From an optimization exercise on the open Yosys and OpenROAD flow, aimed at small area, a short achievable clock period and few clock cycles; shortcuts taken in it are not production practice. At most, simulation tests tie the RTL to the original design; equivalence was not proved. Not every run is shown, and edits may drop behaviour that the tests do not exercise. Only the layout flow was run in runs 14 to 20; the RTL was not checked for function there. Power and IR drop assume default switching activity.

$ cat flow/config.mk
export PLATFORM = sky130hd
export DESIGN_NAME = bch_encoder
export DESIGN_NICKNAME = bch_encoder
export VERILOG_FILES = /design/flow/design.v
export SDC_FILE = /design/flow/constraint.sdc
export NUM_CORES = 4
export LEC_CHECK = 0
export CAP_MARGIN = 20
export CORE_MARGIN = 2
export CORE_UTILIZATION = 40
export SLEW_MARGIN = 20
$ cat flow/constraint.sdc
create_clock -name core_clock -period 6.0 [get_ports {clk}]
set_input_delay 1.2000 -clock core_clock [delete_from_list [all_inputs] [get_ports {clk}]]
set_output_delay 1.2000 -clock core_clock [all_outputs]
set_load 0.01 [all_outputs]
$ cat flow/design.v
module bch_encoder(rst, clk, msg, bch_dataout, done);
    input rst;
    input clk;
    input [190:0] msg;
    output [254:0] bch_dataout;
    output reg done;
    reg [190:0] m;
    always @(posedge clk) begin
        if (rst) done <= 1'b0;
        else done <= 1'b1;
        if (!done) m <= msg;
    end
    wire x191 = m[121] ^ m[147];
    wire x192 = m[51] ^ m[75];
    wire x193 = m[30] ^ m[33];
    wire x194 = m[52] ^ m[179];
    wire x195 = m[80] ^ m[122];
    wire x196 = m[74] ^ m[177];
    wire x197 = m[73] ^ m[176];
    wire x198 = m[2] ^ m[174];
    wire x199 = m[63] ^ m[98];
    wire x200 = m[0] ^ m[175];
    wire x201 = m[107] ^ m[136];
    wire x202 = m[32] ^ m[137];
    wire x203 = m[22] ^ m[44];
    wire x204 = m[76] ^ m[139];
    wire x205 = m[78] ^ m[84];
    wire x206 = m[9] ^ m[25];
    wire x207 = m[10] ^ m[26];
    wire x208 = m[48] ^ m[165];
    wire x209 = m[178] ^ m[190];
    wire x210 = m[138] ^ m[185];
    wire x211 = m[5] ^ m[85];
    wire x212 = m[123] ^ m[128];
    wire x213 = m[1] ^ m[135];
    wire x214 = m[6] ^ m[86];
    wire x215 = m[8] ^ m[166];
    wire x216 = m[61] ^ m[96];
    wire x217 = m[7] ^ m[88];
    wire x218 = m[24] ^ m[116];
    wire x219 = m[62] ^ m[97];
    wire x220 = m[124] ^ m[129];
    wire x221 = m[11] ^ m[115];
    wire x222 = m[157] ^ m[164];
    wire x223 = m[27] ^ m[172];
    wire x224 = m[106] ^ m[183];
    wire x225 = m[53] ^ m[146];
    wire x226 = m[23] ^ m[45];
    wire x227 = m[4] ^ m[156];
    wire x228 = m[89] ^ m[169];
    wire x229 = m[108] ^ m[114];
    wire x230 = m[28] ^ m[173];
    wire x231 = m[134] ^ m[184];
    wire x232 = m[14] ^ m[90];
    wire x233 = m[13] ^ m[110];
    wire x234 = m[56] ^ m[150];
    wire x235 = m[127] ^ m[186];
    wire x236 = m[29] ^ m[120];
    wire x237 = m[111] ^ m[119];
    wire x238 = m[47] ^ m[112];
    wire x239 = m[125] ^ x191;
    wire x240 = m[105] ^ m[109];
    wire x241 = m[31] ^ m[91];
    wire x242 = m[126] ^ m[151];
    wire x243 = m[153] ^ m[188];
    wire x244 = m[148] ^ m[171];
    wire x245 = m[55] ^ m[79];
    wire x246 = m[154] ^ m[189];
    wire x247 = m[66] ^ x199;
    wire x248 = m[155] ^ x192;
    wire x249 = m[87] ^ m[149];
    wire x250 = m[99] ^ m[152];
    wire x251 = m[50] ^ m[104];
    wire x252 = m[20] ^ m[42];
    wire x253 = m[21] ^ m[43];
    wire x254 = m[170] ^ x196;
    wire x255 = m[38] ^ x206;
    wire x256 = m[40] ^ x195;
    wire x257 = m[113] ^ x205;
    wire x258 = m[39] ^ x207;
    wire x259 = m[35] ^ x198;
    wire x260 = m[140] ^ m[167];
    wire x261 = m[58] ^ m[103];
    wire x262 = m[36] ^ m[168];
    wire x263 = m[59] ^ m[94];
    wire x264 = m[60] ^ m[95];
    wire x265 = m[81] ^ m[145];
    wire x266 = m[57] ^ m[92];
    wire x267 = m[77] ^ m[83];
    wire x268 = m[34] ^ m[144];
    wire x269 = m[54] ^ x194;
    wire x270 = m[37] ^ x211;
    wire x271 = m[101] ^ m[117];
    wire x272 = m[141] ^ m[161];
    wire x273 = m[41] ^ m[132];
    wire x274 = m[102] ^ m[143];
    wire x275 = m[72] ^ m[100];
    wire x276 = m[46] ^ m[93];
    wire x277 = m[49] ^ m[69];
    wire x278 = m[142] ^ m[162];
    wire x279 = m[67] ^ x210;
    wire x280 = m[3] ^ m[187];
    wire x281 = m[15] ^ m[118];
    wire x282 = x202 ^ x230;
    wire x283 = m[71] ^ x201;
    wire x284 = m[68] ^ x215;
    wire x285 = m[82] ^ x197;
    wire x286 = m[64] ^ m[159];
    wire x287 = m[158] ^ m[181];
    wire x288 = m[65] ^ m[160];
    wire x289 = m[182] ^ x213;
    wire x290 = m[133] ^ x200;
    wire x291 = x193 ^ x216;
    wire x292 = x203 ^ x204;
    wire x293 = m[12] ^ x217;
    wire x294 = m[17] ^ m[163];
    wire x295 = m[19] ^ m[70];
    wire x296 = m[131] ^ x209;
    wire x297 = x214 ^ x220;
    wire x298 = m[130] ^ x247;
    wire x299 = m[16] ^ m[180];
    wire x300 = m[18] ^ x221;
    wire x301 = x208 ^ x219;
    wire x302 = x224 ^ x231;
    wire x303 = x228 ^ x233;
    wire x304 = x226 ^ x239;
    wire x305 = x212 ^ x267;
    wire x306 = x218 ^ x235;
    wire x307 = x223 ^ x232;
    wire x308 = x241 ^ x268;
    wire x309 = x222 ^ x244;
    wire x310 = x238 ^ x270;
    wire x311 = x227 ^ x285;
    wire x312 = x262 ^ x266;
    wire x313 = m[18] ^ x229;
    wire x314 = m[61] ^ x249;
    wire x315 = x246 ^ x272;
    wire x316 = m[111] ^ x240;
    wire x317 = m[80] ^ x264;
    wire x318 = x250 ^ x275;
    wire x319 = x261 ^ x276;
    wire x320 = m[128] ^ x252;
    wire x321 = x237 ^ x278;
    wire x322 = m[73] ^ x225;
    wire x323 = m[126] ^ x256;
    wire x324 = x248 ^ x257;
    wire x325 = m[155] ^ x258;
    wire x326 = m[1] ^ m[182];
    wire x327 = m[125] ^ x243;
    wire x328 = m[62] ^ x234;
    wire x329 = m[175] ^ x265;
    wire x330 = m[55] ^ x273;
    wire x331 = x245 ^ x253;
    wire x332 = x254 ^ x255;
    wire x333 = x263 ^ x300;
    wire x334 = x269 ^ x282;
    wire x335 = m[75] ^ m[152];
    wire x336 = m[76] ^ m[143];
    wire x337 = m[94] ^ m[153];
    wire x338 = m[4] ^ m[167];
    wire x339 = m[65] ^ m[122];
    wire x340 = m[137] ^ m[146];
    wire x341 = m[95] ^ m[154];
    wire x342 = m[142] ^ m[185];
    wire x343 = m[56] ^ m[148];
    wire x344 = m[60] ^ m[164];
    wire x345 = m[106] ^ m[158];
    wire x346 = m[114] ^ m[178];
    wire x347 = m[53] ^ m[129];
    wire x348 = m[100] ^ m[141];
    wire x349 = m[41] ^ x260;
    wire x350 = m[104] ^ x200;
    wire x351 = m[71] ^ x242;
    wire x352 = m[138] ^ x236;
    wire x353 = m[69] ^ x271;
    wire x354 = m[151] ^ x277;
    wire x355 = m[74] ^ x281;
    wire x356 = x237 ^ x251;
    wire x357 = m[145] ^ x292;
    wire x358 = m[77] ^ x259;
    wire x359 = m[177] ^ x306;
    wire x360 = x197 ^ x283;
    wire x361 = m[109] ^ x289;
    wire x362 = m[16] ^ m[110];
    wire x363 = m[78] ^ m[97];
    wire x364 = m[28] ^ m[102];
    wire x365 = m[46] ^ m[98];
    wire x366 = m[49] ^ m[183];
    wire x367 = m[113] ^ m[159];
    wire x368 = m[12] ^ m[149];
    wire x369 = m[58] ^ m[168];
    wire x370 = m[11] ^ m[190];
    wire x371 = m[13] ^ m[163];
    wire x372 = m[70] ^ m[179];
    wire x373 = m[88] ^ m[96];
    wire x374 = m[57] ^ m[105];
    wire x375 = m[116] ^ m[127];
    wire x376 = m[31] ^ m[108];
    wire x377 = m[33] ^ m[144];
    wire x378 = m[87] ^ m[103];
    wire x379 = m[27] ^ m[184];
    wire x380 = m[101] ^ m[165];
    wire x381 = m[17] ^ m[67];
    wire x382 = m[121] ^ m[130];
    wire x383 = m[86] ^ m[112];
    wire x384 = m[48] ^ m[180];
    wire x385 = m[166] ^ x234;
    wire x386 = m[30] ^ x235;
    wire x387 = m[83] ^ x287;
    wire x388 = m[81] ^ x232;
    wire x389 = x212 ^ x227;
    wire x390 = m[93] ^ x286;
    wire x391 = m[123] ^ x274;
    wire x392 = m[174] ^ x208;
    wire x393 = m[2] ^ x228;
    wire x394 = m[9] ^ x193;
    wire x395 = m[3] ^ x226;
    wire x396 = m[32] ^ x280;
    wire x397 = m[47] ^ x294;
    wire x398 = m[52] ^ x279;
    wire x399 = x290 ^ x291;
    wire x400 = m[19] ^ x293;
    wire x401 = m[188] ^ x296;
    wire x402 = m[189] ^ x269;
    wire x403 = m[59] ^ m[118];
    wire x404 = m[32] ^ m[120];
    wire x405 = m[35] ^ m[45];
    wire x406 = m[10] ^ m[89];
    wire x407 = m[34] ^ m[136];
    wire x408 = m[82] ^ m[132];
    wire x409 = m[0] ^ m[119];
    wire x410 = m[51] ^ m[162];
    wire x411 = m[99] ^ m[115];
    wire x412 = m[90] ^ m[172];
    wire x413 = m[14] ^ m[171];
    wire x414 = m[37] ^ m[63];
    wire x415 = m[133] ^ m[154];
    wire x416 = m[140] ^ m[143];
    wire x417 = m[29] ^ m[38];
    wire x418 = m[15] ^ m[131];
    wire x419 = m[79] ^ m[150];
    wire x420 = m[5] ^ m[186];
    wire x421 = m[40] ^ x209;
    wire x422 = m[160] ^ x243;
    wire x423 = m[42] ^ x240;
    wire x424 = m[181] ^ x204;
    wire x425 = m[84] ^ x246;
    wire x426 = m[46] ^ x288;
    wire x427 = x217 ^ x231;
    wire x428 = x205 ^ x229;
    wire x429 = m[139] ^ x201;
    wire x430 = m[157] ^ x264;
    wire x431 = m[11] ^ x218;
    wire x432 = m[31] ^ x236;
    wire x433 = x245 ^ x252;
    wire x434 = m[23] ^ x250;
    wire x435 = m[43] ^ x220;
    wire x436 = m[12] ^ x219;
    wire x437 = m[85] ^ x223;
    wire x438 = m[39] ^ x233;
    wire x439 = m[179] ^ x242;
    wire x440 = m[64] ^ x322;
    wire x441 = m[187] ^ x303;
    wire x442 = m[92] ^ x284;
    wire x443 = x196 ^ x259;
    wire x444 = x288 ^ x318;
    wire x445 = m[134] ^ x321;
    wire x446 = x221 ^ x239;
    wire x447 = x202 ^ x297;
    wire x448 = m[72] ^ x258;
    wire x449 = x222 ^ x293;
    wire x450 = x298 ^ x305;
    wire x451 = m[50] ^ x304;
    wire x452 = m[124] ^ m[135];
    wire x453 = m[59] ^ m[68];
    wire x454 = m[156] ^ m[167];
    wire x455 = m[71] ^ m[85];
    wire x456 = m[159] ^ m[170];
    wire x457 = m[8] ^ m[136];
    wire x458 = m[6] ^ m[91];
    wire x459 = m[20] ^ m[24];
    wire x460 = m[22] ^ m[161];
    wire x461 = m[36] ^ m[105];
    wire x462 = m[64] ^ m[183];
    wire x463 = m[131] ^ m[190];
    wire x464 = m[19] ^ m[107];
    wire x465 = m[7] ^ m[75];
    wire x466 = m[50] ^ m[120];
    wire x467 = x249 ^ x287;
    wire x468 = m[141] ^ x225;
    wire x469 = x277 ^ x295;
    wire x470 = m[173] ^ x280;
    wire x471 = x278 ^ x299;
    wire x472 = x195 ^ x341;
    wire x473 = x224 ^ x418;
    wire x474 = x213 ^ x266;
    wire x475 = x212 ^ x274;
    wire x476 = x191 ^ x251;
    wire x477 = x198 ^ x263;
    wire x478 = x241 ^ x370;
    wire x479 = m[36] ^ x253;
    wire x480 = m[54] ^ x260;
    wire x481 = m[176] ^ x194;
    wire x482 = x216 ^ x238;
    wire x483 = x206 ^ x295;
    wire x484 = m[112] ^ x268;
    wire x485 = m[153] ^ x273;
    wire x486 = m[44] ^ x267;
    wire x487 = m[124] ^ x263;
    wire x488 = m[129] ^ x214;
    wire x489 = m[115] ^ x248;
    wire x490 = x302 ^ x318;
    wire x491 = m[109] ^ x355;
    wire x492 = x284 ^ x301;
    wire x493 = x199 ^ x291;
    wire x494 = x308 ^ x313;
    wire x495 = x192 ^ x255;
    wire x496 = x279 ^ x317;
    wire x497 = x312 ^ x352;
    wire x498 = m[117] ^ x301;
    wire x499 = x281 ^ x309;
    wire x500 = m[82] ^ x283;
    wire x501 = x244 ^ x290;
    wire x502 = x203 ^ x297;
    wire x503 = x254 ^ x314;
    wire x504 = m[145] ^ x311;
    wire x505 = x307 ^ x310;
    wire x506 = x332 ^ x400;
    wire x507 = m[76] ^ m[160];
    wire x508 = m[79] ^ m[156];
    wire x509 = m[13] ^ m[140];
    wire x510 = m[144] ^ m[158];
    wire x511 = m[25] ^ m[180];
    wire x512 = m[14] ^ m[169];
    wire x513 = m[66] ^ m[88];
    wire x514 = m[30] ^ m[99];
    wire x515 = m[106] ^ m[176];
    wire x516 = m[16] ^ m[90];
    wire x517 = m[0] ^ m[26];
    wire x518 = m[107] ^ m[139];
    wire x519 = m[7] ^ m[134];
    wire x520 = m[101] ^ m[151];
    wire x521 = m[10] ^ m[169];
    wire x522 = m[68] ^ m[165];
    wire x523 = m[33] ^ m[157];
    wire x524 = m[152] ^ m[170];
    wire x525 = m[122] ^ m[162];
    wire x526 = m[40] ^ m[178];
    wire x527 = m[2] ^ m[172];
    wire x528 = m[19] ^ m[182];
    wire x529 = m[37] ^ m[126];
    wire x530 = m[98] ^ m[105];
    wire x531 = m[66] ^ m[174];
    wire x532 = m[3] ^ m[24];
    wire x533 = m[118] ^ m[147];
    wire x534 = m[21] ^ m[137];
    wire x535 = m[41] ^ m[42];
    wire x536 = m[1] ^ m[29];
    wire x537 = m[57] ^ m[93];
    wire x538 = m[35] ^ m[130];
    wire x539 = m[63] ^ m[146];
    wire x540 = m[121] ^ m[161];
    wire x541 = m[65] ^ m[149];
    wire x542 = m[9] ^ m[89];
    wire x543 = m[127] ^ m[146];
    wire x544 = m[49] ^ m[113];
    wire x545 = m[17] ^ m[56];
    wire x546 = m[55] ^ m[84];
    wire x547 = m[10] ^ m[150];
    wire x548 = m[103] ^ m[187];
    wire x549 = m[22] ^ m[34];
    wire x550 = m[110] ^ m[125];
    wire x551 = m[53] ^ m[168];
    wire x552 = m[70] ^ m[116];
    wire x553 = x230 ^ x271;
    wire x554 = m[108] ^ x207;
    wire x555 = m[54] ^ x362;
    wire x556 = m[102] ^ x194;
    wire x557 = x340 ^ x364;
    wire x558 = m[184] ^ x275;
    wire x559 = x215 ^ x375;
    wire x560 = x201 ^ x272;
    wire x561 = x209 ^ x382;
    wire x562 = x225 ^ x287;
    wire x563 = x346 ^ x380;
    wire x564 = x295 ^ x299;
    wire x565 = x199 ^ x343;
    wire x566 = x276 ^ x379;
    wire x567 = x265 ^ x335;
    wire x568 = m[86] ^ x208;
    wire x569 = m[166] ^ x210;
    wire x570 = m[117] ^ x384;
    wire x571 = x220 ^ x344;
    wire x572 = x211 ^ x378;
    wire x573 = m[144] ^ x408;
    wire x574 = x231 ^ x262;
    wire x575 = x326 ^ x338;
    wire x576 = x223 ^ x413;
    wire x577 = x261 ^ x415;
    wire x578 = m[119] ^ x342;
    wire x579 = x326 ^ x345;
    wire x580 = x251 ^ x348;
    wire x581 = m[181] ^ x368;
    wire x582 = m[72] ^ x347;
    wire x583 = m[96] ^ x242;
    wire x584 = x210 ^ x363;
    wire x585 = x218 ^ x372;
    wire x586 = m[92] ^ x383;
    wire x587 = m[164] ^ x336;
    wire x588 = m[171] ^ x412;
    wire x589 = m[74] ^ x381;
    wire x590 = x371 ^ x464;
    wire x591 = m[188] ^ x227;
    wire x592 = x252 ^ x299;
    wire x593 = x204 ^ x241;
    wire x594 = x373 ^ x529;
    wire x595 = m[139] ^ x193;
    wire x596 = x197 ^ x274;
    wire x597 = x194 ^ x374;
    wire x598 = x319 ^ x342;
    wire x599 = x254 ^ x423;
    wire x600 = x256 ^ x316;
    wire x601 = m[52] ^ x350;
    wire x602 = x249 ^ x259;
    wire x603 = x307 ^ x385;
    wire x604 = x257 ^ x284;
    wire x605 = x285 ^ x390;
    wire x606 = x270 ^ x387;
    wire x607 = x392 ^ x396;
    wire x608 = x269 ^ x291;
    wire x609 = x328 ^ x483;
    wire x610 = x353 ^ x579;
    wire x611 = x203 ^ x302;
    wire x612 = x395 ^ x404;
    wire x613 = x279 ^ x292;
    wire x614 = x218 ^ x303;
    wire x615 = x391 ^ x417;
    wire x616 = m[113] ^ x425;
    wire x617 = x234 ^ x308;
    wire x618 = x224 ^ x248;
    wire x619 = m[39] ^ x479;
    wire x620 = x257 ^ x419;
    wire x621 = x250 ^ x484;
    wire x622 = x331 ^ x482;
    wire x623 = m[123] ^ x327;
    wire x624 = m[160] ^ x320;
    wire x625 = m[181] ^ x386;
    wire x626 = x397 ^ x437;
    wire x627 = x315 ^ x426;
    wire x628 = x349 ^ x407;
    wire x629 = m[111] ^ x289;
    wire x630 = x195 ^ x577;
    wire x631 = x331 ^ x432;
    wire x632 = x354 ^ x455;
    wire x633 = x323 ^ x334;
    wire x634 = x305 ^ x325;
    wire x635 = x333 ^ x401;
    wire x636 = x402 ^ x436;
    wire x637 = x244 ^ x448;
    wire x638 = x377 ^ x443;
    wire x639 = x323 ^ x475;
    wire x640 = m[156] ^ m[189];
    wire x641 = m[87] ^ m[104];
    wire x642 = m[8] ^ m[82];
    wire x643 = m[23] ^ m[115];
    wire x644 = m[13] ^ m[77];
    wire x645 = m[64] ^ m[141];
    wire x646 = m[118] ^ m[138];
    wire x647 = m[17] ^ m[116];
    wire x648 = m[83] ^ m[91];
    wire x649 = m[68] ^ m[153];
    wire x650 = m[60] ^ m[70];
    wire x651 = m[18] ^ m[108];
    wire x652 = m[26] ^ m[79];
    wire x653 = m[41] ^ m[167];
    wire x654 = m[70] ^ m[84];
    wire x655 = m[72] ^ m[156];
    wire x656 = m[51] ^ m[67];
    wire x657 = m[4] ^ m[134];
    wire x658 = m[44] ^ m[45];
    wire x659 = m[120] ^ m[189];
    wire x660 = m[1] ^ m[110];
    wire x661 = m[15] ^ m[58];
    wire x662 = m[50] ^ m[56];
    wire x663 = m[36] ^ m[83];
    wire x664 = m[47] ^ m[140];
    wire x665 = m[54] ^ m[80];
    wire x666 = m[92] ^ m[123];
    wire x667 = m[5] ^ m[161];
    wire x668 = m[133] ^ m[162];
    wire x669 = m[6] ^ m[150];
    wire x670 = m[94] ^ m[136];
    wire x671 = m[27] ^ m[143];
    wire x672 = m[104] ^ m[114];
    wire x673 = m[174] ^ m[177];
    wire x674 = m[25] ^ m[173];
    wire x675 = m[37] ^ m[109];
    wire x676 = m[9] ^ m[176];
    wire x677 = m[16] ^ m[20];
    wire x678 = m[110] ^ m[170];
    wire x679 = m[27] ^ m[49];
    wire x680 = m[21] ^ m[103];
    wire x681 = m[91] ^ m[95];
    wire x682 = m[33] ^ m[155];
    wire x683 = m[14] ^ m[127];
    wire x684 = m[32] ^ m[86];
    wire x685 = m[101] ^ m[102];
    wire x686 = m[78] ^ m[142];
    wire x687 = m[100] ^ m[166];
    wire x688 = m[76] ^ m[135];
    wire x689 = m[34] ^ m[62];
    wire x690 = m[24] ^ m[133];
    wire x691 = m[142] ^ m[169];
    wire x692 = m[76] ^ m[81];
    wire x693 = m[164] ^ m[187];
    wire x694 = m[0] ^ m[61];
    wire x695 = m[63] ^ m[140];
    wire x696 = m[93] ^ m[170];
    wire x697 = m[15] ^ m[51];
    wire x698 = m[38] ^ m[188];
    wire x699 = m[7] ^ m[147];
    wire x700 = m[43] ^ m[87];
    wire x701 = m[4] ^ m[151];
    wire x702 = m[39] ^ m[97];
    wire x703 = m[67] ^ m[163];
    wire x704 = m[48] ^ m[119];
    wire x705 = m[69] ^ m[125];
    wire x706 = m[43] ^ m[138];
    wire x707 = m[18] ^ m[69];
    wire x708 = x346 ^ x510;
    wire x709 = m[122] ^ x265;
    wire x710 = x245 ^ x382;
    wire x711 = x253 ^ x679;
    wire x712 = x271 ^ x281;
    wire x713 = x260 ^ x262;
    wire x714 = x210 ^ x238;
    wire x715 = x262 ^ x280;
    wire x716 = m[127] ^ x213;
    wire x717 = x462 ^ x540;
    wire x718 = m[99] ^ x229;
    wire x719 = x196 ^ x278;
    wire x720 = m[128] ^ x344;
    wire x721 = x228 ^ x246;
    wire x722 = x452 ^ x519;
    wire x723 = x212 ^ x534;
    wire x724 = x207 ^ x527;
    wire x725 = m[185] ^ x406;
    wire x726 = x215 ^ x405;
    wire x727 = x240 ^ x662;
    wire x728 = x240 ^ x414;
    wire x729 = x261 ^ x341;
    wire x730 = x339 ^ x547;
    wire x731 = x294 ^ x552;
    wire x732 = x198 ^ x367;
    wire x733 = x192 ^ x550;
    wire x734 = x211 ^ x365;
    wire x735 = x203 ^ x542;
    wire x736 = x337 ^ x465;
    wire x737 = x345 ^ x466;
    wire x738 = x366 ^ x460;
    wire x739 = x348 ^ x371;
    wire x740 = m[175] ^ x337;
    wire x741 = m[48] ^ x411;
    wire x742 = x458 ^ x538;
    wire x743 = x458 ^ x700;
    wire x744 = m[88] ^ x227;
    wire x745 = x243 ^ x409;
    wire x746 = x381 ^ x688;
    wire x747 = m[185] ^ x665;
    wire x748 = m[187] ^ x367;
    wire x749 = m[163] ^ x232;
    wire x750 = x217 ^ x460;
    wire x751 = x216 ^ x383;
    wire x752 = x193 ^ x232;
    wire x753 = x452 ^ x541;
    wire x754 = m[175] ^ x532;
    wire x755 = x242 ^ x286;
    wire x756 = x513 ^ x704;
    wire x757 = m[74] ^ x463;
    wire x758 = m[3] ^ x275;
    wire x759 = x233 ^ x286;
    wire x760 = x277 ^ x462;
    wire x761 = x233 ^ x403;
    wire x762 = m[121] ^ x403;
    wire x763 = x453 ^ x544;
    wire x764 = m[30] ^ x202;
    wire x765 = x219 ^ x526;
    wire x766 = m[95] ^ x376;
    wire x767 = x222 ^ x271;
    wire x768 = m[148] ^ x642;
    wire x769 = x253 ^ x266;
    wire x770 = x230 ^ x236;
    wire x771 = x221 ^ x276;
    wire x772 = m[135] ^ x416;
    wire x773 = x198 ^ x420;
    wire x774 = x208 ^ x288;
    wire x775 = m[96] ^ x465;
    wire x776 = x222 ^ x651;
    wire x777 = x214 ^ x640;
    wire x778 = x209 ^ x288;
    wire x779 = x378 ^ x524;
    wire x780 = x326 ^ x369;
    wire x781 = x339 ^ x543;
    wire x782 = x226 ^ x294;
    wire x783 = m[52] ^ x528;
    wire x784 = x273 ^ x694;
    wire x785 = m[60] ^ x237;
    wire x786 = x238 ^ x454;
    wire x787 = x236 ^ x546;
    wire x788 = x338 ^ x380;
    wire x789 = x208 ^ x514;
    wire x790 = x223 ^ x234;
    wire x791 = m[114] ^ x461;
    wire x792 = x200 ^ x687;
    wire x793 = m[15] ^ x228;
    wire x794 = x251 ^ x647;
    wire x795 = x340 ^ x655;
    wire x796 = x251 ^ x416;
    wire x797 = m[12] ^ x224;
    wire x798 = m[68] ^ x375;
    wire x799 = m[77] ^ x225;
    wire x800 = x264 ^ x539;
    wire x801 = m[65] ^ x652;
    wire x802 = x246 ^ x339;
    wire x803 = m[173] ^ x191;
    wire x804 = x243 ^ x549;
    wire x805 = x213 ^ x377;
    wire x806 = x367 ^ x692;
    wire x807 = x200 ^ x219;
    wire x808 = x268 ^ x411;
    wire x809 = x459 ^ x698;
    wire x810 = m[149] ^ x272;
    wire x811 = m[78] ^ x214;
    wire x812 = x213 ^ x531;
    wire x813 = x229 ^ x276;
    wire x814 = x366 ^ x667;
    wire x815 = x336 ^ x663;
    wire x816 = m[23] ^ x347;
    wire x817 = m[6] ^ x202;
    wire x818 = x191 ^ x364;
    wire x819 = x412 ^ x641;
    wire x820 = x294 ^ x372;
    wire x821 = m[97] ^ x522;
    wire x822 = x466 ^ x705;
    wire x823 = x362 ^ x525;
    wire x824 = x405 ^ x410;
    wire x825 = x215 ^ x701;
    wire x826 = x348 ^ x557;
    wire x827 = x247 ^ x435;
    wire x828 = x356 ^ x752;
    wire x829 = x296 ^ x428;
    wire x830 = x317 ^ x329;
    wire x831 = x328 ^ x511;
    wire x832 = x429 ^ x583;
    wire x833 = x315 ^ x520;
    wire x834 = x315 ^ x676;
    wire x835 = x248 ^ x309;
    wire x836 = x309 ^ x438;
    wire x837 = x239 ^ x597;
    wire x838 = x431 ^ x789;
    wire x839 = x319 ^ x594;
    wire x840 = x420 ^ x421;
    wire x841 = x297 ^ x329;
    wire x842 = m[42] ^ x356;
    wire x843 = x206 ^ x425;
    wire x844 = x256 ^ x284;
    wire x845 = x385 ^ x515;
    wire x846 = x472 ^ x563;
    wire x847 = x301 ^ x785;
    wire x848 = x259 ^ x801;
    wire x849 = x320 ^ x424;
    wire x850 = x322 ^ x533;
    wire x851 = x468 ^ x530;
    wire x852 = x335 ^ x476;
    wire x853 = x394 ^ x469;
    wire x854 = x270 ^ x393;
    wire x855 = x306 ^ x750;
    wire x856 = x349 ^ x351;
    wire x857 = x235 ^ x582;
    wire x858 = x319 ^ x814;
    wire x859 = x297 ^ x320;
    wire x860 = x488 ^ x712;
    wire x861 = x296 ^ x431;
    wire x862 = x303 ^ x330;
    wire x863 = x316 ^ x422;
    wire x864 = x292 ^ x312;
    wire x865 = x293 ^ x302;
    wire x866 = x427 ^ x564;
    wire x867 = x393 ^ x439;
    wire x868 = x735 ^ x795;
    wire x869 = x387 ^ x487;
    wire x870 = x296 ^ x353;
    wire x871 = x421 ^ x585;
    wire x872 = x282 ^ x555;
    wire x873 = x299 ^ x569;
    wire x874 = x390 ^ x477;
    wire x875 = x313 ^ x454;
    wire x876 = x574 ^ x718;
    wire x877 = x254 ^ x467;
    wire x878 = x282 ^ x816;
    wire x879 = x430 ^ x778;
    wire x880 = x196 ^ x756;
    wire x881 = x715 ^ x797;
    wire x882 = x257 ^ x575;
    wire x883 = x558 ^ x788;
    wire x884 = x559 ^ x565;
    wire x885 = x236 ^ x724;
    wire x886 = x351 ^ x572;
    wire x887 = x434 ^ x470;
    wire x888 = x329 ^ x507;
    wire x889 = x374 ^ x745;
    wire x890 = x221 ^ x748;
    wire x891 = x388 ^ x773;
    wire x892 = x457 ^ x717;
    wire x893 = x312 ^ x709;
    wire x894 = x485 ^ x596;
    wire x895 = x308 ^ x352;
    wire x896 = x350 ^ x434;
    wire x897 = x316 ^ x413;
    wire x898 = x578 ^ x730;
    wire x899 = x394 ^ x481;
    wire x900 = x433 ^ x770;
    wire x901 = x389 ^ x571;
    wire x902 = x389 ^ x587;
    wire x903 = x290 ^ x351;
    wire x904 = x256 ^ x289;
    wire x905 = x321 ^ x354;
    wire x906 = x258 ^ x808;
    wire x907 = x314 ^ x397;
    wire x908 = x430 ^ x590;
    wire x909 = x388 ^ x820;
    wire x910 = x239 ^ x436;
    wire x911 = x255 ^ x786;
    wire x912 = x664 ^ x811;
    wire x913 = x586 ^ x723;
    wire x914 = x751 ^ x761;
    wire x915 = x247 ^ x473;
    wire x916 = x593 ^ x708;
    wire x917 = x270 ^ x719;
    wire x918 = x491 ^ x800;
    wire x919 = x497 ^ x779;
    wire x920 = x445 ^ x910;
    wire x921 = x298 ^ x602;
    wire x922 = x359 ^ x361;
    wire x923 = x324 ^ x793;
    wire x924 = x255 ^ x617;
    wire x925 = x489 ^ x523;
    wire x926 = x298 ^ x310;
    wire x927 = x611 ^ x913;
    wire x928 = x446 ^ x619;
    wire x929 = x399 ^ x911;
    wire x930 = x311 ^ x492;
    wire x931 = x498 ^ x622;
    wire x932 = x327 ^ x601;
    wire x933 = x603 ^ x729;
    wire x934 = x360 ^ x477;
    wire x935 = x343 ^ x360;
    wire x936 = x295 ^ x830;
    wire x937 = x490 ^ x885;
    wire x938 = x444 ^ x907;
    wire x939 = x500 ^ x606;
    wire x940 = x417 ^ x447;
    wire x941 = x489 ^ x554;
    wire x942 = x358 ^ x361;
    wire x943 = x325 ^ x855;
    wire x944 = x332 ^ x859;
    wire x945 = x442 ^ x517;
    wire x946 = x428 ^ x440;
    wire x947 = x444 ^ x612;
    wire x948 = x300 ^ x324;
    wire x949 = x304 ^ x499;
    wire x950 = x424 ^ x494;
    wire x951 = x357 ^ x358;
    wire x952 = x359 ^ x916;
    wire x953 = x503 ^ x863;
    wire x954 = x441 ^ x605;
    wire x955 = x324 ^ x836;
    wire x956 = x501 ^ x901;
    wire x957 = x398 ^ x878;
    wire x958 = x304 ^ x874;
    wire x959 = x357 ^ x614;
    wire x960 = x311 ^ x344;
    wire x961 = x442 ^ x856;
    wire x962 = x360 ^ x495;
    wire x963 = x310 ^ x620;
    wire x964 = x398 ^ x630;
    wire x965 = m[80] ^ x500;
    wire x966 = x443 ^ x740;
    wire x967 = x298 ^ x615;
    wire x968 = x480 ^ x827;
    wire x969 = x449 ^ x625;
    wire x970 = x637 ^ x950;
    wire x971 = x450 ^ x506;
    wire x972 = m[112] ^ x212;
    wire x973 = x216 ^ x366;
    wire x974 = x459 ^ x514;
    wire x975 = x542 ^ x644;
    wire x976 = x657 ^ x697;
    wire x977 = x467 ^ x478;
    wire x978 = x565 ^ x570;
    wire x979 = x580 ^ x710;
    wire x980 = x747 ^ x972;
    wire x981 = x973 ^ x974;
    wire x982 = x975 ^ x976;
    wire x983 = x449 ^ x502;
    wire x984 = x612 ^ x628;
    wire x985 = x889 ^ x891;
    wire x986 = x977 ^ x978;
    wire x987 = x979 ^ x980;
    wire x988 = x981 ^ x982;
    wire x989 = x946 ^ x983;
    wire x990 = x984 ^ x985;
    wire x991 = x986 ^ x987;
    wire x992 = x988 ^ x989;
    wire x993 = x990 ^ x991;
    wire x994 = x992 ^ x993;
    wire x995 = m[46] ^ m[85];
    wire x996 = x229 ^ x369;
    wire x997 = x995 ^ x301;
    wire x998 = x592 ^ x757;
    wire x999 = x767 ^ x768;
    wire x1000 = x996 ^ x493;
    wire x1001 = x628 ^ x843;
    wire x1002 = x850 ^ x890;
    wire x1003 = x898 ^ x997;
    wire x1004 = x998 ^ x999;
    wire x1005 = x927 ^ x932;
    wire x1006 = x942 ^ x1000;
    wire x1007 = x1001 ^ x1002;
    wire x1008 = x1003 ^ x1004;
    wire x1009 = x1005 ^ x1006;
    wire x1010 = x1007 ^ x1008;
    wire x1011 = x1009 ^ x1010;
    wire x1012 = m[4] ^ m[59];
    wire x1013 = m[80] ^ m[107];
    wire x1014 = m[138] ^ m[146];
    wire x1015 = m[180] ^ x211;
    wire x1016 = x222 ^ x242;
    wire x1017 = x537 ^ x545;
    wire x1018 = x1012 ^ x1013;
    wire x1019 = x1014 ^ x388;
    wire x1020 = x427 ^ x476;
    wire x1021 = x486 ^ x713;
    wire x1022 = x742 ^ x764;
    wire x1023 = x792 ^ x812;
    wire x1024 = x1015 ^ x1016;
    wire x1025 = x1017 ^ x1018;
    wire x1026 = x491 ^ x614;
    wire x1027 = x616 ^ x624;
    wire x1028 = x894 ^ x1019;
    wire x1029 = x1020 ^ x1021;
    wire x1030 = x1022 ^ x1023;
    wire x1031 = x1024 ^ x1025;
    wire x1032 = x931 ^ x941;
    wire x1033 = x1026 ^ x1027;
    wire x1034 = x1028 ^ x1029;
    wire x1035 = x1030 ^ x1031;
    wire x1036 = x1032 ^ x1033;
    wire x1037 = x1034 ^ x1035;
    wire x1038 = x1036 ^ x1037;
    wire x1039 = m[25] ^ m[45];
    wire x1040 = m[82] ^ m[131];
    wire x1041 = m[152] ^ m[175];
    wire x1042 = m[176] ^ x272;
    wire x1043 = x287 ^ x362;
    wire x1044 = x670 ^ x699;
    wire x1045 = x1039 ^ x1040;
    wire x1046 = x1041 ^ x388;
    wire x1047 = x478 ^ x711;
    wire x1048 = x805 ^ x1042;
    wire x1049 = x1043 ^ x1044;
    wire x1050 = x1045 ^ x324;
    wire x1051 = x599 ^ x847;
    wire x1052 = x854 ^ x860;
    wire x1053 = x864 ^ x875;
    wire x1054 = x884 ^ x1046;
    wire x1055 = x1047 ^ x1048;
    wire x1056 = x1049 ^ x964;
    wire x1057 = x1050 ^ x1051;
    wire x1058 = x1052 ^ x1053;
    wire x1059 = x1054 ^ x1055;
    wire x1060 = x1056 ^ x1057;
    wire x1061 = x1058 ^ x1059;
    wire x1062 = x1060 ^ x1061;
    wire x1063 = m[30] ^ m[48];
    wire x1064 = m[164] ^ x204;
    wire x1065 = x205 ^ x209;
    wire x1066 = x369 ^ x373;
    wire x1067 = x456 ^ x545;
    wire x1068 = x673 ^ x1063;
    wire x1069 = x435 ^ x471;
    wire x1070 = x747 ^ x762;
    wire x1071 = x766 ^ x771;
    wire x1072 = x783 ^ x809;
    wire x1073 = x1064 ^ x1065;
    wire x1074 = x1066 ^ x1067;
    wire x1075 = x1068 ^ x606;
    wire x1076 = x618 ^ x826;
    wire x1077 = x862 ^ x897;
    wire x1078 = x1069 ^ x1070;
    wire x1079 = x1071 ^ x1072;
    wire x1080 = x1073 ^ x1074;
    wire x1081 = x504 ^ x945;
    wire x1082 = x1075 ^ x1076;
    wire x1083 = x1077 ^ x1078;
    wire x1084 = x1079 ^ x1080;
    wire x1085 = x1081 ^ x1082;
    wire x1086 = x1083 ^ x1084;
    wire x1087 = x1085 ^ x1086;
    wire x1088 = m[3] ^ m[38];
    wire x1089 = m[51] ^ m[73];
    wire x1090 = x195 ^ x199;
    wire x1091 = x201 ^ x209;
    wire x1092 = x236 ^ x336;
    wire x1093 = x511 ^ x535;
    wire x1094 = x549 ^ x648;
    wire x1095 = x680 ^ x691;
    wire x1096 = x1088 ^ x1089;
    wire x1097 = x313 ^ x427;
    wire x1098 = x438 ^ x580;
    wire x1099 = x584 ^ x1090;
    wire x1100 = x1091 ^ x1092;
    wire x1101 = x1093 ^ x1094;
    wire x1102 = x1095 ^ x1096;
    wire x1103 = x402 ^ x610;
    wire x1104 = x626 ^ x838;
    wire x1105 = x1097 ^ x1098;
    wire x1106 = x1099 ^ x1100;
    wire x1107 = x1101 ^ x1102;
    wire x1108 = x953 ^ x956;
    wire x1109 = x958 ^ x1103;
    wire x1110 = x1104 ^ x1105;
    wire x1111 = x1106 ^ x1107;
    wire x1112 = x1108 ^ x1109;
    wire x1113 = x1110 ^ x1111;
    wire x1114 = x1112 ^ x1113;
    wire x1115 = m[26] ^ m[44];
    wire x1116 = m[94] ^ m[174];
    wire x1117 = x200 ^ x237;
    wire x1118 = x268 ^ x456;
    wire x1119 = x686 ^ x1115;
    wire x1120 = x1116 ^ x300;
    wire x1121 = x320 ^ x327;
    wire x1122 = x349 ^ x429;
    wire x1123 = x438 ^ x474;
    wire x1124 = x563 ^ x588;
    wire x1125 = x596 ^ x726;
    wire x1126 = x737 ^ x743;
    wire x1127 = x775 ^ x1117;
    wire x1128 = x1118 ^ x1119;
    wire x1129 = x609 ^ x627;
    wire x1130 = x1120 ^ x1121;
    wire x1131 = x1122 ^ x1123;
    wire x1132 = x1124 ^ x1125;
    wire x1133 = x1126 ^ x1127;
    wire x1134 = x1128 ^ x633;
    wire x1135 = x918 ^ x1129;
    wire x1136 = x1130 ^ x1131;
    wire x1137 = x1132 ^ x1133;
    wire x1138 = x1134 ^ x1135;
    wire x1139 = x1136 ^ x1137;
    wire x1140 = x1138 ^ x1139;
    wire x1141 = m[40] ^ m[63];
    wire x1142 = m[66] ^ m[97];
    wire x1143 = m[137] ^ m[190];
    wire x1144 = x286 ^ x347;
    wire x1145 = x658 ^ x660;
    wire x1146 = x681 ^ x1141;
    wire x1147 = x1142 ^ x1143;
    wire x1148 = x283 ^ x319;
    wire x1149 = x321 ^ x349;
    wire x1150 = x391 ^ x439;
    wire x1151 = x559 ^ x576;
    wire x1152 = x592 ^ x803;
    wire x1153 = x1144 ^ x1145;
    wire x1154 = x1146 ^ x1147;
    wire x1155 = x400 ^ x497;
    wire x1156 = x622 ^ x834;
    wire x1157 = x888 ^ x1148;
    wire x1158 = x1149 ^ x1150;
    wire x1159 = x1151 ^ x1152;
    wire x1160 = x1153 ^ x1154;
    wire x1161 = x638 ^ x941;
    wire x1162 = x1155 ^ x1156;
    wire x1163 = x1157 ^ x1158;
    wire x1164 = x1159 ^ x1160;
    wire x1165 = x1161 ^ x1162;
    wire x1166 = x1163 ^ x1164;
    wire x1167 = x1165 ^ x1166;
    wire x1168 = m[50] ^ m[123];
    wire x1169 = x214 ^ x243;
    wire x1170 = x263 ^ x414;
    wire x1171 = x416 ^ x457;
    wire x1172 = x521 ^ x1168;
    wire x1173 = x307 ^ x331;
    wire x1174 = x423 ^ x807;
    wire x1175 = x1169 ^ x1170;
    wire x1176 = x1171 ^ x1172;
    wire x1177 = x311 ^ x324;
    wire x1178 = x445 ^ x449;
    wire x1179 = x858 ^ x893;
    wire x1180 = x1173 ^ x1174;
    wire x1181 = x1175 ^ x1176;
    wire x1182 = x938 ^ x952;
    wire x1183 = x957 ^ x1177;
    wire x1184 = x1178 ^ x1179;
    wire x1185 = x1180 ^ x1181;
    wire x1186 = x1182 ^ x1183;
    wire x1187 = x1184 ^ x1185;
    wire x1188 = x1186 ^ x1187;
    wire x1189 = m[8] ^ m[24];
    wire x1190 = m[92] ^ m[100];
    wire x1191 = m[124] ^ m[163];
    wire x1192 = m[184] ^ m[186];
    wire x1193 = x217 ^ x225;
    wire x1194 = x345 ^ x346;
    wire x1195 = x410 ^ x508;
    wire x1196 = x649 ^ x661;
    wire x1197 = x1189 ^ x1190;
    wire x1198 = x1191 ^ x1192;
    wire x1199 = x305 ^ x315;
    wire x1200 = x317 ^ x328;
    wire x1201 = x352 ^ x392;
    wire x1202 = x743 ^ x767;
    wire x1203 = x796 ^ x805;
    wire x1204 = x1193 ^ x1194;
    wire x1205 = x1195 ^ x1196;
    wire x1206 = x1197 ^ x1198;
    wire x1207 = x332 ^ x333;
    wire x1208 = x334 ^ x357;
    wire x1209 = x1199 ^ x1200;
    wire x1210 = x1201 ^ x1202;
    wire x1211 = x1203 ^ x1204;
    wire x1212 = x1205 ^ x1206;
    wire x1213 = x926 ^ x954;
    wire x1214 = x1207 ^ x1208;
    wire x1215 = x1209 ^ x1210;
    wire x1216 = x1211 ^ x1212;
    wire x1217 = x1213 ^ x1214;
    wire x1218 = x1215 ^ x1216;
    wire x1219 = x1217 ^ x1218;
    wire x1220 = m[29] ^ m[55];
    wire x1221 = m[89] ^ m[105];
    wire x1222 = m[111] ^ m[116];
    wire x1223 = m[118] ^ m[154];
    wire x1224 = m[158] ^ m[163];
    wire x1225 = m[171] ^ m[187];
    wire x1226 = x215 ^ x222;
    wire x1227 = x232 ^ x266;
    wire x1228 = x685 ^ x695;
    wire x1229 = x1220 ^ x1221;
    wire x1230 = x1222 ^ x1223;
    wire x1231 = x1224 ^ x1225;
    wire x1232 = x354 ^ x429;
    wire x1233 = x468 ^ x471;
    wire x1234 = x486 ^ x774;
    wire x1235 = x1226 ^ x1227;
    wire x1236 = x1228 ^ x1229;
    wire x1237 = x1230 ^ x1231;
    wire x1238 = x324 ^ x401;
    wire x1239 = x496 ^ x608;
    wire x1240 = x841 ^ x906;
    wire x1241 = x1232 ^ x1233;
    wire x1242 = x1234 ^ x1235;
    wire x1243 = x1236 ^ x1237;
    wire x1244 = x506 ^ x958;
    wire x1245 = x1238 ^ x1239;
    wire x1246 = x1240 ^ x1241;
    wire x1247 = x1242 ^ x1243;
    wire x1248 = x1244 ^ x1245;
    wire x1249 = x1246 ^ x1247;
    wire x1250 = x1248 ^ x1249;
    wire x1251 = m[88] ^ m[134];
    wire x1252 = m[136] ^ m[159];
    wire x1253 = m[161] ^ x211;
    wire x1254 = x273 ^ x337;
    wire x1255 = x368 ^ x659;
    wire x1256 = x1251 ^ x1252;
    wire x1257 = x247 ^ x258;
    wire x1258 = x576 ^ x731;
    wire x1259 = x1253 ^ x1254;
    wire x1260 = x1255 ^ x1256;
    wire x1261 = x447 ^ x598;
    wire x1262 = x618 ^ x837;
    wire x1263 = x879 ^ x896;
    wire x1264 = x1257 ^ x1258;
    wire x1265 = x1259 ^ x1260;
    wire x1266 = x639 ^ x930;
    wire x1267 = x951 ^ x1261;
    wire x1268 = x1262 ^ x1263;
    wire x1269 = x1264 ^ x1265;
    wire x1270 = x1266 ^ x1267;
    wire x1271 = x1268 ^ x1269;
    wire x1272 = x1270 ^ x1271;
    wire x1273 = m[57] ^ m[84];
    wire x1274 = x193 ^ x238;
    wire x1275 = x245 ^ x272;
    wire x1276 = x410 ^ x1273;
    wire x1277 = x279 ^ x290;
    wire x1278 = x581 ^ x591;
    wire x1279 = x716 ^ x815;
    wire x1280 = x822 ^ x1274;
    wire x1281 = x1275 ^ x1276;
    wire x1282 = x494 ^ x611;
    wire x1283 = x624 ^ x880;
    wire x1284 = x1277 ^ x1278;
    wire x1285 = x1279 ^ x1280;
    wire x1286 = x1281 ^ x633;
    wire x1287 = x933 ^ x934;
    wire x1288 = x1282 ^ x1283;
    wire x1289 = x1284 ^ x1285;
    wire x1290 = x1286 ^ x1287;
    wire x1291 = x1288 ^ x1289;
    wire x1292 = x1290 ^ x1291;
    wire x1293 = m[89] ^ m[104];
    wire x1294 = m[108] ^ m[176];
    wire x1295 = m[178] ^ m[189];
    wire x1296 = x212 ^ x231;
    wire x1297 = x371 ^ x384;
    wire x1298 = x540 ^ x653;
    wire x1299 = x661 ^ x1293;
    wire x1300 = x1294 ^ x1295;
    wire x1301 = x282 ^ x395;
    wire x1302 = x763 ^ x769;
    wire x1303 = x787 ^ x1296;
    wire x1304 = x1297 ^ x1298;
    wire x1305 = x1299 ^ x1300;
    wire x1306 = x398 ^ x617;
    wire x1307 = x832 ^ x857;
    wire x1308 = x917 ^ x1301;
    wire x1309 = x1302 ^ x1303;
    wire x1310 = x1304 ^ x1305;
    wire x1311 = x925 ^ x936;
    wire x1312 = x942 ^ x1306;
    wire x1313 = x1307 ^ x1308;
    wire x1314 = x1309 ^ x1310;
    wire x1315 = x1311 ^ x1312;
    wire x1316 = x1313 ^ x1314;
    wire x1317 = x1315 ^ x1316;
    wire x1318 = m[58] ^ m[183];
    wire x1319 = x280 ^ x335;
    wire x1320 = x407 ^ x453;
    wire x1321 = x1318 ^ x259;
    wire x1322 = x320 ^ x329;
    wire x1323 = x561 ^ x562;
    wire x1324 = x584 ^ x727;
    wire x1325 = x749 ^ x772;
    wire x1326 = x813 ^ x823;
    wire x1327 = x1319 ^ x1320;
    wire x1328 = x359 ^ x608;
    wire x1329 = x632 ^ x864;
    wire x1330 = x1321 ^ x1322;
    wire x1331 = x1323 ^ x1324;
    wire x1332 = x1325 ^ x1326;
    wire x1333 = x1327 ^ x940;
    wire x1334 = x960 ^ x1328;
    wire x1335 = x1329 ^ x1330;
    wire x1336 = x1331 ^ x1332;
    wire x1337 = x1333 ^ x1334;
    wire x1338 = x1335 ^ x1336;
    wire x1339 = x1337 ^ x1338;
    wire x1340 = m[58] ^ m[120];
    wire x1341 = m[182] ^ x195;
    wire x1342 = x206 ^ x277;
    wire x1343 = x343 ^ x368;
    wire x1344 = x373 ^ x459;
    wire x1345 = x653 ^ x1340;
    wire x1346 = x292 ^ x350;
    wire x1347 = x714 ^ x728;
    wire x1348 = x817 ^ x1341;
    wire x1349 = x1342 ^ x1343;
    wire x1350 = x1344 ^ x1345;
    wire x1351 = x490 ^ x829;
    wire x1352 = x847 ^ x869;
    wire x1353 = x909 ^ x1346;
    wire x1354 = x1347 ^ x1348;
    wire x1355 = x1349 ^ x1350;
    wire x1356 = x638 ^ x928;
    wire x1357 = x954 ^ x1351;
    wire x1358 = x1352 ^ x1353;
    wire x1359 = x1354 ^ x1355;
    wire x1360 = x1356 ^ x1357;
    wire x1361 = x1358 ^ x1359;
    wire x1362 = x1360 ^ x1361;
    wire x1363 = m[21] ^ m[31];
    wire x1364 = m[32] ^ m[54];
    wire x1365 = m[87] ^ m[130];
    wire x1366 = m[138] ^ m[145];
    wire x1367 = x207 ^ x237;
    wire x1368 = x271 ^ x338;
    wire x1369 = x363 ^ x373;
    wire x1370 = x1363 ^ x1364;
    wire x1371 = x1365 ^ x1366;
    wire x1372 = x330 ^ x350;
    wire x1373 = x468 ^ x585;
    wire x1374 = x595 ^ x732;
    wire x1375 = x733 ^ x1367;
    wire x1376 = x1368 ^ x1369;
    wire x1377 = x1370 ^ x1371;
    wire x1378 = x323 ^ x333;
    wire x1379 = x361 ^ x845;
    wire x1380 = x876 ^ x879;
    wire x1381 = x1372 ^ x1373;
    wire x1382 = x1374 ^ x1375;
    wire x1383 = x1376 ^ x1377;
    wire x1384 = x939 ^ x944;
    wire x1385 = x1378 ^ x1379;
    wire x1386 = x1380 ^ x1381;
    wire x1387 = x1382 ^ x1383;
    wire x1388 = x1384 ^ x1385;
    wire x1389 = x1386 ^ x1387;
    wire x1390 = x1388 ^ x1389;
    wire x1391 = m[91] ^ m[124];
    wire x1392 = m[137] ^ x197;
    wire x1393 = x363 ^ x414;
    wire x1394 = x464 ^ x531;
    wire x1395 = x551 ^ x657;
    wire x1396 = x691 ^ x1391;
    wire x1397 = x296 ^ x317;
    wire x1398 = x422 ^ x486;
    wire x1399 = x556 ^ x711;
    wire x1400 = x741 ^ x759;
    wire x1401 = x810 ^ x1392;
    wire x1402 = x1393 ^ x1394;
    wire x1403 = x1395 ^ x1396;
    wire x1404 = x448 ^ x495;
    wire x1405 = x828 ^ x849;
    wire x1406 = x903 ^ x1397;
    wire x1407 = x1398 ^ x1399;
    wire x1408 = x1400 ^ x1401;
    wire x1409 = x1402 ^ x1403;
    wire x1410 = x922 ^ x949;
    wire x1411 = x1404 ^ x1405;
    wire x1412 = x1406 ^ x1407;
    wire x1413 = x1408 ^ x1409;
    wire x1414 = x1410 ^ x1411;
    wire x1415 = x1412 ^ x1413;
    wire x1416 = x1414 ^ x1415;
    wire x1417 = m[28] ^ m[114];
    wire x1418 = m[116] ^ m[124];
    wire x1419 = x214 ^ x278;
    wire x1420 = x336 ^ x338;
    wire x1421 = x378 ^ x516;
    wire x1422 = x539 ^ x1417;
    wire x1423 = x1418 ^ x279;
    wire x1424 = x481 ^ x561;
    wire x1425 = x769 ^ x790;
    wire x1426 = x1419 ^ x1420;
    wire x1427 = x1421 ^ x1422;
    wire x1428 = x323 ^ x332;
    wire x1429 = x448 ^ x607;
    wire x1430 = x623 ^ x627;
    wire x1431 = x629 ^ x862;
    wire x1432 = x896 ^ x1423;
    wire x1433 = x1424 ^ x1425;
    wire x1434 = x1426 ^ x1427;
    wire x1435 = x969 ^ x1428;
    wire x1436 = x1429 ^ x1430;
    wire x1437 = x1431 ^ x1432;
    wire x1438 = x1433 ^ x1434;
    wire x1439 = x1435 ^ x1436;
    wire x1440 = x1437 ^ x1438;
    wire x1441 = x1439 ^ x1440;
    wire x1442 = m[139] ^ m[177];
    wire x1443 = m[178] ^ m[185];
    wire x1444 = x418 ^ x543;
    wire x1445 = x671 ^ x696;
    wire x1446 = x1442 ^ x1443;
    wire x1447 = x397 ^ x428;
    wire x1448 = x439 ^ x480;
    wire x1449 = x488 ^ x581;
    wire x1450 = x780 ^ x1444;
    wire x1451 = x1445 ^ x1446;
    wire x1452 = x298 ^ x399;
    wire x1453 = x445 ^ x607;
    wire x1454 = x834 ^ x835;
    wire x1455 = x844 ^ x900;
    wire x1456 = x906 ^ x1447;
    wire x1457 = x1448 ^ x1449;
    wire x1458 = x1450 ^ x1451;
    wire x1459 = x451 ^ x1452;
    wire x1460 = x1453 ^ x1454;
    wire x1461 = x1455 ^ x1456;
    wire x1462 = x1457 ^ x1458;
    wire x1463 = x1459 ^ x1460;
    wire x1464 = x1461 ^ x1462;
    wire x1465 = x1463 ^ x1464;
    wire x1466 = m[28] ^ m[46];
    wire x1467 = m[130] ^ m[155];
    wire x1468 = m[158] ^ m[168];
    wire x1469 = x191 ^ x244;
    wire x1470 = x260 ^ x273;
    wire x1471 = x519 ^ x521;
    wire x1472 = x656 ^ x1466;
    wire x1473 = x1467 ^ x1468;
    wire x1474 = x301 ^ x329;
    wire x1475 = x385 ^ x437;
    wire x1476 = x471 ^ x739;
    wire x1477 = x760 ^ x1469;
    wire x1478 = x1470 ^ x1471;
    wire x1479 = x1472 ^ x1473;
    wire x1480 = x323 ^ x602;
    wire x1481 = x621 ^ x631;
    wire x1482 = x899 ^ x902;
    wire x1483 = x1474 ^ x1475;
    wire x1484 = x1476 ^ x1477;
    wire x1485 = x1478 ^ x1479;
    wire x1486 = x635 ^ x922;
    wire x1487 = x1480 ^ x1481;
    wire x1488 = x1482 ^ x1483;
    wire x1489 = x1484 ^ x1485;
    wire x1490 = x1486 ^ x1487;
    wire x1491 = x1488 ^ x1489;
    wire x1492 = x1490 ^ x1491;
    wire x1493 = m[7] ^ m[105];
    wire x1494 = m[132] ^ m[170];
    wire x1495 = x264 ^ x286;
    wire x1496 = x510 ^ x520;
    wire x1497 = x697 ^ x1493;
    wire x1498 = x1494 ^ x290;
    wire x1499 = x392 ^ x482;
    wire x1500 = x483 ^ x742;
    wire x1501 = x772 ^ x782;
    wire x1502 = x819 ^ x1495;
    wire x1503 = x1496 ^ x1497;
    wire x1504 = x359 ^ x401;
    wire x1505 = x402 ^ x441;
    wire x1506 = x604 ^ x876;
    wire x1507 = x898 ^ x900;
    wire x1508 = x1498 ^ x1499;
    wire x1509 = x1500 ^ x1501;
    wire x1510 = x1502 ^ x1503;
    wire x1511 = x504 ^ x1504;
    wire x1512 = x1505 ^ x1506;
    wire x1513 = x1507 ^ x1508;
    wire x1514 = x1509 ^ x1510;
    wire x1515 = x1511 ^ x1512;
    wire x1516 = x1513 ^ x1514;
    wire x1517 = x1515 ^ x1516;
    wire x1518 = m[16] ^ m[29];
    wire x1519 = m[51] ^ m[115];
    wire x1520 = m[178] ^ x207;
    wire x1521 = x226 ^ x265;
    wire x1522 = x267 ^ x286;
    wire x1523 = x376 ^ x455;
    wire x1524 = x509 ^ x674;
    wire x1525 = x675 ^ x707;
    wire x1526 = x1518 ^ x1519;
    wire x1527 = x257 ^ x356;
    wire x1528 = x393 ^ x396;
    wire x1529 = x426 ^ x473;
    wire x1530 = x474 ^ x479;
    wire x1531 = x825 ^ x1520;
    wire x1532 = x1521 ^ x1522;
    wire x1533 = x1523 ^ x1524;
    wire x1534 = x1525 ^ x1526;
    wire x1535 = x298 ^ x501;
    wire x1536 = x502 ^ x621;
    wire x1537 = x877 ^ x894;
    wire x1538 = x1527 ^ x1528;
    wire x1539 = x1529 ^ x1530;
    wire x1540 = x1531 ^ x1532;
    wire x1541 = x1533 ^ x1534;
    wire x1542 = x636 ^ x1535;
    wire x1543 = x1536 ^ x1537;
    wire x1544 = x1538 ^ x1539;
    wire x1545 = x1540 ^ x1541;
    wire x1546 = x1542 ^ x1543;
    wire x1547 = x1544 ^ x1545;
    wire x1548 = x1546 ^ x1547;
    wire x1549 = m[26] ^ m[38];
    wire x1550 = m[86] ^ m[114];
    wire x1551 = m[145] ^ m[150];
    wire x1552 = m[171] ^ x192;
    wire x1553 = x203 ^ x225;
    wire x1554 = x245 ^ x381;
    wire x1555 = x415 ^ x1549;
    wire x1556 = x1550 ^ x1551;
    wire x1557 = x319 ^ x327;
    wire x1558 = x560 ^ x573;
    wire x1559 = x759 ^ x1552;
    wire x1560 = x1553 ^ x1554;
    wire x1561 = x1555 ^ x1556;
    wire x1562 = x599 ^ x861;
    wire x1563 = x866 ^ x882;
    wire x1564 = x899 ^ x1557;
    wire x1565 = x1558 ^ x1559;
    wire x1566 = x1560 ^ x1561;
    wire x1567 = x505 ^ x921;
    wire x1568 = x947 ^ x1562;
    wire x1569 = x1563 ^ x1564;
    wire x1570 = x1565 ^ x1566;
    wire x1571 = x1567 ^ x1568;
    wire x1572 = x1569 ^ x1570;
    wire x1573 = x1571 ^ x1572;
    wire x1574 = m[49] ^ m[68];
    wire x1575 = m[90] ^ m[101];
    wire x1576 = m[149] ^ m[186];
    wire x1577 = x203 ^ x238;
    wire x1578 = x265 ^ x457;
    wire x1579 = x547 ^ x673;
    wire x1580 = x699 ^ x1574;
    wire x1581 = x1575 ^ x1576;
    wire x1582 = x255 ^ x282;
    wire x1583 = x321 ^ x330;
    wire x1584 = x351 ^ x435;
    wire x1585 = x437 ^ x597;
    wire x1586 = x713 ^ x737;
    wire x1587 = x746 ^ x1577;
    wire x1588 = x1578 ^ x1579;
    wire x1589 = x1580 ^ x1581;
    wire x1590 = x399 ^ x627;
    wire x1591 = x1582 ^ x1583;
    wire x1592 = x1584 ^ x1585;
    wire x1593 = x1586 ^ x1587;
    wire x1594 = x1588 ^ x1589;
    wire x1595 = x450 ^ x635;
    wire x1596 = x955 ^ x1590;
    wire x1597 = x1591 ^ x1592;
    wire x1598 = x1593 ^ x1594;
    wire x1599 = x1595 ^ x1596;
    wire x1600 = x1597 ^ x1598;
    wire x1601 = x1599 ^ x1600;
    wire x1602 = m[8] ^ m[47];
    wire x1603 = m[117] ^ m[152];
    wire x1604 = m[181] ^ m[189];
    wire x1605 = x252 ^ x260;
    wire x1606 = x275 ^ x280;
    wire x1607 = x369 ^ x374;
    wire x1608 = x522 ^ x536;
    wire x1609 = x669 ^ x1602;
    wire x1610 = x1603 ^ x1604;
    wire x1611 = x327 ^ x330;
    wire x1612 = x475 ^ x590;
    wire x1613 = x765 ^ x776;
    wire x1614 = x806 ^ x819;
    wire x1615 = x1605 ^ x1606;
    wire x1616 = x1607 ^ x1608;
    wire x1617 = x1609 ^ x1610;
    wire x1618 = x311 ^ x334;
    wire x1619 = x399 ^ x496;
    wire x1620 = x854 ^ x905;
    wire x1621 = x915 ^ x1611;
    wire x1622 = x1612 ^ x1613;
    wire x1623 = x1614 ^ x1615;
    wire x1624 = x1616 ^ x1617;
    wire x1625 = x943 ^ x1618;
    wire x1626 = x1619 ^ x1620;
    wire x1627 = x1621 ^ x1622;
    wire x1628 = x1623 ^ x1624;
    wire x1629 = x1625 ^ x1626;
    wire x1630 = x1627 ^ x1628;
    wire x1631 = x1629 ^ x1630;
    wire x1632 = m[40] ^ m[112];
    wire x1633 = x222 ^ x229;
    wire x1634 = x253 ^ x261;
    wire x1635 = x267 ^ x370;
    wire x1636 = x403 ^ x518;
    wire x1637 = x551 ^ x645;
    wire x1638 = x668 ^ x671;
    wire x1639 = x703 ^ x1632;
    wire x1640 = x330 ^ x422;
    wire x1641 = x439 ^ x721;
    wire x1642 = x727 ^ x1633;
    wire x1643 = x1634 ^ x1635;
    wire x1644 = x1636 ^ x1637;
    wire x1645 = x1638 ^ x1639;
    wire x1646 = x493 ^ x610;
    wire x1647 = x866 ^ x887;
    wire x1648 = x891 ^ x895;
    wire x1649 = x1640 ^ x1641;
    wire x1650 = x1642 ^ x1643;
    wire x1651 = x1644 ^ x1645;
    wire x1652 = x930 ^ x944;
    wire x1653 = x1646 ^ x1647;
    wire x1654 = x1648 ^ x1649;
    wire x1655 = x1650 ^ x1651;
    wire x1656 = x1652 ^ x1653;
    wire x1657 = x1654 ^ x1655;
    wire x1658 = x1656 ^ x1657;
    wire x1659 = m[35] ^ m[88];
    wire x1660 = m[106] ^ m[139];
    wire x1661 = m[142] ^ m[144];
    wire x1662 = x235 ^ x346;
    wire x1663 = x364 ^ x512;
    wire x1664 = x650 ^ x1659;
    wire x1665 = x1660 ^ x1661;
    wire x1666 = x315 ^ x322;
    wire x1667 = x331 ^ x567;
    wire x1668 = x753 ^ x782;
    wire x1669 = x822 ^ x1662;
    wire x1670 = x1663 ^ x1664;
    wire x1671 = x1665 ^ x442;
    wire x1672 = x498 ^ x501;
    wire x1673 = x599 ^ x890;
    wire x1674 = x914 ^ x1666;
    wire x1675 = x1667 ^ x1668;
    wire x1676 = x1669 ^ x1670;
    wire x1677 = x634 ^ x965;
    wire x1678 = x1671 ^ x1672;
    wire x1679 = x1673 ^ x1674;
    wire x1680 = x1675 ^ x1676;
    wire x1681 = x1677 ^ x1678;
    wire x1682 = x1679 ^ x1680;
    wire x1683 = x1681 ^ x1682;
    wire x1684 = m[126] ^ x265;
    wire x1685 = x277 ^ x536;
    wire x1686 = x548 ^ x678;
    wire x1687 = x314 ^ x355;
    wire x1688 = x422 ^ x576;
    wire x1689 = x720 ^ x813;
    wire x1690 = x815 ^ x1684;
    wire x1691 = x1685 ^ x1686;
    wire x1692 = x845 ^ x868;
    wire x1693 = x871 ^ x1687;
    wire x1694 = x1688 ^ x1689;
    wire x1695 = x1690 ^ x1691;
    wire x1696 = x920 ^ x948;
    wire x1697 = x965 ^ x968;
    wire x1698 = x1692 ^ x1693;
    wire x1699 = x1694 ^ x1695;
    wire x1700 = x1696 ^ x1697;
    wire x1701 = x1698 ^ x1699;
    wire x1702 = x1700 ^ x1701;
    wire x1703 = m[0] ^ m[163];
    wire x1704 = m[172] ^ m[190];
    wire x1705 = x192 ^ x195;
    wire x1706 = x246 ^ x249;
    wire x1707 = x337 ^ x406;
    wire x1708 = x551 ^ x677;
    wire x1709 = x1703 ^ x1704;
    wire x1710 = x279 ^ x308;
    wire x1711 = x392 ^ x583;
    wire x1712 = x722 ^ x738;
    wire x1713 = x758 ^ x1705;
    wire x1714 = x1706 ^ x1707;
    wire x1715 = x1708 ^ x1709;
    wire x1716 = x334 ^ x359;
    wire x1717 = x446 ^ x609;
    wire x1718 = x897 ^ x902;
    wire x1719 = x912 ^ x1710;
    wire x1720 = x1711 ^ x1712;
    wire x1721 = x1713 ^ x1714;
    wire x1722 = x1715 ^ x939;
    wire x1723 = x1716 ^ x1717;
    wire x1724 = x1718 ^ x1719;
    wire x1725 = x1720 ^ x1721;
    wire x1726 = x1722 ^ x1723;
    wire x1727 = x1724 ^ x1725;
    wire x1728 = x1726 ^ x1727;
    wire x1729 = m[17] ^ m[21];
    wire x1730 = m[119] ^ m[149];
    wire x1731 = m[155] ^ x286;
    wire x1732 = x340 ^ x382;
    wire x1733 = x530 ^ x683;
    wire x1734 = x1729 ^ x1730;
    wire x1735 = x289 ^ x291;
    wire x1736 = x387 ^ x470;
    wire x1737 = x584 ^ x824;
    wire x1738 = x1731 ^ x1732;
    wire x1739 = x1733 ^ x1734;
    wire x1740 = x846 ^ x1735;
    wire x1741 = x1736 ^ x1737;
    wire x1742 = x1738 ^ x1739;
    wire x1743 = x924 ^ x932;
    wire x1744 = x937 ^ x959;
    wire x1745 = x961 ^ x1740;
    wire x1746 = x1741 ^ x1742;
    wire x1747 = x1743 ^ x1744;
    wire x1748 = x1745 ^ x1746;
    wire x1749 = x1747 ^ x1748;
    wire x1750 = m[31] ^ m[42];
    wire x1751 = x197 ^ x219;
    wire x1752 = x260 ^ x419;
    wire x1753 = x456 ^ x1750;
    wire x1754 = x300 ^ x353;
    wire x1755 = x386 ^ x389;
    wire x1756 = x473 ^ x556;
    wire x1757 = x566 ^ x569;
    wire x1758 = x749 ^ x803;
    wire x1759 = x804 ^ x1751;
    wire x1760 = x1752 ^ x1753;
    wire x1761 = x325 ^ x358;
    wire x1762 = x629 ^ x832;
    wire x1763 = x843 ^ x851;
    wire x1764 = x893 ^ x1754;
    wire x1765 = x1755 ^ x1756;
    wire x1766 = x1757 ^ x1758;
    wire x1767 = x1759 ^ x1760;
    wire x1768 = x947 ^ x1761;
    wire x1769 = x1762 ^ x1763;
    wire x1770 = x1764 ^ x1765;
    wire x1771 = x1766 ^ x1767;
    wire x1772 = x1768 ^ x1769;
    wire x1773 = x1770 ^ x1771;
    wire x1774 = x1772 ^ x1773;
    wire x1775 = m[100] ^ m[160];
    wire x1776 = m[169] ^ x202;
    wire x1777 = x363 ^ x379;
    wire x1778 = x408 ^ x682;
    wire x1779 = x1775 ^ x256;
    wire x1780 = x306 ^ x322;
    wire x1781 = x389 ^ x429;
    wire x1782 = x434 ^ x478;
    wire x1783 = x554 ^ x564;
    wire x1784 = x818 ^ x1776;
    wire x1785 = x1777 ^ x1778;
    wire x1786 = x310 ^ x499;
    wire x1787 = x598 ^ x833;
    wire x1788 = x881 ^ x1779;
    wire x1789 = x1780 ^ x1781;
    wire x1790 = x1782 ^ x1783;
    wire x1791 = x1784 ^ x1785;
    wire x1792 = x966 ^ x968;
    wire x1793 = x1786 ^ x1787;
    wire x1794 = x1788 ^ x1789;
    wire x1795 = x1790 ^ x1791;
    wire x1796 = x1792 ^ x1793;
    wire x1797 = x1794 ^ x1795;
    wire x1798 = x1796 ^ x1797;
    wire x1799 = m[28] ^ m[56];
    wire x1800 = m[137] ^ x225;
    wire x1801 = x241 ^ x267;
    wire x1802 = x274 ^ x693;
    wire x1803 = x1799 ^ x307;
    wire x1804 = x427 ^ x471;
    wire x1805 = x589 ^ x728;
    wire x1806 = x738 ^ x1800;
    wire x1807 = x1801 ^ x1802;
    wire x1808 = x846 ^ x1803;
    wire x1809 = x1804 ^ x1805;
    wire x1810 = x1806 ^ x1807;
    wire x1811 = x451 ^ x919;
    wire x1812 = x923 ^ x929;
    wire x1813 = x934 ^ x1808;
    wire x1814 = x1809 ^ x1810;
    wire x1815 = x1811 ^ x1812;
    wire x1816 = x1813 ^ x1814;
    wire x1817 = x1815 ^ x1816;
    wire x1818 = m[30] ^ m[64];
    wire x1819 = m[81] ^ m[85];
    wire x1820 = m[90] ^ m[168];
    wire x1821 = x210 ^ x231;
    wire x1822 = x243 ^ x294;
    wire x1823 = x508 ^ x515;
    wire x1824 = x643 ^ x1818;
    wire x1825 = x1819 ^ x1820;
    wire x1826 = x254 ^ x430;
    wire x1827 = x474 ^ x476;
    wire x1828 = x754 ^ x823;
    wire x1829 = x1821 ^ x1822;
    wire x1830 = x1823 ^ x1824;
    wire x1831 = x1825 ^ x334;
    wire x1832 = x492 ^ x615;
    wire x1833 = x839 ^ x1826;
    wire x1834 = x1827 ^ x1828;
    wire x1835 = x1829 ^ x1830;
    wire x1836 = x923 ^ x1831;
    wire x1837 = x1832 ^ x1833;
    wire x1838 = x1834 ^ x1835;
    wire x1839 = x970 ^ x1836;
    wire x1840 = x1837 ^ x1838;
    wire x1841 = x1839 ^ x1840;
    wire x1842 = m[29] ^ m[53];
    wire x1843 = m[90] ^ m[104];
    wire x1844 = x201 ^ x245;
    wire x1845 = x260 ^ x261;
    wire x1846 = x277 ^ x666;
    wire x1847 = x684 ^ x696;
    wire x1848 = x702 ^ x1842;
    wire x1849 = x1843 ^ x309;
    wire x1850 = x721 ^ x753;
    wire x1851 = x783 ^ x1844;
    wire x1852 = x1845 ^ x1846;
    wire x1853 = x1847 ^ x1848;
    wire x1854 = x333 ^ x358;
    wire x1855 = x493 ^ x495;
    wire x1856 = x600 ^ x626;
    wire x1857 = x873 ^ x1849;
    wire x1858 = x1850 ^ x1851;
    wire x1859 = x1852 ^ x1853;
    wire x1860 = x504 ^ x952;
    wire x1861 = x1854 ^ x1855;
    wire x1862 = x1856 ^ x1857;
    wire x1863 = x1858 ^ x1859;
    wire x1864 = x1860 ^ x1861;
    wire x1865 = x1862 ^ x1863;
    wire x1866 = x1864 ^ x1865;
    wire x1867 = m[20] ^ m[25];
    wire x1868 = m[66] ^ m[78];
    wire x1869 = x193 ^ x234;
    wire x1870 = x411 ^ x550;
    wire x1871 = x1867 ^ x1868;
    wire x1872 = x390 ^ x487;
    wire x1873 = x586 ^ x588;
    wire x1874 = x593 ^ x776;
    wire x1875 = x794 ^ x1869;
    wire x1876 = x1870 ^ x1871;
    wire x1877 = x334 ^ x498;
    wire x1878 = x628 ^ x840;
    wire x1879 = x851 ^ x877;
    wire x1880 = x881 ^ x1872;
    wire x1881 = x1873 ^ x1874;
    wire x1882 = x1875 ^ x1876;
    wire x1883 = x634 ^ x936;
    wire x1884 = x1877 ^ x1878;
    wire x1885 = x1879 ^ x1880;
    wire x1886 = x1881 ^ x1882;
    wire x1887 = x1883 ^ x1884;
    wire x1888 = x1885 ^ x1886;
    wire x1889 = x1887 ^ x1888;
    wire x1890 = m[113] ^ m[142];
    wire x1891 = m[168] ^ x218;
    wire x1892 = x236 ^ x517;
    wire x1893 = x528 ^ x538;
    wire x1894 = x675 ^ x1890;
    wire x1895 = x283 ^ x394;
    wire x1896 = x470 ^ x581;
    wire x1897 = x736 ^ x774;
    wire x1898 = x1891 ^ x1892;
    wire x1899 = x1893 ^ x1894;
    wire x1900 = x496 ^ x603;
    wire x1901 = x605 ^ x840;
    wire x1902 = x842 ^ x867;
    wire x1903 = x875 ^ x1895;
    wire x1904 = x1896 ^ x1897;
    wire x1905 = x1898 ^ x1899;
    wire x1906 = x927 ^ x949;
    wire x1907 = x1900 ^ x1901;
    wire x1908 = x1902 ^ x1903;
    wire x1909 = x1904 ^ x1905;
    wire x1910 = x1906 ^ x1907;
    wire x1911 = x1908 ^ x1909;
    wire x1912 = x1910 ^ x1911;
    wire x1913 = m[0] ^ m[5];
    wire x1914 = m[10] ^ m[44];
    wire x1915 = x245 ^ x337;
    wire x1916 = x463 ^ x683;
    wire x1917 = x693 ^ x706;
    wire x1918 = x1913 ^ x1914;
    wire x1919 = x424 ^ x472;
    wire x1920 = x560 ^ x568;
    wire x1921 = x574 ^ x771;
    wire x1922 = x790 ^ x796;
    wire x1923 = x1915 ^ x1916;
    wire x1924 = x1917 ^ x1918;
    wire x1925 = x361 ^ x440;
    wire x1926 = x444 ^ x604;
    wire x1927 = x867 ^ x872;
    wire x1928 = x1919 ^ x1920;
    wire x1929 = x1921 ^ x1922;
    wire x1930 = x1923 ^ x1924;
    wire x1931 = x1925 ^ x1926;
    wire x1932 = x1927 ^ x1928;
    wire x1933 = x1929 ^ x1930;
    wire x1934 = x971 ^ x1931;
    wire x1935 = x1932 ^ x1933;
    wire x1936 = x1934 ^ x1935;
    wire x1937 = m[23] ^ m[94];
    wire x1938 = x341 ^ x512;
    wire x1939 = x541 ^ x678;
    wire x1940 = x1937 ^ x282;
    wire x1941 = x289 ^ x309;
    wire x1942 = x562 ^ x568;
    wire x1943 = x589 ^ x595;
    wire x1944 = x784 ^ x825;
    wire x1945 = x1938 ^ x1939;
    wire x1946 = x445 ^ x852;
    wire x1947 = x870 ^ x895;
    wire x1948 = x1940 ^ x1941;
    wire x1949 = x1942 ^ x1943;
    wire x1950 = x1944 ^ x1945;
    wire x1951 = x926 ^ x943;
    wire x1952 = x1946 ^ x1947;
    wire x1953 = x1948 ^ x1949;
    wire x1954 = x1950 ^ x1951;
    wire x1955 = x1952 ^ x1953;
    wire x1956 = x1954 ^ x1955;
    wire x1957 = m[77] ^ m[134];
    wire x1958 = m[165] ^ m[171];
    wire x1959 = m[181] ^ m[186];
    wire x1960 = x220 ^ x266;
    wire x1961 = x280 ^ x372;
    wire x1962 = x405 ^ x456;
    wire x1963 = x463 ^ x668;
    wire x1964 = x681 ^ x682;
    wire x1965 = x1957 ^ x1958;
    wire x1966 = x1959 ^ x307;
    wire x1967 = x313 ^ x356;
    wire x1968 = x433 ^ x567;
    wire x1969 = x591 ^ x739;
    wire x1970 = x784 ^ x1960;
    wire x1971 = x1961 ^ x1962;
    wire x1972 = x1963 ^ x1964;
    wire x1973 = x1965 ^ x449;
    wire x1974 = x604 ^ x613;
    wire x1975 = x831 ^ x850;
    wire x1976 = x904 ^ x1966;
    wire x1977 = x1967 ^ x1968;
    wire x1978 = x1969 ^ x1970;
    wire x1979 = x1971 ^ x1972;
    wire x1980 = x967 ^ x1973;
    wire x1981 = x1974 ^ x1975;
    wire x1982 = x1976 ^ x1977;
    wire x1983 = x1978 ^ x1979;
    wire x1984 = x1980 ^ x1981;
    wire x1985 = x1982 ^ x1983;
    wire x1986 = x1984 ^ x1985;
    wire x1987 = m[62] ^ m[73];
    wire x1988 = m[98] ^ x347;
    wire x1989 = x376 ^ x546;
    wire x1990 = x690 ^ x703;
    wire x1991 = x1987 ^ x292;
    wire x1992 = x314 ^ x553;
    wire x1993 = x573 ^ x580;
    wire x1994 = x588 ^ x757;
    wire x1995 = x777 ^ x1988;
    wire x1996 = x1989 ^ x1990;
    wire x1997 = x361 ^ x400;
    wire x1998 = x598 ^ x607;
    wire x1999 = x624 ^ x632;
    wire x2000 = x1991 ^ x1992;
    wire x2001 = x1993 ^ x1994;
    wire x2002 = x1995 ^ x1996;
    wire x2003 = x928 ^ x945;
    wire x2004 = x1997 ^ x1998;
    wire x2005 = x1999 ^ x2000;
    wire x2006 = x2001 ^ x2002;
    wire x2007 = x2003 ^ x2004;
    wire x2008 = x2005 ^ x2006;
    wire x2009 = x2007 ^ x2008;
    wire x2010 = m[70] ^ m[98];
    wire x2011 = m[121] ^ x384;
    wire x2012 = x537 ^ x660;
    wire x2013 = x669 ^ x674;
    wire x2014 = x689 ^ x2010;
    wire x2015 = x284 ^ x353;
    wire x2016 = x431 ^ x485;
    wire x2017 = x567 ^ x578;
    wire x2018 = x758 ^ x810;
    wire x2019 = x2011 ^ x2012;
    wire x2020 = x2013 ^ x2014;
    wire x2021 = x399 ^ x491;
    wire x2022 = x631 ^ x869;
    wire x2023 = x2015 ^ x2016;
    wire x2024 = x2017 ^ x2018;
    wire x2025 = x2019 ^ x2020;
    wire x2026 = x505 ^ x639;
    wire x2027 = x946 ^ x2021;
    wire x2028 = x2022 ^ x2023;
    wire x2029 = x2024 ^ x2025;
    wire x2030 = x2026 ^ x2027;
    wire x2031 = x2028 ^ x2029;
    wire x2032 = x2030 ^ x2031;
    wire x2033 = x404 ^ x535;
    wire x2034 = x654 ^ x285;
    wire x2035 = x391 ^ x553;
    wire x2036 = x555 ^ x575;
    wire x2037 = x736 ^ x741;
    wire x2038 = x806 ^ x2033;
    wire x2039 = x502 ^ x625;
    wire x2040 = x630 ^ x632;
    wire x2041 = x848 ^ x2034;
    wire x2042 = x2035 ^ x2036;
    wire x2043 = x2037 ^ x2038;
    wire x2044 = x918 ^ x920;
    wire x2045 = x924 ^ x2039;
    wire x2046 = x2040 ^ x2041;
    wire x2047 = x2042 ^ x2043;
    wire x2048 = x2044 ^ x2045;
    wire x2049 = x2046 ^ x2047;
    wire x2050 = x2048 ^ x2049;
    wire x2051 = m[16] ^ m[27];
    wire x2052 = m[43] ^ m[55];
    wire x2053 = m[64] ^ m[114];
    wire x2054 = m[182] ^ x274;
    wire x2055 = x275 ^ x335;
    wire x2056 = x366 ^ x2051;
    wire x2057 = x2052 ^ x2053;
    wire x2058 = x312 ^ x396;
    wire x2059 = x432 ^ x472;
    wire x2060 = x722 ^ x731;
    wire x2061 = x768 ^ x2054;
    wire x2062 = x2055 ^ x2056;
    wire x2063 = x2057 ^ x304;
    wire x2064 = x325 ^ x842;
    wire x2065 = x886 ^ x888;
    wire x2066 = x914 ^ x2058;
    wire x2067 = x2059 ^ x2060;
    wire x2068 = x2061 ^ x2062;
    wire x2069 = x450 ^ x638;
    wire x2070 = x2063 ^ x2064;
    wire x2071 = x2065 ^ x2066;
    wire x2072 = x2067 ^ x2068;
    wire x2073 = x2069 ^ x2070;
    wire x2074 = x2071 ^ x2072;
    wire x2075 = x2073 ^ x2074;
    wire x2076 = m[28] ^ m[43];
    wire x2077 = m[71] ^ m[72];
    wire x2078 = m[131] ^ x249;
    wire x2079 = x271 ^ x343;
    wire x2080 = x379 ^ x404;
    wire x2081 = x461 ^ x512;
    wire x2082 = x532 ^ x2076;
    wire x2083 = x2077 ^ x356;
    wire x2084 = x394 ^ x486;
    wire x2085 = x746 ^ x765;
    wire x2086 = x781 ^ x2078;
    wire x2087 = x2079 ^ x2080;
    wire x2088 = x2081 ^ x2082;
    wire x2089 = x621 ^ x623;
    wire x2090 = x839 ^ x841;
    wire x2091 = x892 ^ x2083;
    wire x2092 = x2084 ^ x2085;
    wire x2093 = x2086 ^ x2087;
    wire x2094 = x2088 ^ x948;
    wire x2095 = x960 ^ x2089;
    wire x2096 = x2090 ^ x2091;
    wire x2097 = x2092 ^ x2093;
    wire x2098 = x2094 ^ x2095;
    wire x2099 = x2096 ^ x2097;
    wire x2100 = x2098 ^ x2099;
    wire x2101 = m[18] ^ m[44];
    wire x2102 = m[76] ^ m[106];
    wire x2103 = m[126] ^ x281;
    wire x2104 = x375 ^ x407;
    wire x2105 = x523 ^ x672;
    wire x2106 = x2101 ^ x2102;
    wire x2107 = x314 ^ x432;
    wire x2108 = x485 ^ x487;
    wire x2109 = x557 ^ x558;
    wire x2110 = x725 ^ x802;
    wire x2111 = x821 ^ x824;
    wire x2112 = x2103 ^ x2104;
    wire x2113 = x2105 ^ x2106;
    wire x2114 = x837 ^ x2107;
    wire x2115 = x2108 ^ x2109;
    wire x2116 = x2110 ^ x2111;
    wire x2117 = x2112 ^ x2113;
    wire x2118 = x504 ^ x963;
    wire x2119 = x2114 ^ x2115;
    wire x2120 = x2116 ^ x2117;
    wire x2121 = x971 ^ x2118;
    wire x2122 = x2119 ^ x2120;
    wire x2123 = x2121 ^ x2122;
    wire x2124 = m[75] ^ m[89];
    wire x2125 = m[90] ^ m[99];
    wire x2126 = x242 ^ x244;
    wire x2127 = x345 ^ x689;
    wire x2128 = x2124 ^ x2125;
    wire x2129 = x386 ^ x592;
    wire x2130 = x726 ^ x734;
    wire x2131 = x791 ^ x2126;
    wire x2132 = x2127 ^ x2128;
    wire x2133 = x440 ^ x446;
    wire x2134 = x620 ^ x870;
    wire x2135 = x880 ^ x908;
    wire x2136 = x2129 ^ x2130;
    wire x2137 = x2131 ^ x2132;
    wire x2138 = x634 ^ x940;
    wire x2139 = x964 ^ x2133;
    wire x2140 = x2134 ^ x2135;
    wire x2141 = x2136 ^ x2137;
    wire x2142 = x2138 ^ x2139;
    wire x2143 = x2140 ^ x2141;
    wire x2144 = x2142 ^ x2143;
    wire x2145 = m[34] ^ m[73];
    wire x2146 = m[102] ^ m[141];
    wire x2147 = m[152] ^ x201;
    wire x2148 = x223 ^ x224;
    wire x2149 = x365 ^ x453;
    wire x2150 = x509 ^ x545;
    wire x2151 = x2145 ^ x2146;
    wire x2152 = x330 ^ x355;
    wire x2153 = x396 ^ x570;
    wire x2154 = x744 ^ x755;
    wire x2155 = x781 ^ x2147;
    wire x2156 = x2148 ^ x2149;
    wire x2157 = x2150 ^ x2151;
    wire x2158 = x310 ^ x358;
    wire x2159 = x613 ^ x619;
    wire x2160 = x871 ^ x889;
    wire x2161 = x2152 ^ x2153;
    wire x2162 = x2154 ^ x2155;
    wire x2163 = x2156 ^ x2157;
    wire x2164 = x451 ^ x925;
    wire x2165 = x2158 ^ x2159;
    wire x2166 = x2160 ^ x2161;
    wire x2167 = x2162 ^ x2163;
    wire x2168 = x2164 ^ x2165;
    wire x2169 = x2166 ^ x2167;
    wire x2170 = x2168 ^ x2169;
    wire x2171 = m[1] ^ m[13];
    wire x2172 = m[37] ^ m[81];
    wire x2173 = m[100] ^ x204;
    wire x2174 = x261 ^ x342;
    wire x2175 = x516 ^ x707;
    wire x2176 = x2171 ^ x2172;
    wire x2177 = x283 ^ x355;
    wire x2178 = x426 ^ x433;
    wire x2179 = x478 ^ x571;
    wire x2180 = x791 ^ x798;
    wire x2181 = x2173 ^ x2174;
    wire x2182 = x2175 ^ x2176;
    wire x2183 = x440 ^ x616;
    wire x2184 = x852 ^ x865;
    wire x2185 = x2177 ^ x2178;
    wire x2186 = x2179 ^ x2180;
    wire x2187 = x2181 ^ x2182;
    wire x2188 = x633 ^ x921;
    wire x2189 = x929 ^ x2183;
    wire x2190 = x2184 ^ x2185;
    wire x2191 = x2186 ^ x2187;
    wire x2192 = x2188 ^ x2189;
    wire x2193 = x2190 ^ x2191;
    wire x2194 = x2192 ^ x2193;
    wire x2195 = m[8] ^ m[59];
    wire x2196 = x221 ^ x253;
    wire x2197 = x339 ^ x340;
    wire x2198 = x516 ^ x2195;
    wire x2199 = x285 ^ x467;
    wire x2200 = x560 ^ x587;
    wire x2201 = x589 ^ x716;
    wire x2202 = x775 ^ x807;
    wire x2203 = x809 ^ x2196;
    wire x2204 = x2197 ^ x2198;
    wire x2205 = x325 ^ x497;
    wire x2206 = x502 ^ x853;
    wire x2207 = x883 ^ x915;
    wire x2208 = x2199 ^ x2200;
    wire x2209 = x2201 ^ x2202;
    wire x2210 = x2203 ^ x2204;
    wire x2211 = x451 ^ x963;
    wire x2212 = x2205 ^ x2206;
    wire x2213 = x2207 ^ x2208;
    wire x2214 = x2209 ^ x2210;
    wire x2215 = x2211 ^ x2212;
    wire x2216 = x2213 ^ x2214;
    wire x2217 = x2215 ^ x2216;
    wire x2218 = m[2] ^ m[17];
    wire x2219 = m[87] ^ m[113];
    wire x2220 = m[132] ^ m[148];
    wire x2221 = x419 ^ x521;
    wire x2222 = x534 ^ x650;
    wire x2223 = x677 ^ x685;
    wire x2224 = x702 ^ x2218;
    wire x2225 = x2219 ^ x2220;
    wire x2226 = x293 ^ x566;
    wire x2227 = x755 ^ x777;
    wire x2228 = x780 ^ x2221;
    wire x2229 = x2222 ^ x2223;
    wire x2230 = x2224 ^ x2225;
    wire x2231 = x494 ^ x613;
    wire x2232 = x838 ^ x844;
    wire x2233 = x917 ^ x2226;
    wire x2234 = x2227 ^ x2228;
    wire x2235 = x2229 ^ x2230;
    wire x2236 = x450 ^ x451;
    wire x2237 = x962 ^ x2231;
    wire x2238 = x2232 ^ x2233;
    wire x2239 = x2234 ^ x2235;
    wire x2240 = x2236 ^ x2237;
    wire x2241 = x2238 ^ x2239;
    wire x2242 = x2240 ^ x2241;
    wire x2243 = m[22] ^ m[28];
    wire x2244 = m[31] ^ m[35];
    wire x2245 = m[109] ^ m[117];
    wire x2246 = m[148] ^ m[157];
    wire x2247 = x192 ^ x204;
    wire x2248 = x235 ^ x265;
    wire x2249 = x365 ^ x644;
    wire x2250 = x680 ^ x690;
    wire x2251 = x2243 ^ x2244;
    wire x2252 = x2245 ^ x2246;
    wire x2253 = x256 ^ x258;
    wire x2254 = x391 ^ x393;
    wire x2255 = x395 ^ x760;
    wire x2256 = x2247 ^ x2248;
    wire x2257 = x2249 ^ x2250;
    wire x2258 = x2251 ^ x2252;
    wire x2259 = x333 ^ x398;
    wire x2260 = x447 ^ x829;
    wire x2261 = x2253 ^ x2254;
    wire x2262 = x2255 ^ x2256;
    wire x2263 = x2257 ^ x2258;
    wire x2264 = x506 ^ x938;
    wire x2265 = x961 ^ x2259;
    wire x2266 = x2260 ^ x2261;
    wire x2267 = x2262 ^ x2263;
    wire x2268 = x2264 ^ x2265;
    wire x2269 = x2266 ^ x2267;
    wire x2270 = x2268 ^ x2269;
    wire x2271 = m[57] ^ m[65];
    wire x2272 = m[115] ^ m[157];
    wire x2273 = m[188] ^ x198;
    wire x2274 = x211 ^ x262;
    wire x2275 = x408 ^ x409;
    wire x2276 = x524 ^ x548;
    wire x2277 = x658 ^ x2271;
    wire x2278 = x2272 ^ x247;
    wire x2279 = x317 ^ x421;
    wire x2280 = x423 ^ x469;
    wire x2281 = x566 ^ x714;
    wire x2282 = x733 ^ x787;
    wire x2283 = x798 ^ x2273;
    wire x2284 = x2274 ^ x2275;
    wire x2285 = x2276 ^ x2277;
    wire x2286 = x608 ^ x831;
    wire x2287 = x860 ^ x892;
    wire x2288 = x2278 ^ x2279;
    wire x2289 = x2280 ^ x2281;
    wire x2290 = x2282 ^ x2283;
    wire x2291 = x2284 ^ x2285;
    wire x2292 = x2286 ^ x2287;
    wire x2293 = x2288 ^ x2289;
    wire x2294 = x2290 ^ x2291;
    wire x2295 = x970 ^ x2292;
    wire x2296 = x2293 ^ x2294;
    wire x2297 = x2295 ^ x2296;
    wire x2298 = m[16] ^ m[58];
    wire x2299 = m[67] ^ m[190];
    wire x2300 = x229 ^ x365;
    wire x2301 = x410 ^ x513;
    wire x2302 = x643 ^ x648;
    wire x2303 = x666 ^ x670;
    wire x2304 = x2298 ^ x2299;
    wire x2305 = x302 ^ x435;
    wire x2306 = x469 ^ x2300;
    wire x2307 = x2301 ^ x2302;
    wire x2308 = x2303 ^ x2304;
    wire x2309 = x499 ^ x600;
    wire x2310 = x826 ^ x848;
    wire x2311 = x882 ^ x903;
    wire x2312 = x2305 ^ x2306;
    wire x2313 = x2307 ^ x2308;
    wire x2314 = x505 ^ x636;
    wire x2315 = x959 ^ x2309;
    wire x2316 = x2310 ^ x2311;
    wire x2317 = x2312 ^ x2313;
    wire x2318 = x2314 ^ x2315;
    wire x2319 = x2316 ^ x2317;
    wire x2320 = x2318 ^ x2319;
    wire x2321 = m[93] ^ m[106];
    wire x2322 = m[128] ^ m[129];
    wire x2323 = x216 ^ x552;
    wire x2324 = x645 ^ x656;
    wire x2325 = x686 ^ x2321;
    wire x2326 = x2322 ^ x255;
    wire x2327 = x316 ^ x763;
    wire x2328 = x766 ^ x804;
    wire x2329 = x812 ^ x2323;
    wire x2330 = x2324 ^ x2325;
    wire x2331 = x446 ^ x601;
    wire x2332 = x626 ^ x872;
    wire x2333 = x883 ^ x2326;
    wire x2334 = x2327 ^ x2328;
    wire x2335 = x2329 ^ x2330;
    wire x2336 = x919 ^ x935;
    wire x2337 = x969 ^ x2331;
    wire x2338 = x2332 ^ x2333;
    wire x2339 = x2334 ^ x2335;
    wire x2340 = x2336 ^ x2337;
    wire x2341 = x2338 ^ x2339;
    wire x2342 = x2340 ^ x2341;
    wire x2343 = m[5] ^ m[29];
    wire x2344 = m[31] ^ m[142];
    wire x2345 = x274 ^ x368;
    wire x2346 = x369 ^ x383;
    wire x2347 = x537 ^ x2343;
    wire x2348 = x2344 ^ x313;
    wire x2349 = x316 ^ x594;
    wire x2350 = x595 ^ x710;
    wire x2351 = x720 ^ x794;
    wire x2352 = x802 ^ x2345;
    wire x2353 = x2346 ^ x2347;
    wire x2354 = x360 ^ x441;
    wire x2355 = x492 ^ x610;
    wire x2356 = x2348 ^ x2349;
    wire x2357 = x2350 ^ x2351;
    wire x2358 = x2352 ^ x2353;
    wire x2359 = x637 ^ x957;
    wire x2360 = x966 ^ x2354;
    wire x2361 = x2355 ^ x2356;
    wire x2362 = x2357 ^ x2358;
    wire x2363 = x2359 ^ x2360;
    wire x2364 = x2361 ^ x2362;
    wire x2365 = x2363 ^ x2364;
    wire x2366 = m[36] ^ m[117];
    wire x2367 = x197 ^ x376;
    wire x2368 = x518 ^ x646;
    wire x2369 = x2366 ^ x303;
    wire x2370 = x480 ^ x484;
    wire x2371 = x732 ^ x754;
    wire x2372 = x817 ^ x821;
    wire x2373 = x2367 ^ x2368;
    wire x2374 = x503 ^ x600;
    wire x2375 = x618 ^ x853;
    wire x2376 = x857 ^ x2369;
    wire x2377 = x2370 ^ x2371;
    wire x2378 = x2372 ^ x2373;
    wire x2379 = x635 ^ x933;
    wire x2380 = x967 ^ x2374;
    wire x2381 = x2375 ^ x2376;
    wire x2382 = x2377 ^ x2378;
    wire x2383 = x2379 ^ x2380;
    wire x2384 = x2381 ^ x2382;
    wire x2385 = x2383 ^ x2384;
    wire x2386 = m[132] ^ m[168];
    wire x2387 = x226 ^ x230;
    wire x2388 = x377 ^ x406;
    wire x2389 = x414 ^ x420;
    wire x2390 = x508 ^ x548;
    wire x2391 = x659 ^ x2386;
    wire x2392 = x283 ^ x302;
    wire x2393 = x354 ^ x481;
    wire x2394 = x488 ^ x562;
    wire x2395 = x570 ^ x762;
    wire x2396 = x792 ^ x2387;
    wire x2397 = x2388 ^ x2389;
    wire x2398 = x2390 ^ x2391;
    wire x2399 = x496 ^ x609;
    wire x2400 = x861 ^ x2392;
    wire x2401 = x2393 ^ x2394;
    wire x2402 = x2395 ^ x2396;
    wire x2403 = x2397 ^ x2398;
    wire x2404 = x951 ^ x953;
    wire x2405 = x955 ^ x2399;
    wire x2406 = x2400 ^ x2401;
    wire x2407 = x2402 ^ x2403;
    wire x2408 = x2404 ^ x2405;
    wire x2409 = x2406 ^ x2407;
    wire x2410 = x2408 ^ x2409;
    wire x2411 = m[122] ^ m[147];
    wire x2412 = m[159] ^ m[177];
    wire x2413 = x194 ^ x241;
    wire x2414 = x281 ^ x461;
    wire x2415 = x526 ^ x649;
    wire x2416 = x654 ^ x2411;
    wire x2417 = x2412 ^ x328;
    wire x2418 = x330 ^ x568;
    wire x2419 = x734 ^ x764;
    wire x2420 = x2413 ^ x2414;
    wire x2421 = x2415 ^ x2416;
    wire x2422 = x357 ^ x441;
    wire x2423 = x629 ^ x833;
    wire x2424 = x2417 ^ x2418;
    wire x2425 = x2419 ^ x2420;
    wire x2426 = x2421 ^ x937;
    wire x2427 = x956 ^ x962;
    wire x2428 = x2422 ^ x2423;
    wire x2429 = x2424 ^ x2425;
    wire x2430 = x2426 ^ x2427;
    wire x2431 = x2428 ^ x2429;
    wire x2432 = x2430 ^ x2431;
    wire x2433 = m[2] ^ m[11];
    wire x2434 = m[157] ^ m[173];
    wire x2435 = x193 ^ x376;
    wire x2436 = x380 ^ x415;
    wire x2437 = x507 ^ x535;
    wire x2438 = x695 ^ x2433;
    wire x2439 = x2434 ^ x395;
    wire x2440 = x474 ^ x556;
    wire x2441 = x561 ^ x799;
    wire x2442 = x2435 ^ x2436;
    wire x2443 = x2437 ^ x2438;
    wire x2444 = x325 ^ x447;
    wire x2445 = x490 ^ x503;
    wire x2446 = x623 ^ x873;
    wire x2447 = x905 ^ x2439;
    wire x2448 = x2440 ^ x2441;
    wire x2449 = x2442 ^ x2443;
    wire x2450 = x505 ^ x935;
    wire x2451 = x2444 ^ x2445;
    wire x2452 = x2446 ^ x2447;
    wire x2453 = x2448 ^ x2449;
    wire x2454 = x2450 ^ x2451;
    wire x2455 = x2452 ^ x2453;
    wire x2456 = x2454 ^ x2455;
    wire x2457 = m[38] ^ m[41];
    wire x2458 = m[129] ^ m[135];
    wire x2459 = m[166] ^ x196;
    wire x2460 = x240 ^ x250;
    wire x2461 = x379 ^ x409;
    wire x2462 = x509 ^ x518;
    wire x2463 = x672 ^ x706;
    wire x2464 = x2457 ^ x2458;
    wire x2465 = x328 ^ x433;
    wire x2466 = x553 ^ x2459;
    wire x2467 = x2460 ^ x2461;
    wire x2468 = x2462 ^ x2463;
    wire x2469 = x2464 ^ x304;
    wire x2470 = x401 ^ x493;
    wire x2471 = x616 ^ x835;
    wire x2472 = x858 ^ x868;
    wire x2473 = x909 ^ x2465;
    wire x2474 = x2466 ^ x2467;
    wire x2475 = x2468 ^ x639;
    wire x2476 = x2469 ^ x2470;
    wire x2477 = x2471 ^ x2472;
    wire x2478 = x2473 ^ x2474;
    wire x2479 = x2475 ^ x2476;
    wire x2480 = x2477 ^ x2478;
    wire x2481 = x2479 ^ x2480;
    wire x2482 = m[3] ^ m[9];
    wire x2483 = m[22] ^ m[49];
    wire x2484 = m[178] ^ x205;
    wire x2485 = x365 ^ x406;
    wire x2486 = x409 ^ x525;
    wire x2487 = x527 ^ x536;
    wire x2488 = x646 ^ x684;
    wire x2489 = x2482 ^ x2483;
    wire x2490 = x248 ^ x386;
    wire x2491 = x438 ^ x573;
    wire x2492 = x591 ^ x799;
    wire x2493 = x818 ^ x2484;
    wire x2494 = x2485 ^ x2486;
    wire x2495 = x2487 ^ x2488;
    wire x2496 = x2489 ^ x333;
    wire x2497 = x402 ^ x849;
    wire x2498 = x865 ^ x886;
    wire x2499 = x2490 ^ x2491;
    wire x2500 = x2492 ^ x2493;
    wire x2501 = x2494 ^ x2495;
    wire x2502 = x931 ^ x2496;
    wire x2503 = x2497 ^ x2498;
    wire x2504 = x2499 ^ x2500;
    wire x2505 = x2501 ^ x2502;
    wire x2506 = x2503 ^ x2504;
    wire x2507 = x2505 ^ x2506;
    wire x2508 = m[2] ^ m[133];
    wire x2509 = m[184] ^ x370;
    wire x2510 = x384 ^ x533;
    wire x2511 = x544 ^ x2508;
    wire x2512 = x305 ^ x572;
    wire x2513 = x582 ^ x725;
    wire x2514 = x744 ^ x2509;
    wire x2515 = x2510 ^ x2511;
    wire x2516 = x357 ^ x631;
    wire x2517 = x828 ^ x884;
    wire x2518 = x887 ^ x904;
    wire x2519 = x908 ^ x912;
    wire x2520 = x2512 ^ x2513;
    wire x2521 = x2514 ^ x2515;
    wire x2522 = x636 ^ x2516;
    wire x2523 = x2517 ^ x2518;
    wire x2524 = x2519 ^ x2520;
    wire x2525 = x2521 ^ x2522;
    wire x2526 = x2523 ^ x2524;
    wire x2527 = x2525 ^ x2526;
    wire [63:0] p;
    assign p[0] = x994;
    assign p[1] = x1011;
    assign p[2] = x1038;
    assign p[3] = x1062;
    assign p[4] = x1087;
    assign p[5] = x1114;
    assign p[6] = x1140;
    assign p[7] = x1167;
    assign p[8] = x1188;
    assign p[9] = x1219;
    assign p[10] = x1250;
    assign p[11] = x1272;
    assign p[12] = x1292;
    assign p[13] = x1317;
    assign p[14] = x1339;
    assign p[15] = x1362;
    assign p[16] = x1390;
    assign p[17] = x1416;
    assign p[18] = x1441;
    assign p[19] = x1465;
    assign p[20] = x1492;
    assign p[21] = x1517;
    assign p[22] = x1548;
    assign p[23] = x1573;
    assign p[24] = x1601;
    assign p[25] = x1631;
    assign p[26] = x1658;
    assign p[27] = x1683;
    assign p[28] = x1702;
    assign p[29] = x1728;
    assign p[30] = x1749;
    assign p[31] = x1774;
    assign p[32] = x1798;
    assign p[33] = x1817;
    assign p[34] = x1841;
    assign p[35] = x1866;
    assign p[36] = x1889;
    assign p[37] = x1912;
    assign p[38] = x1936;
    assign p[39] = x1956;
    assign p[40] = x1986;
    assign p[41] = x2009;
    assign p[42] = x2032;
    assign p[43] = x2050;
    assign p[44] = x2075;
    assign p[45] = x2100;
    assign p[46] = x2123;
    assign p[47] = x2144;
    assign p[48] = x2170;
    assign p[49] = x2194;
    assign p[50] = x2217;
    assign p[51] = x2242;
    assign p[52] = x2270;
    assign p[53] = x2297;
    assign p[54] = x2320;
    assign p[55] = x2342;
    assign p[56] = x2365;
    assign p[57] = x2385;
    assign p[58] = x2410;
    assign p[59] = x2432;
    assign p[60] = x2456;
    assign p[61] = x2481;
    assign p[62] = x2507;
    assign p[63] = x2527;
    assign bch_dataout = {m, p};
endmodule
$ cat flow/run.sh
#!/bin/bash
# synth_recipe.tcl (not shown) runs the flow's synth.tcl, then flattens the netlist and writes it again
# the make line also repeats each setting of config.mk as NAME=value (left out here)
make -C /OpenROAD-flow-scripts/flow DESIGN_CONFIG=/design/flow/config.mk WORK_HOME=/design/flow/orfs CLKGATE_MAP_FILE= SYNTH_SCRIPT=/design/flow/synth_recipe.tcl finish
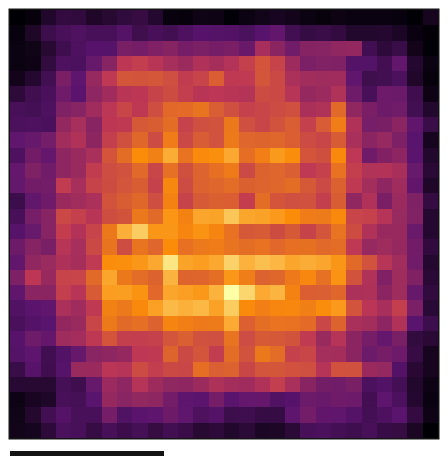
**Above:** run 1 (wire density map).
Scale bar: 100 um. 28 x 28 tiles, from black (low) to pale yellow (high), scaled to the fullest tile. Values are wire area over tile area, all layers added.
- tiles over half the peak: 42%
- fullest tile: 1.3
- nearly empty tiles: 1.1%

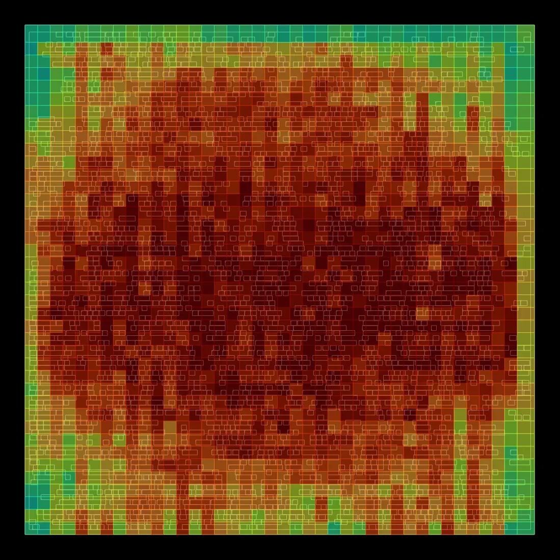
**Above:** run 1 (track usage over the die).
routing usage on met1: 0.587
global-route met3 utilization: 0.384
average routed wire per standard cell: 54.9 um

==> run summary, run 1 <==
number of cells on the critical path 8; fraction of standard cell area that is sequential 0.149; netlist area before placement 30200 um2; violated layout checks negative setup slack; worst slack, placed 251 ps; final core utilization 0.517; final instance area 38600 um2; Inverters excl. clock 7; distinct cell type count after synthesis 16; unrepaired setup endpoints after global routing no; status finished with violations; count of endpoints failing hold in the final timing report 0; number of tap cells inserted 969; Psw 12.9 mW; delay of the slowest critical-path stage 940 ps; core region area 74600 um2; Detailed Place HPWL 179 mm; clkbuf count 17; Worst EP arrival 5080 ps; maximum fanout encountered on the critical timing path 4; sequential cell area in the final layout 5760 um2; combinational-cell power consumption 24.0 mW; largest clock skew in the final design 31.4 ps; library cell occupying the most area in the post-synthesis netlist sky130_fd_sc_hd__xnor2_1; top post-synthesis cells by count sky130_fd_sc_hd__xnor2_1 (1141), sky130_fd_sc_hd__xnor3_1 (370), sky130_fd_sc_hd__xor2_1 (337); layout overhead on the synthesized area 27.9%; area of combinational cells with multiple inputs 23400 um2; CTS H-Tree Depth 4; final setup violation count 26; cell count after synthesis 2384; hold buffer count at CTS 0; count of max-cap constraint violations 0; number of multi-input combinational cells 1936; number of nets in the finished design 3186; number of stages on the worst hold path 1; routed via count 25400; max reg flops 191; synth top area cells sky130_fd_sc_hd__xnor2_1 (33%), sky130_fd_sc_hd__xnor3_1 (28%), sky130_fd_sc_hd__edfxtp_1 (19%); clock network fraction of design power 0.049; number of nets with antenna violations after routing 0; effective utilization at floorplan 0.404; uppermost layer routed met5; met2 WL 82.3 mm; required time of the worst setup path 4800 ps; compound-gate portion of the synthesized area 0; wire length reported by the detailed router 219 mm; Final Max Slew Viols 0; Signal buf overhead 0.194; portion of the post-synthesis area used by sequential elements 0.191; Num CTS Buffers 17; Internal Pwr Total 14.2 mW; most flop-heavy register m; end point of the critical path bch_dataout[47]; wire length of the first global-routing pass 269 mm; most instantiated flip-flop cell in the synthesis netlist sky130_fd_sc_hd__edfxtp_1; worst min-delay path startpoint done; registers with the most flip-flops m (191), done (1); Clk. pwr 1.34 mW; postcts setup bufs 2; clock insertion delay at the later pin of the skew report 540 ps; total design power 27.1 mW; wire length on met3 38.7 mm; Pwr Density 704 nW/um2; main power-consuming group combinational cells; number of warnings issued by yosys 1; number of search-and-repair iterations in the first detailed-routing pass 7; most common cell after layout, fill and taps aside sky130_fd_sc_hd__xnor2_1; GRT Util Overall 0.559; maximum count of clock buffers along a single path 2; per-cell via count in the routed design 6.37; final worst hold slack 911 ps; setup ws final -279 ps
Testbench counts for the RTL of run 1, summed over its fixed seeds: cycles 480.
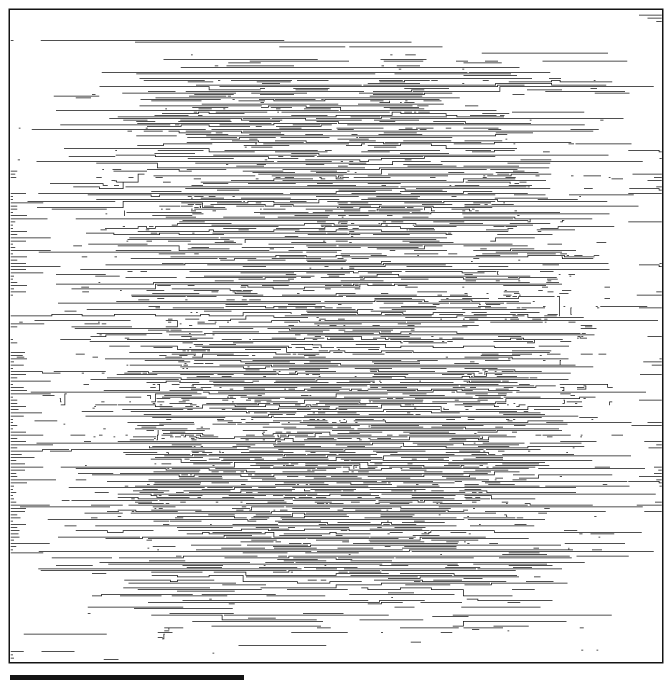
**Above:** run 1 (metal 3).
Scale bar: 100 um.
- share of all routed wire: 18%
- wire length on this layer: 38.7 mm

**Run 1: routed metal, one colour a layer**

Scale bar: 100 um. Only two layers are drawn.
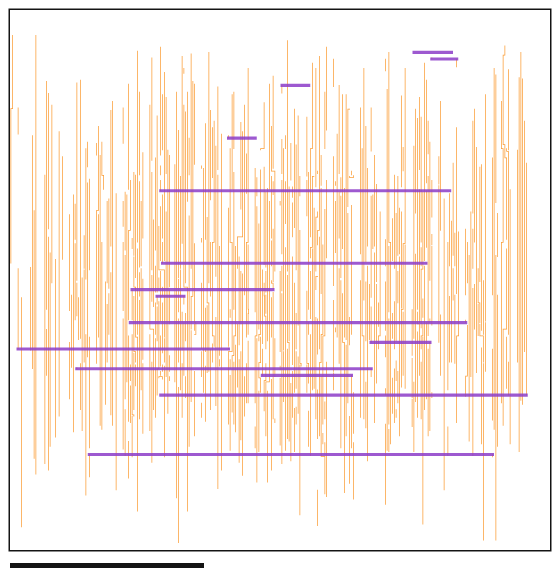

==> run 2: too many edits to list; what changed since run 1 <==
flow/design.v: 2416 -> 2414 lines; modules unchanged: 0
  bch_encoder: edited, 2416 -> 2414 lines
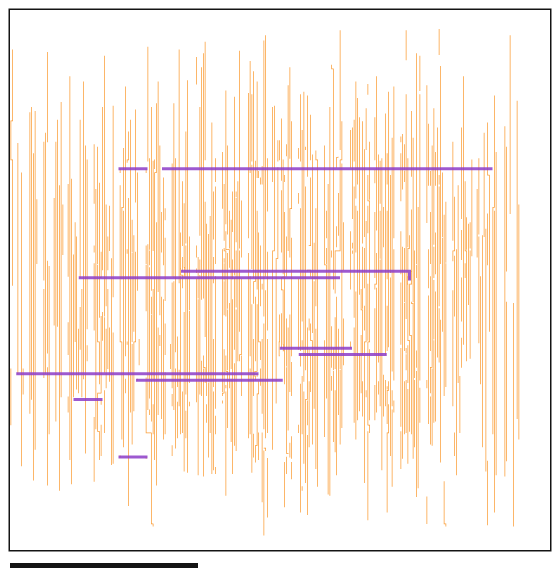
**Above:** run 2 (routed metal, one colour a layer).
Scale bar: 100 um. Only two layers are drawn.
- orange: met4 (wire length 27.2 mm)
- purple: met5 (wire length 762 um)

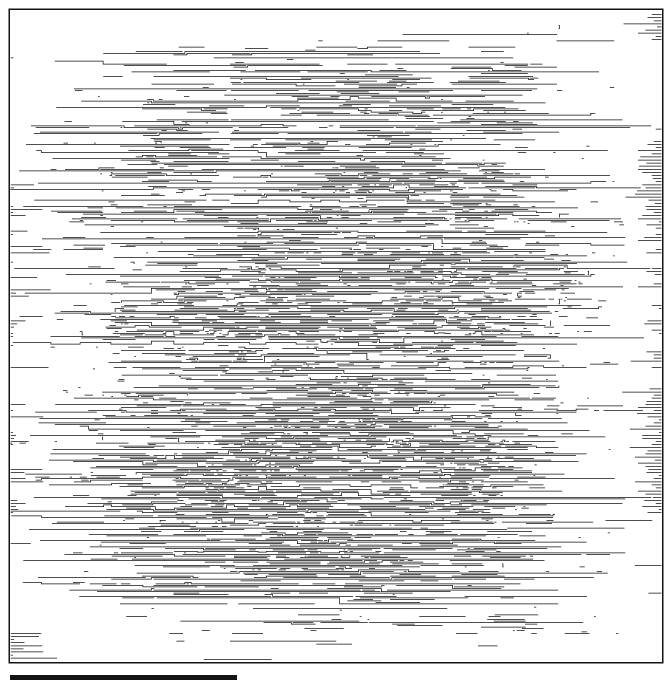
**Above:** run 2 (metal 3).
Scale bar: 100 um.
- share of all routed wire: 18%
- nets with wire on the layer: 948
- longest straight run: 207 um
- wire length on this layer: 41.9 mm
- main direction: horizontal
wire length reported by the detailed router: 229 mm
global-route met3 utilization: 0.378
routed via count: 26700

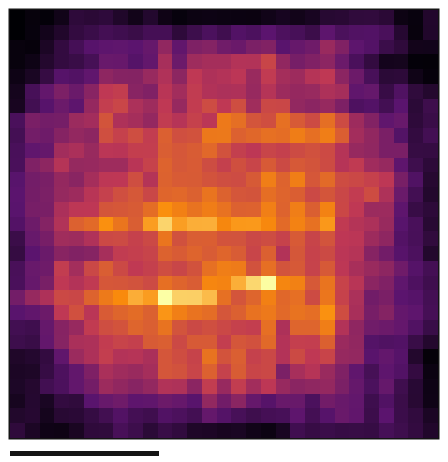
**Above:** run 2 (wire density map).
Scale bar: 100 um. 29 x 29 tiles, from black (low) to pale yellow (high), scaled to the fullest tile. Values are wire area over tile area, all layers added.
- fullest tile: 1.4
- densest ninth of the die: centre
- nearly empty tiles: 1.1%
- mean over tiles: 0.55

==> run summary, run 2 <==
status finished clean; cell count after synthesis 2380 (-0.17%); hold buffer count at CTS 0 (unchanged); number of multi-input combinational cells 1939 (+0.15%); most instantiated flip-flop cell in the synthesis netlist sky130_fd_sc_hd__edfxtp_1; layout overhead on the synthesized area 28.7%; delay of the slowest critical-path stage 1110 ps (+170 ps); wire length of the first global-routing pass 281 mm (+4.3%); number of warnings issued by yosys 1 (unchanged); most common cell after layout, fill and taps aside sky130_fd_sc_hd__xnor2_1; average routed wire per standard cell 55.1 um (+0.39%); worst min-delay path startpoint done; per-cell via count in the routed design 6.41 (+0.61%); Clk. pwr 2.08 mW (+55%); final core utilization 0.521 (+0.00324); Final Max Slew Viols 0 (unchanged); effective utilization at floorplan 0.404 (about the same); largest clock skew in the final design 30.8 ps (-0.622 ps); count of max-cap constraint violations 0 (unchanged); main power-consuming group combinational cells; max reg flops 255 (+34%); number of search-and-repair iterations in the first detailed-routing pass 7 (unchanged); maximum fanout encountered on the critical timing path 7 (+3); final instance area 41100 um2 (+6.6%); Num CTS Buffers 34 (+17); clkbuf count 40 (+23); count of endpoints failing hold in the final timing report 0 (unchanged); Detailed Place HPWL 186 mm (+4.0%); met2 WL 85.3 mm (+3.7%); Pwr Density 589 nW/um2 (-16%); library cell occupying the most area in the post-synthesis netlist sky130_fd_sc_hd__xnor2_1; fraction of standard cell area that is sequential 0.187 (+0.0375); CTS H-Tree Depth 2 (-2); compound-gate portion of the synthesized area 0 (unchanged); number of nets in the finished design 3273 (+2.7%); portion of the post-synthesis area used by sequential elements 0.240 (+0.0495); postcts setup bufs 0 (-2); area of combinational cells with multiple inputs 23500 um2 (+0.56%); synth top area cells sky130_fd_sc_hd__xnor2_1 (31%), sky130_fd_sc_hd__xnor3_1 (24%), sky130_fd_sc_hd__edfxtp_1 (24%); clock network fraction of design power 0.086 (+0.037); sequential cell area in the final layout 7680 um2 (+33%); registers with the most flip-flops bch_dataout (255), done (1); clock insertion delay at the later pin of the skew report 590 ps (+50 ps); GRT Util Overall 0.550 (-0.00803); total design power 24.2 mW (-11%); required time of the worst setup path 6320 ps (+1520 ps); number of nets with antenna violations after routing 0 (unchanged); Worst EP arrival 6130 ps (+1050 ps); maximum count of clock buffers along a single path 3 (+1); type of the worst setup path input pin to register; number of tap cells inserted 1050 (+8.4%); uppermost layer routed met5; combinational-cell power consumption 19.0 mW (-21%); worst-case register-to-register setup slack 3990 ps; Psw 11.1 mW (-14%); final worst hold slack 809 ps (-102 ps); worst slack, placed 96.9 ps (-154 ps)
Testbench counts for the RTL of run 2, summed over its fixed seeds: cycles 480.
==> run 2 -> run 3 <==
--- a/flow/config.mk
+++ b/flow/config.mk
@@ -7,5 +7,7 @@
 export LEC_CHECK = 0
+export ABC_CLOCK_PERIOD_IN_PS = 2500
 export CAP_MARGIN = 20
 export CORE_MARGIN = 2
-export CORE_UTILIZATION = 40
+export CORE_UTILIZATION = 55
+export SETUP_SLACK_MARGIN = 3.5
 export SLEW_MARGIN = 20
==> run summary, run 3 <==
standard-cell row count 88; most common cell in the netlist sky130_fd_sc_hd__xnor2_1; synth top area cells sky130_fd_sc_hd__xnor2_1 (31%), sky130_fd_sc_hd__xnor3_1 (24%), sky130_fd_sc_hd__edfxtp_1 (24%); EDFF count, synth 255; placer congestion estimate 1.43; Die X 245 um; most instantiated flip-flop cell in the synthesis netlist sky130_fd_sc_hd__edfxtp_1; adder and majority cell fraction of the synthesized area 0; CTS H-Tree Depth 1 (-1); effective utilization at floorplan 0.555 (+0.150); die extent in y 245 um; postcts setup bufs 576 (+576); portion of the post-synthesis area used by sequential elements 0.240 (unchanged); total of flip-flops plus latches after synthesis 256; status aborted with a tool error; maximum count of clock buffers along a single path 3 (unchanged); Root Buffer Master sky130_fd_sc_hd__clkbuf_16; top post-synthesis cells by count sky130_fd_sc_hd__xnor2_1 (1138), sky130_fd_sc_hd__xnor3_1 (345), sky130_fd_sc_hd__xor2_1 (318); global route hottest layer met2; Remaining Overflow, GRT 1779; via count of the first global-routing pass 38400; error text reported by the tool [ERROR GRT-0116] Global routing finished with congestion. Check the congestion regions in the DRC Viewer.; number of instances resized during post-cts repair 2479; global-route met3 utilization 0.839; compound-gate portion of the synthesized area 0 (unchanged); largest family of logic cells by synthesized area XOR/XNOR gates; placed instance area 40400 um2; worst slack, placed 370 ps (+273 ps); routing usage on met1 0.898; Post-Syn Area per Cell 13.4 um2; cell count after placement 3627; stage at which the flow ended 5_1_grt; wire length of the first global-routing pass 381 mm; Detailed Place HPWL 159 mm (-15%); number of warnings issued by yosys 1 (unchanged); Num CTS Buffers 29 (-15%); cell count after synthesis 2380 (unchanged); Post-Synth Simple-Gate Area 0; library cell occupying the most area in the post-synthesis netlist sky130_fd_sc_hd__xnor2_1; GRT Util Overall 0.926; global-route met2 utilization 1.06; netlist area before placement 31900 um2; distinct cell type count after synthesis 18; post-synthesis share of cell area spent on xor and xnor gates 0.730; hold buffer count at CTS 0 (unchanged)
==> run 3 -> run 4 <==
==> flow/flow/run.sh (new file) <==
#!/bin/bash
# Standard ORFS layout, with two changes:
#  - the 3-input XOR/XNOR cells are added to the platform's don't-use list,
#    so the parity network maps to 2-input XOR/XNOR cells (smaller here);
#  - ports are buffered with buf_2 instead of the resizer's default pick.
set -euo pipefail
DU="sky130_fd_sc_hd__probe_p_8 sky130_fd_sc_hd__probec_p_8 sky130_fd_sc_hd__lpflow_bleeder_1 sky130_fd_sc_hd__lpflow_clkbufkapwr_1 sky130_fd_sc_hd__lpflow_clkbufkapwr_16 sky130_fd_sc_hd__lpflow_clkbufkapwr_2 sky130_fd_sc_hd__lpflow_clkbufkapwr_4 sky130_fd_sc_hd__lpflow_clkbufkapwr_8 sky130_fd_sc_hd__lpflow_clkinvkapwr_1 sky130_fd_sc_hd__lpflow_clkinvkapwr_16 sky130_fd_sc_hd__lpflow_clkinvkapwr_2 sky130_fd_sc_hd__lpflow_clkinvkapwr_4 sky130_fd_sc_hd__lpflow_clkinvkapwr_8 sky130_fd_sc_hd__lpflow_decapkapwr_12 sky130_fd_sc_hd__lpflow_decapkapwr_3 sky130_fd_sc_hd__lpflow_decapkapwr_4 sky130_fd_sc_hd__lpflow_decapkapwr_6 sky130_fd_sc_hd__lpflow_decapkapwr_8 sky130_fd_sc_hd__lpflow_inputiso0n_1 sky130_fd_sc_hd__lpflow_inputiso0p_1 sky130_fd_sc_hd__lpflow_inputiso1n_1 sky130_fd_sc_hd__lpflow_inputiso1p_1 sky130_fd_sc_hd__lpflow_inputisolatch_1 sky130_fd_sc_hd__lpflow_isobufsrc_1 sky130_fd_sc_hd__lpflow_isobufsrc_16 sky130_fd_sc_hd__lpflow_isobufsrc_2 sky130_fd_sc_hd__lpflow_isobufsrc_4 sky130_fd_sc_hd__lpflow_isobufsrc_8 sky130_fd_sc_hd__lpflow_isobufsrckapwr_16 sky130_fd_sc_hd__lpflow_lsbuf_lh_hl_isowell_tap_1 sky130_fd_sc_hd__lpflow_lsbuf_lh_hl_isowell_tap_2 sky130_fd_sc_hd__lpflow_lsbuf_lh_hl_isowell_tap_4 sky130_fd_sc_hd__lpflow_lsbuf_lh_isowell_4 sky130_fd_sc_hd__lpflow_lsbuf_lh_isowell_tap_1 sky130_fd_sc_hd__lpflow_lsbuf_lh_isowell_tap_2 sky130_fd_sc_hd__lpflow_lsbuf_lh_isowell_tap_4 sky130_fd_sc_hd__fill_1 sky130_fd_sc_hd__fill_2 sky130_fd_sc_hd__fill_4 sky130_fd_sc_hd__fill_8 "
DU="$DU sky130_fd_sc_hd__xor3_1 sky130_fd_sc_hd__xor3_2 sky130_fd_sc_hd__xor3_4"
DU="$DU sky130_fd_sc_hd__xnor3_1 sky130_fd_sc_hd__xnor3_2 sky130_fd_sc_hd__xnor3_4"
BP="${BP:-sky130_fd_sc_hd__buf_2}"
bash standard.sh "DONT_USE_CELLS=$DU" "BUFFER_PORTS_ARGS=-buffer_cell $BP" finish > make.log 2>&1
==> flow/standard.sh (new file) <==
#!/bin/bash
# synth_recipe.tcl (not shown) runs the flow's synth.tcl, then flattens the netlist and writes it again
# the make line also repeats each setting of config.mk as NAME=value (left out here)
make -C /OpenROAD-flow-scripts/flow DESIGN_CONFIG=/design/flow/config.mk WORK_HOME=/design/flow/orfs CLKGATE_MAP_FILE= SYNTH_SCRIPT=/design/flow/synth_recipe.tcl "${@:-finish}"
--- a/flow/config.mk
+++ b/flow/config.mk
@@ -7,7 +7,6 @@
 export LEC_CHECK = 0
-export ABC_CLOCK_PERIOD_IN_PS = 2500
 export CAP_MARGIN = 20
 export CORE_MARGIN = 2
-export CORE_UTILIZATION = 55
-export SETUP_SLACK_MARGIN = 3.5
+export CORE_UTILIZATION = 40
+export SETUP_SLACK_MARGIN = 1.5
 export SLEW_MARGIN = 20
removed: flow/run.sh
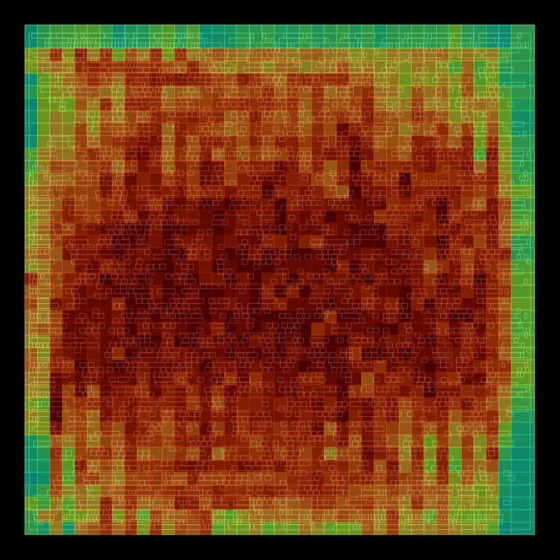
**Above:** run 4 (track usage over the die).
global-route met3 utilization: 0.268
average routed wire per standard cell: 51.5 um
routing usage on met1: 0.608
global-route met2 utilization: 0.712
final core utilization: 0.466

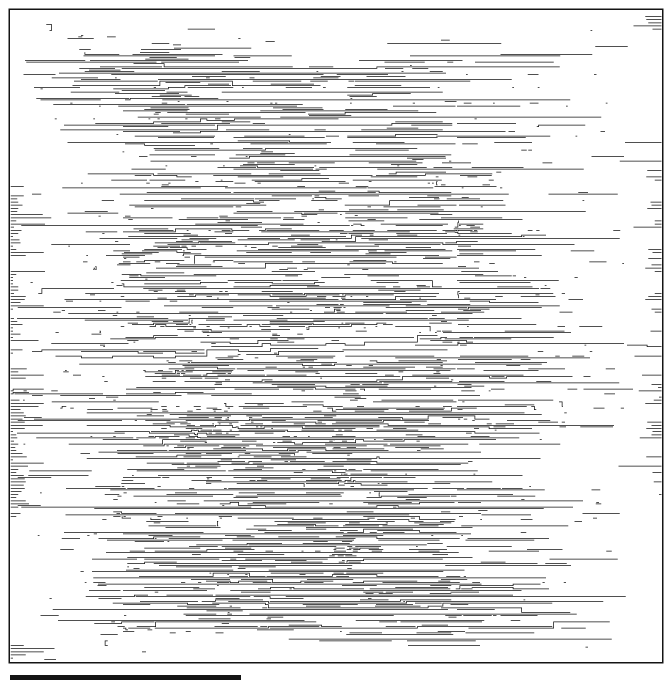
**Above:** run 4 (metal 3).
Scale bar: 100 um.
- main direction: horizontal
- wire length on this layer: 31.4 mm
- longest straight run: 196 um
routed via count: 24400
wire length reported by the detailed router: 214 mm

==> run summary, run 4 <==
status finished clean; total of flip-flops plus latches after synthesis 256 (unchanged); Pwr Density 643 nW/um2; largest family of logic cells by synthesized area XOR/XNOR gates; compound-gate portion of the synthesized area 0 (unchanged); library cell occupying the most area in the post-synthesis netlist sky130_fd_sc_hd__xnor2_1; share of cells above drive strength 1 0.271; standard-cell row count 101 (+15%); most common cell in the netlist sky130_fd_sc_hd__xnor2_1; kind of capture point of the worst setup path register; Internal Pwr Total 10.8 mW; GRT Util Overall 0.531; share of flip-flops with an asynchronous set or reset 0; via count of the first global-routing pass 22800; EDFF count, synth 255 (unchanged); cell count after placement 4095 (+13%); wire length on met3 31.4 mm; overall die area 79500 um2; maximum count of clock buffers along a single path 3 (unchanged); number of warnings issued by yosys 1 (unchanged); portion of the post-synthesis area used by sequential elements 0.248 (+0.00807); clkbuf count 36; Final Max Slew Viols 0; placer congestion estimate 1.24 (-13%); final instance area 35500 um2; final setup violation count 0; placed instance area 34400 um2 (-15%); synth top area cells sky130_fd_sc_hd__xnor2_1 (50%), sky130_fd_sc_hd__edfxtp_1 (25%), sky130_fd_sc_hd__xnor2_4 (7.6%); most instantiated flip-flop cell in the synthesis netlist sky130_fd_sc_hd__edfxtp_1; distinct cell type count after synthesis 15 (-3); sequential share of power 0.136; most flop-heavy register bch_dataout; number of search-and-repair iterations in the first detailed-routing pass 6; Signal buf overhead 0.0902; die extent in y 282 um (+15%); postcts setup bufs 0 (-100%); highest-count cells in the layout ignoring fill and taps sky130_fd_sc_hd__xnor2_1 (1742), sky130_fd_sc_hd__buf_2 (448), sky130_fd_sc_hd__xor2_1 (266), sky130_fd_sc_hd__edfxtp_1 (255), sky130_fd_sc_hd__xnor2_2 (128); number of sinks handled by clock tree synthesis 256; number of stages on the worst hold path 2; wire length of the first global-routing pass 262 mm; top post-synthesis cells by count sky130_fd_sc_hd__xnor2_1 (1772), sky130_fd_sc_hd__xor2_1 (267), sky130_fd_sc_hd__edfxtp_1 (255); CTS H-Tree Depth 1 (unchanged); layout sequential cell count 256; global route hottest layer met2; endpoint of the worst hold-timing path done; Remaining Overflow, GRT 0; hold buffer count at CTS 0 (unchanged); origin of the critical flop-to-flop path done; Num CTS Buffers 29 (unchanged); layout overhead on the synthesized area 14.8%; critical path's most frequent cell sky130_fd_sc_hd__xnor2_1; Root Buffer Master sky130_fd_sc_hd__clkbuf_16; Die X 282 um (+15%); net count after synthesis 2871; Detailed Place HPWL 179 mm (+13%); post-synthesis share of cell area spent on xor and xnor gates 0.715 (-0.0157); DRC 0; largest clock skew in the final design 11.2 ps; number of instances resized during post-cts repair 2 (-99.9%); cell count after synthesis 2678 (+13%); number of cells in the finished layout apart from fillers 4152; netlist area before placement 30900 um2 (-3.3%); adder and majority cell fraction of the synthesized area 0 (unchanged); met2 WL 82.4 mm; worst min-delay path startpoint rst; Post-Syn Area per Cell 11.5 um2 (-14%); most common cell after layout, fill and taps aside sky130_fd_sc_hd__xnor2_1; clock-cell share of area 0.0259; number of multi-input combinational cells 2237; effective utilization at floorplan 0.406 (-0.149); Post-Synth Simple-Gate Area 0 (unchanged); worst slack, placed 670 ps (+301 ps); multi-input combinational area share 0.631
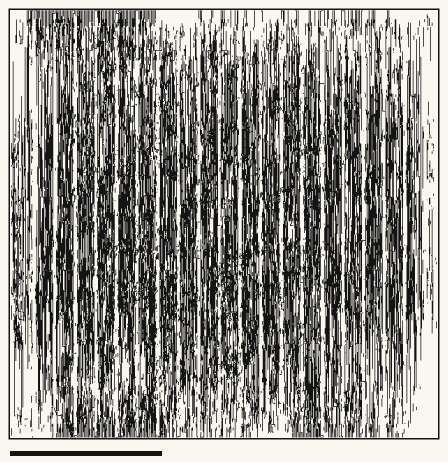
**Above:** run 4 (the metal 2 layer).
Scale bar: 100 um.
- longest straight run: 199 um
- nets with wire on the layer: 2844
- main direction: vertical
- share of all routed wire: 39%

**Run 4: wire density map**

Scale bar: 100 um. 28 x 28 tiles, from black (low) to pale yellow (high), scaled to the fullest tile. Values are wire area over tile area, all layers added.
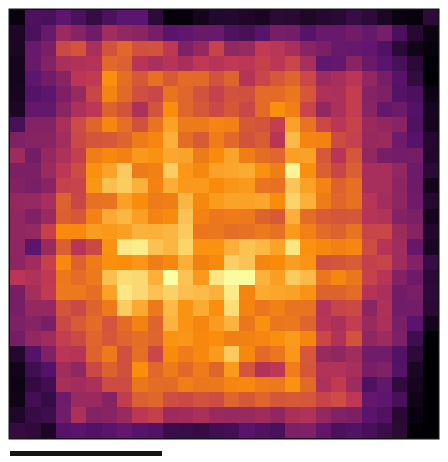

==> run 4 -> run 5 <==
--- a/flow/config.mk
+++ b/flow/config.mk
@@ -10,3 +10,3 @@
 export CORE_UTILIZATION = 40
-export SETUP_SLACK_MARGIN = 1.5
+export SETUP_SLACK_MARGIN = 3.0
 export SLEW_MARGIN = 20
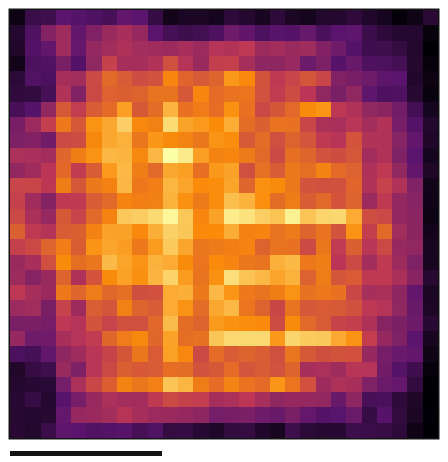
**Above:** run 5 (wire density map).
Scale bar: 100 um. 28 x 28 tiles, from black (low) to pale yellow (high), scaled to the fullest tile. Values are wire area over tile area, all layers added.
- emptiest ninth of the die: upper right
- fullest tile: 1.1
- mean over tiles: 0.54
- densest ninth of the die: centre
average routed wire per standard cell: 48.3 um
wire length reported by the detailed router: 221 mm

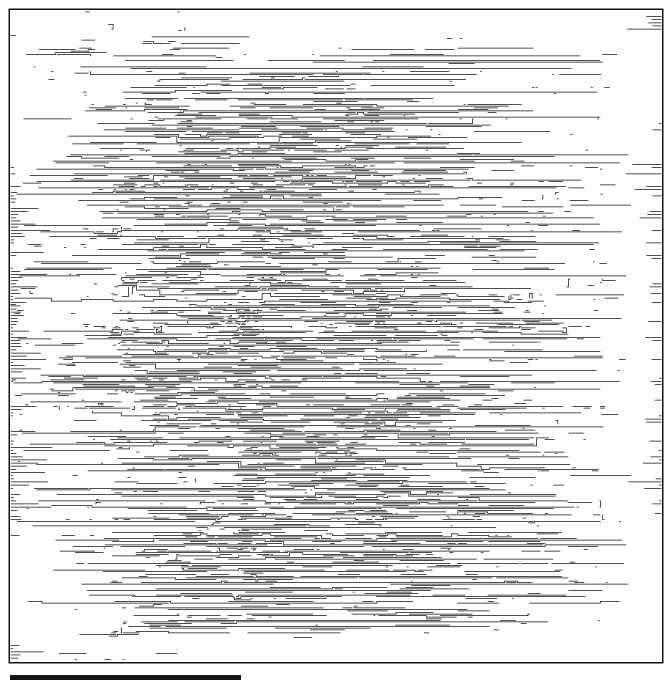
**Above:** run 5 (metal 3).
Scale bar: 100 um.
- longest straight run: 193 um
- share of all routed wire: 16%
- main direction: horizontal
routed via count: 27100
global-route met3 utilization: 0.314

==> run summary, run 5 <==
status finished clean; fraction of standard cell area that is sequential 0.150; number of search-and-repair iterations in the first detailed-routing pass 5 (-1); placed instance area 35100 um2 (+2.0%); number of cells in the finished layout apart from fillers 4580 (+10%); unrepaired setup endpoints after global routing yes; wire length on met3 36.3 mm (+15%); netlist area before placement 30900 um2 (unchanged); core region area 76200 um2; die extent in y 282 um (unchanged); largest clock skew in the final design 23.6 ps (+12.4 ps); EDFF count, synth 255 (unchanged); top post-synthesis cells by count sky130_fd_sc_hd__xnor2_1 (1772), sky130_fd_sc_hd__xor2_1 (267), sky130_fd_sc_hd__edfxtp_1 (255); number of stages on the worst hold path 2 (unchanged); sequential cell area in the final layout 7680 um2; depth of the worst register-to-register path 3; clkbuf count 35 (-2.8%); Post-Syn Area per Cell 11.5 um2 (unchanged); post-synthesis share of cell area spent on xor and xnor gates 0.715 (unchanged); final instance area 51100 um2 (+44%); Max-slew headroom 0.325; crit-path cells buf_4 -> xnor2_4 -> xor2_2 -> xnor2_4 -> xnor2_2 -> xnor2_2 -> xnor2_1 -> xnor2_1; antenna violations before repair 4; share of cells above drive strength 1 0.569 (+0.299); Psw 13.8 mW; share of flip-flops with an asynchronous set or reset 0 (unchanged); start point of the critical path msg[40]; count of endpoints failing hold in the final timing report 0; wire length of the first global-routing pass 270 mm (+3.0%); Clk. pwr 1.98 mW; cell count after placement 4039 (-1.4%); final setup violation count 0 (unchanged); Largest area class, layout multi-input combinational cells; combinational-cell power consumption 23.4 mW; total of flip-flops plus latches after synthesis 256 (unchanged); library cell occupying the most area in the post-synthesis netlist sky130_fd_sc_hd__xnor2_1; cell count after synthesis 2678 (unchanged); largest family of logic cells by synthesized area XOR/XNOR gates; most common cell after layout, fill and taps aside sky130_fd_sc_hd__xnor2_1; Root Buffer Master sky130_fd_sc_hd__clkbuf_16; switching share of power 0.484; CTS H-Tree Depth 1 (unchanged); Internal Pwr Total 14.7 mW (+35%); via count of the first global-routing pass 25100 (+10%); worst slack, placed 799 ps (+129 ps); layout sequential cell count 256 (unchanged); synth top area cells sky130_fd_sc_hd__xnor2_1 (50%), sky130_fd_sc_hd__edfxtp_1 (25%), sky130_fd_sc_hd__xnor2_4 (7.6%); sequential share of power 0.109 (-0.027); final core utilization 0.671 (+0.205); Post-Synth Simple-Gate Area 0 (unchanged); endpoint of the worst hold-timing path done; clock-cell share of area 0.0202 (-0.00571); number of warnings issued by yosys 1 (unchanged); per-cell via count in the routed design 5.91; overall die area 79500 um2 (unchanged); most common cell in the netlist sky130_fd_sc_hd__xnor2_1; met2 WL 84.9 mm (+2.9%); clock insertion delay at the later pin of the skew report 640 ps; Max stage delay cell, worst path sky130_fd_sc_hd__xnor2_4; DRC 0 (unchanged); kind of capture point of the worst setup path register; multi-input combinational area share 0.614 (-0.0171); routing usage on met1 0.594 (-0.0141); destination of the worst register-to-register timing path bch_dataout[41]; most flop-heavy register bch_dataout; origin of the critical flop-to-flop path done; number of cells on the critical path 8; hold buffer count at CTS 0 (unchanged); compound-gate portion of the synthesized area 0 (unchanged); Die X 282 um (unchanged); count of max-cap constraint violations 0; distinct cell type count after synthesis 15 (unchanged); portion of the post-synthesis area used by sequential elements 0.248 (unchanged); # port buffers 448; standard-cell row count 101 (unchanged); maximum count of clock buffers along a single path 3 (unchanged); Num CTS Buffers 30 (+3.4%); Period Utilization, post-route 0.564; number of multi-input combinational cells 2237 (unchanged); net count after synthesis 2871 (unchanged); number of filler cells placed in the layout 5484; layout overhead on the synthesized area 65.4%; global route hottest layer met2; worst hold path type input pin to register; maximum resistive drop on vdd 0.284 mV; Remaining Overflow, GRT 0 (unchanged); most instantiated flip-flop cell in the synthesis netlist sky130_fd_sc_hd__edfxtp_1; number of instances resized during post-cts repair 815 (+813); Detailed Place HPWL 175 mm (-2.5%); TritonCTS clock tree done; highest-count cells in the layout ignoring fill and taps sky130_fd_sc_hd__xnor2_1 (1063), sky130_fd_sc_hd__xnor2_2 (533), sky130_fd_sc_hd__buf_4 (393), sky130_fd_sc_hd__xnor2_4 (364), sky130_fd_sc_hd__buf_2 (278); postcts setup bufs 353 (+353); adder and majority cell fraction of the synthesized area 0 (unchanged); GRT Util Overall 0.542 (+0.0114); number of tap cells inserted 1030; number of sinks handled by clock tree synthesis 256 (unchanged); worst min-delay path startpoint rst; Pwr Density 556 nW/um2 (-14%); Signal buf overhead 0.190 (+0.100); total of plain and repair buffers excluding clock buffers 996; Final Max Slew Viols 0 (unchanged); effective utilization at floorplan 0.406 (unchanged); placer congestion estimate 1.23 (-1.1%)
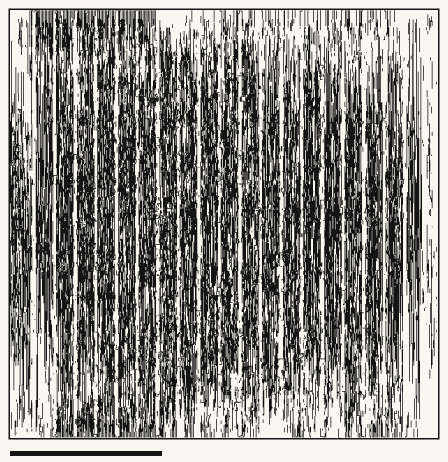
**Above:** run 5 (the metal 2 layer).
Scale bar: 100 um.
- main direction: vertical
- share of all routed wire: 38%
- nets with wire on the layer: 3319
- longest straight run: 161 um
- wire length on this layer: 84.9 mm
global-route met2 utilization: 0.730

**Run 5: routed metal, one colour a layer**

Scale bar: 100 um. Only two layers are drawn.
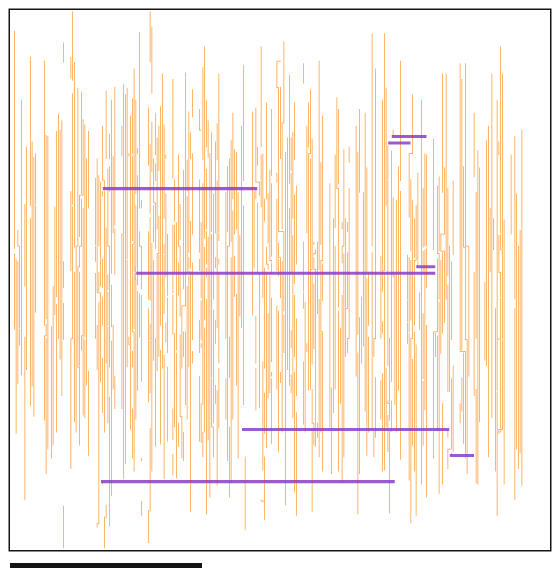

==> run 5 -> run 6 <==
==> flow/flow/run.sh (replaced) <==
#!/bin/bash
# Standard ORFS layout (standard synthesis) with these changes:
#  - the 3-input XOR/XNOR cells are added to the don't-use list, so the
#    parity network maps to 2-input XNOR/XOR cells (smaller here);
#  - every input port is buffered with buf_4 and every output port with
#    buf_1 (global_place.tcl's one buffer_ports call becomes two), instead of
#    the resizer's default pick for both.
# Each make run logs to its own file here; ORFS's own logs are under orfs/logs.
set -euo pipefail
here=$(pwd)
DU="sky130_fd_sc_hd__probe_p_8 sky130_fd_sc_hd__probec_p_8 sky130_fd_sc_hd__lpflow_bleeder_1 sky130_fd_sc_hd__lpflow_clkbufkapwr_1 sky130_fd_sc_hd__lpflow_clkbufkapwr_16 sky130_fd_sc_hd__lpflow_clkbufkapwr_2 sky130_fd_sc_hd__lpflow_clkbufkapwr_4 sky130_fd_sc_hd__lpflow_clkbufkapwr_8 sky130_fd_sc_hd__lpflow_clkinvkapwr_1 sky130_fd_sc_hd__lpflow_clkinvkapwr_16 sky130_fd_sc_hd__lpflow_clkinvkapwr_2 sky130_fd_sc_hd__lpflow_clkinvkapwr_4 sky130_fd_sc_hd__lpflow_clkinvkapwr_8 sky130_fd_sc_hd__lpflow_decapkapwr_12 sky130_fd_sc_hd__lpflow_decapkapwr_3 sky130_fd_sc_hd__lpflow_decapkapwr_4 sky130_fd_sc_hd__lpflow_decapkapwr_6 sky130_fd_sc_hd__lpflow_decapkapwr_8 sky130_fd_sc_hd__lpflow_inputiso0n_1 sky130_fd_sc_hd__lpflow_inputiso0p_1 sky130_fd_sc_hd__lpflow_inputiso1n_1 sky130_fd_sc_hd__lpflow_inputiso1p_1 sky130_fd_sc_hd__lpflow_inputisolatch_1 sky130_fd_sc_hd__lpflow_isobufsrc_1 sky130_fd_sc_hd__lpflow_isobufsrc_16 sky130_fd_sc_hd__lpflow_isobufsrc_2 sky130_fd_sc_hd__lpflow_isobufsrc_4 sky130_fd_sc_hd__lpflow_isobufsrc_8 sky130_fd_sc_hd__lpflow_isobufsrckapwr_16 sky130_fd_sc_hd__lpflow_lsbuf_lh_hl_isowell_tap_1 sky130_fd_sc_hd__lpflow_lsbuf_lh_hl_isowell_tap_2 sky130_fd_sc_hd__lpflow_lsbuf_lh_hl_isowell_tap_4 sky130_fd_sc_hd__lpflow_lsbuf_lh_isowell_4 sky130_fd_sc_hd__lpflow_lsbuf_lh_isowell_tap_1 sky130_fd_sc_hd__lpflow_lsbuf_lh_isowell_tap_2 sky130_fd_sc_hd__lpflow_lsbuf_lh_isowell_tap_4 sky130_fd_sc_hd__fill_1 sky130_fd_sc_hd__fill_2 sky130_fd_sc_hd__fill_4 sky130_fd_sc_hd__fill_8 "
DU="$DU sky130_fd_sc_hd__xor3_1 sky130_fd_sc_hd__xor3_2 sky130_fd_sc_hd__xor3_4"
DU="$DU sky130_fd_sc_hd__xnor3_1 sky130_fd_sc_hd__xnor3_2 sky130_fd_sc_hd__xnor3_4"
IBUF=${IBUF:-sky130_fd_sc_hd__buf_4}
OBUF=${OBUF:-sky130_fd_sc_hd__buf_1}
rm -rf scripts_xor; cp -r "$FLOW_HOME/scripts" scripts_xor
sed -i 's|^    buffer_ports {\*}\[env_var_or_empty BUFFER_PORTS_ARGS\]|    buffer_ports -inputs -buffer_cell '"$IBUF"'; buffer_ports -outputs -buffer_cell '"$OBUF"'|' scripts_xor/global_place.tcl
grep -q "buffer_ports -inputs" scripts_xor/global_place.tcl
bash standard.sh "DONT_USE_CELLS=$DU" "SCRIPTS_DIR=$here/scripts_xor" finish > make_finish.log 2>&1
--- a/flow/config.mk
+++ b/flow/config.mk
@@ -9,4 +9,4 @@
 export CORE_MARGIN = 2
-export CORE_UTILIZATION = 40
-export SETUP_SLACK_MARGIN = 3.0
+export CORE_UTILIZATION = 35
+export SETUP_SLACK_MARGIN = 2.75
 export SLEW_MARGIN = 20
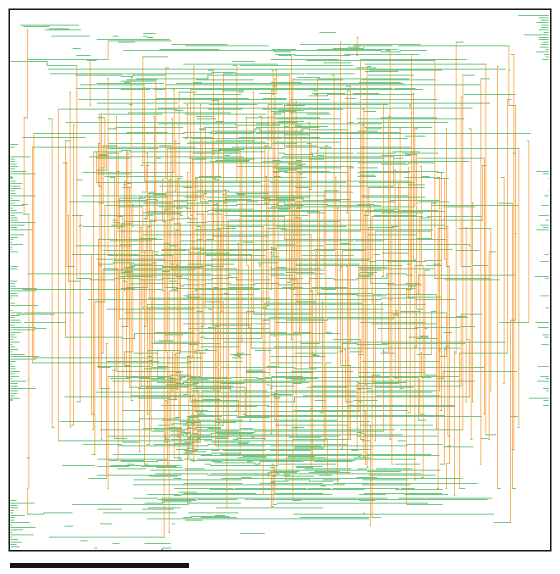
**Above:** run 6 (routed metal, one colour a layer).
Scale bar: 100 um. Only two layers are drawn.
- orange: met4 (wire length 23.3 mm)
- green: met3 (wire length 27.7 mm)

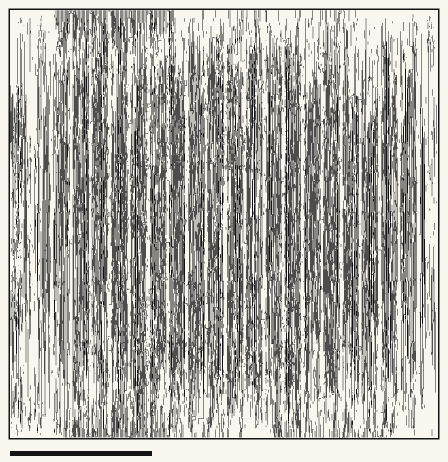
**Above:** run 6 (the metal 2 layer).
Scale bar: 100 um.
- main direction: vertical
- share of all routed wire: 40%
routed via count: 24300
wire length reported by the detailed router: 223 mm
global-route met2 utilization: 0.679

==> run summary, run 6 <==
share of flip-flops with an asynchronous set or reset 0 (unchanged); core region area 87200 um2 (+14%); netlist area before placement 30900 um2 (unchanged); die extent in y 301 um (+6.8%); count of endpoints failing hold in the final timing report 0 (unchanged); number of tap cells inserted 1155 (+12%); Max stage delay cell, worst path sky130_fd_sc_hd__xnor2_4; global-route met3 utilization 0.170 (-0.144); highest-count cells in the layout ignoring fill and taps sky130_fd_sc_hd__xnor2_1 (1466), sky130_fd_sc_hd__buf_4 (425), sky130_fd_sc_hd__xnor2_2 (314), sky130_fd_sc_hd__buf_1 (256), sky130_fd_sc_hd__edfxtp_1 (255); wire length of the first global-routing pass 273 mm (+1.1%); worst hold path type input pin to register; placed instance area 34600 um2 (-1.5%); routing usage on met1 0.605 (+0.0114); Remaining Overflow, GRT 0 (unchanged); share of cells above drive strength 1 0.323 (-0.246); unrepaired setup endpoints after global routing yes; hold buffer count at CTS 0 (unchanged); number of search-and-repair iterations in the first detailed-routing pass 7 (+2); wire length on met3 27.7 mm (-24%); via count of the first global-routing pass 22800 (-9.2%); most common cell after layout, fill and taps aside sky130_fd_sc_hd__xnor2_1; most flop-heavy register bch_dataout; number of cells in the finished layout apart from fillers 4460 (-2.6%); total of plain and repair buffers excluding clock buffers 755 (-24%); final core utilization 0.474 (-0.197); number of sinks handled by clock tree synthesis 256 (unchanged); number of instances resized during post-cts repair 272 (-67%); CTS H-Tree Depth 1 (unchanged); cell count after synthesis 2678 (unchanged); Signal buf overhead 0.134 (-0.0568); # port buffers 448 (unchanged); clock insertion delay at the later pin of the skew report 630 ps (about the same); Internal Pwr Total 12.0 mW (-18%); compound-gate portion of the synthesized area 0 (unchanged); number of cells on the critical path 10 (+2); cell count after placement 4204 (+4.1%); most instantiated flip-flop cell in the synthesis netlist sky130_fd_sc_hd__edfxtp_1; placer congestion estimate 1.14 (-7.4%); Post-Syn Area per Cell 11.5 um2 (unchanged); standard-cell row count 108 (+6.9%); fraction of standard cell area that is sequential 0.186 (+0.0356); origin of the critical flop-to-flop path done; distinct cell type count after synthesis 15 (unchanged); depth of the worst register-to-register path 2 (-1); layout sequential cell count 256 (unchanged); number of multi-input combinational cells 2237 (unchanged); clkbuf count 36 (+2.9%); status finished clean; final setup violation count 0 (unchanged); Num CTS Buffers 30 (unchanged); Clk. pwr 1.83 mW (-8%); most common cell in the netlist sky130_fd_sc_hd__xnor2_1; clock-cell share of area 0.0228 (+0.00261); kind of capture point of the worst setup path register; synth top area cells sky130_fd_sc_hd__xnor2_1 (50%), sky130_fd_sc_hd__edfxtp_1 (25%), sky130_fd_sc_hd__xnor2_4 (7.6%); EDFF count, synth 255 (unchanged); crit-path cells buf_4 -> xnor2_4 -> buf_12 -> xnor2_4 -> xnor2_1 -> xnor2_1 -> xnor2_1 -> xnor2_1 -> xnor2_1 -> xnor2_1; worst slack, placed 1130 ps (+335 ps); global route hottest layer met2; postcts setup bufs 131 (-63%); per-cell via count in the routed design 5.44 (-7.9%); final instance area 41300 um2 (-19%); met2 WL 88.7 mm (+4.5%); number of stages on the worst hold path 2 (unchanged); overall die area 90700 um2 (+14%); net count after synthesis 2871 (unchanged); layout overhead on the synthesized area 33.7%; Pwr Density 588 nW/um2 (+5.7%); Detailed Place HPWL 188 mm (+7.7%); sequential cell area in the final layout 7680 um2 (unchanged); antenna violations before repair 2 (-2); DRC 0 (unchanged); number of nets with antenna violations after routing 0; Final Max Slew Viols 0 (unchanged); Period Utilization, post-route 0.583 (+0.0195); switching share of power 0.504 (+0.0201); number of warnings issued by yosys 1 (unchanged); TritonCTS clock tree done; maximum count of clock buffers along a single path 3 (unchanged); portion of the post-synthesis area used by sequential elements 0.248 (unchanged); Max-slew headroom 0.183 (-0.141); number of filler cells placed in the layout 8089 (+48%); largest clock skew in the final design 8.37 ps (-15.2 ps); effective utilization at floorplan 0.355 (-0.0510); post-synthesis share of cell area spent on xor and xnor gates 0.715 (unchanged); total of flip-flops plus latches after synthesis 256 (unchanged); endpoint of the worst hold-timing path done; final worst hold slack 707 ps; destination of the worst register-to-register timing path bch_dataout[28]; start point of the critical path msg[85]
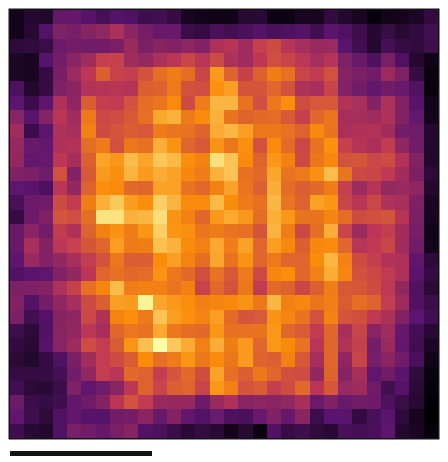
**Above:** run 6 (wire density map).
Scale bar: 100 um. 30 x 30 tiles, from black (low) to pale yellow (high), scaled to the fullest tile. Values are wire area over tile area, all layers added.
- tiles over half the peak: 50%
- mean over tiles: 0.44
- fullest tile: 0.92
- densest ninth of the die: centre
- nearly empty tiles: 0.60%
GRT Util Overall: 0.485
average routed wire per standard cell: 50.1 um

**Run 6: track usage over the die**

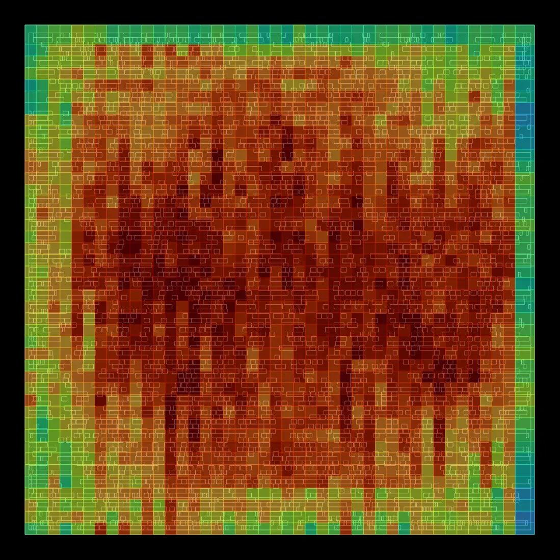

==> run 6 -> run 7 <==
--- a/flow/config.mk
+++ b/flow/config.mk
@@ -10,3 +10,3 @@
 export CORE_UTILIZATION = 35
-export SETUP_SLACK_MARGIN = 2.75
+export SETUP_SLACK_MARGIN = 2.5
 export SLEW_MARGIN = 20
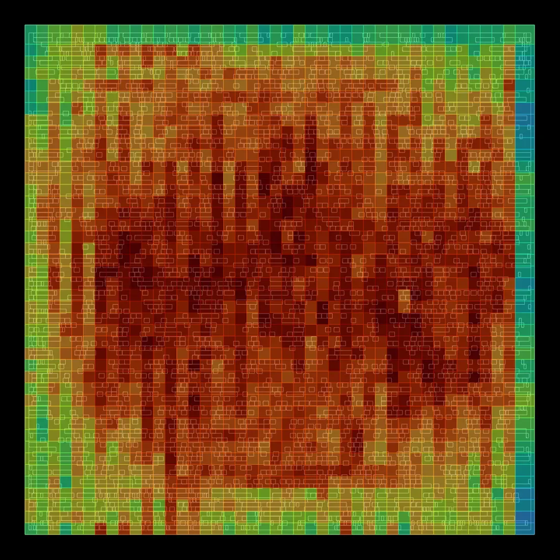
**Above:** run 7 (track usage over the die).
final core utilization: 0.434
global-route met2 utilization: 0.675
global route hottest layer: met2
GRT Util Overall: 0.483

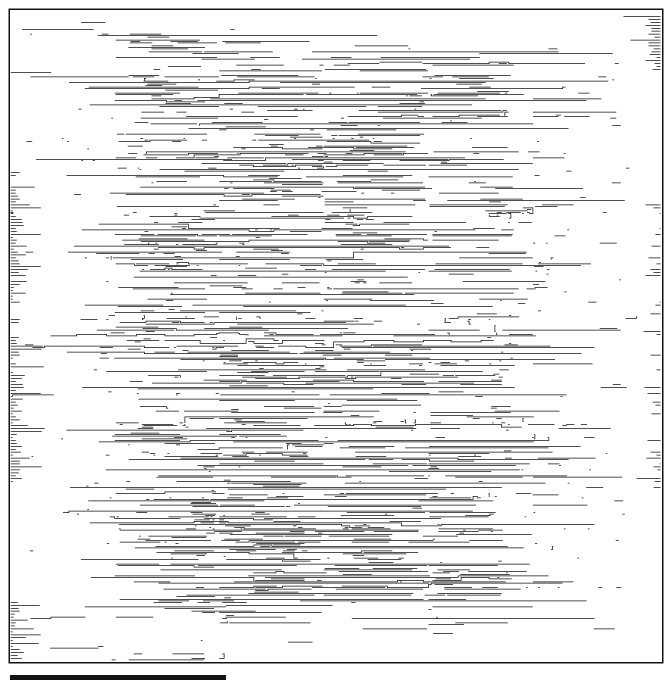
**Above:** run 7 (metal 3).
Scale bar: 100 um.
- wire length on this layer: 26.6 mm
- nets with wire on the layer: 733
- share of all routed wire: 12%
- main direction: horizontal

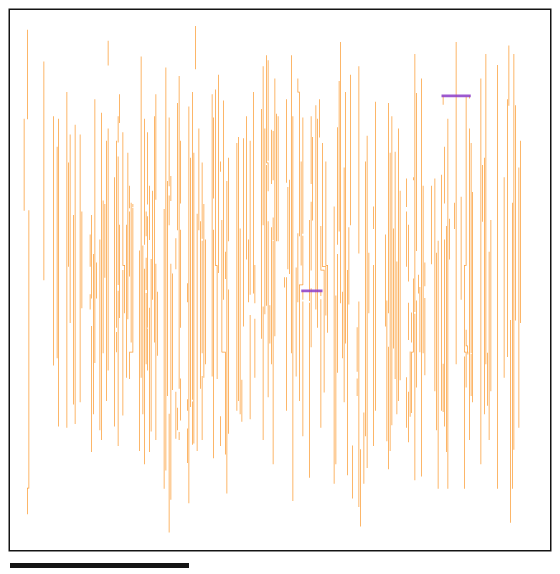
**Above:** run 7 (routed metal, one colour a layer).
Scale bar: 100 um. Only two layers are drawn.
- orange: met4 (wire length 21.8 mm)
- purple: met5 (wire length 24.8 um)
average routed wire per standard cell: 51.4 um
wire length reported by the detailed router: 222 mm

==> run summary, run 7 <==
status finished clean; # port buffers 448 (unchanged); cell count after synthesis 2678 (unchanged); depth of the worst register-to-register path 2 (unchanged); synth top area cells sky130_fd_sc_hd__xnor2_1 (50%), sky130_fd_sc_hd__edfxtp_1 (25%), sky130_fd_sc_hd__xnor2_4 (7.6%); start point of the critical path msg[103]; CTS clock-pin slew for the worst setup and hold paths 60 ps; distinct cell type count after synthesis 15 (unchanged); met2 WL 89.0 mm (+0.39%); count of endpoints failing hold in the final timing report 0 (unchanged); highest-count cells in the layout ignoring fill and taps sky130_fd_sc_hd__xnor2_1 (1636), sky130_fd_sc_hd__buf_4 (336), sky130_fd_sc_hd__xor2_1 (259), sky130_fd_sc_hd__buf_1 (256), sky130_fd_sc_hd__edfxtp_1 (255); portion of the post-synthesis area used by sequential elements 0.248 (unchanged); Final Max Slew Viols 0 (unchanged); kind of capture point of the worst setup path register; most common cell in the netlist sky130_fd_sc_hd__xnor2_1; placed instance area 34600 um2 (unchanged); Detailed Place HPWL 188 mm (unchanged); Period Utilization, post-route 0.635 (+0.0518); fraction of standard cell area that is sequential 0.203 (+0.0174); Post-Syn Area per Cell 11.5 um2 (unchanged); top post-synthesis cells by count sky130_fd_sc_hd__xnor2_1 (1772), sky130_fd_sc_hd__xor2_1 (267), sky130_fd_sc_hd__edfxtp_1 (255); final setup violation count 0 (unchanged); layout sequential cell count 256 (unchanged); standard-cell row count 108 (unchanged); Psw 11.9 mW; net count after synthesis 2871 (unchanged); wire length on met3 26.6 mm (-4.0%); number of multi-input combinational cells 2237 (unchanged); worst slack, placed 1130 ps (unchanged); Remaining Overflow, GRT 0 (unchanged); number of warnings issued by yosys 1 (unchanged); post-synthesis share of cell area spent on xor and xnor gates 0.715 (unchanged); via count of the first global-routing pass 22200 (-2.4%); Die X 301 um; clock insertion delay at the later pin of the skew report 620 ps (about the same); number of filler cells placed in the layout 8360 (+3.4%); antenna violations before repair 5 (+3); most instantiated flip-flop cell in the synthesis netlist sky130_fd_sc_hd__edfxtp_1; number of cells in the finished layout apart from fillers 4322 (-3.1%); overall die area 90700 um2 (unchanged); final instance area 37800 um2 (-8.5%); netlist area before placement 30900 um2 (unchanged); total of plain and repair buffers excluding clock buffers 620 (-18%); number of search-and-repair iterations in the first detailed-routing pass 5 (-2); crit-path cells buf_4 -> xnor2_4 -> xnor2_4 -> xor2_2 -> xnor2_1 -> xnor2_1 -> xnor2_1 -> xnor2_1 -> xnor2_1; number of tap cells inserted 1155 (unchanged); number of sinks handled by clock tree synthesis 256 (unchanged); wire length of the first global-routing pass 271 mm (-0.76%); end point of the critical path bch_dataout[41]; cell count after placement 4204 (unchanged); Seq. pwr 3.08 mW; core region area 87200 um2 (unchanged); final worst hold slack 709 ps (+1.33 ps); Max-slew headroom 0.131 (-0.0523); Clk. pwr 1.82 mW (about the same); die extent in y 301 um (unchanged); layout overhead on the synthesized area 22.3%; maximum count of clock buffers along a single path 3 (unchanged); clock period minus final worst setup slack 3810 ps; number of placed I/O pins 449; routing usage on met1 0.599 (-0.00603); most flop-heavy register bch_dataout; TritonCTS clock tree done; number of nets with antenna violations after routing 0 (unchanged); clkbuf count 36 (unchanged); most common cell after layout, fill and taps aside sky130_fd_sc_hd__xnor2_1; number of cells on the critical path 9 (-1); share of flip-flops with an asynchronous set or reset 0 (unchanged); Num CTS Buffers 30 (unchanged); worst hold path type input pin to register; destination of the worst register-to-register timing path bch_dataout[223]; sequential cell area in the final layout 7680 um2 (unchanged); compound-gate portion of the synthesized area 0 (unchanged); Signal buf overhead 0.107 (-0.0270); largest clock skew in the final design 8.27 ps (-0.100 ps); share of cells above drive strength 1 0.236 (-0.0876); Max stage delay cell, worst path sky130_fd_sc_hd__xor2_2; placer congestion estimate 1.14 (unchanged); routed via count 23500 (-3.3%); origin of the critical flop-to-flop path done; switching share of power 0.514 (+0.0102); number of stages on the worst hold path 2 (unchanged); Pwr Density 614 nW/um2 (+4.4%); hold buffer count at CTS 0 (unchanged); CP delay by family, top XOR/XNOR gates; postcts setup bufs 40 (-69%); CTS H-Tree Depth 1 (unchanged); number of instances resized during post-cts repair 116 (-57%); per-cell via count in the routed design 5.43 (-0.25%); Internal Pwr Total 11.3 mW (-6.4%); total of flip-flops plus latches after synthesis 256 (unchanged)
**Run 7: wire density map**

Scale bar: 100 um. 30 x 30 tiles, from black (low) to pale yellow (high), scaled to the fullest tile. Values are wire area over tile area, all layers added.
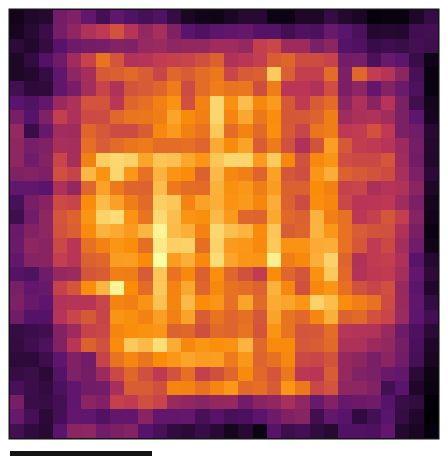

==> run 7 -> run 8 <==
--- a/flow/flow/run.sh
+++ b/flow/flow/run.sh
@@ -1,8 +1,8 @@
 #!/bin/bash
-# Standard ORFS layout (standard synthesis) with these changes:
-#  - the 3-input XOR/XNOR cells are added to the don't-use list, so the
-#    parity network maps to 2-input XNOR/XOR cells (smaller here);
-#  - every input port is buffered with buf_4 and every output port with
-#    buf_1 (global_place.tcl's one buffer_ports call becomes two), instead of
-#    the resizer's default pick for both.
+# Standard ORFS layout with these changes:
+#  - synthesis maps the XOR network cell for cell (flow/synth_xor.tcl and
+#    flow/xormap.v, through a copy of ORFS's scripts whose synth.tcl calls
+#    techmap in place of abc);
+#  - the 3-input XOR/XNOR cells are added to the don't-use list;
+#  - ports are buffered with buf_2 instead of the resizer's default pick.
 # Each make run logs to its own file here; ORFS's own logs are under orfs/logs.
@@ -13,7 +13,8 @@
 DU="$DU sky130_fd_sc_hd__xnor3_1 sky130_fd_sc_hd__xnor3_2 sky130_fd_sc_hd__xnor3_4"
-IBUF=${IBUF:-sky130_fd_sc_hd__buf_4}
-OBUF=${OBUF:-sky130_fd_sc_hd__buf_1}
+BP=sky130_fd_sc_hd__buf_2
 rm -rf scripts_xor; cp -r "$FLOW_HOME/scripts" scripts_xor
-sed -i 's|^    buffer_ports {\*}\[env_var_or_empty BUFFER_PORTS_ARGS\]|    buffer_ports -inputs -buffer_cell '"$IBUF"'; buffer_ports -outputs -buffer_cell '"$OBUF"'|' scripts_xor/global_place.tcl
-grep -q "buffer_ports -inputs" scripts_xor/global_place.tcl
-bash standard.sh "DONT_USE_CELLS=$DU" "SCRIPTS_DIR=$here/scripts_xor" finish > make_finish.log 2>&1
+sed -i 's|^  log_cmd abc {\*}$abc_args|  techmap -map '"$here"'/flow/xormap.v|' scripts_xor/synth.tcl
+grep -q "flow/xormap.v" scripts_xor/synth.tcl
+bash standard.sh "DONT_USE_CELLS=$DU" "BUFFER_PORTS_ARGS=-buffer_cell $BP" \
+  "SCRIPTS_DIR=$here/scripts_xor" "SYNTH_SCRIPT=$here/flow/synth_xor.tcl" synth > make_synth.log 2>&1
+bash standard.sh "DONT_USE_CELLS=$DU" "BUFFER_PORTS_ARGS=-buffer_cell $BP" finish > make_finish.log 2>&1
==> flow/flow/synth_xor.tcl (new file) <==
# synth_recipe.tcl with two changes: Yosys's synth skips its internal ABC pass
# (-noabc), and synth.tcl (a patched copy, see run.sh) maps the XOR network
# gate for gate with xormap.v instead of ABC, so the generated depth-7 XOR
# network reaches the layout as written.
proc synth {args} { yosys synth -nofsm -noshare -noabc {*}$args }
source $::env(SCRIPTS_DIR)/synth.tcl
# left out here: clear keep_hierarchy, flatten, clean up, hide names made inside functions, write 1_2_yosys.v
==> flow/flow/xormap.v (new file) <==
module \$_XOR_ (input A, input B, output Y);
  sky130_fd_sc_hd__xor2_1 _TECHMAP_REPLACE_ (.A(A), .B(B), .X(Y));
endmodule
module \$_XNOR_ (input A, input B, output Y);
  sky130_fd_sc_hd__xnor2_1 _TECHMAP_REPLACE_ (.A(A), .B(B), .Y(Y));
endmodule
module \$_NOT_ (input A, output Y);
  sky130_fd_sc_hd__inv_1 _TECHMAP_REPLACE_ (.A(A), .Y(Y));
endmodule
--- a/flow/config.mk
+++ b/flow/config.mk
@@ -9,4 +9,4 @@
 export CORE_MARGIN = 2
-export CORE_UTILIZATION = 35
-export SETUP_SLACK_MARGIN = 2.5
+export CORE_UTILIZATION = 40
+export SETUP_SLACK_MARGIN = 2.0
 export SLEW_MARGIN = 20
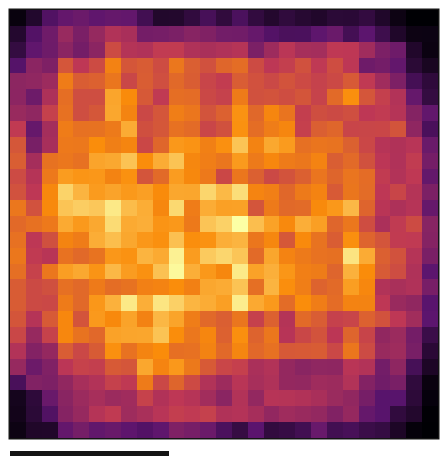
**Above:** run 8 (wire density map).
Scale bar: 100 um. 27 x 27 tiles, from black (low) to pale yellow (high), scaled to the fullest tile. Values are wire area over tile area, all layers added.
- fullest tile: 0.93
- tiles over half the peak: 62%
- nearly empty tiles: 0.80%

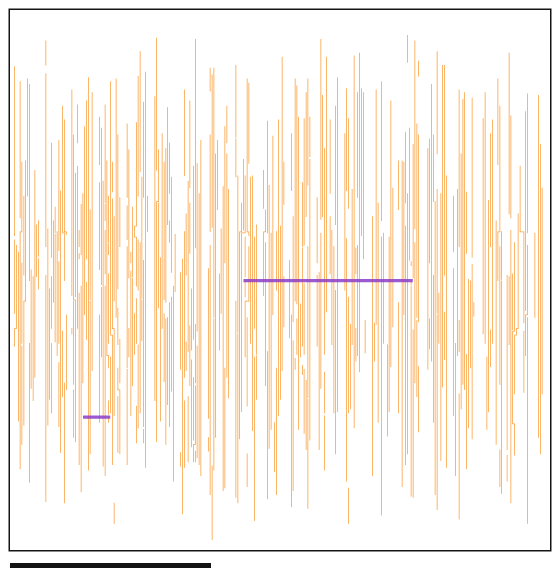
**Above:** run 8 (routed metal, one colour a layer).
Scale bar: 100 um. Only two layers are drawn.
- orange: met4 (wire length 24.2 mm)
- purple: met5 (wire length 94.8 um)

==> run summary, run 8 <==
Post-Syn Area per Cell 10.8 um2 (-6.0%); number of search-and-repair iterations in the first detailed-routing pass 5 (unchanged); most flop-heavy register bch_dataout; final worst hold slack 736 ps (+27.1 ps); net count after synthesis 2788 (-2.9%); kind of capture point of the worst setup path register; total of plain and repair buffers excluding clock buffers 669 (+7.9%); most common cell in the netlist sky130_fd_sc_hd__xor2_1; standard-cell row count 97 (-10%); postcts setup bufs 0 (-100%); met2 WL 78.7 mm (-12%); final core utilization 0.500 (+0.0662); most instantiated flip-flop cell in the synthesis netlist sky130_fd_sc_hd__edfxtp_1; clkbuf count 32 (-11%); number of multi-input combinational cells 2337 (+4.5%); routing usage on met1 0.628 (+0.0286); placed instance area 33500 um2 (-3.2%); clock insertion delay at the later pin of the skew report 620 ps (about the same); final instance area 34900 um2 (-7.5%); per-cell via count in the routed design 5.79 (+6.7%); synth top area cells sky130_fd_sc_hd__xor2_1 (73%), sky130_fd_sc_hd__edfxtp_1 (27%), sky130_fd_sc_hd__dfxtp_1 (0.071%); count of endpoints failing hold in the final timing report 0 (unchanged); crit-path cells buf_2 -> xor2_1 -> xor2_1 -> xor2_1 -> xor2_1 -> xor2_1 -> xor2_1 -> xor2_1; largest clock skew in the final design 22.4 ps (+14.2 ps); via count of the first global-routing pass 23700 (+6.6%); GRT Util Overall 0.535 (+0.0522); number of warnings issued by yosys 1 (unchanged); Clk. pwr 1.90 mW (+4%); post-synthesis share of cell area spent on xor and xnor gates 0.727 (+0.0123); highest-count cells in the layout ignoring fill and taps sky130_fd_sc_hd__xor2_1 (2266), sky130_fd_sc_hd__buf_2 (448), sky130_fd_sc_hd__edfxtp_1 (255), sky130_fd_sc_hd__buf_4 (216), sky130_fd_sc_hd__xor2_2 (59); switching share of power 0.566 (+0.0512); core region area 69900 um2 (-20%); status finished clean; number of stages on the worst hold path 2 (unchanged); Pwr Density 557 nW/um2 (-9.3%); routed via count 24700 (+5.2%); wire length reported by the detailed router 200 mm (-9.8%); start point of the critical path msg[70]; TritonCTS clock tree done; total of flip-flops plus latches after synthesis 256 (unchanged); cell count after synthesis 2595 (-3.1%); netlist area before placement 28200 um2 (-8.9%); cell count after placement 4203 (-0.024%); Die X 269 um (-11%); worst hold path type input pin to register; number of cells on the critical path 8 (-1); CP delay by family, top XOR/XNOR gates; Max stage delay cell, worst path sky130_fd_sc_hd__xor2_1
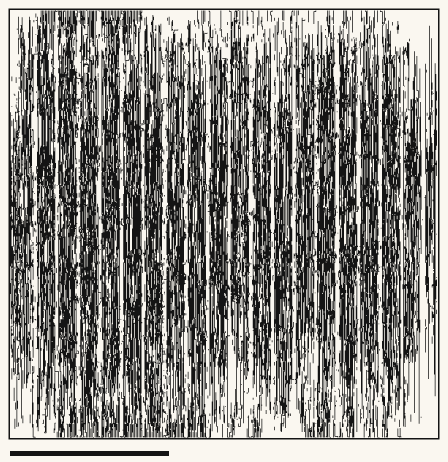
**Above:** run 8 (the metal 2 layer).
Scale bar: 100 um.
- nets with wire on the layer: 2992
- wire length on this layer: 78.7 mm

**Run 8: track usage over the die**

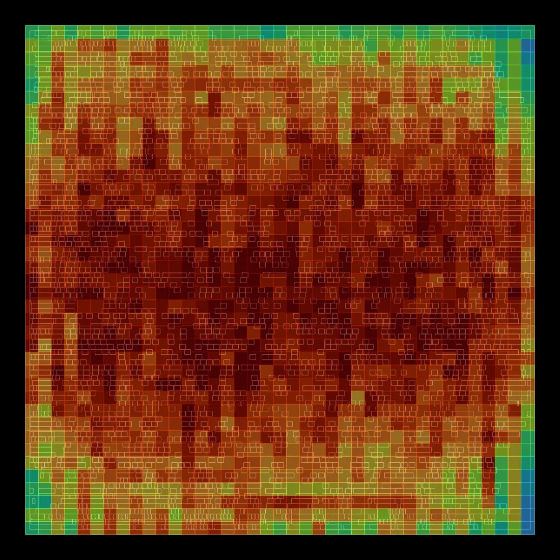

==> run 8 -> run 9 <==
--- a/flow/config.mk
+++ b/flow/config.mk
@@ -9,4 +9,4 @@
 export CORE_MARGIN = 2
-export CORE_UTILIZATION = 40
-export SETUP_SLACK_MARGIN = 2.0
+export CORE_UTILIZATION = 35
+export SETUP_SLACK_MARGIN = 2.5
 export SLEW_MARGIN = 20
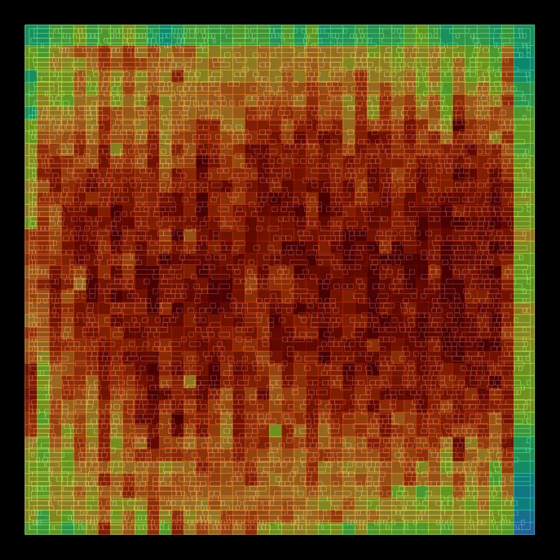
**Above:** run 9 (track usage over the die).
GRT Util Overall: 0.504
global-route met2 utilization: 0.726

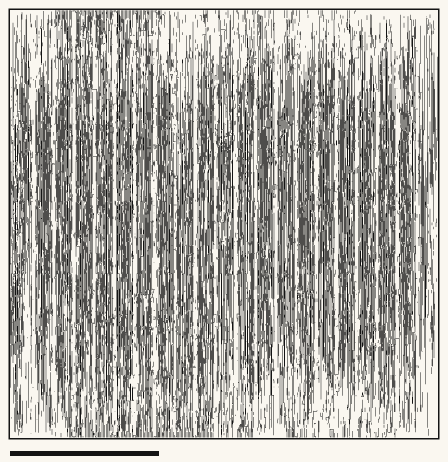
**Above:** run 9 (the metal 2 layer).
Scale bar: 100 um.
- longest straight run: 186 um
- share of all routed wire: 41%

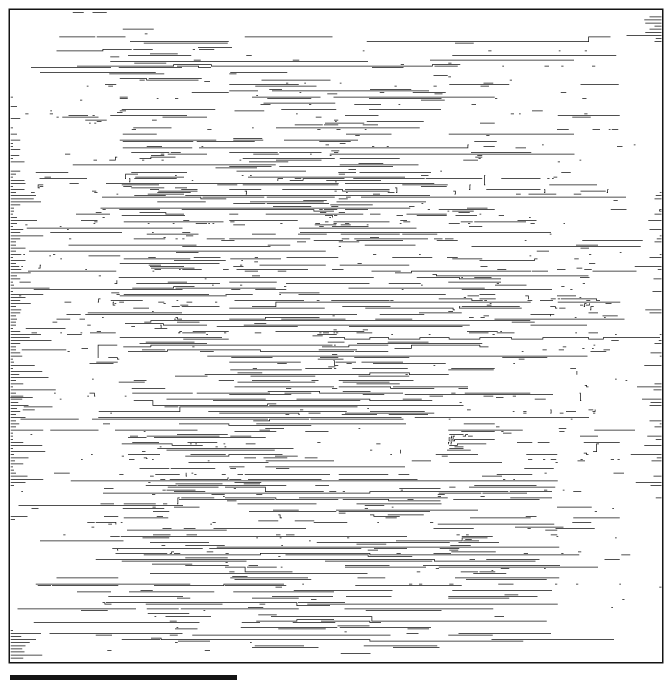
**Above:** run 9 (metal 3).
Scale bar: 100 um.
- main direction: horizontal
- nets with wire on the layer: 812
- share of all routed wire: 9.6%

==> run summary, run 9 <==
combinational group share of total power 0.754; Setup Total Neg Slack 0 ps; DRC 0; via count of the first global-routing pass 23600 (-0.22%); Remaining Overflow, GRT 0; kind of capture point of the worst setup path register; Die X 288 um (+6.8%); layout sequential cell count 256; Pwr Density 535 nW/um2 (-3.9%); area share of the leading cell type in the synthesized netlist 0.727; crit-path cells buf_2 -> xor2_2 -> xor2_1 -> xor2_1 -> xor2_1 -> xor2_1 -> xor2_1 -> xor2_1; Detailed Place HPWL 180 mm; endpoint of the worst hold-timing path done; number of buffer and inverter stages on the critical path 1; status finished clean; number of instances resized during post-cts repair 270; wire length reported by the detailed router 212 mm (+5.9%); number of warnings issued by yosys 1 (unchanged); number of sinks handled by clock tree synthesis 256; area of combinational cells with multiple inputs 23800 um2; number of nets in the finished design 3554; clock insertion delay at the later pin of the skew report 640 ps (+20 ps); maximum resistive drop on vdd 0.256 mV; share of flip-flops with an asynchronous set or reset 0; Clk. pwr 2.00 mW (+5%); standard-cell row count 104 (+7.2%); uppermost layer routed met5; setup ws final 2280 ps; placed instance area 33900 um2 (+1.3%); peak clock frequency supported by timing 0.269 GHz; clkbuf count 32 (unchanged); destination of the worst register-to-register timing path bch_dataout[19]; origin of the critical flop-to-flop path done; net count after synthesis 2788 (unchanged); maximum number of pins on one net before global-route repair 134; number of search-and-repair iterations in the first detailed-routing pass 5 (unchanged); most common cell in the netlist sky130_fd_sc_hd__xor2_1; switching share of power 0.562 (-0.00348); count of endpoints failing hold in the final timing report 0 (unchanged); Root Buffer Master sky130_fd_sc_hd__clkbuf_16; count of max-cap constraint violations 0; Largest area class, layout multi-input combinational cells; per-cell via count in the routed design 5.46 (-5.7%); cell count after placement 4353 (+3.6%); Max stage delay cell, worst path sky130_fd_sc_hd__xor2_1; routed via count 24300 (-1.5%); hold buffer count at CTS 0; postcts setup bufs 26 (+26); antenna diode count 5; fraction of standard cell area that is sequential 0.199; number of nets with antenna violations after routing 0; depth of the worst register-to-register path 2; number of stages on the worst hold path 2 (unchanged); library cell occupying the most area in the post-synthesis netlist sky130_fd_sc_hd__xor2_1; largest clock skew in the final design 34.3 ps (+11.8 ps); die extent in y 288 um; overall die area 82700 um2; number of cells on the critical path 8 (unchanged); number of DRC markers after the initial detailed-route iteration 3180; Post-Syn Area per Cell 10.8 um2 (unchanged); netlist area before placement 28200 um2 (unchanged); maximum count of clock buffers along a single path 3; sort of element at the start of the critical path input pin; clock-cell share of area 0.0270; static power due to leakage 16.8 nW; number of cells in the finished layout apart from fillers 4449; worst hold path type input pin to register; CTS clock-pin slew for the worst setup and hold paths 60 ps; largest family of logic cells by synthesized area XOR/XNOR gates; # port buffers 448; cell count after synthesis 2595 (unchanged); sequential share of power 0.149; average routed wire per standard cell 47.6 um; total of plain and repair buffers excluding clock buffers 735 (+9.9%); final worst hold slack 727 ps (-8.27 ps); final instance area 38600 um2 (+10%); most instantiated flip-flop cell in the synthesis netlist sky130_fd_sc_hd__edfxtp_1; Final Max Slew Viols 0; required time of the worst setup path 6360 ps; share of cells above drive strength 1 0.332; most flop-heavy register bch_dataout; Post-Synth Simple-Gate Area 0; met2 WL 86.5 mm (+10%); slew at the pin closest to its max-slew limit 1320 ps; Inverters excl. clock 2; start point of the critical path msg[4]; synth top area cells sky130_fd_sc_hd__xor2_1 (73%), sky130_fd_sc_hd__edfxtp_1 (27%), sky130_fd_sc_hd__dfxtp_1 (0.071%); total of flip-flops plus latches after synthesis 256 (unchanged); max reg flops 255; number of multi-input combinational cells 2337 (unchanged); type of the worst setup path input pin to register; final core utilization 0.482 (-0.0177); TritonCTS clock tree done; highest-count cells in the layout ignoring fill and taps sky130_fd_sc_hd__xor2_1 (1998), sky130_fd_sc_hd__buf_2 (416), sky130_fd_sc_hd__buf_4 (283), sky130_fd_sc_hd__xor2_2 (266), sky130_fd_sc_hd__edfxtp_1 (255); post-synthesis share of cell area spent on xor and xnor gates 0.727 (unchanged); core region area 80000 um2 (+14%); maximum fanout encountered on the critical timing path 6; routing usage on met1 0.620 (-0.00844); total routed wire length on the met1 layer 80.2 mm; CTS H-Tree Depth 1; Internal Pwr Total 9.04 mW; final setup violation count 0; CP delay by family, top XOR/XNOR gates; global route hottest layer met2
**Run 9: wire density map**

Scale bar: 100 um. 29 x 29 tiles, from black (low) to pale yellow (high), scaled to the fullest tile. Values are wire area over tile area, all layers added.
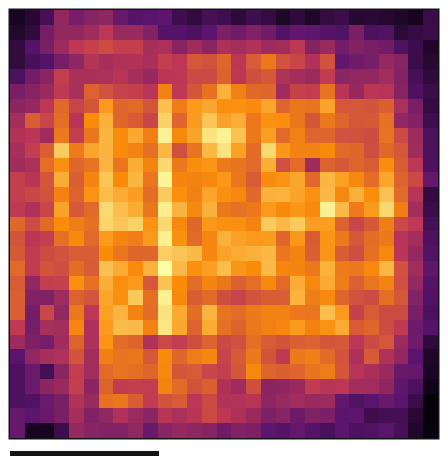

==> run 9 -> run 10 <==
--- a/flow/config.mk
+++ b/flow/config.mk
@@ -9,4 +9,4 @@
 export CORE_MARGIN = 2
-export CORE_UTILIZATION = 35
-export SETUP_SLACK_MARGIN = 2.5
+export CORE_UTILIZATION = 30
+export SETUP_SLACK_MARGIN = 3.0
 export SLEW_MARGIN = 20
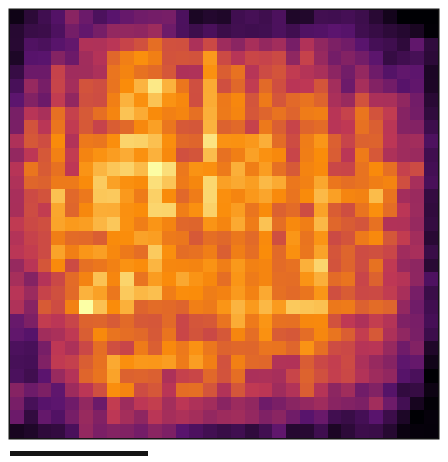
**Above:** run 10 (wire density map).
Scale bar: 100 um. 31 x 31 tiles, from black (low) to pale yellow (high), scaled to the fullest tile. Values are wire area over tile area, all layers added.
- tiles over half the peak: 60%
- fullest tile: 0.80
- nearly empty tiles: 1.0%
- mean over tiles: 0.42
- densest ninth of the die: centre
average routed wire per standard cell: 45.7 um
GRT Util Overall: 0.477
routed via count: 25700
wire length reported by the detailed router: 231 mm

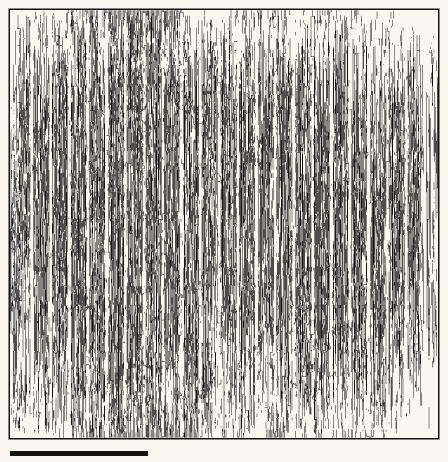
**Above:** run 10 (the metal 2 layer).
Scale bar: 100 um.
- share of all routed wire: 42%
- longest straight run: 170 um
- nets with wire on the layer: 3537
- wire length on this layer: 97.6 mm

==> run summary, run 10 <==
Final Max Slew Viols 0 (unchanged); static power due to leakage 22.2 nW (+32%); Die X 310 um (+7.9%); core region area 93200 um2 (+16%); global route hottest layer met2; # port buffers 448 (unchanged); worst hold path type input pin to register; wire length on met3 21.6 mm; overall die area 96300 um2 (+16%); number of multi-input combinational cells 2337 (unchanged); TritonCTS clock tree done; DRC 0 (unchanged); endpoint of the worst hold-timing path done; clock-cell share of area 0.0172 (-0.00975); status finished clean; Max stage delay cell, worst path sky130_fd_sc_hd__xor2_1; met2 WL 97.6 mm (+13%); via count of the first global-routing pass 25600 (+8.2%); origin of the critical flop-to-flop path done; slew at the pin closest to its max-slew limit 1080 ps (-241 ps); largest clock skew in the final design 12.2 ps (-22.1 ps); kind of capture point of the worst setup path register; cell count after synthesis 2595 (unchanged); Pwr Density 447 nW/um2 (-16%); antenna diode count 0 (-5); setup ws final 2810 ps (+525 ps); maximum fanout encountered on the critical timing path 6 (unchanged); final core utilization 0.612 (+0.130); cell count after placement 4460 (+2.5%); total of flip-flops plus latches after synthesis 256 (unchanged); Largest area class, layout multi-input combinational cells; total of plain and repair buffers excluding clock buffers 1156 (+57%); number of cells on the critical path 8 (unchanged); Root Buffer Master sky130_fd_sc_hd__clkbuf_16; number of warnings issued by yosys 1 (unchanged); count of endpoints failing hold in the final timing report 0 (unchanged); postcts setup bufs 415 (+1500%); number of cells in the finished layout apart from fillers 5059 (+14%); CTS H-Tree Depth 1 (unchanged); number of buffer and inverter stages on the critical path 1 (unchanged); number of DRC markers after the initial detailed-route iteration 3000 (-5.7%); maximum resistive drop on vdd 0.278 mV (+8.5%); number of stages on the worst hold path 2 (unchanged); fraction of standard cell area that is sequential 0.135 (-0.0644); peak clock frequency supported by timing 0.313 GHz (+16%); Internal Pwr Total 11.7 mW (+29%); uppermost layer routed met4; most common cell in the netlist sky130_fd_sc_hd__xor2_1; Period Utilization, post-route 0.532; Inverters excl. clock 2 (unchanged); sort of element at the start of the critical path input pin; share of flip-flops with an asynchronous set or reset 0 (unchanged); standard-cell row count 112 (+7.7%); clkbuf count 32 (unchanged); end point of the critical path bch_dataout[20]; destination of the worst register-to-register timing path bch_dataout[4]; count of max-cap constraint violations 0 (unchanged); share of cells above drive strength 1 0.606 (+0.274); type of the worst setup path input pin to register; Post-Syn Area per Cell 10.8 um2 (unchanged); Seq. pwr 3.06 mW; post-synthesis share of cell area spent on xor and xnor gates 0.727 (unchanged); number of search-and-repair iterations in the first detailed-routing pass 5 (unchanged); required time of the worst setup path 6360 ps (about the same); library cell occupying the most area in the post-synthesis netlist sky130_fd_sc_hd__xor2_1; placed instance area 36400 um2 (+7.2%); Setup Total Neg Slack 0 ps (unchanged); Remaining Overflow, GRT 0 (unchanged); final worst hold slack 707 ps (-20.5 ps); most instantiated flip-flop cell in the synthesis netlist sky130_fd_sc_hd__edfxtp_1; netlist area before placement 28200 um2 (unchanged); maximum number of pins on one net before global-route repair 125 (-6.7%); total routed wire length on the met1 layer 84.7 mm (+5.7%); combinational group share of total power 0.806 (+0.052); routing usage on met1 0.588 (-0.0317); number of instances resized during post-cts repair 1392 (+420%); number of nets with antenna violations after routing 0 (unchanged); highest-count cells in the layout ignoring fill and taps sky130_fd_sc_hd__xor2_1 (1234), sky130_fd_sc_hd__xor2_2 (604), sky130_fd_sc_hd__xor2_4 (499), sky130_fd_sc_hd__buf_4 (414), sky130_fd_sc_hd__buf_2 (260); number of nets in the finished design 3976 (+12%); area share of the leading cell type in the synthesized netlist 0.727 (unchanged); layout sequential cell count 256 (unchanged); area of combinational cells with multiple inputs 34400 um2 (+44%); net count after synthesis 2788 (unchanged); maximum count of clock buffers along a single path 3 (unchanged); clock insertion delay at the later pin of the skew report 630 ps (about the same); Post-Synth Simple-Gate Area 0 (unchanged); Max-slew headroom 0.280; global-route met2 utilization 0.699 (-0.0275); number of sinks handled by clock tree synthesis 256 (unchanged); final instance area 57000 um2 (+48%); CTS clock-pin slew for the worst setup and hold paths 60 ps (about the same); synth top area cells sky130_fd_sc_hd__xor2_1 (73%), sky130_fd_sc_hd__edfxtp_1 (27%), sky130_fd_sc_hd__dfxtp_1 (0.071%); CP delay by family, top XOR/XNOR gates; Clk. pwr 1.89 mW (-6%); per-cell via count in the routed design 5.09 (-6.8%); most flop-heavy register bch_dataout; depth of the worst register-to-register path 2 (unchanged); start point of the critical path msg[155]; Detailed Place HPWL 192 mm (+6.6%); die extent in y 310 um (+7.9%); crit-path cells buf_4 -> xor2_1 -> xor2_1 -> xor2_2 -> xor2_2 -> xor2_4 -> xor2_2 -> xor2_1; sequential share of power 0.120 (-0.029); total design power 25.5 mW; max reg flops 255 (unchanged); final setup violation count 0 (unchanged)
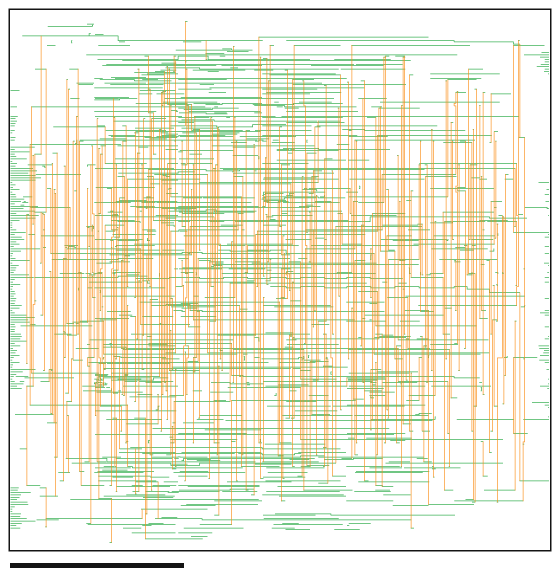
**Above:** run 10 (routed metal, one colour a layer).
Scale bar: 100 um. Only two layers are drawn.
- orange: met4 (wire length 27.2 mm)
- green: met3 (wire length 21.6 mm)

==> run 10 -> run 11 <==
--- a/flow/config.mk
+++ b/flow/config.mk
@@ -9,3 +9,3 @@
 export CORE_MARGIN = 2
-export CORE_UTILIZATION = 30
+export CORE_UTILIZATION = 40
 export SETUP_SLACK_MARGIN = 3.0
==> run summary, run 11 <==
most common cell in the netlist sky130_fd_sc_hd__xor2_1; Remaining Overflow, GRT 215; cell count after synthesis 2595 (unchanged); multiplexer fraction of the synthesized cell area 0; # port buffers 448 (unchanged); library cell occupying the most area in the post-synthesis netlist sky130_fd_sc_hd__xor2_1; worst endpoint left by the global-route repair_timing run bch_dataout[49]$_DFFE_PN_/D; number of instances resized during post-cts repair 1172 (-16%); cell count after placement 4046 (-9.3%); Post-Syn Area per Cell 10.8 um2 (unchanged); global-route met3 utilization 0.431; maximum number of pins on one net before global-route repair 131; top post-synthesis cells by count sky130_fd_sc_hd__xor2_1 (2337), sky130_fd_sc_hd__edfxtp_1 (255), sky130_fd_sc_hd__inv_1 (2); global-route met2 utilization 0.818; number of warnings issued by yosys 1 (unchanged); Detailed Place HPWL 158 mm (-18%); Num CTS Buffers 29; adder and majority cell fraction of the synthesized area 0; placer congestion estimate 1.29; postcts setup bufs 394 (-5.1%); hold buffer count at CTS 0; portion of the post-synthesis area used by sequential elements 0.273; compound-gate portion of the synthesized area 0; GRT Util Overall 0.631; global route hottest layer met2; placed instance area 35200 um2 (-3.3%); post-synthesis share of cell area spent on xor and xnor gates 0.727 (unchanged); standard-cell row count 97 (-13%); Root Buffer Master sky130_fd_sc_hd__clkbuf_16; synth top area cells sky130_fd_sc_hd__xor2_1 (73%), sky130_fd_sc_hd__edfxtp_1 (27%), sky130_fd_sc_hd__dfxtp_1 (0.071%); status aborted with a tool error; error text reported by the tool [ERROR GRT-0232] Routing congestion too high. Check the congestion heatmap in the GUI.; number of sinks handled by clock tree synthesis 256 (unchanged); most instantiated flip-flop cell in the synthesis netlist sky130_fd_sc_hd__edfxtp_1; die extent in y 269 um (-13%); Post-Synth Simple-Gate Area 0 (unchanged); Worst EP kind sequential cell input; effective utilization at floorplan 0.403; total of flip-flops plus latches after synthesis 256 (unchanged); worst slack, placed 1260 ps; number of placed I/O pins 449; net count after synthesis 2788 (unchanged); share of flip-flops with an asynchronous set or reset 0 (unchanged); CTS H-Tree Depth 1 (unchanged); distinct cell type count after synthesis 4; maximum count of clock buffers along a single path 3 (unchanged); largest family of logic cells by synthesized area XOR/XNOR gates; area share of the leading cell type in the synthesized netlist 0.727 (unchanged); Die X 269 um (-13%); routing usage on met1 0.670; stage at which the flow ended 5_1_grt; netlist area before placement 28200 um2 (unchanged); EDFF count, synth 255
==> run 11 -> run 12 <==
--- a/flow/flow/run.sh
+++ b/flow/flow/run.sh
@@ -4,5 +4,9 @@
 #    flow/xormap.v, through a copy of ORFS's scripts whose synth.tcl calls
-#    techmap in place of abc);
+#    techmap in place of abc), then flow/xnorize.py turns the XOR cells
+#    into the faster XNOR cells, complementing internal nodes, with the
+#    value at every flip-flop unchanged;
 #  - the 3-input XOR/XNOR cells are added to the don't-use list;
-#  - ports are buffered with buf_2 instead of the resizer's default pick.
+#  - every input port is buffered with buf_4 and every output port with
+#    buf_1 (global_place.tcl's one buffer_ports call becomes two), instead of
+#    the resizer's default pick for both.
 # Each make run logs to its own file here; ORFS's own logs are under orfs/logs.
@@ -13,3 +17,4 @@
 DU="$DU sky130_fd_sc_hd__xnor3_1 sky130_fd_sc_hd__xnor3_2 sky130_fd_sc_hd__xnor3_4"
-BP=sky130_fd_sc_hd__buf_2
+IBUF=${IBUF:-sky130_fd_sc_hd__buf_4}
+OBUF=${OBUF:-sky130_fd_sc_hd__buf_1}
 rm -rf scripts_xor; cp -r "$FLOW_HOME/scripts" scripts_xor
@@ -17,4 +22,7 @@
 grep -q "flow/xormap.v" scripts_xor/synth.tcl
-bash standard.sh "DONT_USE_CELLS=$DU" "BUFFER_PORTS_ARGS=-buffer_cell $BP" \
-  "SCRIPTS_DIR=$here/scripts_xor" "SYNTH_SCRIPT=$here/flow/synth_xor.tcl" synth > make_synth.log 2>&1
-bash standard.sh "DONT_USE_CELLS=$DU" "BUFFER_PORTS_ARGS=-buffer_cell $BP" finish > make_finish.log 2>&1
+sed -i 's|^    buffer_ports {\*}\[env_var_or_empty BUFFER_PORTS_ARGS\]|    buffer_ports -inputs -buffer_cell '"$IBUF"'; buffer_ports -outputs -buffer_cell '"$OBUF"'|' scripts_xor/global_place.tcl
+grep -q "buffer_ports -inputs" scripts_xor/global_place.tcl
+bash standard.sh "DONT_USE_CELLS=$DU" "SCRIPTS_DIR=$here/scripts_xor" \
+  "SYNTH_SCRIPT=$here/flow/synth_xor.tcl" synth > make_synth.log 2>&1
+python3 flow/xnorize.py orfs/results/sky130hd/bch_encoder/base/1_2_yosys.v > xnorize.log 2>&1
+bash standard.sh "DONT_USE_CELLS=$DU" "SCRIPTS_DIR=$here/scripts_xor" finish > make_finish.log 2>&1
==> flow/flow/xnorize.py (new file) <==
# Rewrites the synthesized netlist's 2-input XOR cells (sky130 xor2_1, slow
# here) as xnor2_1 cells: every XOR node whose output only feeds other XOR
# nodes is implemented as XNOR and so carries its value complemented; a node
# that feeds anything else (a flip-flop) gets the cell that makes its value
# true again. The logic function at every non-XOR load is unchanged.
import re, sys
path = sys.argv[1]
txt = open(path).read()
cell_re = re.compile(r'(  sky130_fd_sc_hd__(\w+) (\S+)\s+\((.*?)\n  \);)', re.S)
pin_re = re.compile(r'\.(\w+)\(([^()]*)\)')
if re.search(r'^\s*assign\b', txt, re.M):
    sys.exit("xnorize: netlist has assign statements; left unchanged")
ports = set(re.findall(r'^\s*output\s+(?:\[[^]]*\]\s*)?(\w+);', txt, re.M))
xors = {}      # output net -> (cell text, name, a, b)
loads = {}     # net -> list of (celltype)
for full, typ, name, body in cell_re.findall(txt):
    pins = pin_re.findall(body)
    for p, net in pins:
        net = net.strip()
        if p in ('X', 'Y', 'Q'):
            continue
        loads.setdefault(net, []).append(typ)
    if typ == 'xor2_1':
        d = dict((p, n.strip()) for p, n in pins)
        xors[d['X']] = (full, name, d['A'], d['B'])
comp = {}
def c(net):
    if net not in xors:
        return 0
    if net in comp:
        return comp[net]
    full, name, a, b = xors[net]
    cin = c(a) ^ c(b)
    if re.sub(r'\[.*', '', net).lstrip('\\') in ports:
        comp[net] = 0
        return 0
    only_xor = all(t == 'xor2_1' for t in loads.get(net, []))
    # the node's loads must also not be an output port directly
    comp[net] = (cin ^ 1) if (only_xor and loads.get(net)) else 0
    return comp[net]
sys.setrecursionlimit(100000)
out = txt
nx = 0
for net, (full, name, a, b) in xors.items():
    cin = c(a) ^ c(b)
    if c(net) == cin:
        continue       # stays an XOR cell
    nx += 1
    new = full.replace('sky130_fd_sc_hd__xor2_1 ', 'sky130_fd_sc_hd__xnor2_1 ', 1)
    new = new.replace('.X(', '.Y(', 1)
    out = out.replace(full, new, 1)
open(path, 'w').write(out)
print(f"xnorize: {nx} of {len(xors)} XOR cells now XNOR")
--- a/flow/config.mk
+++ b/flow/config.mk
@@ -9,3 +9,3 @@
 export CORE_MARGIN = 2
-export CORE_UTILIZATION = 40
+export CORE_UTILIZATION = 35
 export SETUP_SLACK_MARGIN = 3.0
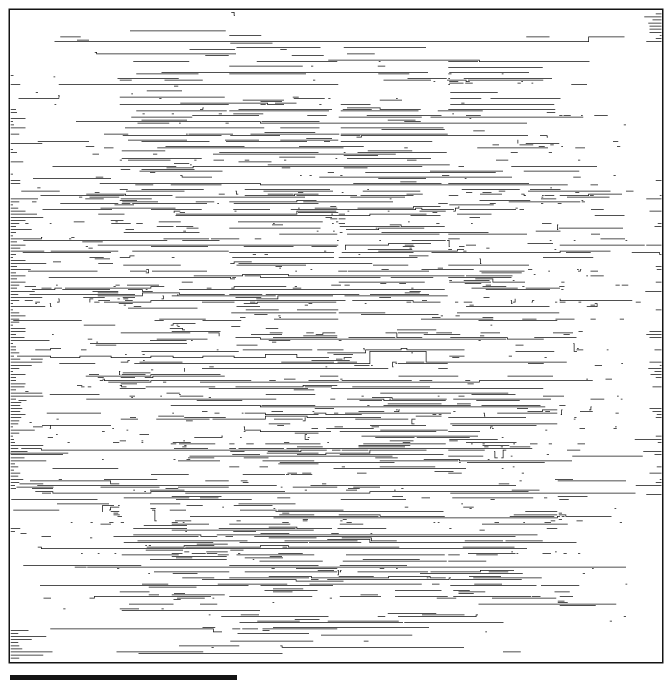
**Above:** run 12 (metal 3).
Scale bar: 100 um.
- nets with wire on the layer: 821
- wire length on this layer: 22.0 mm
- main direction: horizontal

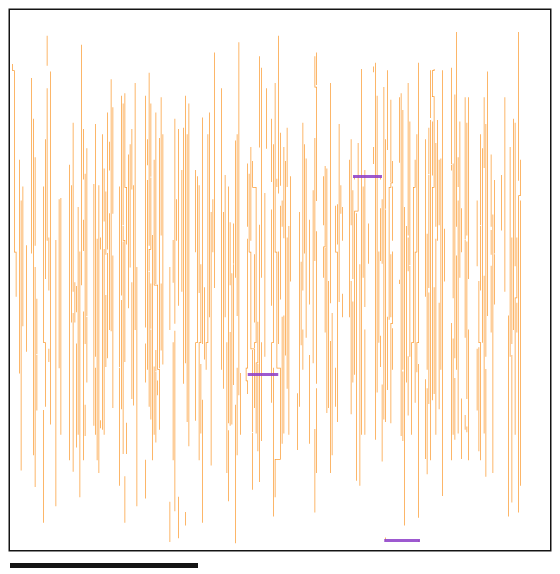
**Above:** run 12 (routed metal, one colour a layer).
Scale bar: 100 um. Only two layers are drawn.
- purple: met5 (wire length 46.0 um)
- orange: met4 (wire length 24.0 mm)

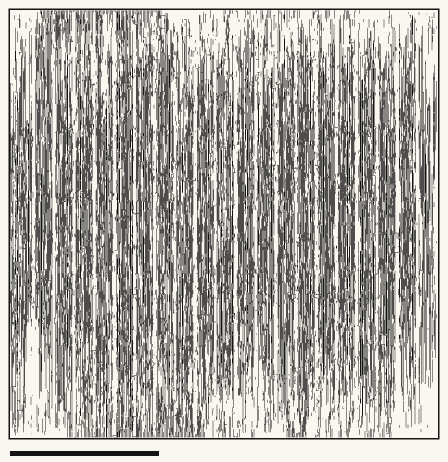
**Above:** run 12 (the metal 2 layer).
Scale bar: 100 um.
- wire length on this layer: 88.3 mm
- nets with wire on the layer: 3091
- main direction: vertical
- longest straight run: 162 um
- share of all routed wire: 42%
routed via count: 25000
global-route met2 utilization: 0.734
wire length reported by the detailed router: 211 mm

==> run summary, run 12 <==
origin of the critical flop-to-flop path done; count of endpoints failing hold in the final timing report 0; maximum resistive drop on vdd 0.257 mV; area of combinational cells with multiple inputs 27500 um2; Signal buf overhead 0.127; maximum number of pins on one net before global-route repair 130; type of the worst setup path input pin to register; Max-slew headroom 0.345; portion of the post-synthesis area used by sequential elements 0.273 (unchanged); DRC 0; final setup violation count 0; compound-gate portion of the synthesized area 0 (unchanged); share of cells above drive strength 1 0.350; Die X 288 um (+6.8%); placed instance area 34200 um2 (-2.8%); sort of element at the start of the critical path input pin; maximum count of clock buffers along a single path 3 (unchanged); cell count after placement 4233 (+4.6%); Max stage delay cell, worst path sky130_fd_sc_hd__xnor2_2; Clk. pwr 1.88 mW; wire length on met3 22.0 mm; endpoint of the worst hold-timing path done; Largest area class, layout multi-input combinational cells; combinational group share of total power 0.798; net count after synthesis 2788 (unchanged); Detailed Place HPWL 176 mm (+11%); hold buffer count at CTS 0 (unchanged); global route hottest layer met2; status finished clean; number of DRC markers after the initial detailed-route iteration 3397; area share of the leading cell type in the synthesized netlist 0.727 (unchanged); Period Utilization, post-route 0.530; worst slack, placed 1140 ps (-122 ps); global-route met3 utilization 0.118; combinational-cell power consumption 19.7 mW; multiplexer fraction of the synthesized cell area 0 (unchanged); required time of the worst setup path 6350 ps; placer congestion estimate 1.12 (-13%); total of flip-flops plus latches after synthesis 256 (unchanged); core region area 80000 um2; setup ws final 2820 ps; number of warnings issued by yosys 1 (unchanged); effective utilization at floorplan 0.352 (-0.0509); number of sinks handled by clock tree synthesis 256 (unchanged); Root Buffer Master sky130_fd_sc_hd__clkbuf_16; # port buffers 448 (unchanged); number of multi-input combinational cells 2337; Final Max Slew Viols 0; postcts setup bufs 123 (-69%); routing usage on met1 0.601; wire length of the first global-routing pass 260 mm; synth top area cells sky130_fd_sc_hd__xor2_1 (73%), sky130_fd_sc_hd__edfxtp_1 (27%), sky130_fd_sc_hd__dfxtp_1 (0.071%); antenna diode count 2; distinct cell type count after synthesis 4 (unchanged); Post-Syn Area per Cell 10.8 um2 (unchanged); crit-path cells buf_4 -> xnor2_2 -> xnor2_2 -> xnor2_1 -> xnor2_1 -> xnor2_1 -> xnor2_1 -> xnor2_1; adder and majority cell fraction of the synthesized area 0 (unchanged); EDFF count, synth 255 (unchanged); Num CTS Buffers 30 (+3.4%); number of cells on the critical path 8; total of plain and repair buffers excluding clock buffers 746; worst min-delay path startpoint rst; most common cell after layout, fill and taps aside sky130_fd_sc_hd__xnor2_1; Setup Total Neg Slack 0 ps; sequential cell area in the final layout 7680 um2; switching share of power 0.496; cell count after synthesis 2595 (unchanged); via count of the first global-routing pass 23600; TritonCTS clock tree done; fraction of standard cell area that is sequential 0.179; GRT Util Overall 0.498; number of placed I/O pins 449 (unchanged); worst hold path type input pin to register; number of stages on the worst hold path 2; Post-Synth Simple-Gate Area 0 (unchanged); start point of the critical path msg[160]; antenna violations before repair 6; slew at the pin closest to its max-slew limit 975 ps; clock insertion delay at the later pin of the skew report 610 ps; number of instances resized during post-cts repair 532 (-55%); count of max-cap constraint violations 0; most common cell in the netlist sky130_fd_sc_hd__xor2_1; Seq. pwr 3.09 mW; library cell occupying the most area in the post-synthesis netlist sky130_fd_sc_hd__xor2_1; CTS clock-pin slew for the worst setup and hold paths 60 ps; CTS H-Tree Depth 1 (unchanged); top post-synthesis cells by count sky130_fd_sc_hd__xor2_1 (2337), sky130_fd_sc_hd__edfxtp_1 (255), sky130_fd_sc_hd__inv_1 (2); largest family of logic cells by synthesized area XOR/XNOR gates; standard-cell row count 104 (+7.2%); die extent in y 288 um (+6.8%); number of nets in the finished design 3566; post-synthesis share of cell area spent on xor and xnor gates 0.727 (unchanged); Remaining Overflow, GRT 0; netlist area before placement 28200 um2 (unchanged); most instantiated flip-flop cell in the synthesis netlist sky130_fd_sc_hd__edfxtp_1; destination of the worst register-to-register timing path bch_dataout[35]; maximum fanout encountered on the critical timing path 6; share of flip-flops with an asynchronous set or reset 0 (unchanged)
**Run 12: wire density map**

Scale bar: 100 um. 29 x 29 tiles, from black (low) to pale yellow (high), scaled to the fullest tile. Values are wire area over tile area, all layers added.
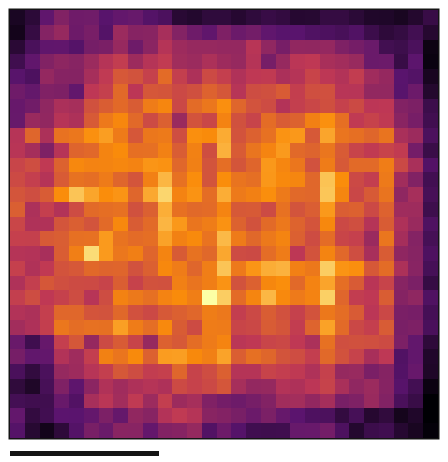

==> run 12 -> run 13 <==
--- a/flow/config.mk
+++ b/flow/config.mk
@@ -10,3 +10,3 @@
 export CORE_UTILIZATION = 35
-export SETUP_SLACK_MARGIN = 3.0
+export SETUP_SLACK_MARGIN = 2.75
 export SLEW_MARGIN = 20
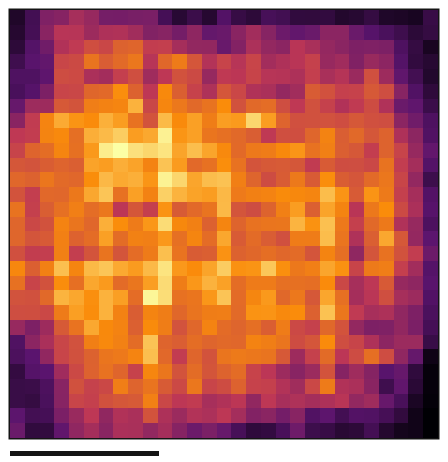
**Above:** run 13 (wire density map).
Scale bar: 100 um. 29 x 29 tiles, from black (low) to pale yellow (high), scaled to the fullest tile. Values are wire area over tile area, all layers added.
- fullest tile: 0.84
- tiles over half the peak: 64%
- nearly empty tiles: 0.60%
- mean over tiles: 0.45

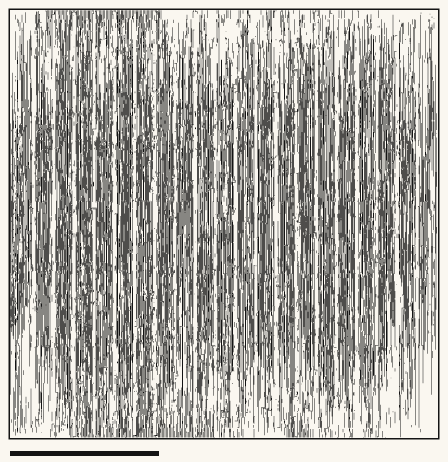
**Above:** run 13 (the metal 2 layer).
Scale bar: 100 um.
- nets with wire on the layer: 2963
- wire length on this layer: 87.7 mm
- share of all routed wire: 42%

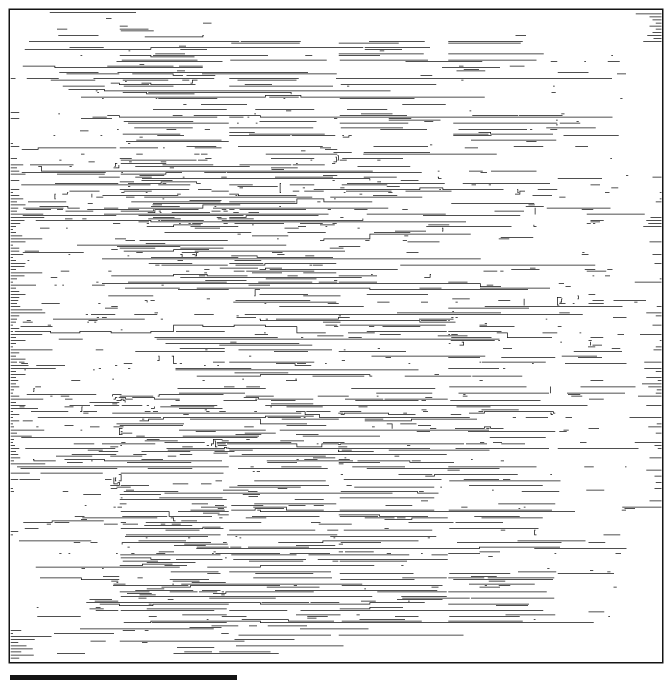
**Above:** run 13 (metal 3).
Scale bar: 100 um.
- wire length on this layer: 22.2 mm
- nets with wire on the layer: 801
global-route met3 utilization: 0.116
routed via count: 24400

==> run summary, run 13 <==
routing usage on met1 0.610 (+0.00848); count of endpoints failing hold in the final timing report 0 (unchanged); most instantiated flip-flop cell in the synthesis netlist sky130_fd_sc_hd__edfxtp_1; netlist area before placement 28200 um2 (unchanged); Detailed Place HPWL 178 mm (+1.5%); Clk. pwr 1.81 mW (-4%); start point of the critical path msg[89]; Num CTS Buffers 30 (unchanged); endpoint of the worst hold-timing path done; fraction of standard cell area that is sequential 0.204 (+0.0247); area share of the leading cell type in the synthesized netlist 0.727 (unchanged); number of warnings issued by yosys 1 (unchanged); worst slack, placed 1190 ps (+48.7 ps); slew at the pin closest to its max-slew limit 1140 ps (+160 ps); number of nets in the finished design 3471 (-2.7%); combinational-cell power consumption 17.9 mW (-9%); Max-slew headroom 0.237 (-0.108); Largest area class, layout multi-input combinational cells; cell count after synthesis 2595 (unchanged); CTS H-Tree Depth 1 (unchanged); DRC 0 (unchanged); worst min-delay path startpoint rst; clock insertion delay at the later pin of the skew report 630 ps (+20 ps); sequential cell area in the final layout 7680 um2 (unchanged); Die X 288 um (unchanged); global route hottest layer met2; Post-Syn Area per Cell 10.8 um2 (unchanged); GRT Util Overall 0.498 (about the same); total of flip-flops plus latches after synthesis 256 (unchanged); Post-Synth Simple-Gate Area 0 (unchanged); required time of the worst setup path 6350 ps (about the same); status finished clean; hold buffer count at CTS 0 (unchanged); number of cells on the critical path 8 (unchanged); number of placed I/O pins 449 (unchanged); effective utilization at floorplan 0.352 (unchanged); synth top area cells sky130_fd_sc_hd__xor2_1 (73%), sky130_fd_sc_hd__edfxtp_1 (27%), sky130_fd_sc_hd__dfxtp_1 (0.071%); antenna diode count 1 (-1); maximum count of clock buffers along a single path 3 (unchanged); share of cells above drive strength 1 0.234 (-0.115); post-synthesis share of cell area spent on xor and xnor gates 0.727 (unchanged); crit-path cells buf_4 -> xnor2_1 -> buf_4 -> xnor2_1 -> xnor2_1 -> xnor2_2 -> xnor2_1 -> xnor2_1; top post-synthesis cells by count sky130_fd_sc_hd__xor2_1 (2337), sky130_fd_sc_hd__edfxtp_1 (255), sky130_fd_sc_hd__inv_1 (2); standard-cell row count 104 (unchanged); Signal buf overhead 0.106 (-0.0209); TritonCTS clock tree done; Period Utilization, post-route 0.570 (+0.0400)
**Run 13: routed metal, one colour a layer**

Scale bar: 100 um. Only two layers are drawn.
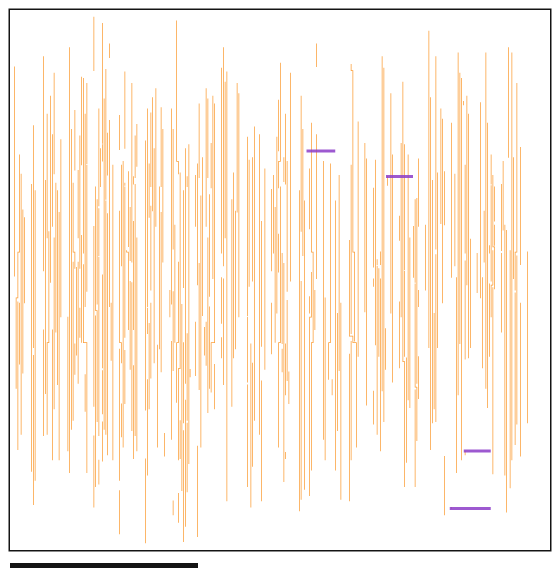

## Run 14: large edit since run 13, in outline
flow/design.v: 2414 -> 2414 lines; modules unchanged: 0
  bch_encoder: edited, 2414 -> 2414 lines
--- a/flow/flow/run.sh
+++ b/flow/flow/run.sh
@@ -3,11 +3,7 @@
 #  - synthesis maps the XOR network cell for cell (flow/synth_xor.tcl and
 #    flow/xormap.v, through a copy of ORFS's scripts whose synth.tcl calls
-#    techmap in place of abc), then flow/xnorize.py turns the XOR cells
-#    into the faster XNOR cells, complementing internal nodes, with the
-#    value at every flip-flop unchanged;
+#    techmap in place of abc);
 #  - the 3-input XOR/XNOR cells are added to the don't-use list;
-#  - every input port is buffered with buf_4 and every output port with
-#    buf_1 (global_place.tcl's one buffer_ports call becomes two), instead of
-#    the resizer's default pick for both.
+#  - ports are buffered with buf_2 instead of the resizer's default pick.
 # Each make run logs to its own file here; ORFS's own logs are under orfs/logs.
 set -euo pipefail
@@ -16,13 +12,9 @@
 DU="$DU sky130_fd_sc_hd__xor3_1 sky130_fd_sc_hd__xor3_2 sky130_fd_sc_hd__xor3_4"
 DU="$DU sky130_fd_sc_hd__xnor3_1 sky130_fd_sc_hd__xnor3_2 sky130_fd_sc_hd__xnor3_4"
-IBUF=${IBUF:-sky130_fd_sc_hd__buf_4}
-OBUF=${OBUF:-sky130_fd_sc_hd__buf_1}
+BP=sky130_fd_sc_hd__buf_2
 rm -rf scripts_xor; cp -r "$FLOW_HOME/scripts" scripts_xor
 sed -i 's|^  log_cmd abc {\*}$abc_args|  techmap -map '"$here"'/flow/xormap.v|' scripts_xor/synth.tcl
 grep -q "flow/xormap.v" scripts_xor/synth.tcl
-sed -i 's|^    buffer_ports {\*}\[env_var_or_empty BUFFER_PORTS_ARGS\]|    buffer_ports -inputs -buffer_cell '"$IBUF"'; buffer_ports -outputs -buffer_cell '"$OBUF"'|' scripts_xor/global_place.tcl
-grep -q "buffer_ports -inputs" scripts_xor/global_place.tcl
-bash standard.sh "DONT_USE_CELLS=$DU" "SCRIPTS_DIR=$here/scripts_xor" \
-  "SYNTH_SCRIPT=$here/flow/synth_xor.tcl" synth > make_synth.log 2>&1
-python3 flow/xnorize.py orfs/results/sky130hd/bch_encoder/base/1_2_yosys.v > xnorize.log 2>&1
-bash standard.sh "DONT_USE_CELLS=$DU" "SCRIPTS_DIR=$here/scripts_xor" finish > make_finish.log 2>&1
+bash standard.sh "DONT_USE_CELLS=$DU" "BUFFER_PORTS_ARGS=-buffer_cell $BP" \
+  "SCRIPTS_DIR=$here/scripts_xor" "SYNTH_SCRIPT=$here/flow/synth_xor.tcl" synth > make_synth.log 2>&1
+bash standard.sh "DONT_USE_CELLS=$DU" "BUFFER_PORTS_ARGS=-buffer_cell $BP" finish > make_finish.log 2>&1
--- a/flow/config.mk
+++ b/flow/config.mk
@@ -8,5 +8,5 @@
 export CAP_MARGIN = 20
 export CORE_MARGIN = 2
-export CORE_UTILIZATION = 35
-export SETUP_SLACK_MARGIN = 2.75
+export CORE_UTILIZATION = 40
+export SETUP_SLACK_MARGIN = 2.0
 export SLEW_MARGIN = 20
removed: flow/flow/xnorize.py
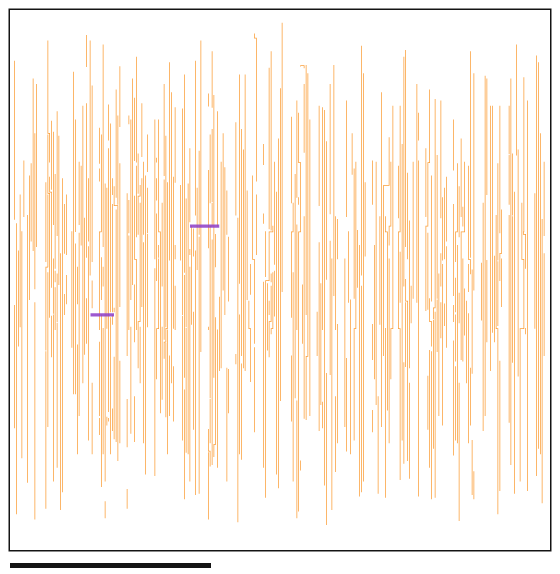
**Above:** run 14 (routed metal, one colour a layer).
Scale bar: 100 um. Only two layers are drawn.
- purple: met5 (wire length 23.0 um)
- orange: met4 (wire length 24.7 mm)

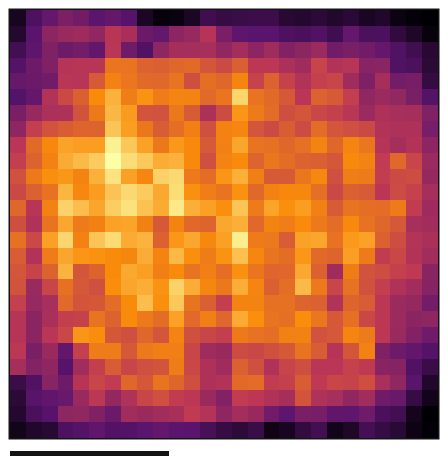
**Above:** run 14 (wire density map).
Scale bar: 100 um. 27 x 27 tiles, from black (low) to pale yellow (high), scaled to the fullest tile. Values are wire area over tile area, all layers added.
- nearly empty tiles: 0.70%
- tiles over half the peak: 60%
- fullest tile: 0.95
- mean over tiles: 0.51
GRT Util Overall: 0.533
wire length reported by the detailed router: 199 mm
routed via count: 24800
average routed wire per standard cell: 47.1 um

==> run summary, run 14 <==
DRC 0 (unchanged); Signal buf overhead 0.107 (+0.00102); netlist area before placement 28200 um2 (unchanged); clkbuf count 34; sequential cell area in the final layout 7680 um2 (unchanged); Period Utilization, post-route 0.721 (+0.151); most common cell after layout, fill and taps aside sky130_fd_sc_hd__xnor2_1; critical path's most frequent cell sky130_fd_sc_hd__xnor2_1; post-synthesis share of cell area spent on xor and xnor gates 0.727 (unchanged); switching share of power 0.505; peak clock frequency supported by timing 0.231 GHz; final setup violation count 0; share of cells above drive strength 1 0.228 (-0.00584); postcts setup bufs 0; Post-Synth Simple-Gate Area 0 (unchanged); Pwr Density 635 nW/um2; required time of the worst setup path 6340 ps (about the same); final instance area 34600 um2; EDFF count, synth 255; sort of element at the start of the critical path input pin; worst min-delay path startpoint rst; number of instances resized during post-cts repair 7; routing usage on met1 0.622 (+0.0119); top post-synthesis cells by count sky130_fd_sc_hd__xnor2_1 (2337), sky130_fd_sc_hd__edfxtp_1 (255), sky130_fd_sc_hd__inv_1 (2); global route hottest layer met2; combinational group share of total power 0.773; Worst EP arrival 4670 ps; kind of capture point of the worst setup path register; synth top area cells sky130_fd_sc_hd__xnor2_1 (73%), sky130_fd_sc_hd__edfxtp_1 (27%), sky130_fd_sc_hd__dfxtp_1 (0.071%); start point of the critical path msg[37]; worst hold path type input pin to register; max reg flops 255; Setup Total Neg Slack 0 ps; number of nets with antenna violations after routing 0; layout sequential cell count 256; adder and majority cell fraction of the synthesized area 0; end point of the critical path bch_dataout[15]; number of nets in the finished design 3458 (-0.37%); maximum count of clock buffers along a single path 3 (unchanged); multiplexer fraction of the synthesized cell area 0; Max stage delay cell, worst path sky130_fd_sc_hd__xnor2_1; antenna diode count 0 (-1); CTS H-Tree Depth 1 (unchanged); count of max-cap constraint violations 0; standard-cell row count 97 (-6.7%); layout overhead on the synthesized area 22.7%; most instantiated flip-flop cell in the synthesis netlist sky130_fd_sc_hd__edfxtp_1; clock period minus final worst setup slack 4330 ps; met2 WL 78.3 mm; slew at the pin closest to its max-slew limit 1370 ps (+239 ps); clock-cell share of area 0.0281; count of endpoints failing hold in the final timing report 0 (unchanged); total of plain and repair buffers excluding clock buffers 639; endpoint of the worst hold-timing path done; number of filler cells placed in the layout 6655; total design power 21.9 mW; area share of the leading cell type in the synthesized netlist 0.727 (unchanged); origin of the critical flop-to-flop path done; core region area 69900 um2; total of flip-flops plus latches after synthesis 256 (unchanged); hold buffer count at CTS 0 (unchanged); Detailed Place HPWL 167 mm (-6.6%); destination of the worst register-to-register timing path bch_dataout[141]; number of tap cells inserted 940; worst slack, placed 1020 ps (-172 ps); clock insertion delay at the later pin of the skew report 610 ps (-20 ps); total routed wire length on the met1 layer 69.4 mm; number of stages on the worst hold path 2; number of cells on the critical path 8 (unchanged); Largest area class, layout multi-input combinational cells; TritonCTS clock tree done; status finished clean; type of the worst setup path input pin to register; CP delay by family, top XOR/XNOR gates; die extent in y 269 um; number of warnings issued by yosys 1 (unchanged); Max-slew headroom 0.0772 (-0.160); largest clock skew in the final design 18.5 ps; per-cell via count in the routed design 5.86; clock network fraction of design power 0.086; crit-path cells buf_2 -> xnor2_1 -> xnor2_1 -> xnor2_1 -> xnor2_1 -> xnor2_1 -> xnor2_1 -> xnor2_1; number of placed I/O pins 449 (unchanged); Num CTS Buffers 29 (-3.3%); wire length of the first global-routing pass 250 mm; number of multi-input combinational cells 2337; Root Buffer Master sky130_fd_sc_hd__clkbuf_16; Clk. pwr 1.88 mW (+4%); depth of the worst register-to-register path 3; fraction of standard cell area that is sequential 0.222 (+0.0187); static power due to leakage 10.9 nW; effective utilization at floorplan 0.403 (+0.0509); cell count after synthesis 2595 (unchanged); maximum fanout encountered on the critical timing path 6; Seq. pwr 3.09 mW; worst-case register-to-register setup slack 3680 ps; Die X 269 um (-6.4%); Post-Syn Area per Cell 10.8 um2 (unchanged); # port buffers 448; combinational-cell power consumption 17.0 mW (-5%)
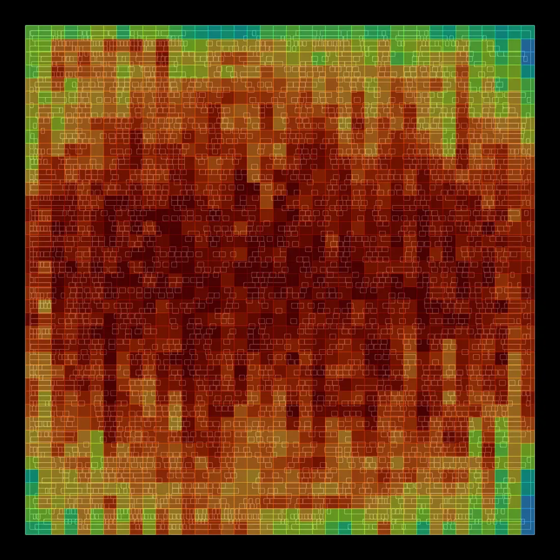
**Above:** run 14 (track usage over the die).
final core utilization: 0.494
global-route met2 utilization: 0.744
global-route met3 utilization: 0.192

**Run 14: the metal 2 layer**

Scale bar: 100 um.
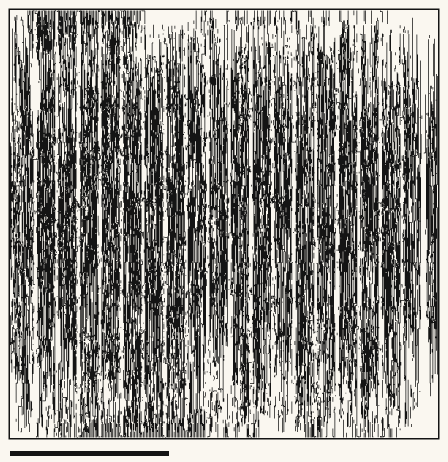

==> run 14 -> run 15 <==
--- a/flow/config.mk
+++ b/flow/config.mk
@@ -9,4 +9,4 @@
 export CORE_MARGIN = 2
-export CORE_UTILIZATION = 40
-export SETUP_SLACK_MARGIN = 2.0
+export CORE_UTILIZATION = 35
+export SETUP_SLACK_MARGIN = 2.5
 export SLEW_MARGIN = 20
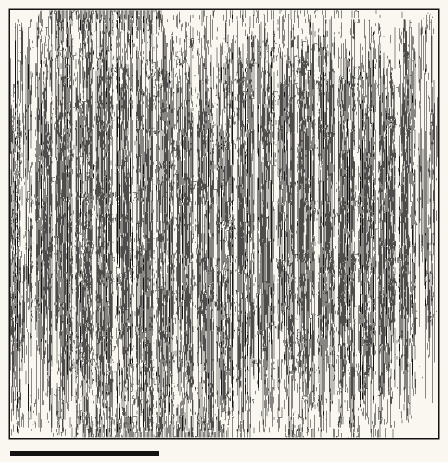
**Above:** run 15 (the metal 2 layer).
Scale bar: 100 um.
- share of all routed wire: 41%
- main direction: vertical
- nets with wire on the layer: 2962
- longest straight run: 192 um
- wire length on this layer: 87.3 mm
global-route met2 utilization: 0.733
routed via count: 24300
wire length reported by the detailed router: 212 mm

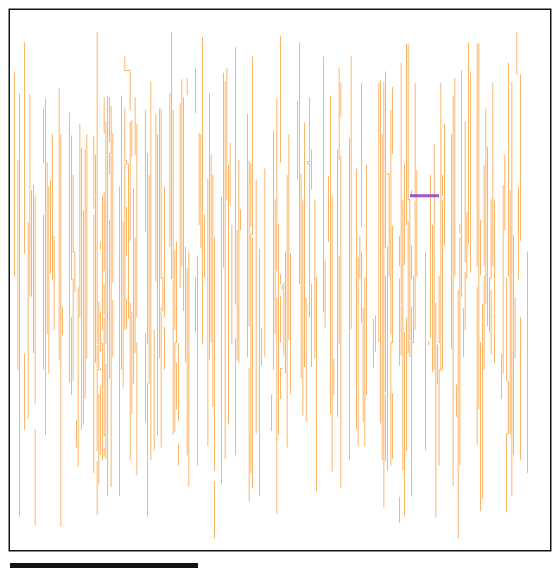
**Above:** run 15 (routed metal, one colour a layer).
Scale bar: 100 um. Only two layers are drawn.
- orange: met4 (wire length 23.5 mm)
- purple: met5 (wire length 13.8 um)
GRT Util Overall: 0.500
average routed wire per standard cell: 48.4 um

==> run summary, run 15 <==
combinational-cell power consumption 17.7 mW (+4%); CTS H-Tree Depth 1 (unchanged); combinational group share of total power 0.785 (+0.012); destination of the worst register-to-register timing path bch_dataout[23]; depth of the worst register-to-register path 2 (-1); count of max-cap constraint violations 0 (unchanged); synth top area cells sky130_fd_sc_hd__xnor2_1 (73%), sky130_fd_sc_hd__edfxtp_1 (27%), sky130_fd_sc_hd__dfxtp_1 (0.071%); clock period minus final worst setup slack 3760 ps (-564 ps); number of instances resized during post-cts repair 114 (+107); maximum fanout encountered on the critical timing path 5 (-1); Num CTS Buffers 30 (+3.4%); Signal buf overhead 0.108 (+0.00146); EDFF count, synth 255 (unchanged); start point of the critical path msg[143]; peak clock frequency supported by timing 0.266 GHz (+15%); TritonCTS clock tree done; Largest area class, layout multi-input combinational cells; type of the worst setup path input pin to register; clock insertion delay at the later pin of the skew report 620 ps (about the same); sort of element at the start of the critical path input pin; fraction of standard cell area that is sequential 0.213 (-0.00950); clock network fraction of design power 0.077 (-0.009); Root Buffer Master sky130_fd_sc_hd__clkbuf_16; Detailed Place HPWL 179 mm (+7.7%); Post-Synth Simple-Gate Area 0 (unchanged); number of stages on the worst hold path 2 (unchanged); CP delay by family, top XOR/XNOR gates; most instantiated flip-flop cell in the synthesis netlist sky130_fd_sc_hd__edfxtp_1; share of cells above drive strength 1 0.271 (+0.0429); clock-cell share of area 0.0248 (-0.00332); count of endpoints failing hold in the final timing report 0 (unchanged); worst-case register-to-register setup slack 4400 ps (+720 ps); max reg flops 255 (unchanged); final core utilization 0.451 (-0.0432); total of flip-flops plus latches after synthesis 256 (unchanged); static power due to leakage 11.7 nW (+7.7%); origin of the critical flop-to-flop path done; antenna diode count 2 (+2); end point of the critical path bch_dataout[29]; status finished clean; total of plain and repair buffers excluding clock buffers 666 (+4.2%); total routed wire length on the met1 layer 79.1 mm (+14%); Die X 288 um (+6.8%); Period Utilization, post-route 0.627 (-0.0939); cell count after synthesis 2595 (unchanged); most common cell after layout, fill and taps aside sky130_fd_sc_hd__xnor2_1; number of warnings issued by yosys 1 (unchanged); met2 WL 87.3 mm (+12%); multiplexer fraction of the synthesized cell area 0 (unchanged); required time of the worst setup path 6320 ps (-20 ps); top post-synthesis cells by count sky130_fd_sc_hd__xnor2_1 (2337), sky130_fd_sc_hd__edfxtp_1 (255), sky130_fd_sc_hd__inv_1 (2); number of filler cells placed in the layout 7826 (+18%); # port buffers 448 (unchanged)
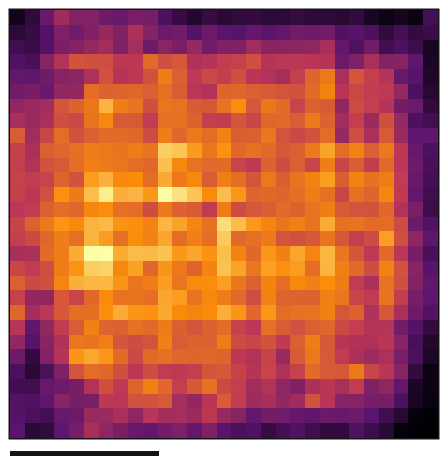
**Above:** run 15 (wire density map).
Scale bar: 100 um. 29 x 29 tiles, from black (low) to pale yellow (high), scaled to the fullest tile. Values are wire area over tile area, all layers added.
- nearly empty tiles: 0.60%
- mean over tiles: 0.45
- fullest tile: 0.88
- tiles over half the peak: 60%

**Run 15: track usage over the die**

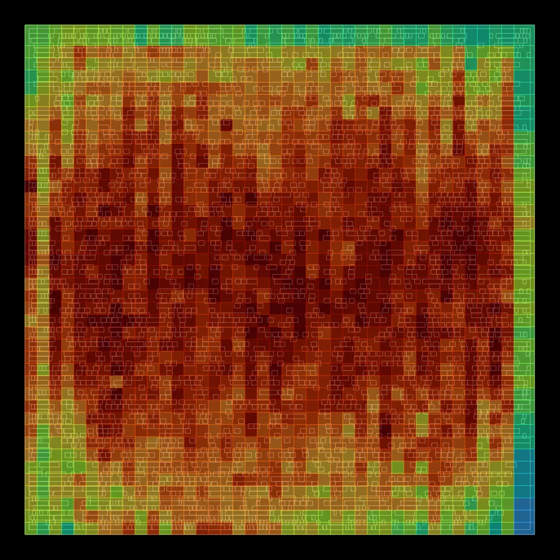

==> run 15 -> run 16 <==
--- a/flow/config.mk
+++ b/flow/config.mk
@@ -10,3 +10,3 @@
 export CORE_UTILIZATION = 35
-export SETUP_SLACK_MARGIN = 2.5
+export SETUP_SLACK_MARGIN = 3.0
 export SLEW_MARGIN = 20
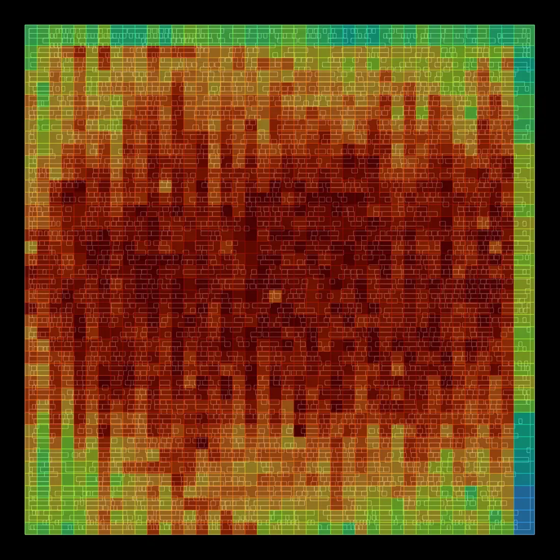
**Above:** run 16 (track usage over the die).
routing usage on met1: 0.604
GRT Util Overall: 0.511
global-route met3 utilization: 0.146

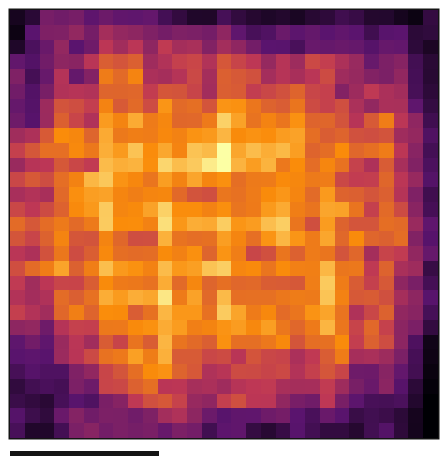
**Above:** run 16 (wire density map).
Scale bar: 100 um. 29 x 29 tiles, from black (low) to pale yellow (high), scaled to the fullest tile. Values are wire area over tile area, all layers added.
- fullest tile: 0.91
- densest ninth of the die: centre
- mean over tiles: 0.47
- tiles over half the peak: 57%
- nearly empty tiles: 0.50%

==> run summary, run 16 <==
clock-cell share of area 0.0215 (-0.00336); largest family of logic cells by synthesized area XOR/XNOR gates; global-route met2 utilization 0.736 (+0.00294); Internal Pwr Total 13.0 mW; total of plain and repair buffers excluding clock buffers 847 (+27%); number of warnings issued by yosys 1 (unchanged); clock period minus final worst setup slack 3170 ps (-595 ps); synth top area cells sky130_fd_sc_hd__xnor2_1 (73%), sky130_fd_sc_hd__edfxtp_1 (27%), sky130_fd_sc_hd__dfxtp_1 (0.071%); max reg flops 255 (unchanged); status finished clean; Signal buf overhead 0.148 (+0.0399); EDFF count, synth 255 (unchanged); clock insertion delay at the later pin of the skew report 620 ps (about the same); destination of the worst register-to-register timing path bch_dataout[20]; average routed wire per standard cell 47.3 um (-2.3%); multiplexer fraction of the synthesized cell area 0 (unchanged); type of the worst setup path input pin to register; routed via count 25800 (+6.0%); clock network fraction of design power 0.074 (-0.003); Pwr Density 558 nW/um2; wire length reported by the detailed router 215 mm (+1.7%); fraction of standard cell area that is sequential 0.169 (-0.0441); number of stages on the worst hold path 2 (unchanged); top post-synthesis cells by count sky130_fd_sc_hd__xnor2_1 (2337), sky130_fd_sc_hd__edfxtp_1 (255), sky130_fd_sc_hd__inv_1 (2); combinational group share of total power 0.804 (+0.019); count of endpoints failing hold in the final timing report 0 (unchanged); Num CTS Buffers 30 (unchanged); TritonCTS clock tree done; placer congestion estimate 1.15; Post-Synth Simple-Gate Area 0 (unchanged); Largest area class, layout multi-input combinational cells; number of nets in the finished design 3667; most common cell after layout, fill and taps aside sky130_fd_sc_hd__xnor2_1; Max stage delay cell, worst path sky130_fd_sc_hd__xnor2_1; required time of the worst setup path 6370 ps (+50 ps); total routed wire length on the met1 layer 76.3 mm (-3.6%); total of flip-flops plus latches after synthesis 256 (unchanged); worst-case register-to-register setup slack 4420 ps (+20 ps); cell count after synthesis 2595 (unchanged); met2 WL 87.8 mm (+0.53%); layout sequential cell count 256; antenna diode count 1 (-1); final core utilization 0.569 (+0.118); maximum count of clock buffers along a single path 3; number of instances resized during post-cts repair 688 (+500%); # port buffers 448 (unchanged); CP delay by family, top XOR/XNOR gates; start point of the critical path msg[16]; Detailed Place HPWL 179 mm (-0.17%); combinational-cell power consumption 20.4 mW (+15%); count of max-cap constraint violations 0 (unchanged); maximum fanout encountered on the critical timing path 8 (+3); Root Buffer Master sky130_fd_sc_hd__clkbuf_16; number of DRC markers after the initial detailed-route iteration 3782; Seq. pwr 3.09 mW; static power due to leakage 16.5 nW (+40%); sequential cell area in the final layout 7680 um2; share of cells above drive strength 1 0.463 (+0.192); end point of the critical path bch_dataout[47]; final instance area 45500 um2; sort of element at the start of the critical path input pin; most instantiated flip-flop cell in the synthesis netlist sky130_fd_sc_hd__edfxtp_1; Die X 288 um (unchanged); origin of the critical flop-to-flop path done
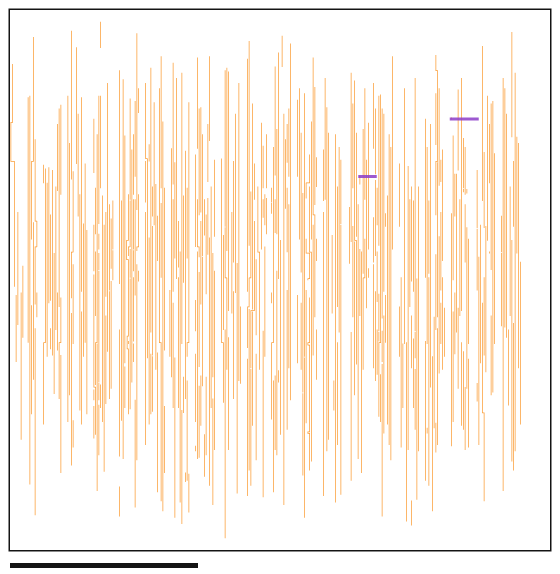
**Above:** run 16 (routed metal, one colour a layer).
Scale bar: 100 um. Only two layers are drawn.
- purple: met5 (wire length 22.1 um)
- orange: met4 (wire length 26.4 mm)

**Run 16: metal 3**

Scale bar: 100 um.
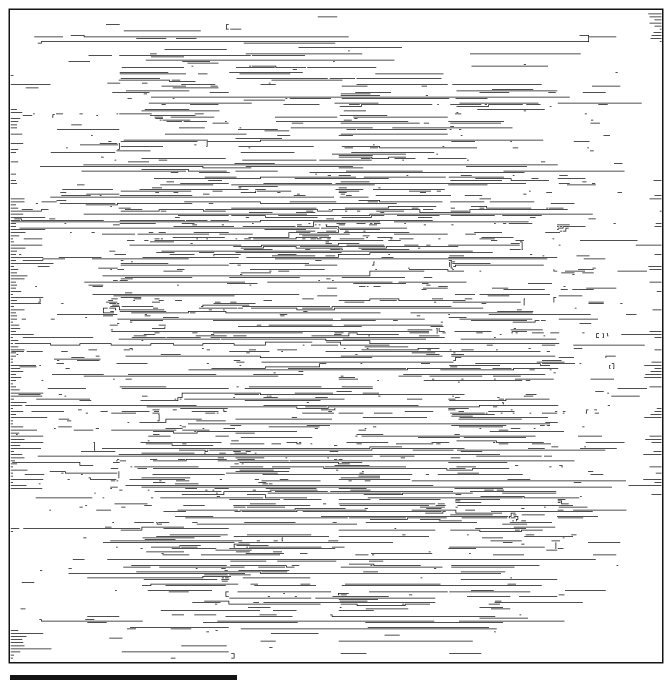

==> run 16 -> run 17 <==
--- a/flow/config.mk
+++ b/flow/config.mk
@@ -10,3 +10,3 @@
 export CORE_UTILIZATION = 35
-export SETUP_SLACK_MARGIN = 3.0
+export SETUP_SLACK_MARGIN = 3.5
 export SLEW_MARGIN = 20
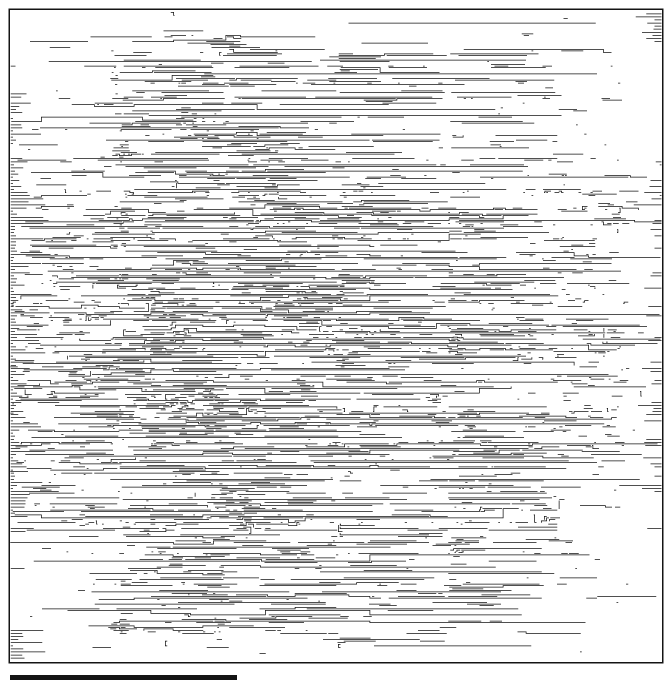
**Above:** run 17 (metal 3).
Scale bar: 100 um.
- wire length on this layer: 33.4 mm
- longest straight run: 253 um
- main direction: horizontal
- nets with wire on the layer: 1190

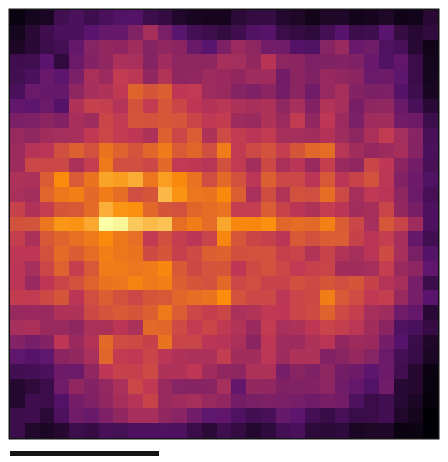
**Above:** run 17 (wire density map).
Scale bar: 100 um. 29 x 29 tiles, from black (low) to pale yellow (high), scaled to the fullest tile. Values are wire area over tile area, all layers added.
- tiles over half the peak: 37%
- mean over tiles: 0.55
- fullest tile: 1.3
- nearly empty tiles: 0.40%

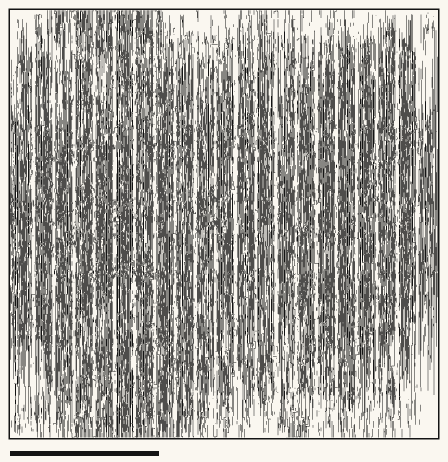
**Above:** run 17 (the metal 2 layer).
Scale bar: 100 um.
- share of all routed wire: 41%
- nets with wire on the layer: 3949
- main direction: vertical

==> run summary, run 17 <==
met2 WL 97.0 mm (+11%); global-route met3 utilization 0.232 (+0.0853); Post-Synth Simple-Gate Area 0 (unchanged); clock insertion delay at the later pin of the skew report 670 ps (+50 ps); number of instances resized during post-cts repair 2000 (+190%); largest family of logic cells by synthesized area XOR/XNOR gates; Max stage delay cell, worst path sky130_fd_sc_hd__xnor2_2; final core utilization 0.810 (+0.241); count of endpoints failing hold in the final timing report 0 (unchanged); antenna diode count 0 (-1); wire length reported by the detailed router 239 mm (+11%); static power due to leakage 25.5 nW (+55%); maximum fanout encountered on the critical timing path 6 (-2); TritonCTS clock tree done; synth top area cells sky130_fd_sc_hd__xnor2_1 (73%), sky130_fd_sc_hd__edfxtp_1 (27%), sky130_fd_sc_hd__dfxtp_1 (0.071%); GRT Util Overall 0.552 (+0.0418); destination of the worst register-to-register timing path bch_dataout[39]; Largest area class, layout multi-input combinational cells; fraction of standard cell area that is sequential 0.119 (-0.0502); type of the worst setup path input pin to register; average routed wire per standard cell 47.1 um (-0.33%); number of nets in the finished design 4187 (+14%); maximum count of clock buffers along a single path 3 (unchanged); combinational group share of total power 0.843 (+0.039); Root Buffer Master sky130_fd_sc_hd__clkbuf_16; per-cell via count in the routed design 6.11; multiplexer fraction of the synthesized cell area 0 (unchanged); top post-synthesis cells by count sky130_fd_sc_hd__xnor2_1 (2337), sky130_fd_sc_hd__edfxtp_1 (255), sky130_fd_sc_hd__inv_1 (2); clock-cell share of area 0.0163 (-0.00517); cell count after synthesis 2595 (unchanged); Pwr Density 512 nW/um2 (-8.3%); global-route met2 utilization 0.784 (+0.0478); total of flip-flops plus latches after synthesis 256 (unchanged); count of max-cap constraint violations 0 (unchanged); DRC 0; EDFF count, synth 255 (unchanged); final instance area 64800 um2 (+42%); Die X 288 um (unchanged); share of cells above drive strength 1 0.708 (+0.245); required time of the worst setup path 6420 ps (+50 ps); CP delay by family, top XOR/XNOR gates; clock period minus final worst setup slack 2970 ps (-192 ps); status finished clean; number of buffer and inverter stages on the critical path 1; number of cells on the critical path 8; Psw 15.5 mW; Seq. pwr 3.10 mW (about the same); layout sequential cell count 256 (unchanged); combinational-cell power consumption 28.0 mW (+37%); number of stages on the worst hold path 2 (unchanged); # port buffers 448 (unchanged); max reg flops 255 (unchanged); Detailed Place HPWL 176 mm (-1.6%); origin of the critical flop-to-flop path done; total of plain and repair buffers excluding clock buffers 1367 (+61%); unrepaired setup endpoints after global routing yes; Max-slew headroom 0.274; kind of capture point of the worst setup path register; start point of the critical path msg[91]; sequential cell area in the final layout 7680 um2 (unchanged); end point of the critical path bch_dataout[7]; worst-case register-to-register setup slack 4330 ps (-90 ps); routed via count 31000 (+20%); clock network fraction of design power 0.064 (-0.010); placer congestion estimate 1.17 (+1.7%); total routed wire length on the met1 layer 77.4 mm (+1.4%); routing usage on met1 0.619 (+0.0146); placed instance area 36000 um2; number of DRC markers after the initial detailed-route iteration 4947 (+31%); sort of element at the start of the critical path input pin; Internal Pwr Total 17.7 mW (+36%); number of warnings issued by yosys 1 (unchanged)
**Run 17: track usage over the die**

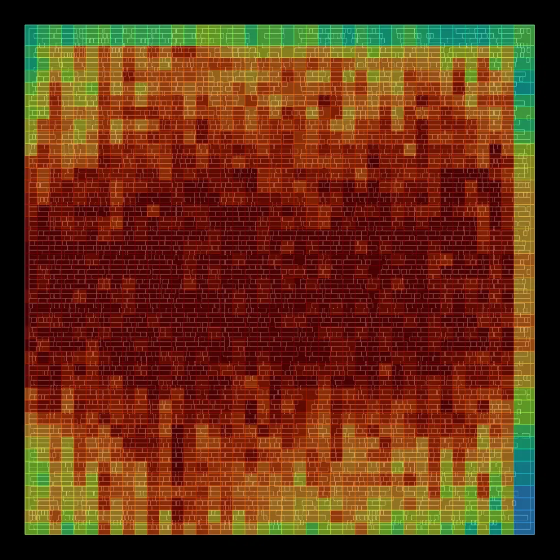

==> run 17 -> run 18 <==
--- a/flow/config.mk
+++ b/flow/config.mk
@@ -10,3 +10,4 @@
 export CORE_UTILIZATION = 35
-export SETUP_SLACK_MARGIN = 3.5
+export PLACE_DENSITY = 0.75
+export SETUP_SLACK_MARGIN = 2.5
 export SLEW_MARGIN = 20
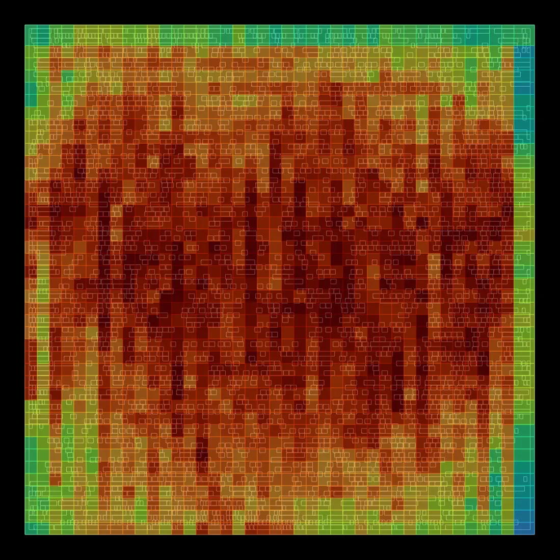
**Above:** run 18 (track usage over the die).
global-route met3 utilization: 0.140
global-route met2 utilization: 0.720
GRT Util Overall: 0.503
average routed wire per standard cell: 48.5 um
routing usage on met1: 0.614

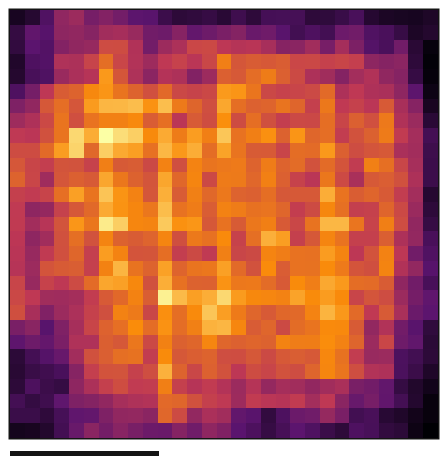
**Above:** run 18 (wire density map).
Scale bar: 100 um. 29 x 29 tiles, from black (low) to pale yellow (high), scaled to the fullest tile. Values are wire area over tile area, all layers added.
- fullest tile: 0.90
- densest ninth of the die: centre
- mean over tiles: 0.46

==> run summary, run 18 <==
number of tap cells inserted 1060; number of nets in the finished design 3507 (-16%); end point of the critical path bch_dataout[46]; global route hottest layer met2; clock-cell share of area 0.0285 (+0.0122); static power due to leakage 12.0 nW (-53%); Setup Total Neg Slack 0 ps; start point of the critical path msg[114]; fraction of standard cell area that is sequential 0.210 (+0.0910); Root Buffer Master sky130_fd_sc_hd__clkbuf_16; netlist area before placement 28200 um2; worst-case register-to-register setup slack 3740 ps (-590 ps); layout sequential cell count 256 (unchanged); Seq. pwr 3.08 mW (about the same); Post-Syn Area per Cell 10.8 um2; critical path's most frequent cell sky130_fd_sc_hd__xnor2_1; status finished clean; CTS H-Tree Depth 1; sort of element at the start of the critical path input pin; number of instances resized during post-cts repair 119 (-94%); number of search-and-repair iterations in the first detailed-routing pass 5; maximum fanout encountered on the critical timing path 8 (+2); kind of capture point of the worst setup path register; synth top area cells sky130_fd_sc_hd__xnor2_1 (73%), sky130_fd_sc_hd__edfxtp_1 (27%), sky130_fd_sc_hd__dfxtp_1 (0.071%); per-cell via count in the routed design 5.53 (-9.5%); total routed wire length on the met1 layer 79.3 mm (+2.6%); # port buffers 448 (unchanged); clock network fraction of design power 0.088 (+0.024); destination of the worst register-to-register timing path bch_dataout[0]; combinational group share of total power 0.776 (-0.067); number of buffer and inverter stages on the critical path 1 (unchanged); number of warnings issued by yosys 1 (unchanged); max reg flops 255 (unchanged); sequential cell area in the final layout 7680 um2 (unchanged); final core utilization 0.458 (-0.352); Signal buf overhead 0.111; Psw 11.4 mW (-26%); placed instance area 33900 um2 (-5.7%); multiplexer fraction of the synthesized cell area 0 (unchanged); origin of the critical flop-to-flop path done; number of cells on the critical path 8 (unchanged); Max-slew headroom 0.185 (-0.0882); Internal Pwr Total 11.3 mW (-36%); clock insertion delay at the later pin of the skew report 630 ps (-40 ps); Post-Synth Simple-Gate Area 0 (unchanged); largest family of logic cells by synthesized area XOR/XNOR gates; total design power 22.7 mW; EDFF count, synth 255 (unchanged); area share of the leading cell type in the synthesized netlist 0.727; Detailed Place HPWL 180 mm (+2.1%); number of placed I/O pins 449; count of max-cap constraint violations 0 (unchanged); met2 WL 86.9 mm (-10%); number of DRC markers after the initial detailed-route iteration 4028 (-19%); Max stage delay cell, worst path sky130_fd_sc_hd__xnor2_1; count of endpoints failing hold in the final timing report 0 (unchanged); CP delay by family, top XOR/XNOR gates; final setup violation count 0; Inverters excl. clock 2; number of multi-input combinational cells 2337; TritonCTS clock tree done; largest clock skew in the final design 25.5 ps; Pwr Density 620 nW/um2 (+21%); adder and majority cell fraction of the synthesized area 0; DRC 0 (unchanged); maximum number of pins on one net before global-route repair 143; combinational-cell power consumption 17.6 mW (-37%); setup ws final 2190 ps; number of stages on the worst hold path 2 (unchanged); final instance area 36700 um2 (-43%); worst min-delay path startpoint rst; total of flip-flops plus latches after synthesis 256 (unchanged); clock period minus final worst setup slack 3810 ps (+838 ps); placer congestion estimate 1.13 (-3.6%); total of plain and repair buffers excluding clock buffers 687 (-50%); Largest area class, layout multi-input combinational cells; antenna diode count 3 (+3); Final Max Slew Viols 0; maximum count of clock buffers along a single path 3 (unchanged); top post-synthesis cells by count sky130_fd_sc_hd__xnor2_1 (2337), sky130_fd_sc_hd__edfxtp_1 (255), sky130_fd_sc_hd__inv_1 (2); effective utilization at floorplan 0.352; Die X 288 um (unchanged); type of the worst setup path input pin to register; share of cells above drive strength 1 0.282 (-0.426); unrepaired setup endpoints after global routing yes; cell count after synthesis 2595 (unchanged); required time of the worst setup path 6320 ps (-100 ps)
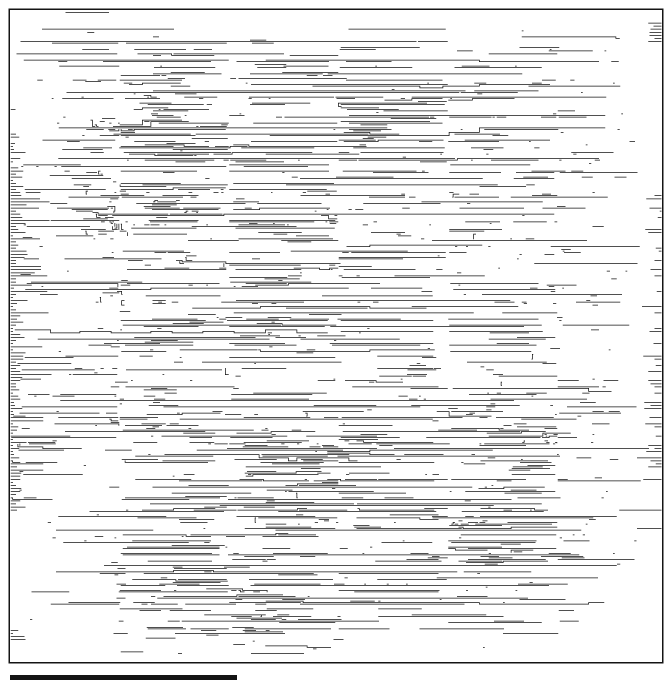
**Above:** run 18 (metal 3).
Scale bar: 100 um.
- nets with wire on the layer: 808
- longest straight run: 226 um
routed via count: 24300
wire length reported by the detailed router: 213 mm

**Run 18: routed metal, one colour a layer**

Scale bar: 100 um. Only two layers are drawn.
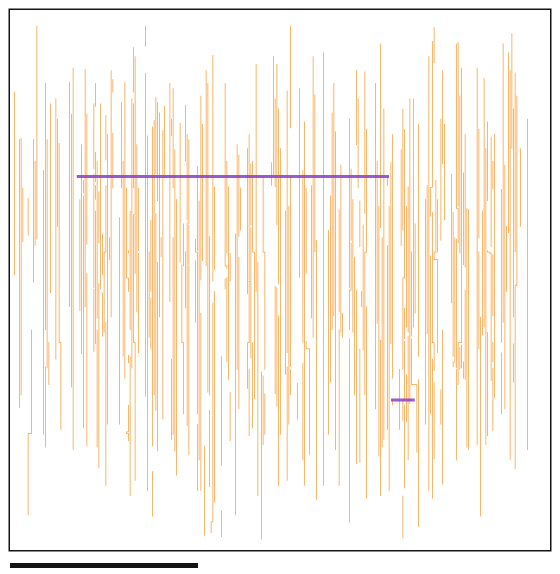

==> run 18 -> run 19 <==
--- a/flow/flow/run.sh
+++ b/flow/flow/run.sh
@@ -6,3 +6,5 @@
 #  - the 3-input XOR/XNOR cells are added to the don't-use list;
-#  - ports are buffered with buf_2 instead of the resizer's default pick.
+#  - every input port is buffered with buf_4 and every output port with
+#    buf_1 (global_place.tcl's one buffer_ports call becomes two), instead of
+#    the resizer's default pick for both.
 # Each make run logs to its own file here; ORFS's own logs are under orfs/logs.
@@ -13,3 +15,4 @@
 DU="$DU sky130_fd_sc_hd__xnor3_1 sky130_fd_sc_hd__xnor3_2 sky130_fd_sc_hd__xnor3_4"
-BP=sky130_fd_sc_hd__buf_2
+IBUF=${IBUF:-sky130_fd_sc_hd__buf_4}
+OBUF=${OBUF:-sky130_fd_sc_hd__buf_1}
 rm -rf scripts_xor; cp -r "$FLOW_HOME/scripts" scripts_xor
@@ -17,4 +20,6 @@
 grep -q "flow/xormap.v" scripts_xor/synth.tcl
-bash standard.sh "DONT_USE_CELLS=$DU" "BUFFER_PORTS_ARGS=-buffer_cell $BP" \
-  "SCRIPTS_DIR=$here/scripts_xor" "SYNTH_SCRIPT=$here/flow/synth_xor.tcl" synth > make_synth.log 2>&1
-bash standard.sh "DONT_USE_CELLS=$DU" "BUFFER_PORTS_ARGS=-buffer_cell $BP" finish > make_finish.log 2>&1
+sed -i 's|^    buffer_ports {\*}\[env_var_or_empty BUFFER_PORTS_ARGS\]|    buffer_ports -inputs -buffer_cell '"$IBUF"'; buffer_ports -outputs -buffer_cell '"$OBUF"'|' scripts_xor/global_place.tcl
+grep -q "buffer_ports -inputs" scripts_xor/global_place.tcl
+bash standard.sh "DONT_USE_CELLS=$DU" "SCRIPTS_DIR=$here/scripts_xor" \
+  "SYNTH_SCRIPT=$here/flow/synth_xor.tcl" synth > make_synth.log 2>&1
+bash standard.sh "DONT_USE_CELLS=$DU" "SCRIPTS_DIR=$here/scripts_xor" finish > make_finish.log 2>&1
--- a/flow/config.mk
+++ b/flow/config.mk
@@ -10,3 +10,2 @@
 export CORE_UTILIZATION = 35
-export PLACE_DENSITY = 0.75
 export SETUP_SLACK_MARGIN = 2.5
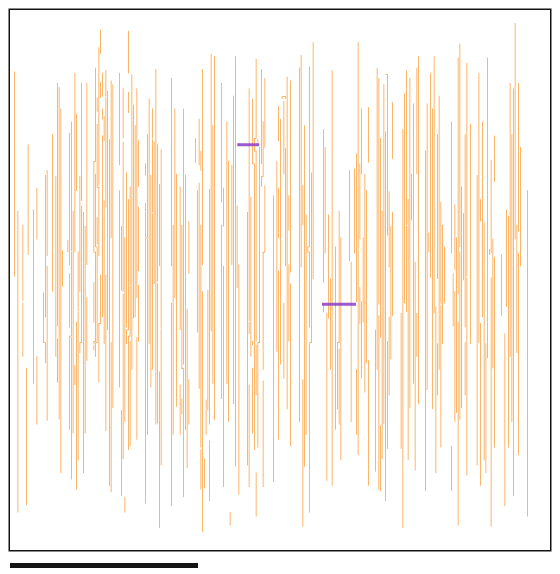
**Above:** run 19 (routed metal, one colour a layer).
Scale bar: 100 um. Only two layers are drawn.
- purple: met5 (wire length 26.7 um)
- orange: met4 (wire length 24.8 mm)
wire length reported by the detailed router: 210 mm
GRT Util Overall: 0.497
routed via count: 24100

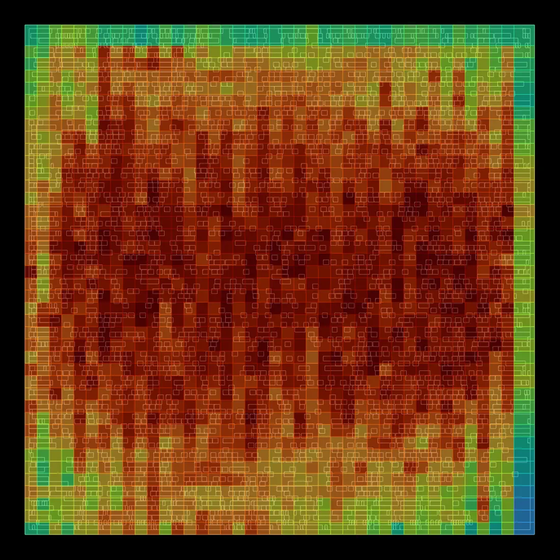
**Above:** run 19 (track usage over the die).
global-route met3 utilization: 0.115
final core utilization: 0.447
average routed wire per standard cell: 48.1 um
global-route met2 utilization: 0.723

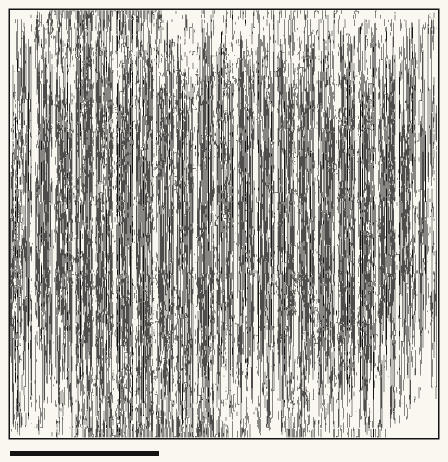
**Above:** run 19 (the metal 2 layer).
Scale bar: 100 um.
- nets with wire on the layer: 2906
- main direction: vertical

==> run summary, run 19 <==
count of endpoints failing hold in the final timing report 0 (unchanged); top post-synthesis cells by count sky130_fd_sc_hd__xnor2_1 (2337), sky130_fd_sc_hd__edfxtp_1 (255), sky130_fd_sc_hd__inv_1 (2); Pwr Density 625 nW/um2 (+0.81%); sequential cell area in the final layout 7680 um2 (unchanged); Largest area class, layout multi-input combinational cells; Root Buffer Master sky130_fd_sc_hd__clkbuf_16; Psw 11.5 mW (+0.37%); total routed wire length on the met1 layer 77.9 mm (-1.8%); Inverters excl. clock 2 (unchanged); maximum fanout encountered on the critical timing path 6 (-2); number of tap cells inserted 1060 (unchanged); final setup violation count 0 (unchanged); core region area 80000 um2; number of nets in the finished design 3473 (-0.97%); Setup Total Neg Slack 0 ps (unchanged); slew at the pin closest to its max-slew limit 1220 ps; maximum number of pins on one net before global-route repair 132 (-7.7%); compound-gate portion of the synthesized area 0; cell count after synthesis 2595 (unchanged); destination of the worst register-to-register timing path bch_dataout[9]; clock period minus final worst setup slack 3820 ps (+4.74 ps); Signal buf overhead 0.111 (-0.000112); layout sequential cell count 256 (unchanged); status finished clean; most flop-heavy register bch_dataout; Final Max Slew Viols 0 (unchanged); clock-cell share of area 0.0249 (-0.00360); sort of element at the start of the critical path input pin; hold buffer count at CTS 0; total of plain and repair buffers excluding clock buffers 654 (-4.8%); net count after synthesis 2788; share of flip-flops with an asynchronous set or reset 0; largest family of logic cells by synthesized area XOR/XNOR gates; placed instance area 33800 um2 (-0.28%); Post-Syn Area per Cell 10.8 um2 (unchanged); TritonCTS clock tree done; number of warnings issued by yosys 1 (unchanged); number of stages on the worst hold path 2 (unchanged); number of cells in the finished layout apart from fillers 4362; Max stage delay cell, worst path sky130_fd_sc_hd__xnor2_1; routing usage on met1 0.603 (-0.0110); combinational group share of total power 0.783 (+0.007); clock network fraction of design power 0.079 (-0.009); highest-count cells in the layout ignoring fill and taps sky130_fd_sc_hd__xnor2_1 (2180), sky130_fd_sc_hd__buf_4 (395), sky130_fd_sc_hd__buf_1 (256), sky130_fd_sc_hd__edfxtp_1 (255), sky130_fd_sc_hd__xnor2_2 (136); multiplexer fraction of the synthesized cell area 0 (unchanged); number of placed I/O pins 449 (unchanged); share of cells above drive strength 1 0.181 (-0.101); static power due to leakage 10.9 nW (-8.9%); distinct cell type count after synthesis 4; maximum count of clock buffers along a single path 3 (unchanged); multi-input combinational area share 0.612; CTS H-Tree Depth 1 (unchanged); Seq. pwr 3.08 mW (about the same); # port buffers 448 (unchanged); combinational-cell power consumption 17.5 mW (about the same); sequential share of power 0.138; origin of the critical flop-to-flop path done; registers with the most flip-flops bch_dataout (255), done (1); worst-case register-to-register setup slack 4430 ps (+690 ps); number of search-and-repair iterations in the first detailed-routing pass 5 (unchanged); number of filler cells placed in the layout 7821; CP delay by family, top XOR/XNOR gates; total design power 22.4 mW (-1.6%); number of instances resized during post-cts repair 78 (-34%); uppermost layer routed met5; number of multi-input combinational cells 2337 (unchanged); start point of the critical path msg[121]; Die X 288 um (unchanged); adder and majority cell fraction of the synthesized area 0 (unchanged); setup ws final 2180 ps (-4.74 ps); max reg flops 255 (unchanged); required time of the worst setup path 6330 ps (about the same); clock insertion delay at the later pin of the skew report 620 ps (about the same); placer congestion estimate 1.12 (-0.82%); Max-slew headroom 0.184 (-0.00153); fraction of standard cell area that is sequential 0.215 (+0.00512); number of DRC markers after the initial detailed-route iteration 3750 (-6.9%); critical path's most frequent cell sky130_fd_sc_hd__xnor2_1; DRC 0 (unchanged); netlist area before placement 28200 um2 (unchanged); antenna diode count 3 (unchanged); synth top area cells sky130_fd_sc_hd__xnor2_1 (73%), sky130_fd_sc_hd__edfxtp_1 (27%), sky130_fd_sc_hd__dfxtp_1 (0.071%); Worst EP arrival 4140 ps; number of cells on the critical path 9 (+1); EDFF count, synth 255 (unchanged); total of flip-flops plus latches after synthesis 256 (unchanged); Post-Synth Simple-Gate Area 0 (unchanged); Internal Pwr Total 10.9 mW (-3.6%); worst min-delay path startpoint rst; effective utilization at floorplan 0.352 (unchanged); unrepaired setup endpoints after global routing yes; largest clock skew in the final design 24.9 ps (-0.667 ps); number of buffer and inverter stages on the critical path 2 (+1); area share of the leading cell type in the synthesized netlist 0.727 (unchanged); wire length of the first global-routing pass 258 mm; final instance area 35800 um2 (-2.4%); count of max-cap constraint violations 0 (unchanged); Detailed Place HPWL 179 mm (-0.77%); type of the worst setup path input pin to register; end point of the critical path bch_dataout[62]; kind of capture point of the worst setup path register; per-cell via count in the routed design 5.52 (-0.18%); met2 WL 85.9 mm (-1.1%); global route hottest layer met2
**Run 19: metal 3**

Scale bar: 100 um.
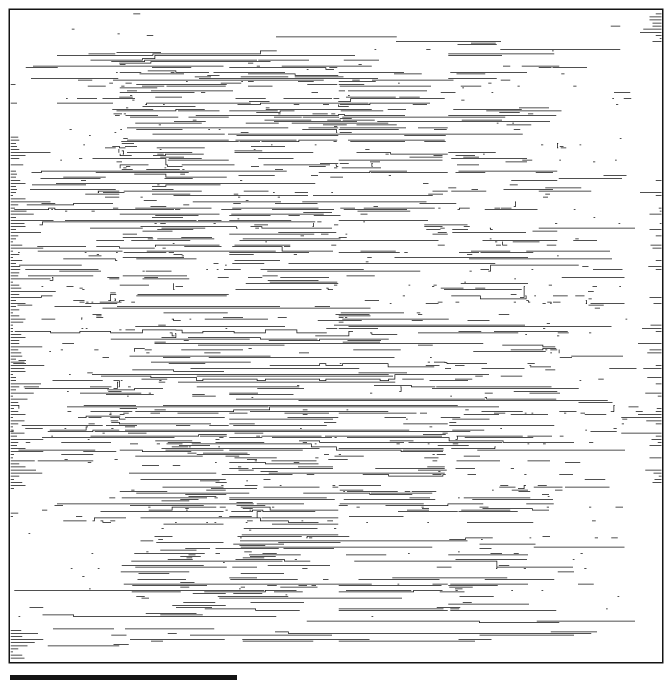

## Run 20: large edit since run 19, in outline
flow/design.v: 2414 -> 2287 lines; modules unchanged: 0
  bch_encoder: edited, 2414 -> 2287 lines
--- a/flow/flow/run.sh
+++ b/flow/flow/run.sh
@@ -5,7 +5,5 @@
 #    techmap in place of abc);
 #  - the 3-input XOR/XNOR cells are added to the don't-use list;
-#  - every input port is buffered with buf_4 and every output port with
-#    buf_1 (global_place.tcl's one buffer_ports call becomes two), instead of
-#    the resizer's default pick for both.
+#  - ports are buffered with buf_2 instead of the resizer's default pick.
 # Each make run logs to its own file here; ORFS's own logs are under orfs/logs.
 set -euo pipefail
@@ -14,12 +12,9 @@
 DU="$DU sky130_fd_sc_hd__xor3_1 sky130_fd_sc_hd__xor3_2 sky130_fd_sc_hd__xor3_4"
 DU="$DU sky130_fd_sc_hd__xnor3_1 sky130_fd_sc_hd__xnor3_2 sky130_fd_sc_hd__xnor3_4"
-IBUF=${IBUF:-sky130_fd_sc_hd__buf_4}
-OBUF=${OBUF:-sky130_fd_sc_hd__buf_1}
+BP=sky130_fd_sc_hd__buf_2
 rm -rf scripts_xor; cp -r "$FLOW_HOME/scripts" scripts_xor
 sed -i 's|^  log_cmd abc {\*}$abc_args|  techmap -map '"$here"'/flow/xormap.v|' scripts_xor/synth.tcl
 grep -q "flow/xormap.v" scripts_xor/synth.tcl
-sed -i 's|^    buffer_ports {\*}\[env_var_or_empty BUFFER_PORTS_ARGS\]|    buffer_ports -inputs -buffer_cell '"$IBUF"'; buffer_ports -outputs -buffer_cell '"$OBUF"'|' scripts_xor/global_place.tcl
-grep -q "buffer_ports -inputs" scripts_xor/global_place.tcl
-bash standard.sh "DONT_USE_CELLS=$DU" "SCRIPTS_DIR=$here/scripts_xor" \
-  "SYNTH_SCRIPT=$here/flow/synth_xor.tcl" synth > make_synth.log 2>&1
-bash standard.sh "DONT_USE_CELLS=$DU" "SCRIPTS_DIR=$here/scripts_xor" finish > make_finish.log 2>&1
+bash standard.sh "DONT_USE_CELLS=$DU" "BUFFER_PORTS_ARGS=-buffer_cell $BP" \
+  "SCRIPTS_DIR=$here/scripts_xor" "SYNTH_SCRIPT=$here/flow/synth_xor.tcl" synth > make_synth.log 2>&1
+bash standard.sh "DONT_USE_CELLS=$DU" "BUFFER_PORTS_ARGS=-buffer_cell $BP" finish > make_finish.log 2>&1
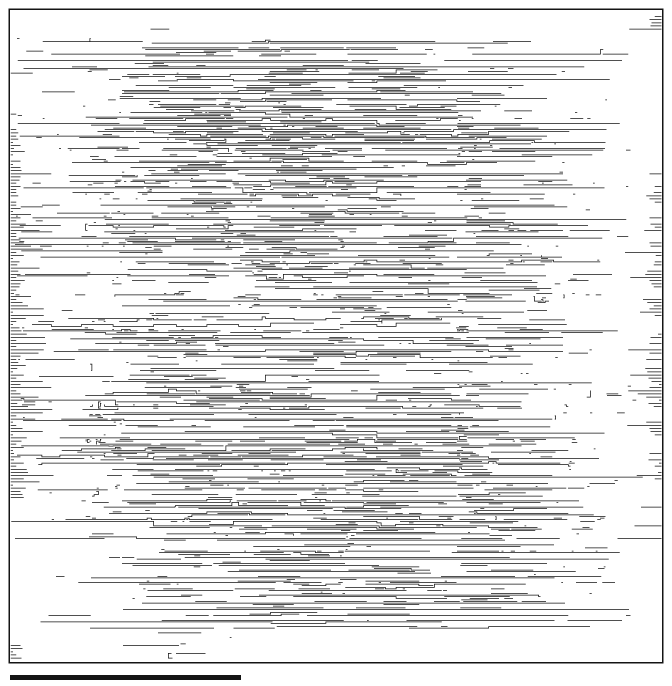
**Above:** run 20 (metal 3).
Scale bar: 100 um.
- main direction: horizontal
- wire length on this layer: 32.1 mm

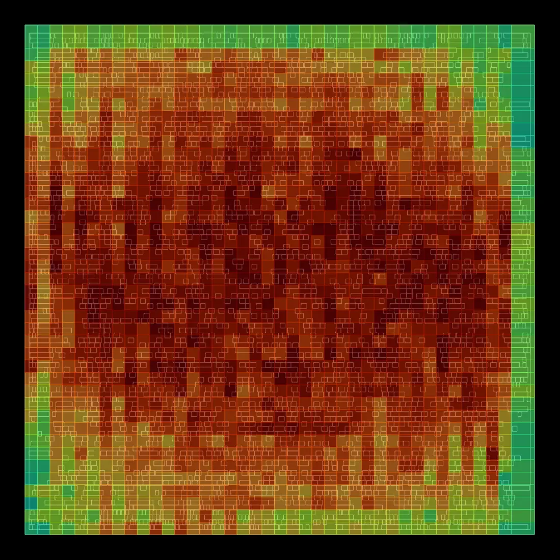
**Above:** run 20 (track usage over the die).
final core utilization: 0.477
average routed wire per standard cell: 50.1 um
global-route met3 utilization: 0.259
routing usage on met1: 0.626
GRT Util Overall: 0.533

==> run summary, run 20 <==
status finished clean; CP delay by family, top XOR/XNOR gates; distinct cell type count after synthesis 4 (unchanged); end point of the critical path bch_dataout[27]; total design power 23.5 mW (+5.1%); multiplexer fraction of the synthesized cell area 0 (unchanged); largest family of logic cells by synthesized area XOR/XNOR gates; global route hottest layer met2; EDFF count, synth 255 (unchanged); count of endpoints failing hold in the final timing report 0 (unchanged); per-cell via count in the routed design 5.69 (+3.2%); wire length of the first global-routing pass 262 mm (+1.6%); static power due to leakage 12.3 nW (+13%); number of buffer and inverter stages on the critical path 1 (-1); # port buffers 448 (unchanged); kind of capture point of the worst setup path register; share of flip-flops with an asynchronous set or reset 0 (unchanged); Final Max Slew Viols 0 (unchanged); maximum number of pins on one net before global-route repair 140 (+6.1%); Root Buffer Master sky130_fd_sc_hd__clkbuf_16; layout sequential cell count 256 (unchanged); clock insertion delay at the later pin of the skew report 620 ps (about the same); met2 WL 81.7 mm (-4.9%); antenna diode count 3 (unchanged); registers with the most flip-flops bch_dataout (255), done (1); total of flip-flops plus latches after synthesis 256 (unchanged); clock network fraction of design power 0.077 (-0.002); number of tap cells inserted 1030 (-2.8%); global-route met2 utilization 0.713 (-0.0102); Signal buf overhead 0.128 (+0.0165); Internal Pwr Total 11.5 mW (+5.7%); netlist area before placement 27000 um2 (-4.0%); number of search-and-repair iterations in the first detailed-routing pass 6 (+1); Pwr Density 647 nW/um2 (+3.6%); top post-synthesis cells by count sky130_fd_sc_hd__xnor2_1 (2210), sky130_fd_sc_hd__edfxtp_1 (255), sky130_fd_sc_hd__inv_1 (2); Psw 12.0 mW (+4.5%); highest-count cells in the layout ignoring fill and taps sky130_fd_sc_hd__xnor2_1 (1954), sky130_fd_sc_hd__buf_2 (440), sky130_fd_sc_hd__buf_4 (296), sky130_fd_sc_hd__edfxtp_1 (255), sky130_fd_sc_hd__xnor2_2 (213); largest clock skew in the final design 23.6 ps (-1.24 ps); area share of the leading cell type in the synthesized netlist 0.716 (-0.0112); sequential share of power 0.131 (-0.007); Max stage delay cell, worst path sky130_fd_sc_hd__xnor2_1; clock period minus final worst setup slack 3790 ps (-24.1 ps); compound-gate portion of the synthesized area 0 (unchanged); Detailed Place HPWL 185 mm (+3.6%); CTS H-Tree Depth 1 (unchanged); worst-case register-to-register setup slack 3820 ps (-610 ps); Post-Syn Area per Cell 11.0 um2 (+0.99%); synth top area cells sky130_fd_sc_hd__xnor2_1 (72%), sky130_fd_sc_hd__edfxtp_1 (28%), sky130_fd_sc_hd__dfxtp_1 (0.074%); total of plain and repair buffers excluding clock buffers 752 (+15%); wire length reported by the detailed router 216 mm (+2.8%); final instance area 36300 um2 (+1.5%); number of nets in the finished design 3445 (-0.81%); max reg flops 255 (unchanged); hold buffer count at CTS 0 (unchanged); Seq. pwr 3.09 mW (about the same); Die X 282 um (-2.0%); share of cells above drive strength 1 0.321 (+0.140); required time of the worst setup path 6350 ps (+20 ps); number of stages on the worst hold path 2 (unchanged); final setup violation count 0 (unchanged); clock-cell share of area 0.0255 (+0.000599); fraction of standard cell area that is sequential 0.212 (-0.00315); number of placed I/O pins 449 (unchanged); placed instance area 33100 um2 (-2.1%); maximum count of clock buffers along a single path 3 (unchanged); number of cells on the critical path 8 (-1); start point of the critical path msg[82]; setup ws final 2210 ps (+24.1 ps); Worst EP arrival 4140 ps (about the same); Largest area class, layout multi-input combinational cells; effective utilization at floorplan 0.355 (+0.00306); Inverters excl. clock 2 (unchanged); type of the worst setup path input pin to register; origin of the critical flop-to-flop path done; number of warnings issued by yosys 1 (unchanged); TritonCTS clock tree done; slew at the pin closest to its max-slew limit 1280 ps (+64.5 ps); multi-input combinational area share 0.599 (-0.0123); cell count after synthesis 2468 (-4.9%); Setup Total Neg Slack 0 ps (unchanged); total routed wire length on the met1 layer 76.9 mm (-1.3%); clkbuf count 37; number of multi-input combinational cells 2210 (-5.4%); combinational-cell power consumption 18.6 mW (+6%); Post-Synth Simple-Gate Area 0 (unchanged); unrepaired setup endpoints after global routing yes; net count after synthesis 2661 (-4.6%); number of filler cells placed in the layout 7304 (-6.6%); number of DRC markers after the initial detailed-route iteration 4263 (+14%); maximum fanout encountered on the critical timing path 6 (unchanged); critical path's most frequent cell sky130_fd_sc_hd__xnor2_1; DRC 0 (unchanged); placer congestion estimate 1.20 (+7.7%); number of instances resized during post-cts repair 180 (+130%); uppermost layer routed met5
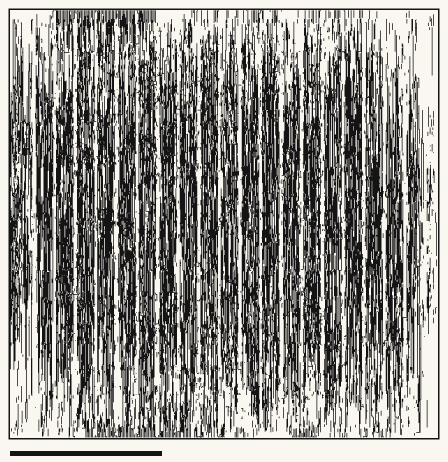
**Above:** run 20 (the metal 2 layer).
Scale bar: 100 um.
- longest straight run: 167 um
- wire length on this layer: 81.7 mm
- share of all routed wire: 38%
- main direction: vertical
- nets with wire on the layer: 3024


==> notes/layouts.md <==
Pictures saved along the way, in no particular order.

The metal 2 layer.
Scale bar: 100 um.
(a)
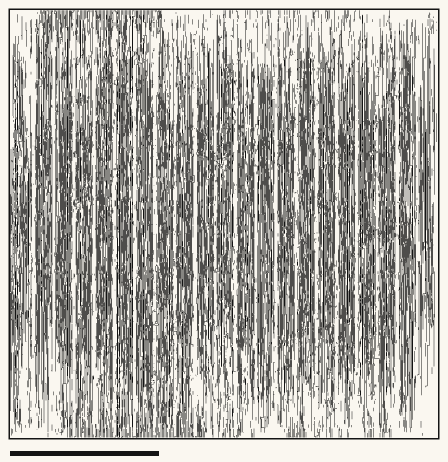
(b)
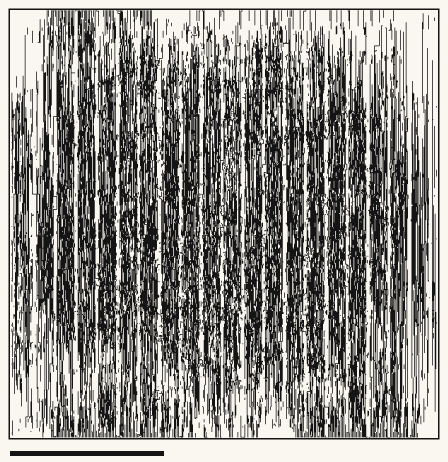
(c)
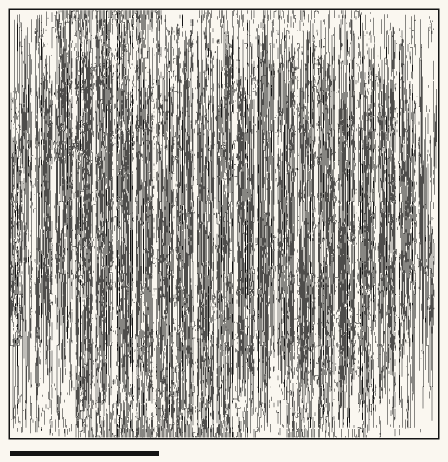
(d)
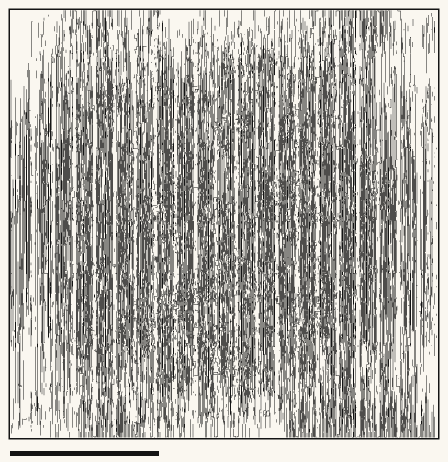
(e)
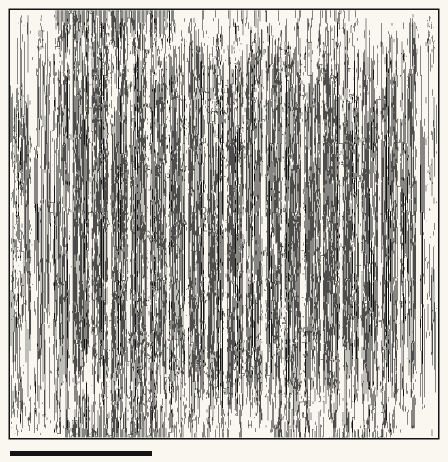
For run 16, see (a).
For run 18, see (c).
For run 1, see (b).
For run 7, see (e).
For run 2, see (d).

## static timing again, ports no longer ideal
In the flow no input, the clock included, has a driving cell. The finished layouts below were timed again as built, in two steps.
Step 1: set_driving_cell puts a clkbuf_16 on clk and a buf_2 on each other input, an assumption about the parent block.
Step 2 also shifts input and output timing later by t, the mid clock arrival at the registers, as if the neighbouring blocks saw the same clock.
Three values: ideal ports, drivers, drivers and shift; two values: the first two.
run	t (ns)	slack for setup (ns)	cell pins on the clock port's net
run 1	0.599	-0.279 / -0.351 / 0.248	1
run 2	0.645	0.188 / 0.231 / -0.414	1
run 4	0.691	1.201 / 1.241 / 0.551	1
run 5	0.705	2.617 / 2.666 / 1.961	1
run 6	0.701	2.500 / 2.554 / 1.853	1
run 7	0.700	2.189 / 2.240 / 1.539	1
run 8	0.678	1.707 / 1.755 / 1.077	1
run 9	0.688	2.282 / 2.320 / 1.632	1
run 10	0.705	2.807 / 2.855 / 2.150	1
run 12	0.677	2.822 / 2.862 / 2.185	1
run 13	0.694	2.582 / 2.635 / 1.941	1
run 14	0.677	1.675 / 1.724 / 1.047	1
run 15	0.680	2.238 / 2.296 / 1.615	1
run 16	0.680	2.833 / 2.884 / 2.203	1
run 17	0.742	3.025 / 3.048 / 2.306	1
run 18	0.696	2.188 / 2.234 / 1.539	1
run 19	0.681	2.183 / 2.236 / 1.555	1
run 20	0.686	2.207 / 2.259 / 1.573	1
With both steps, setup timing fails in run 2, where it was met with ideal ports. The setup slack of run 17, which loses most, moves by +0.023 ns with the drivers and by -0.719 ns with both steps.
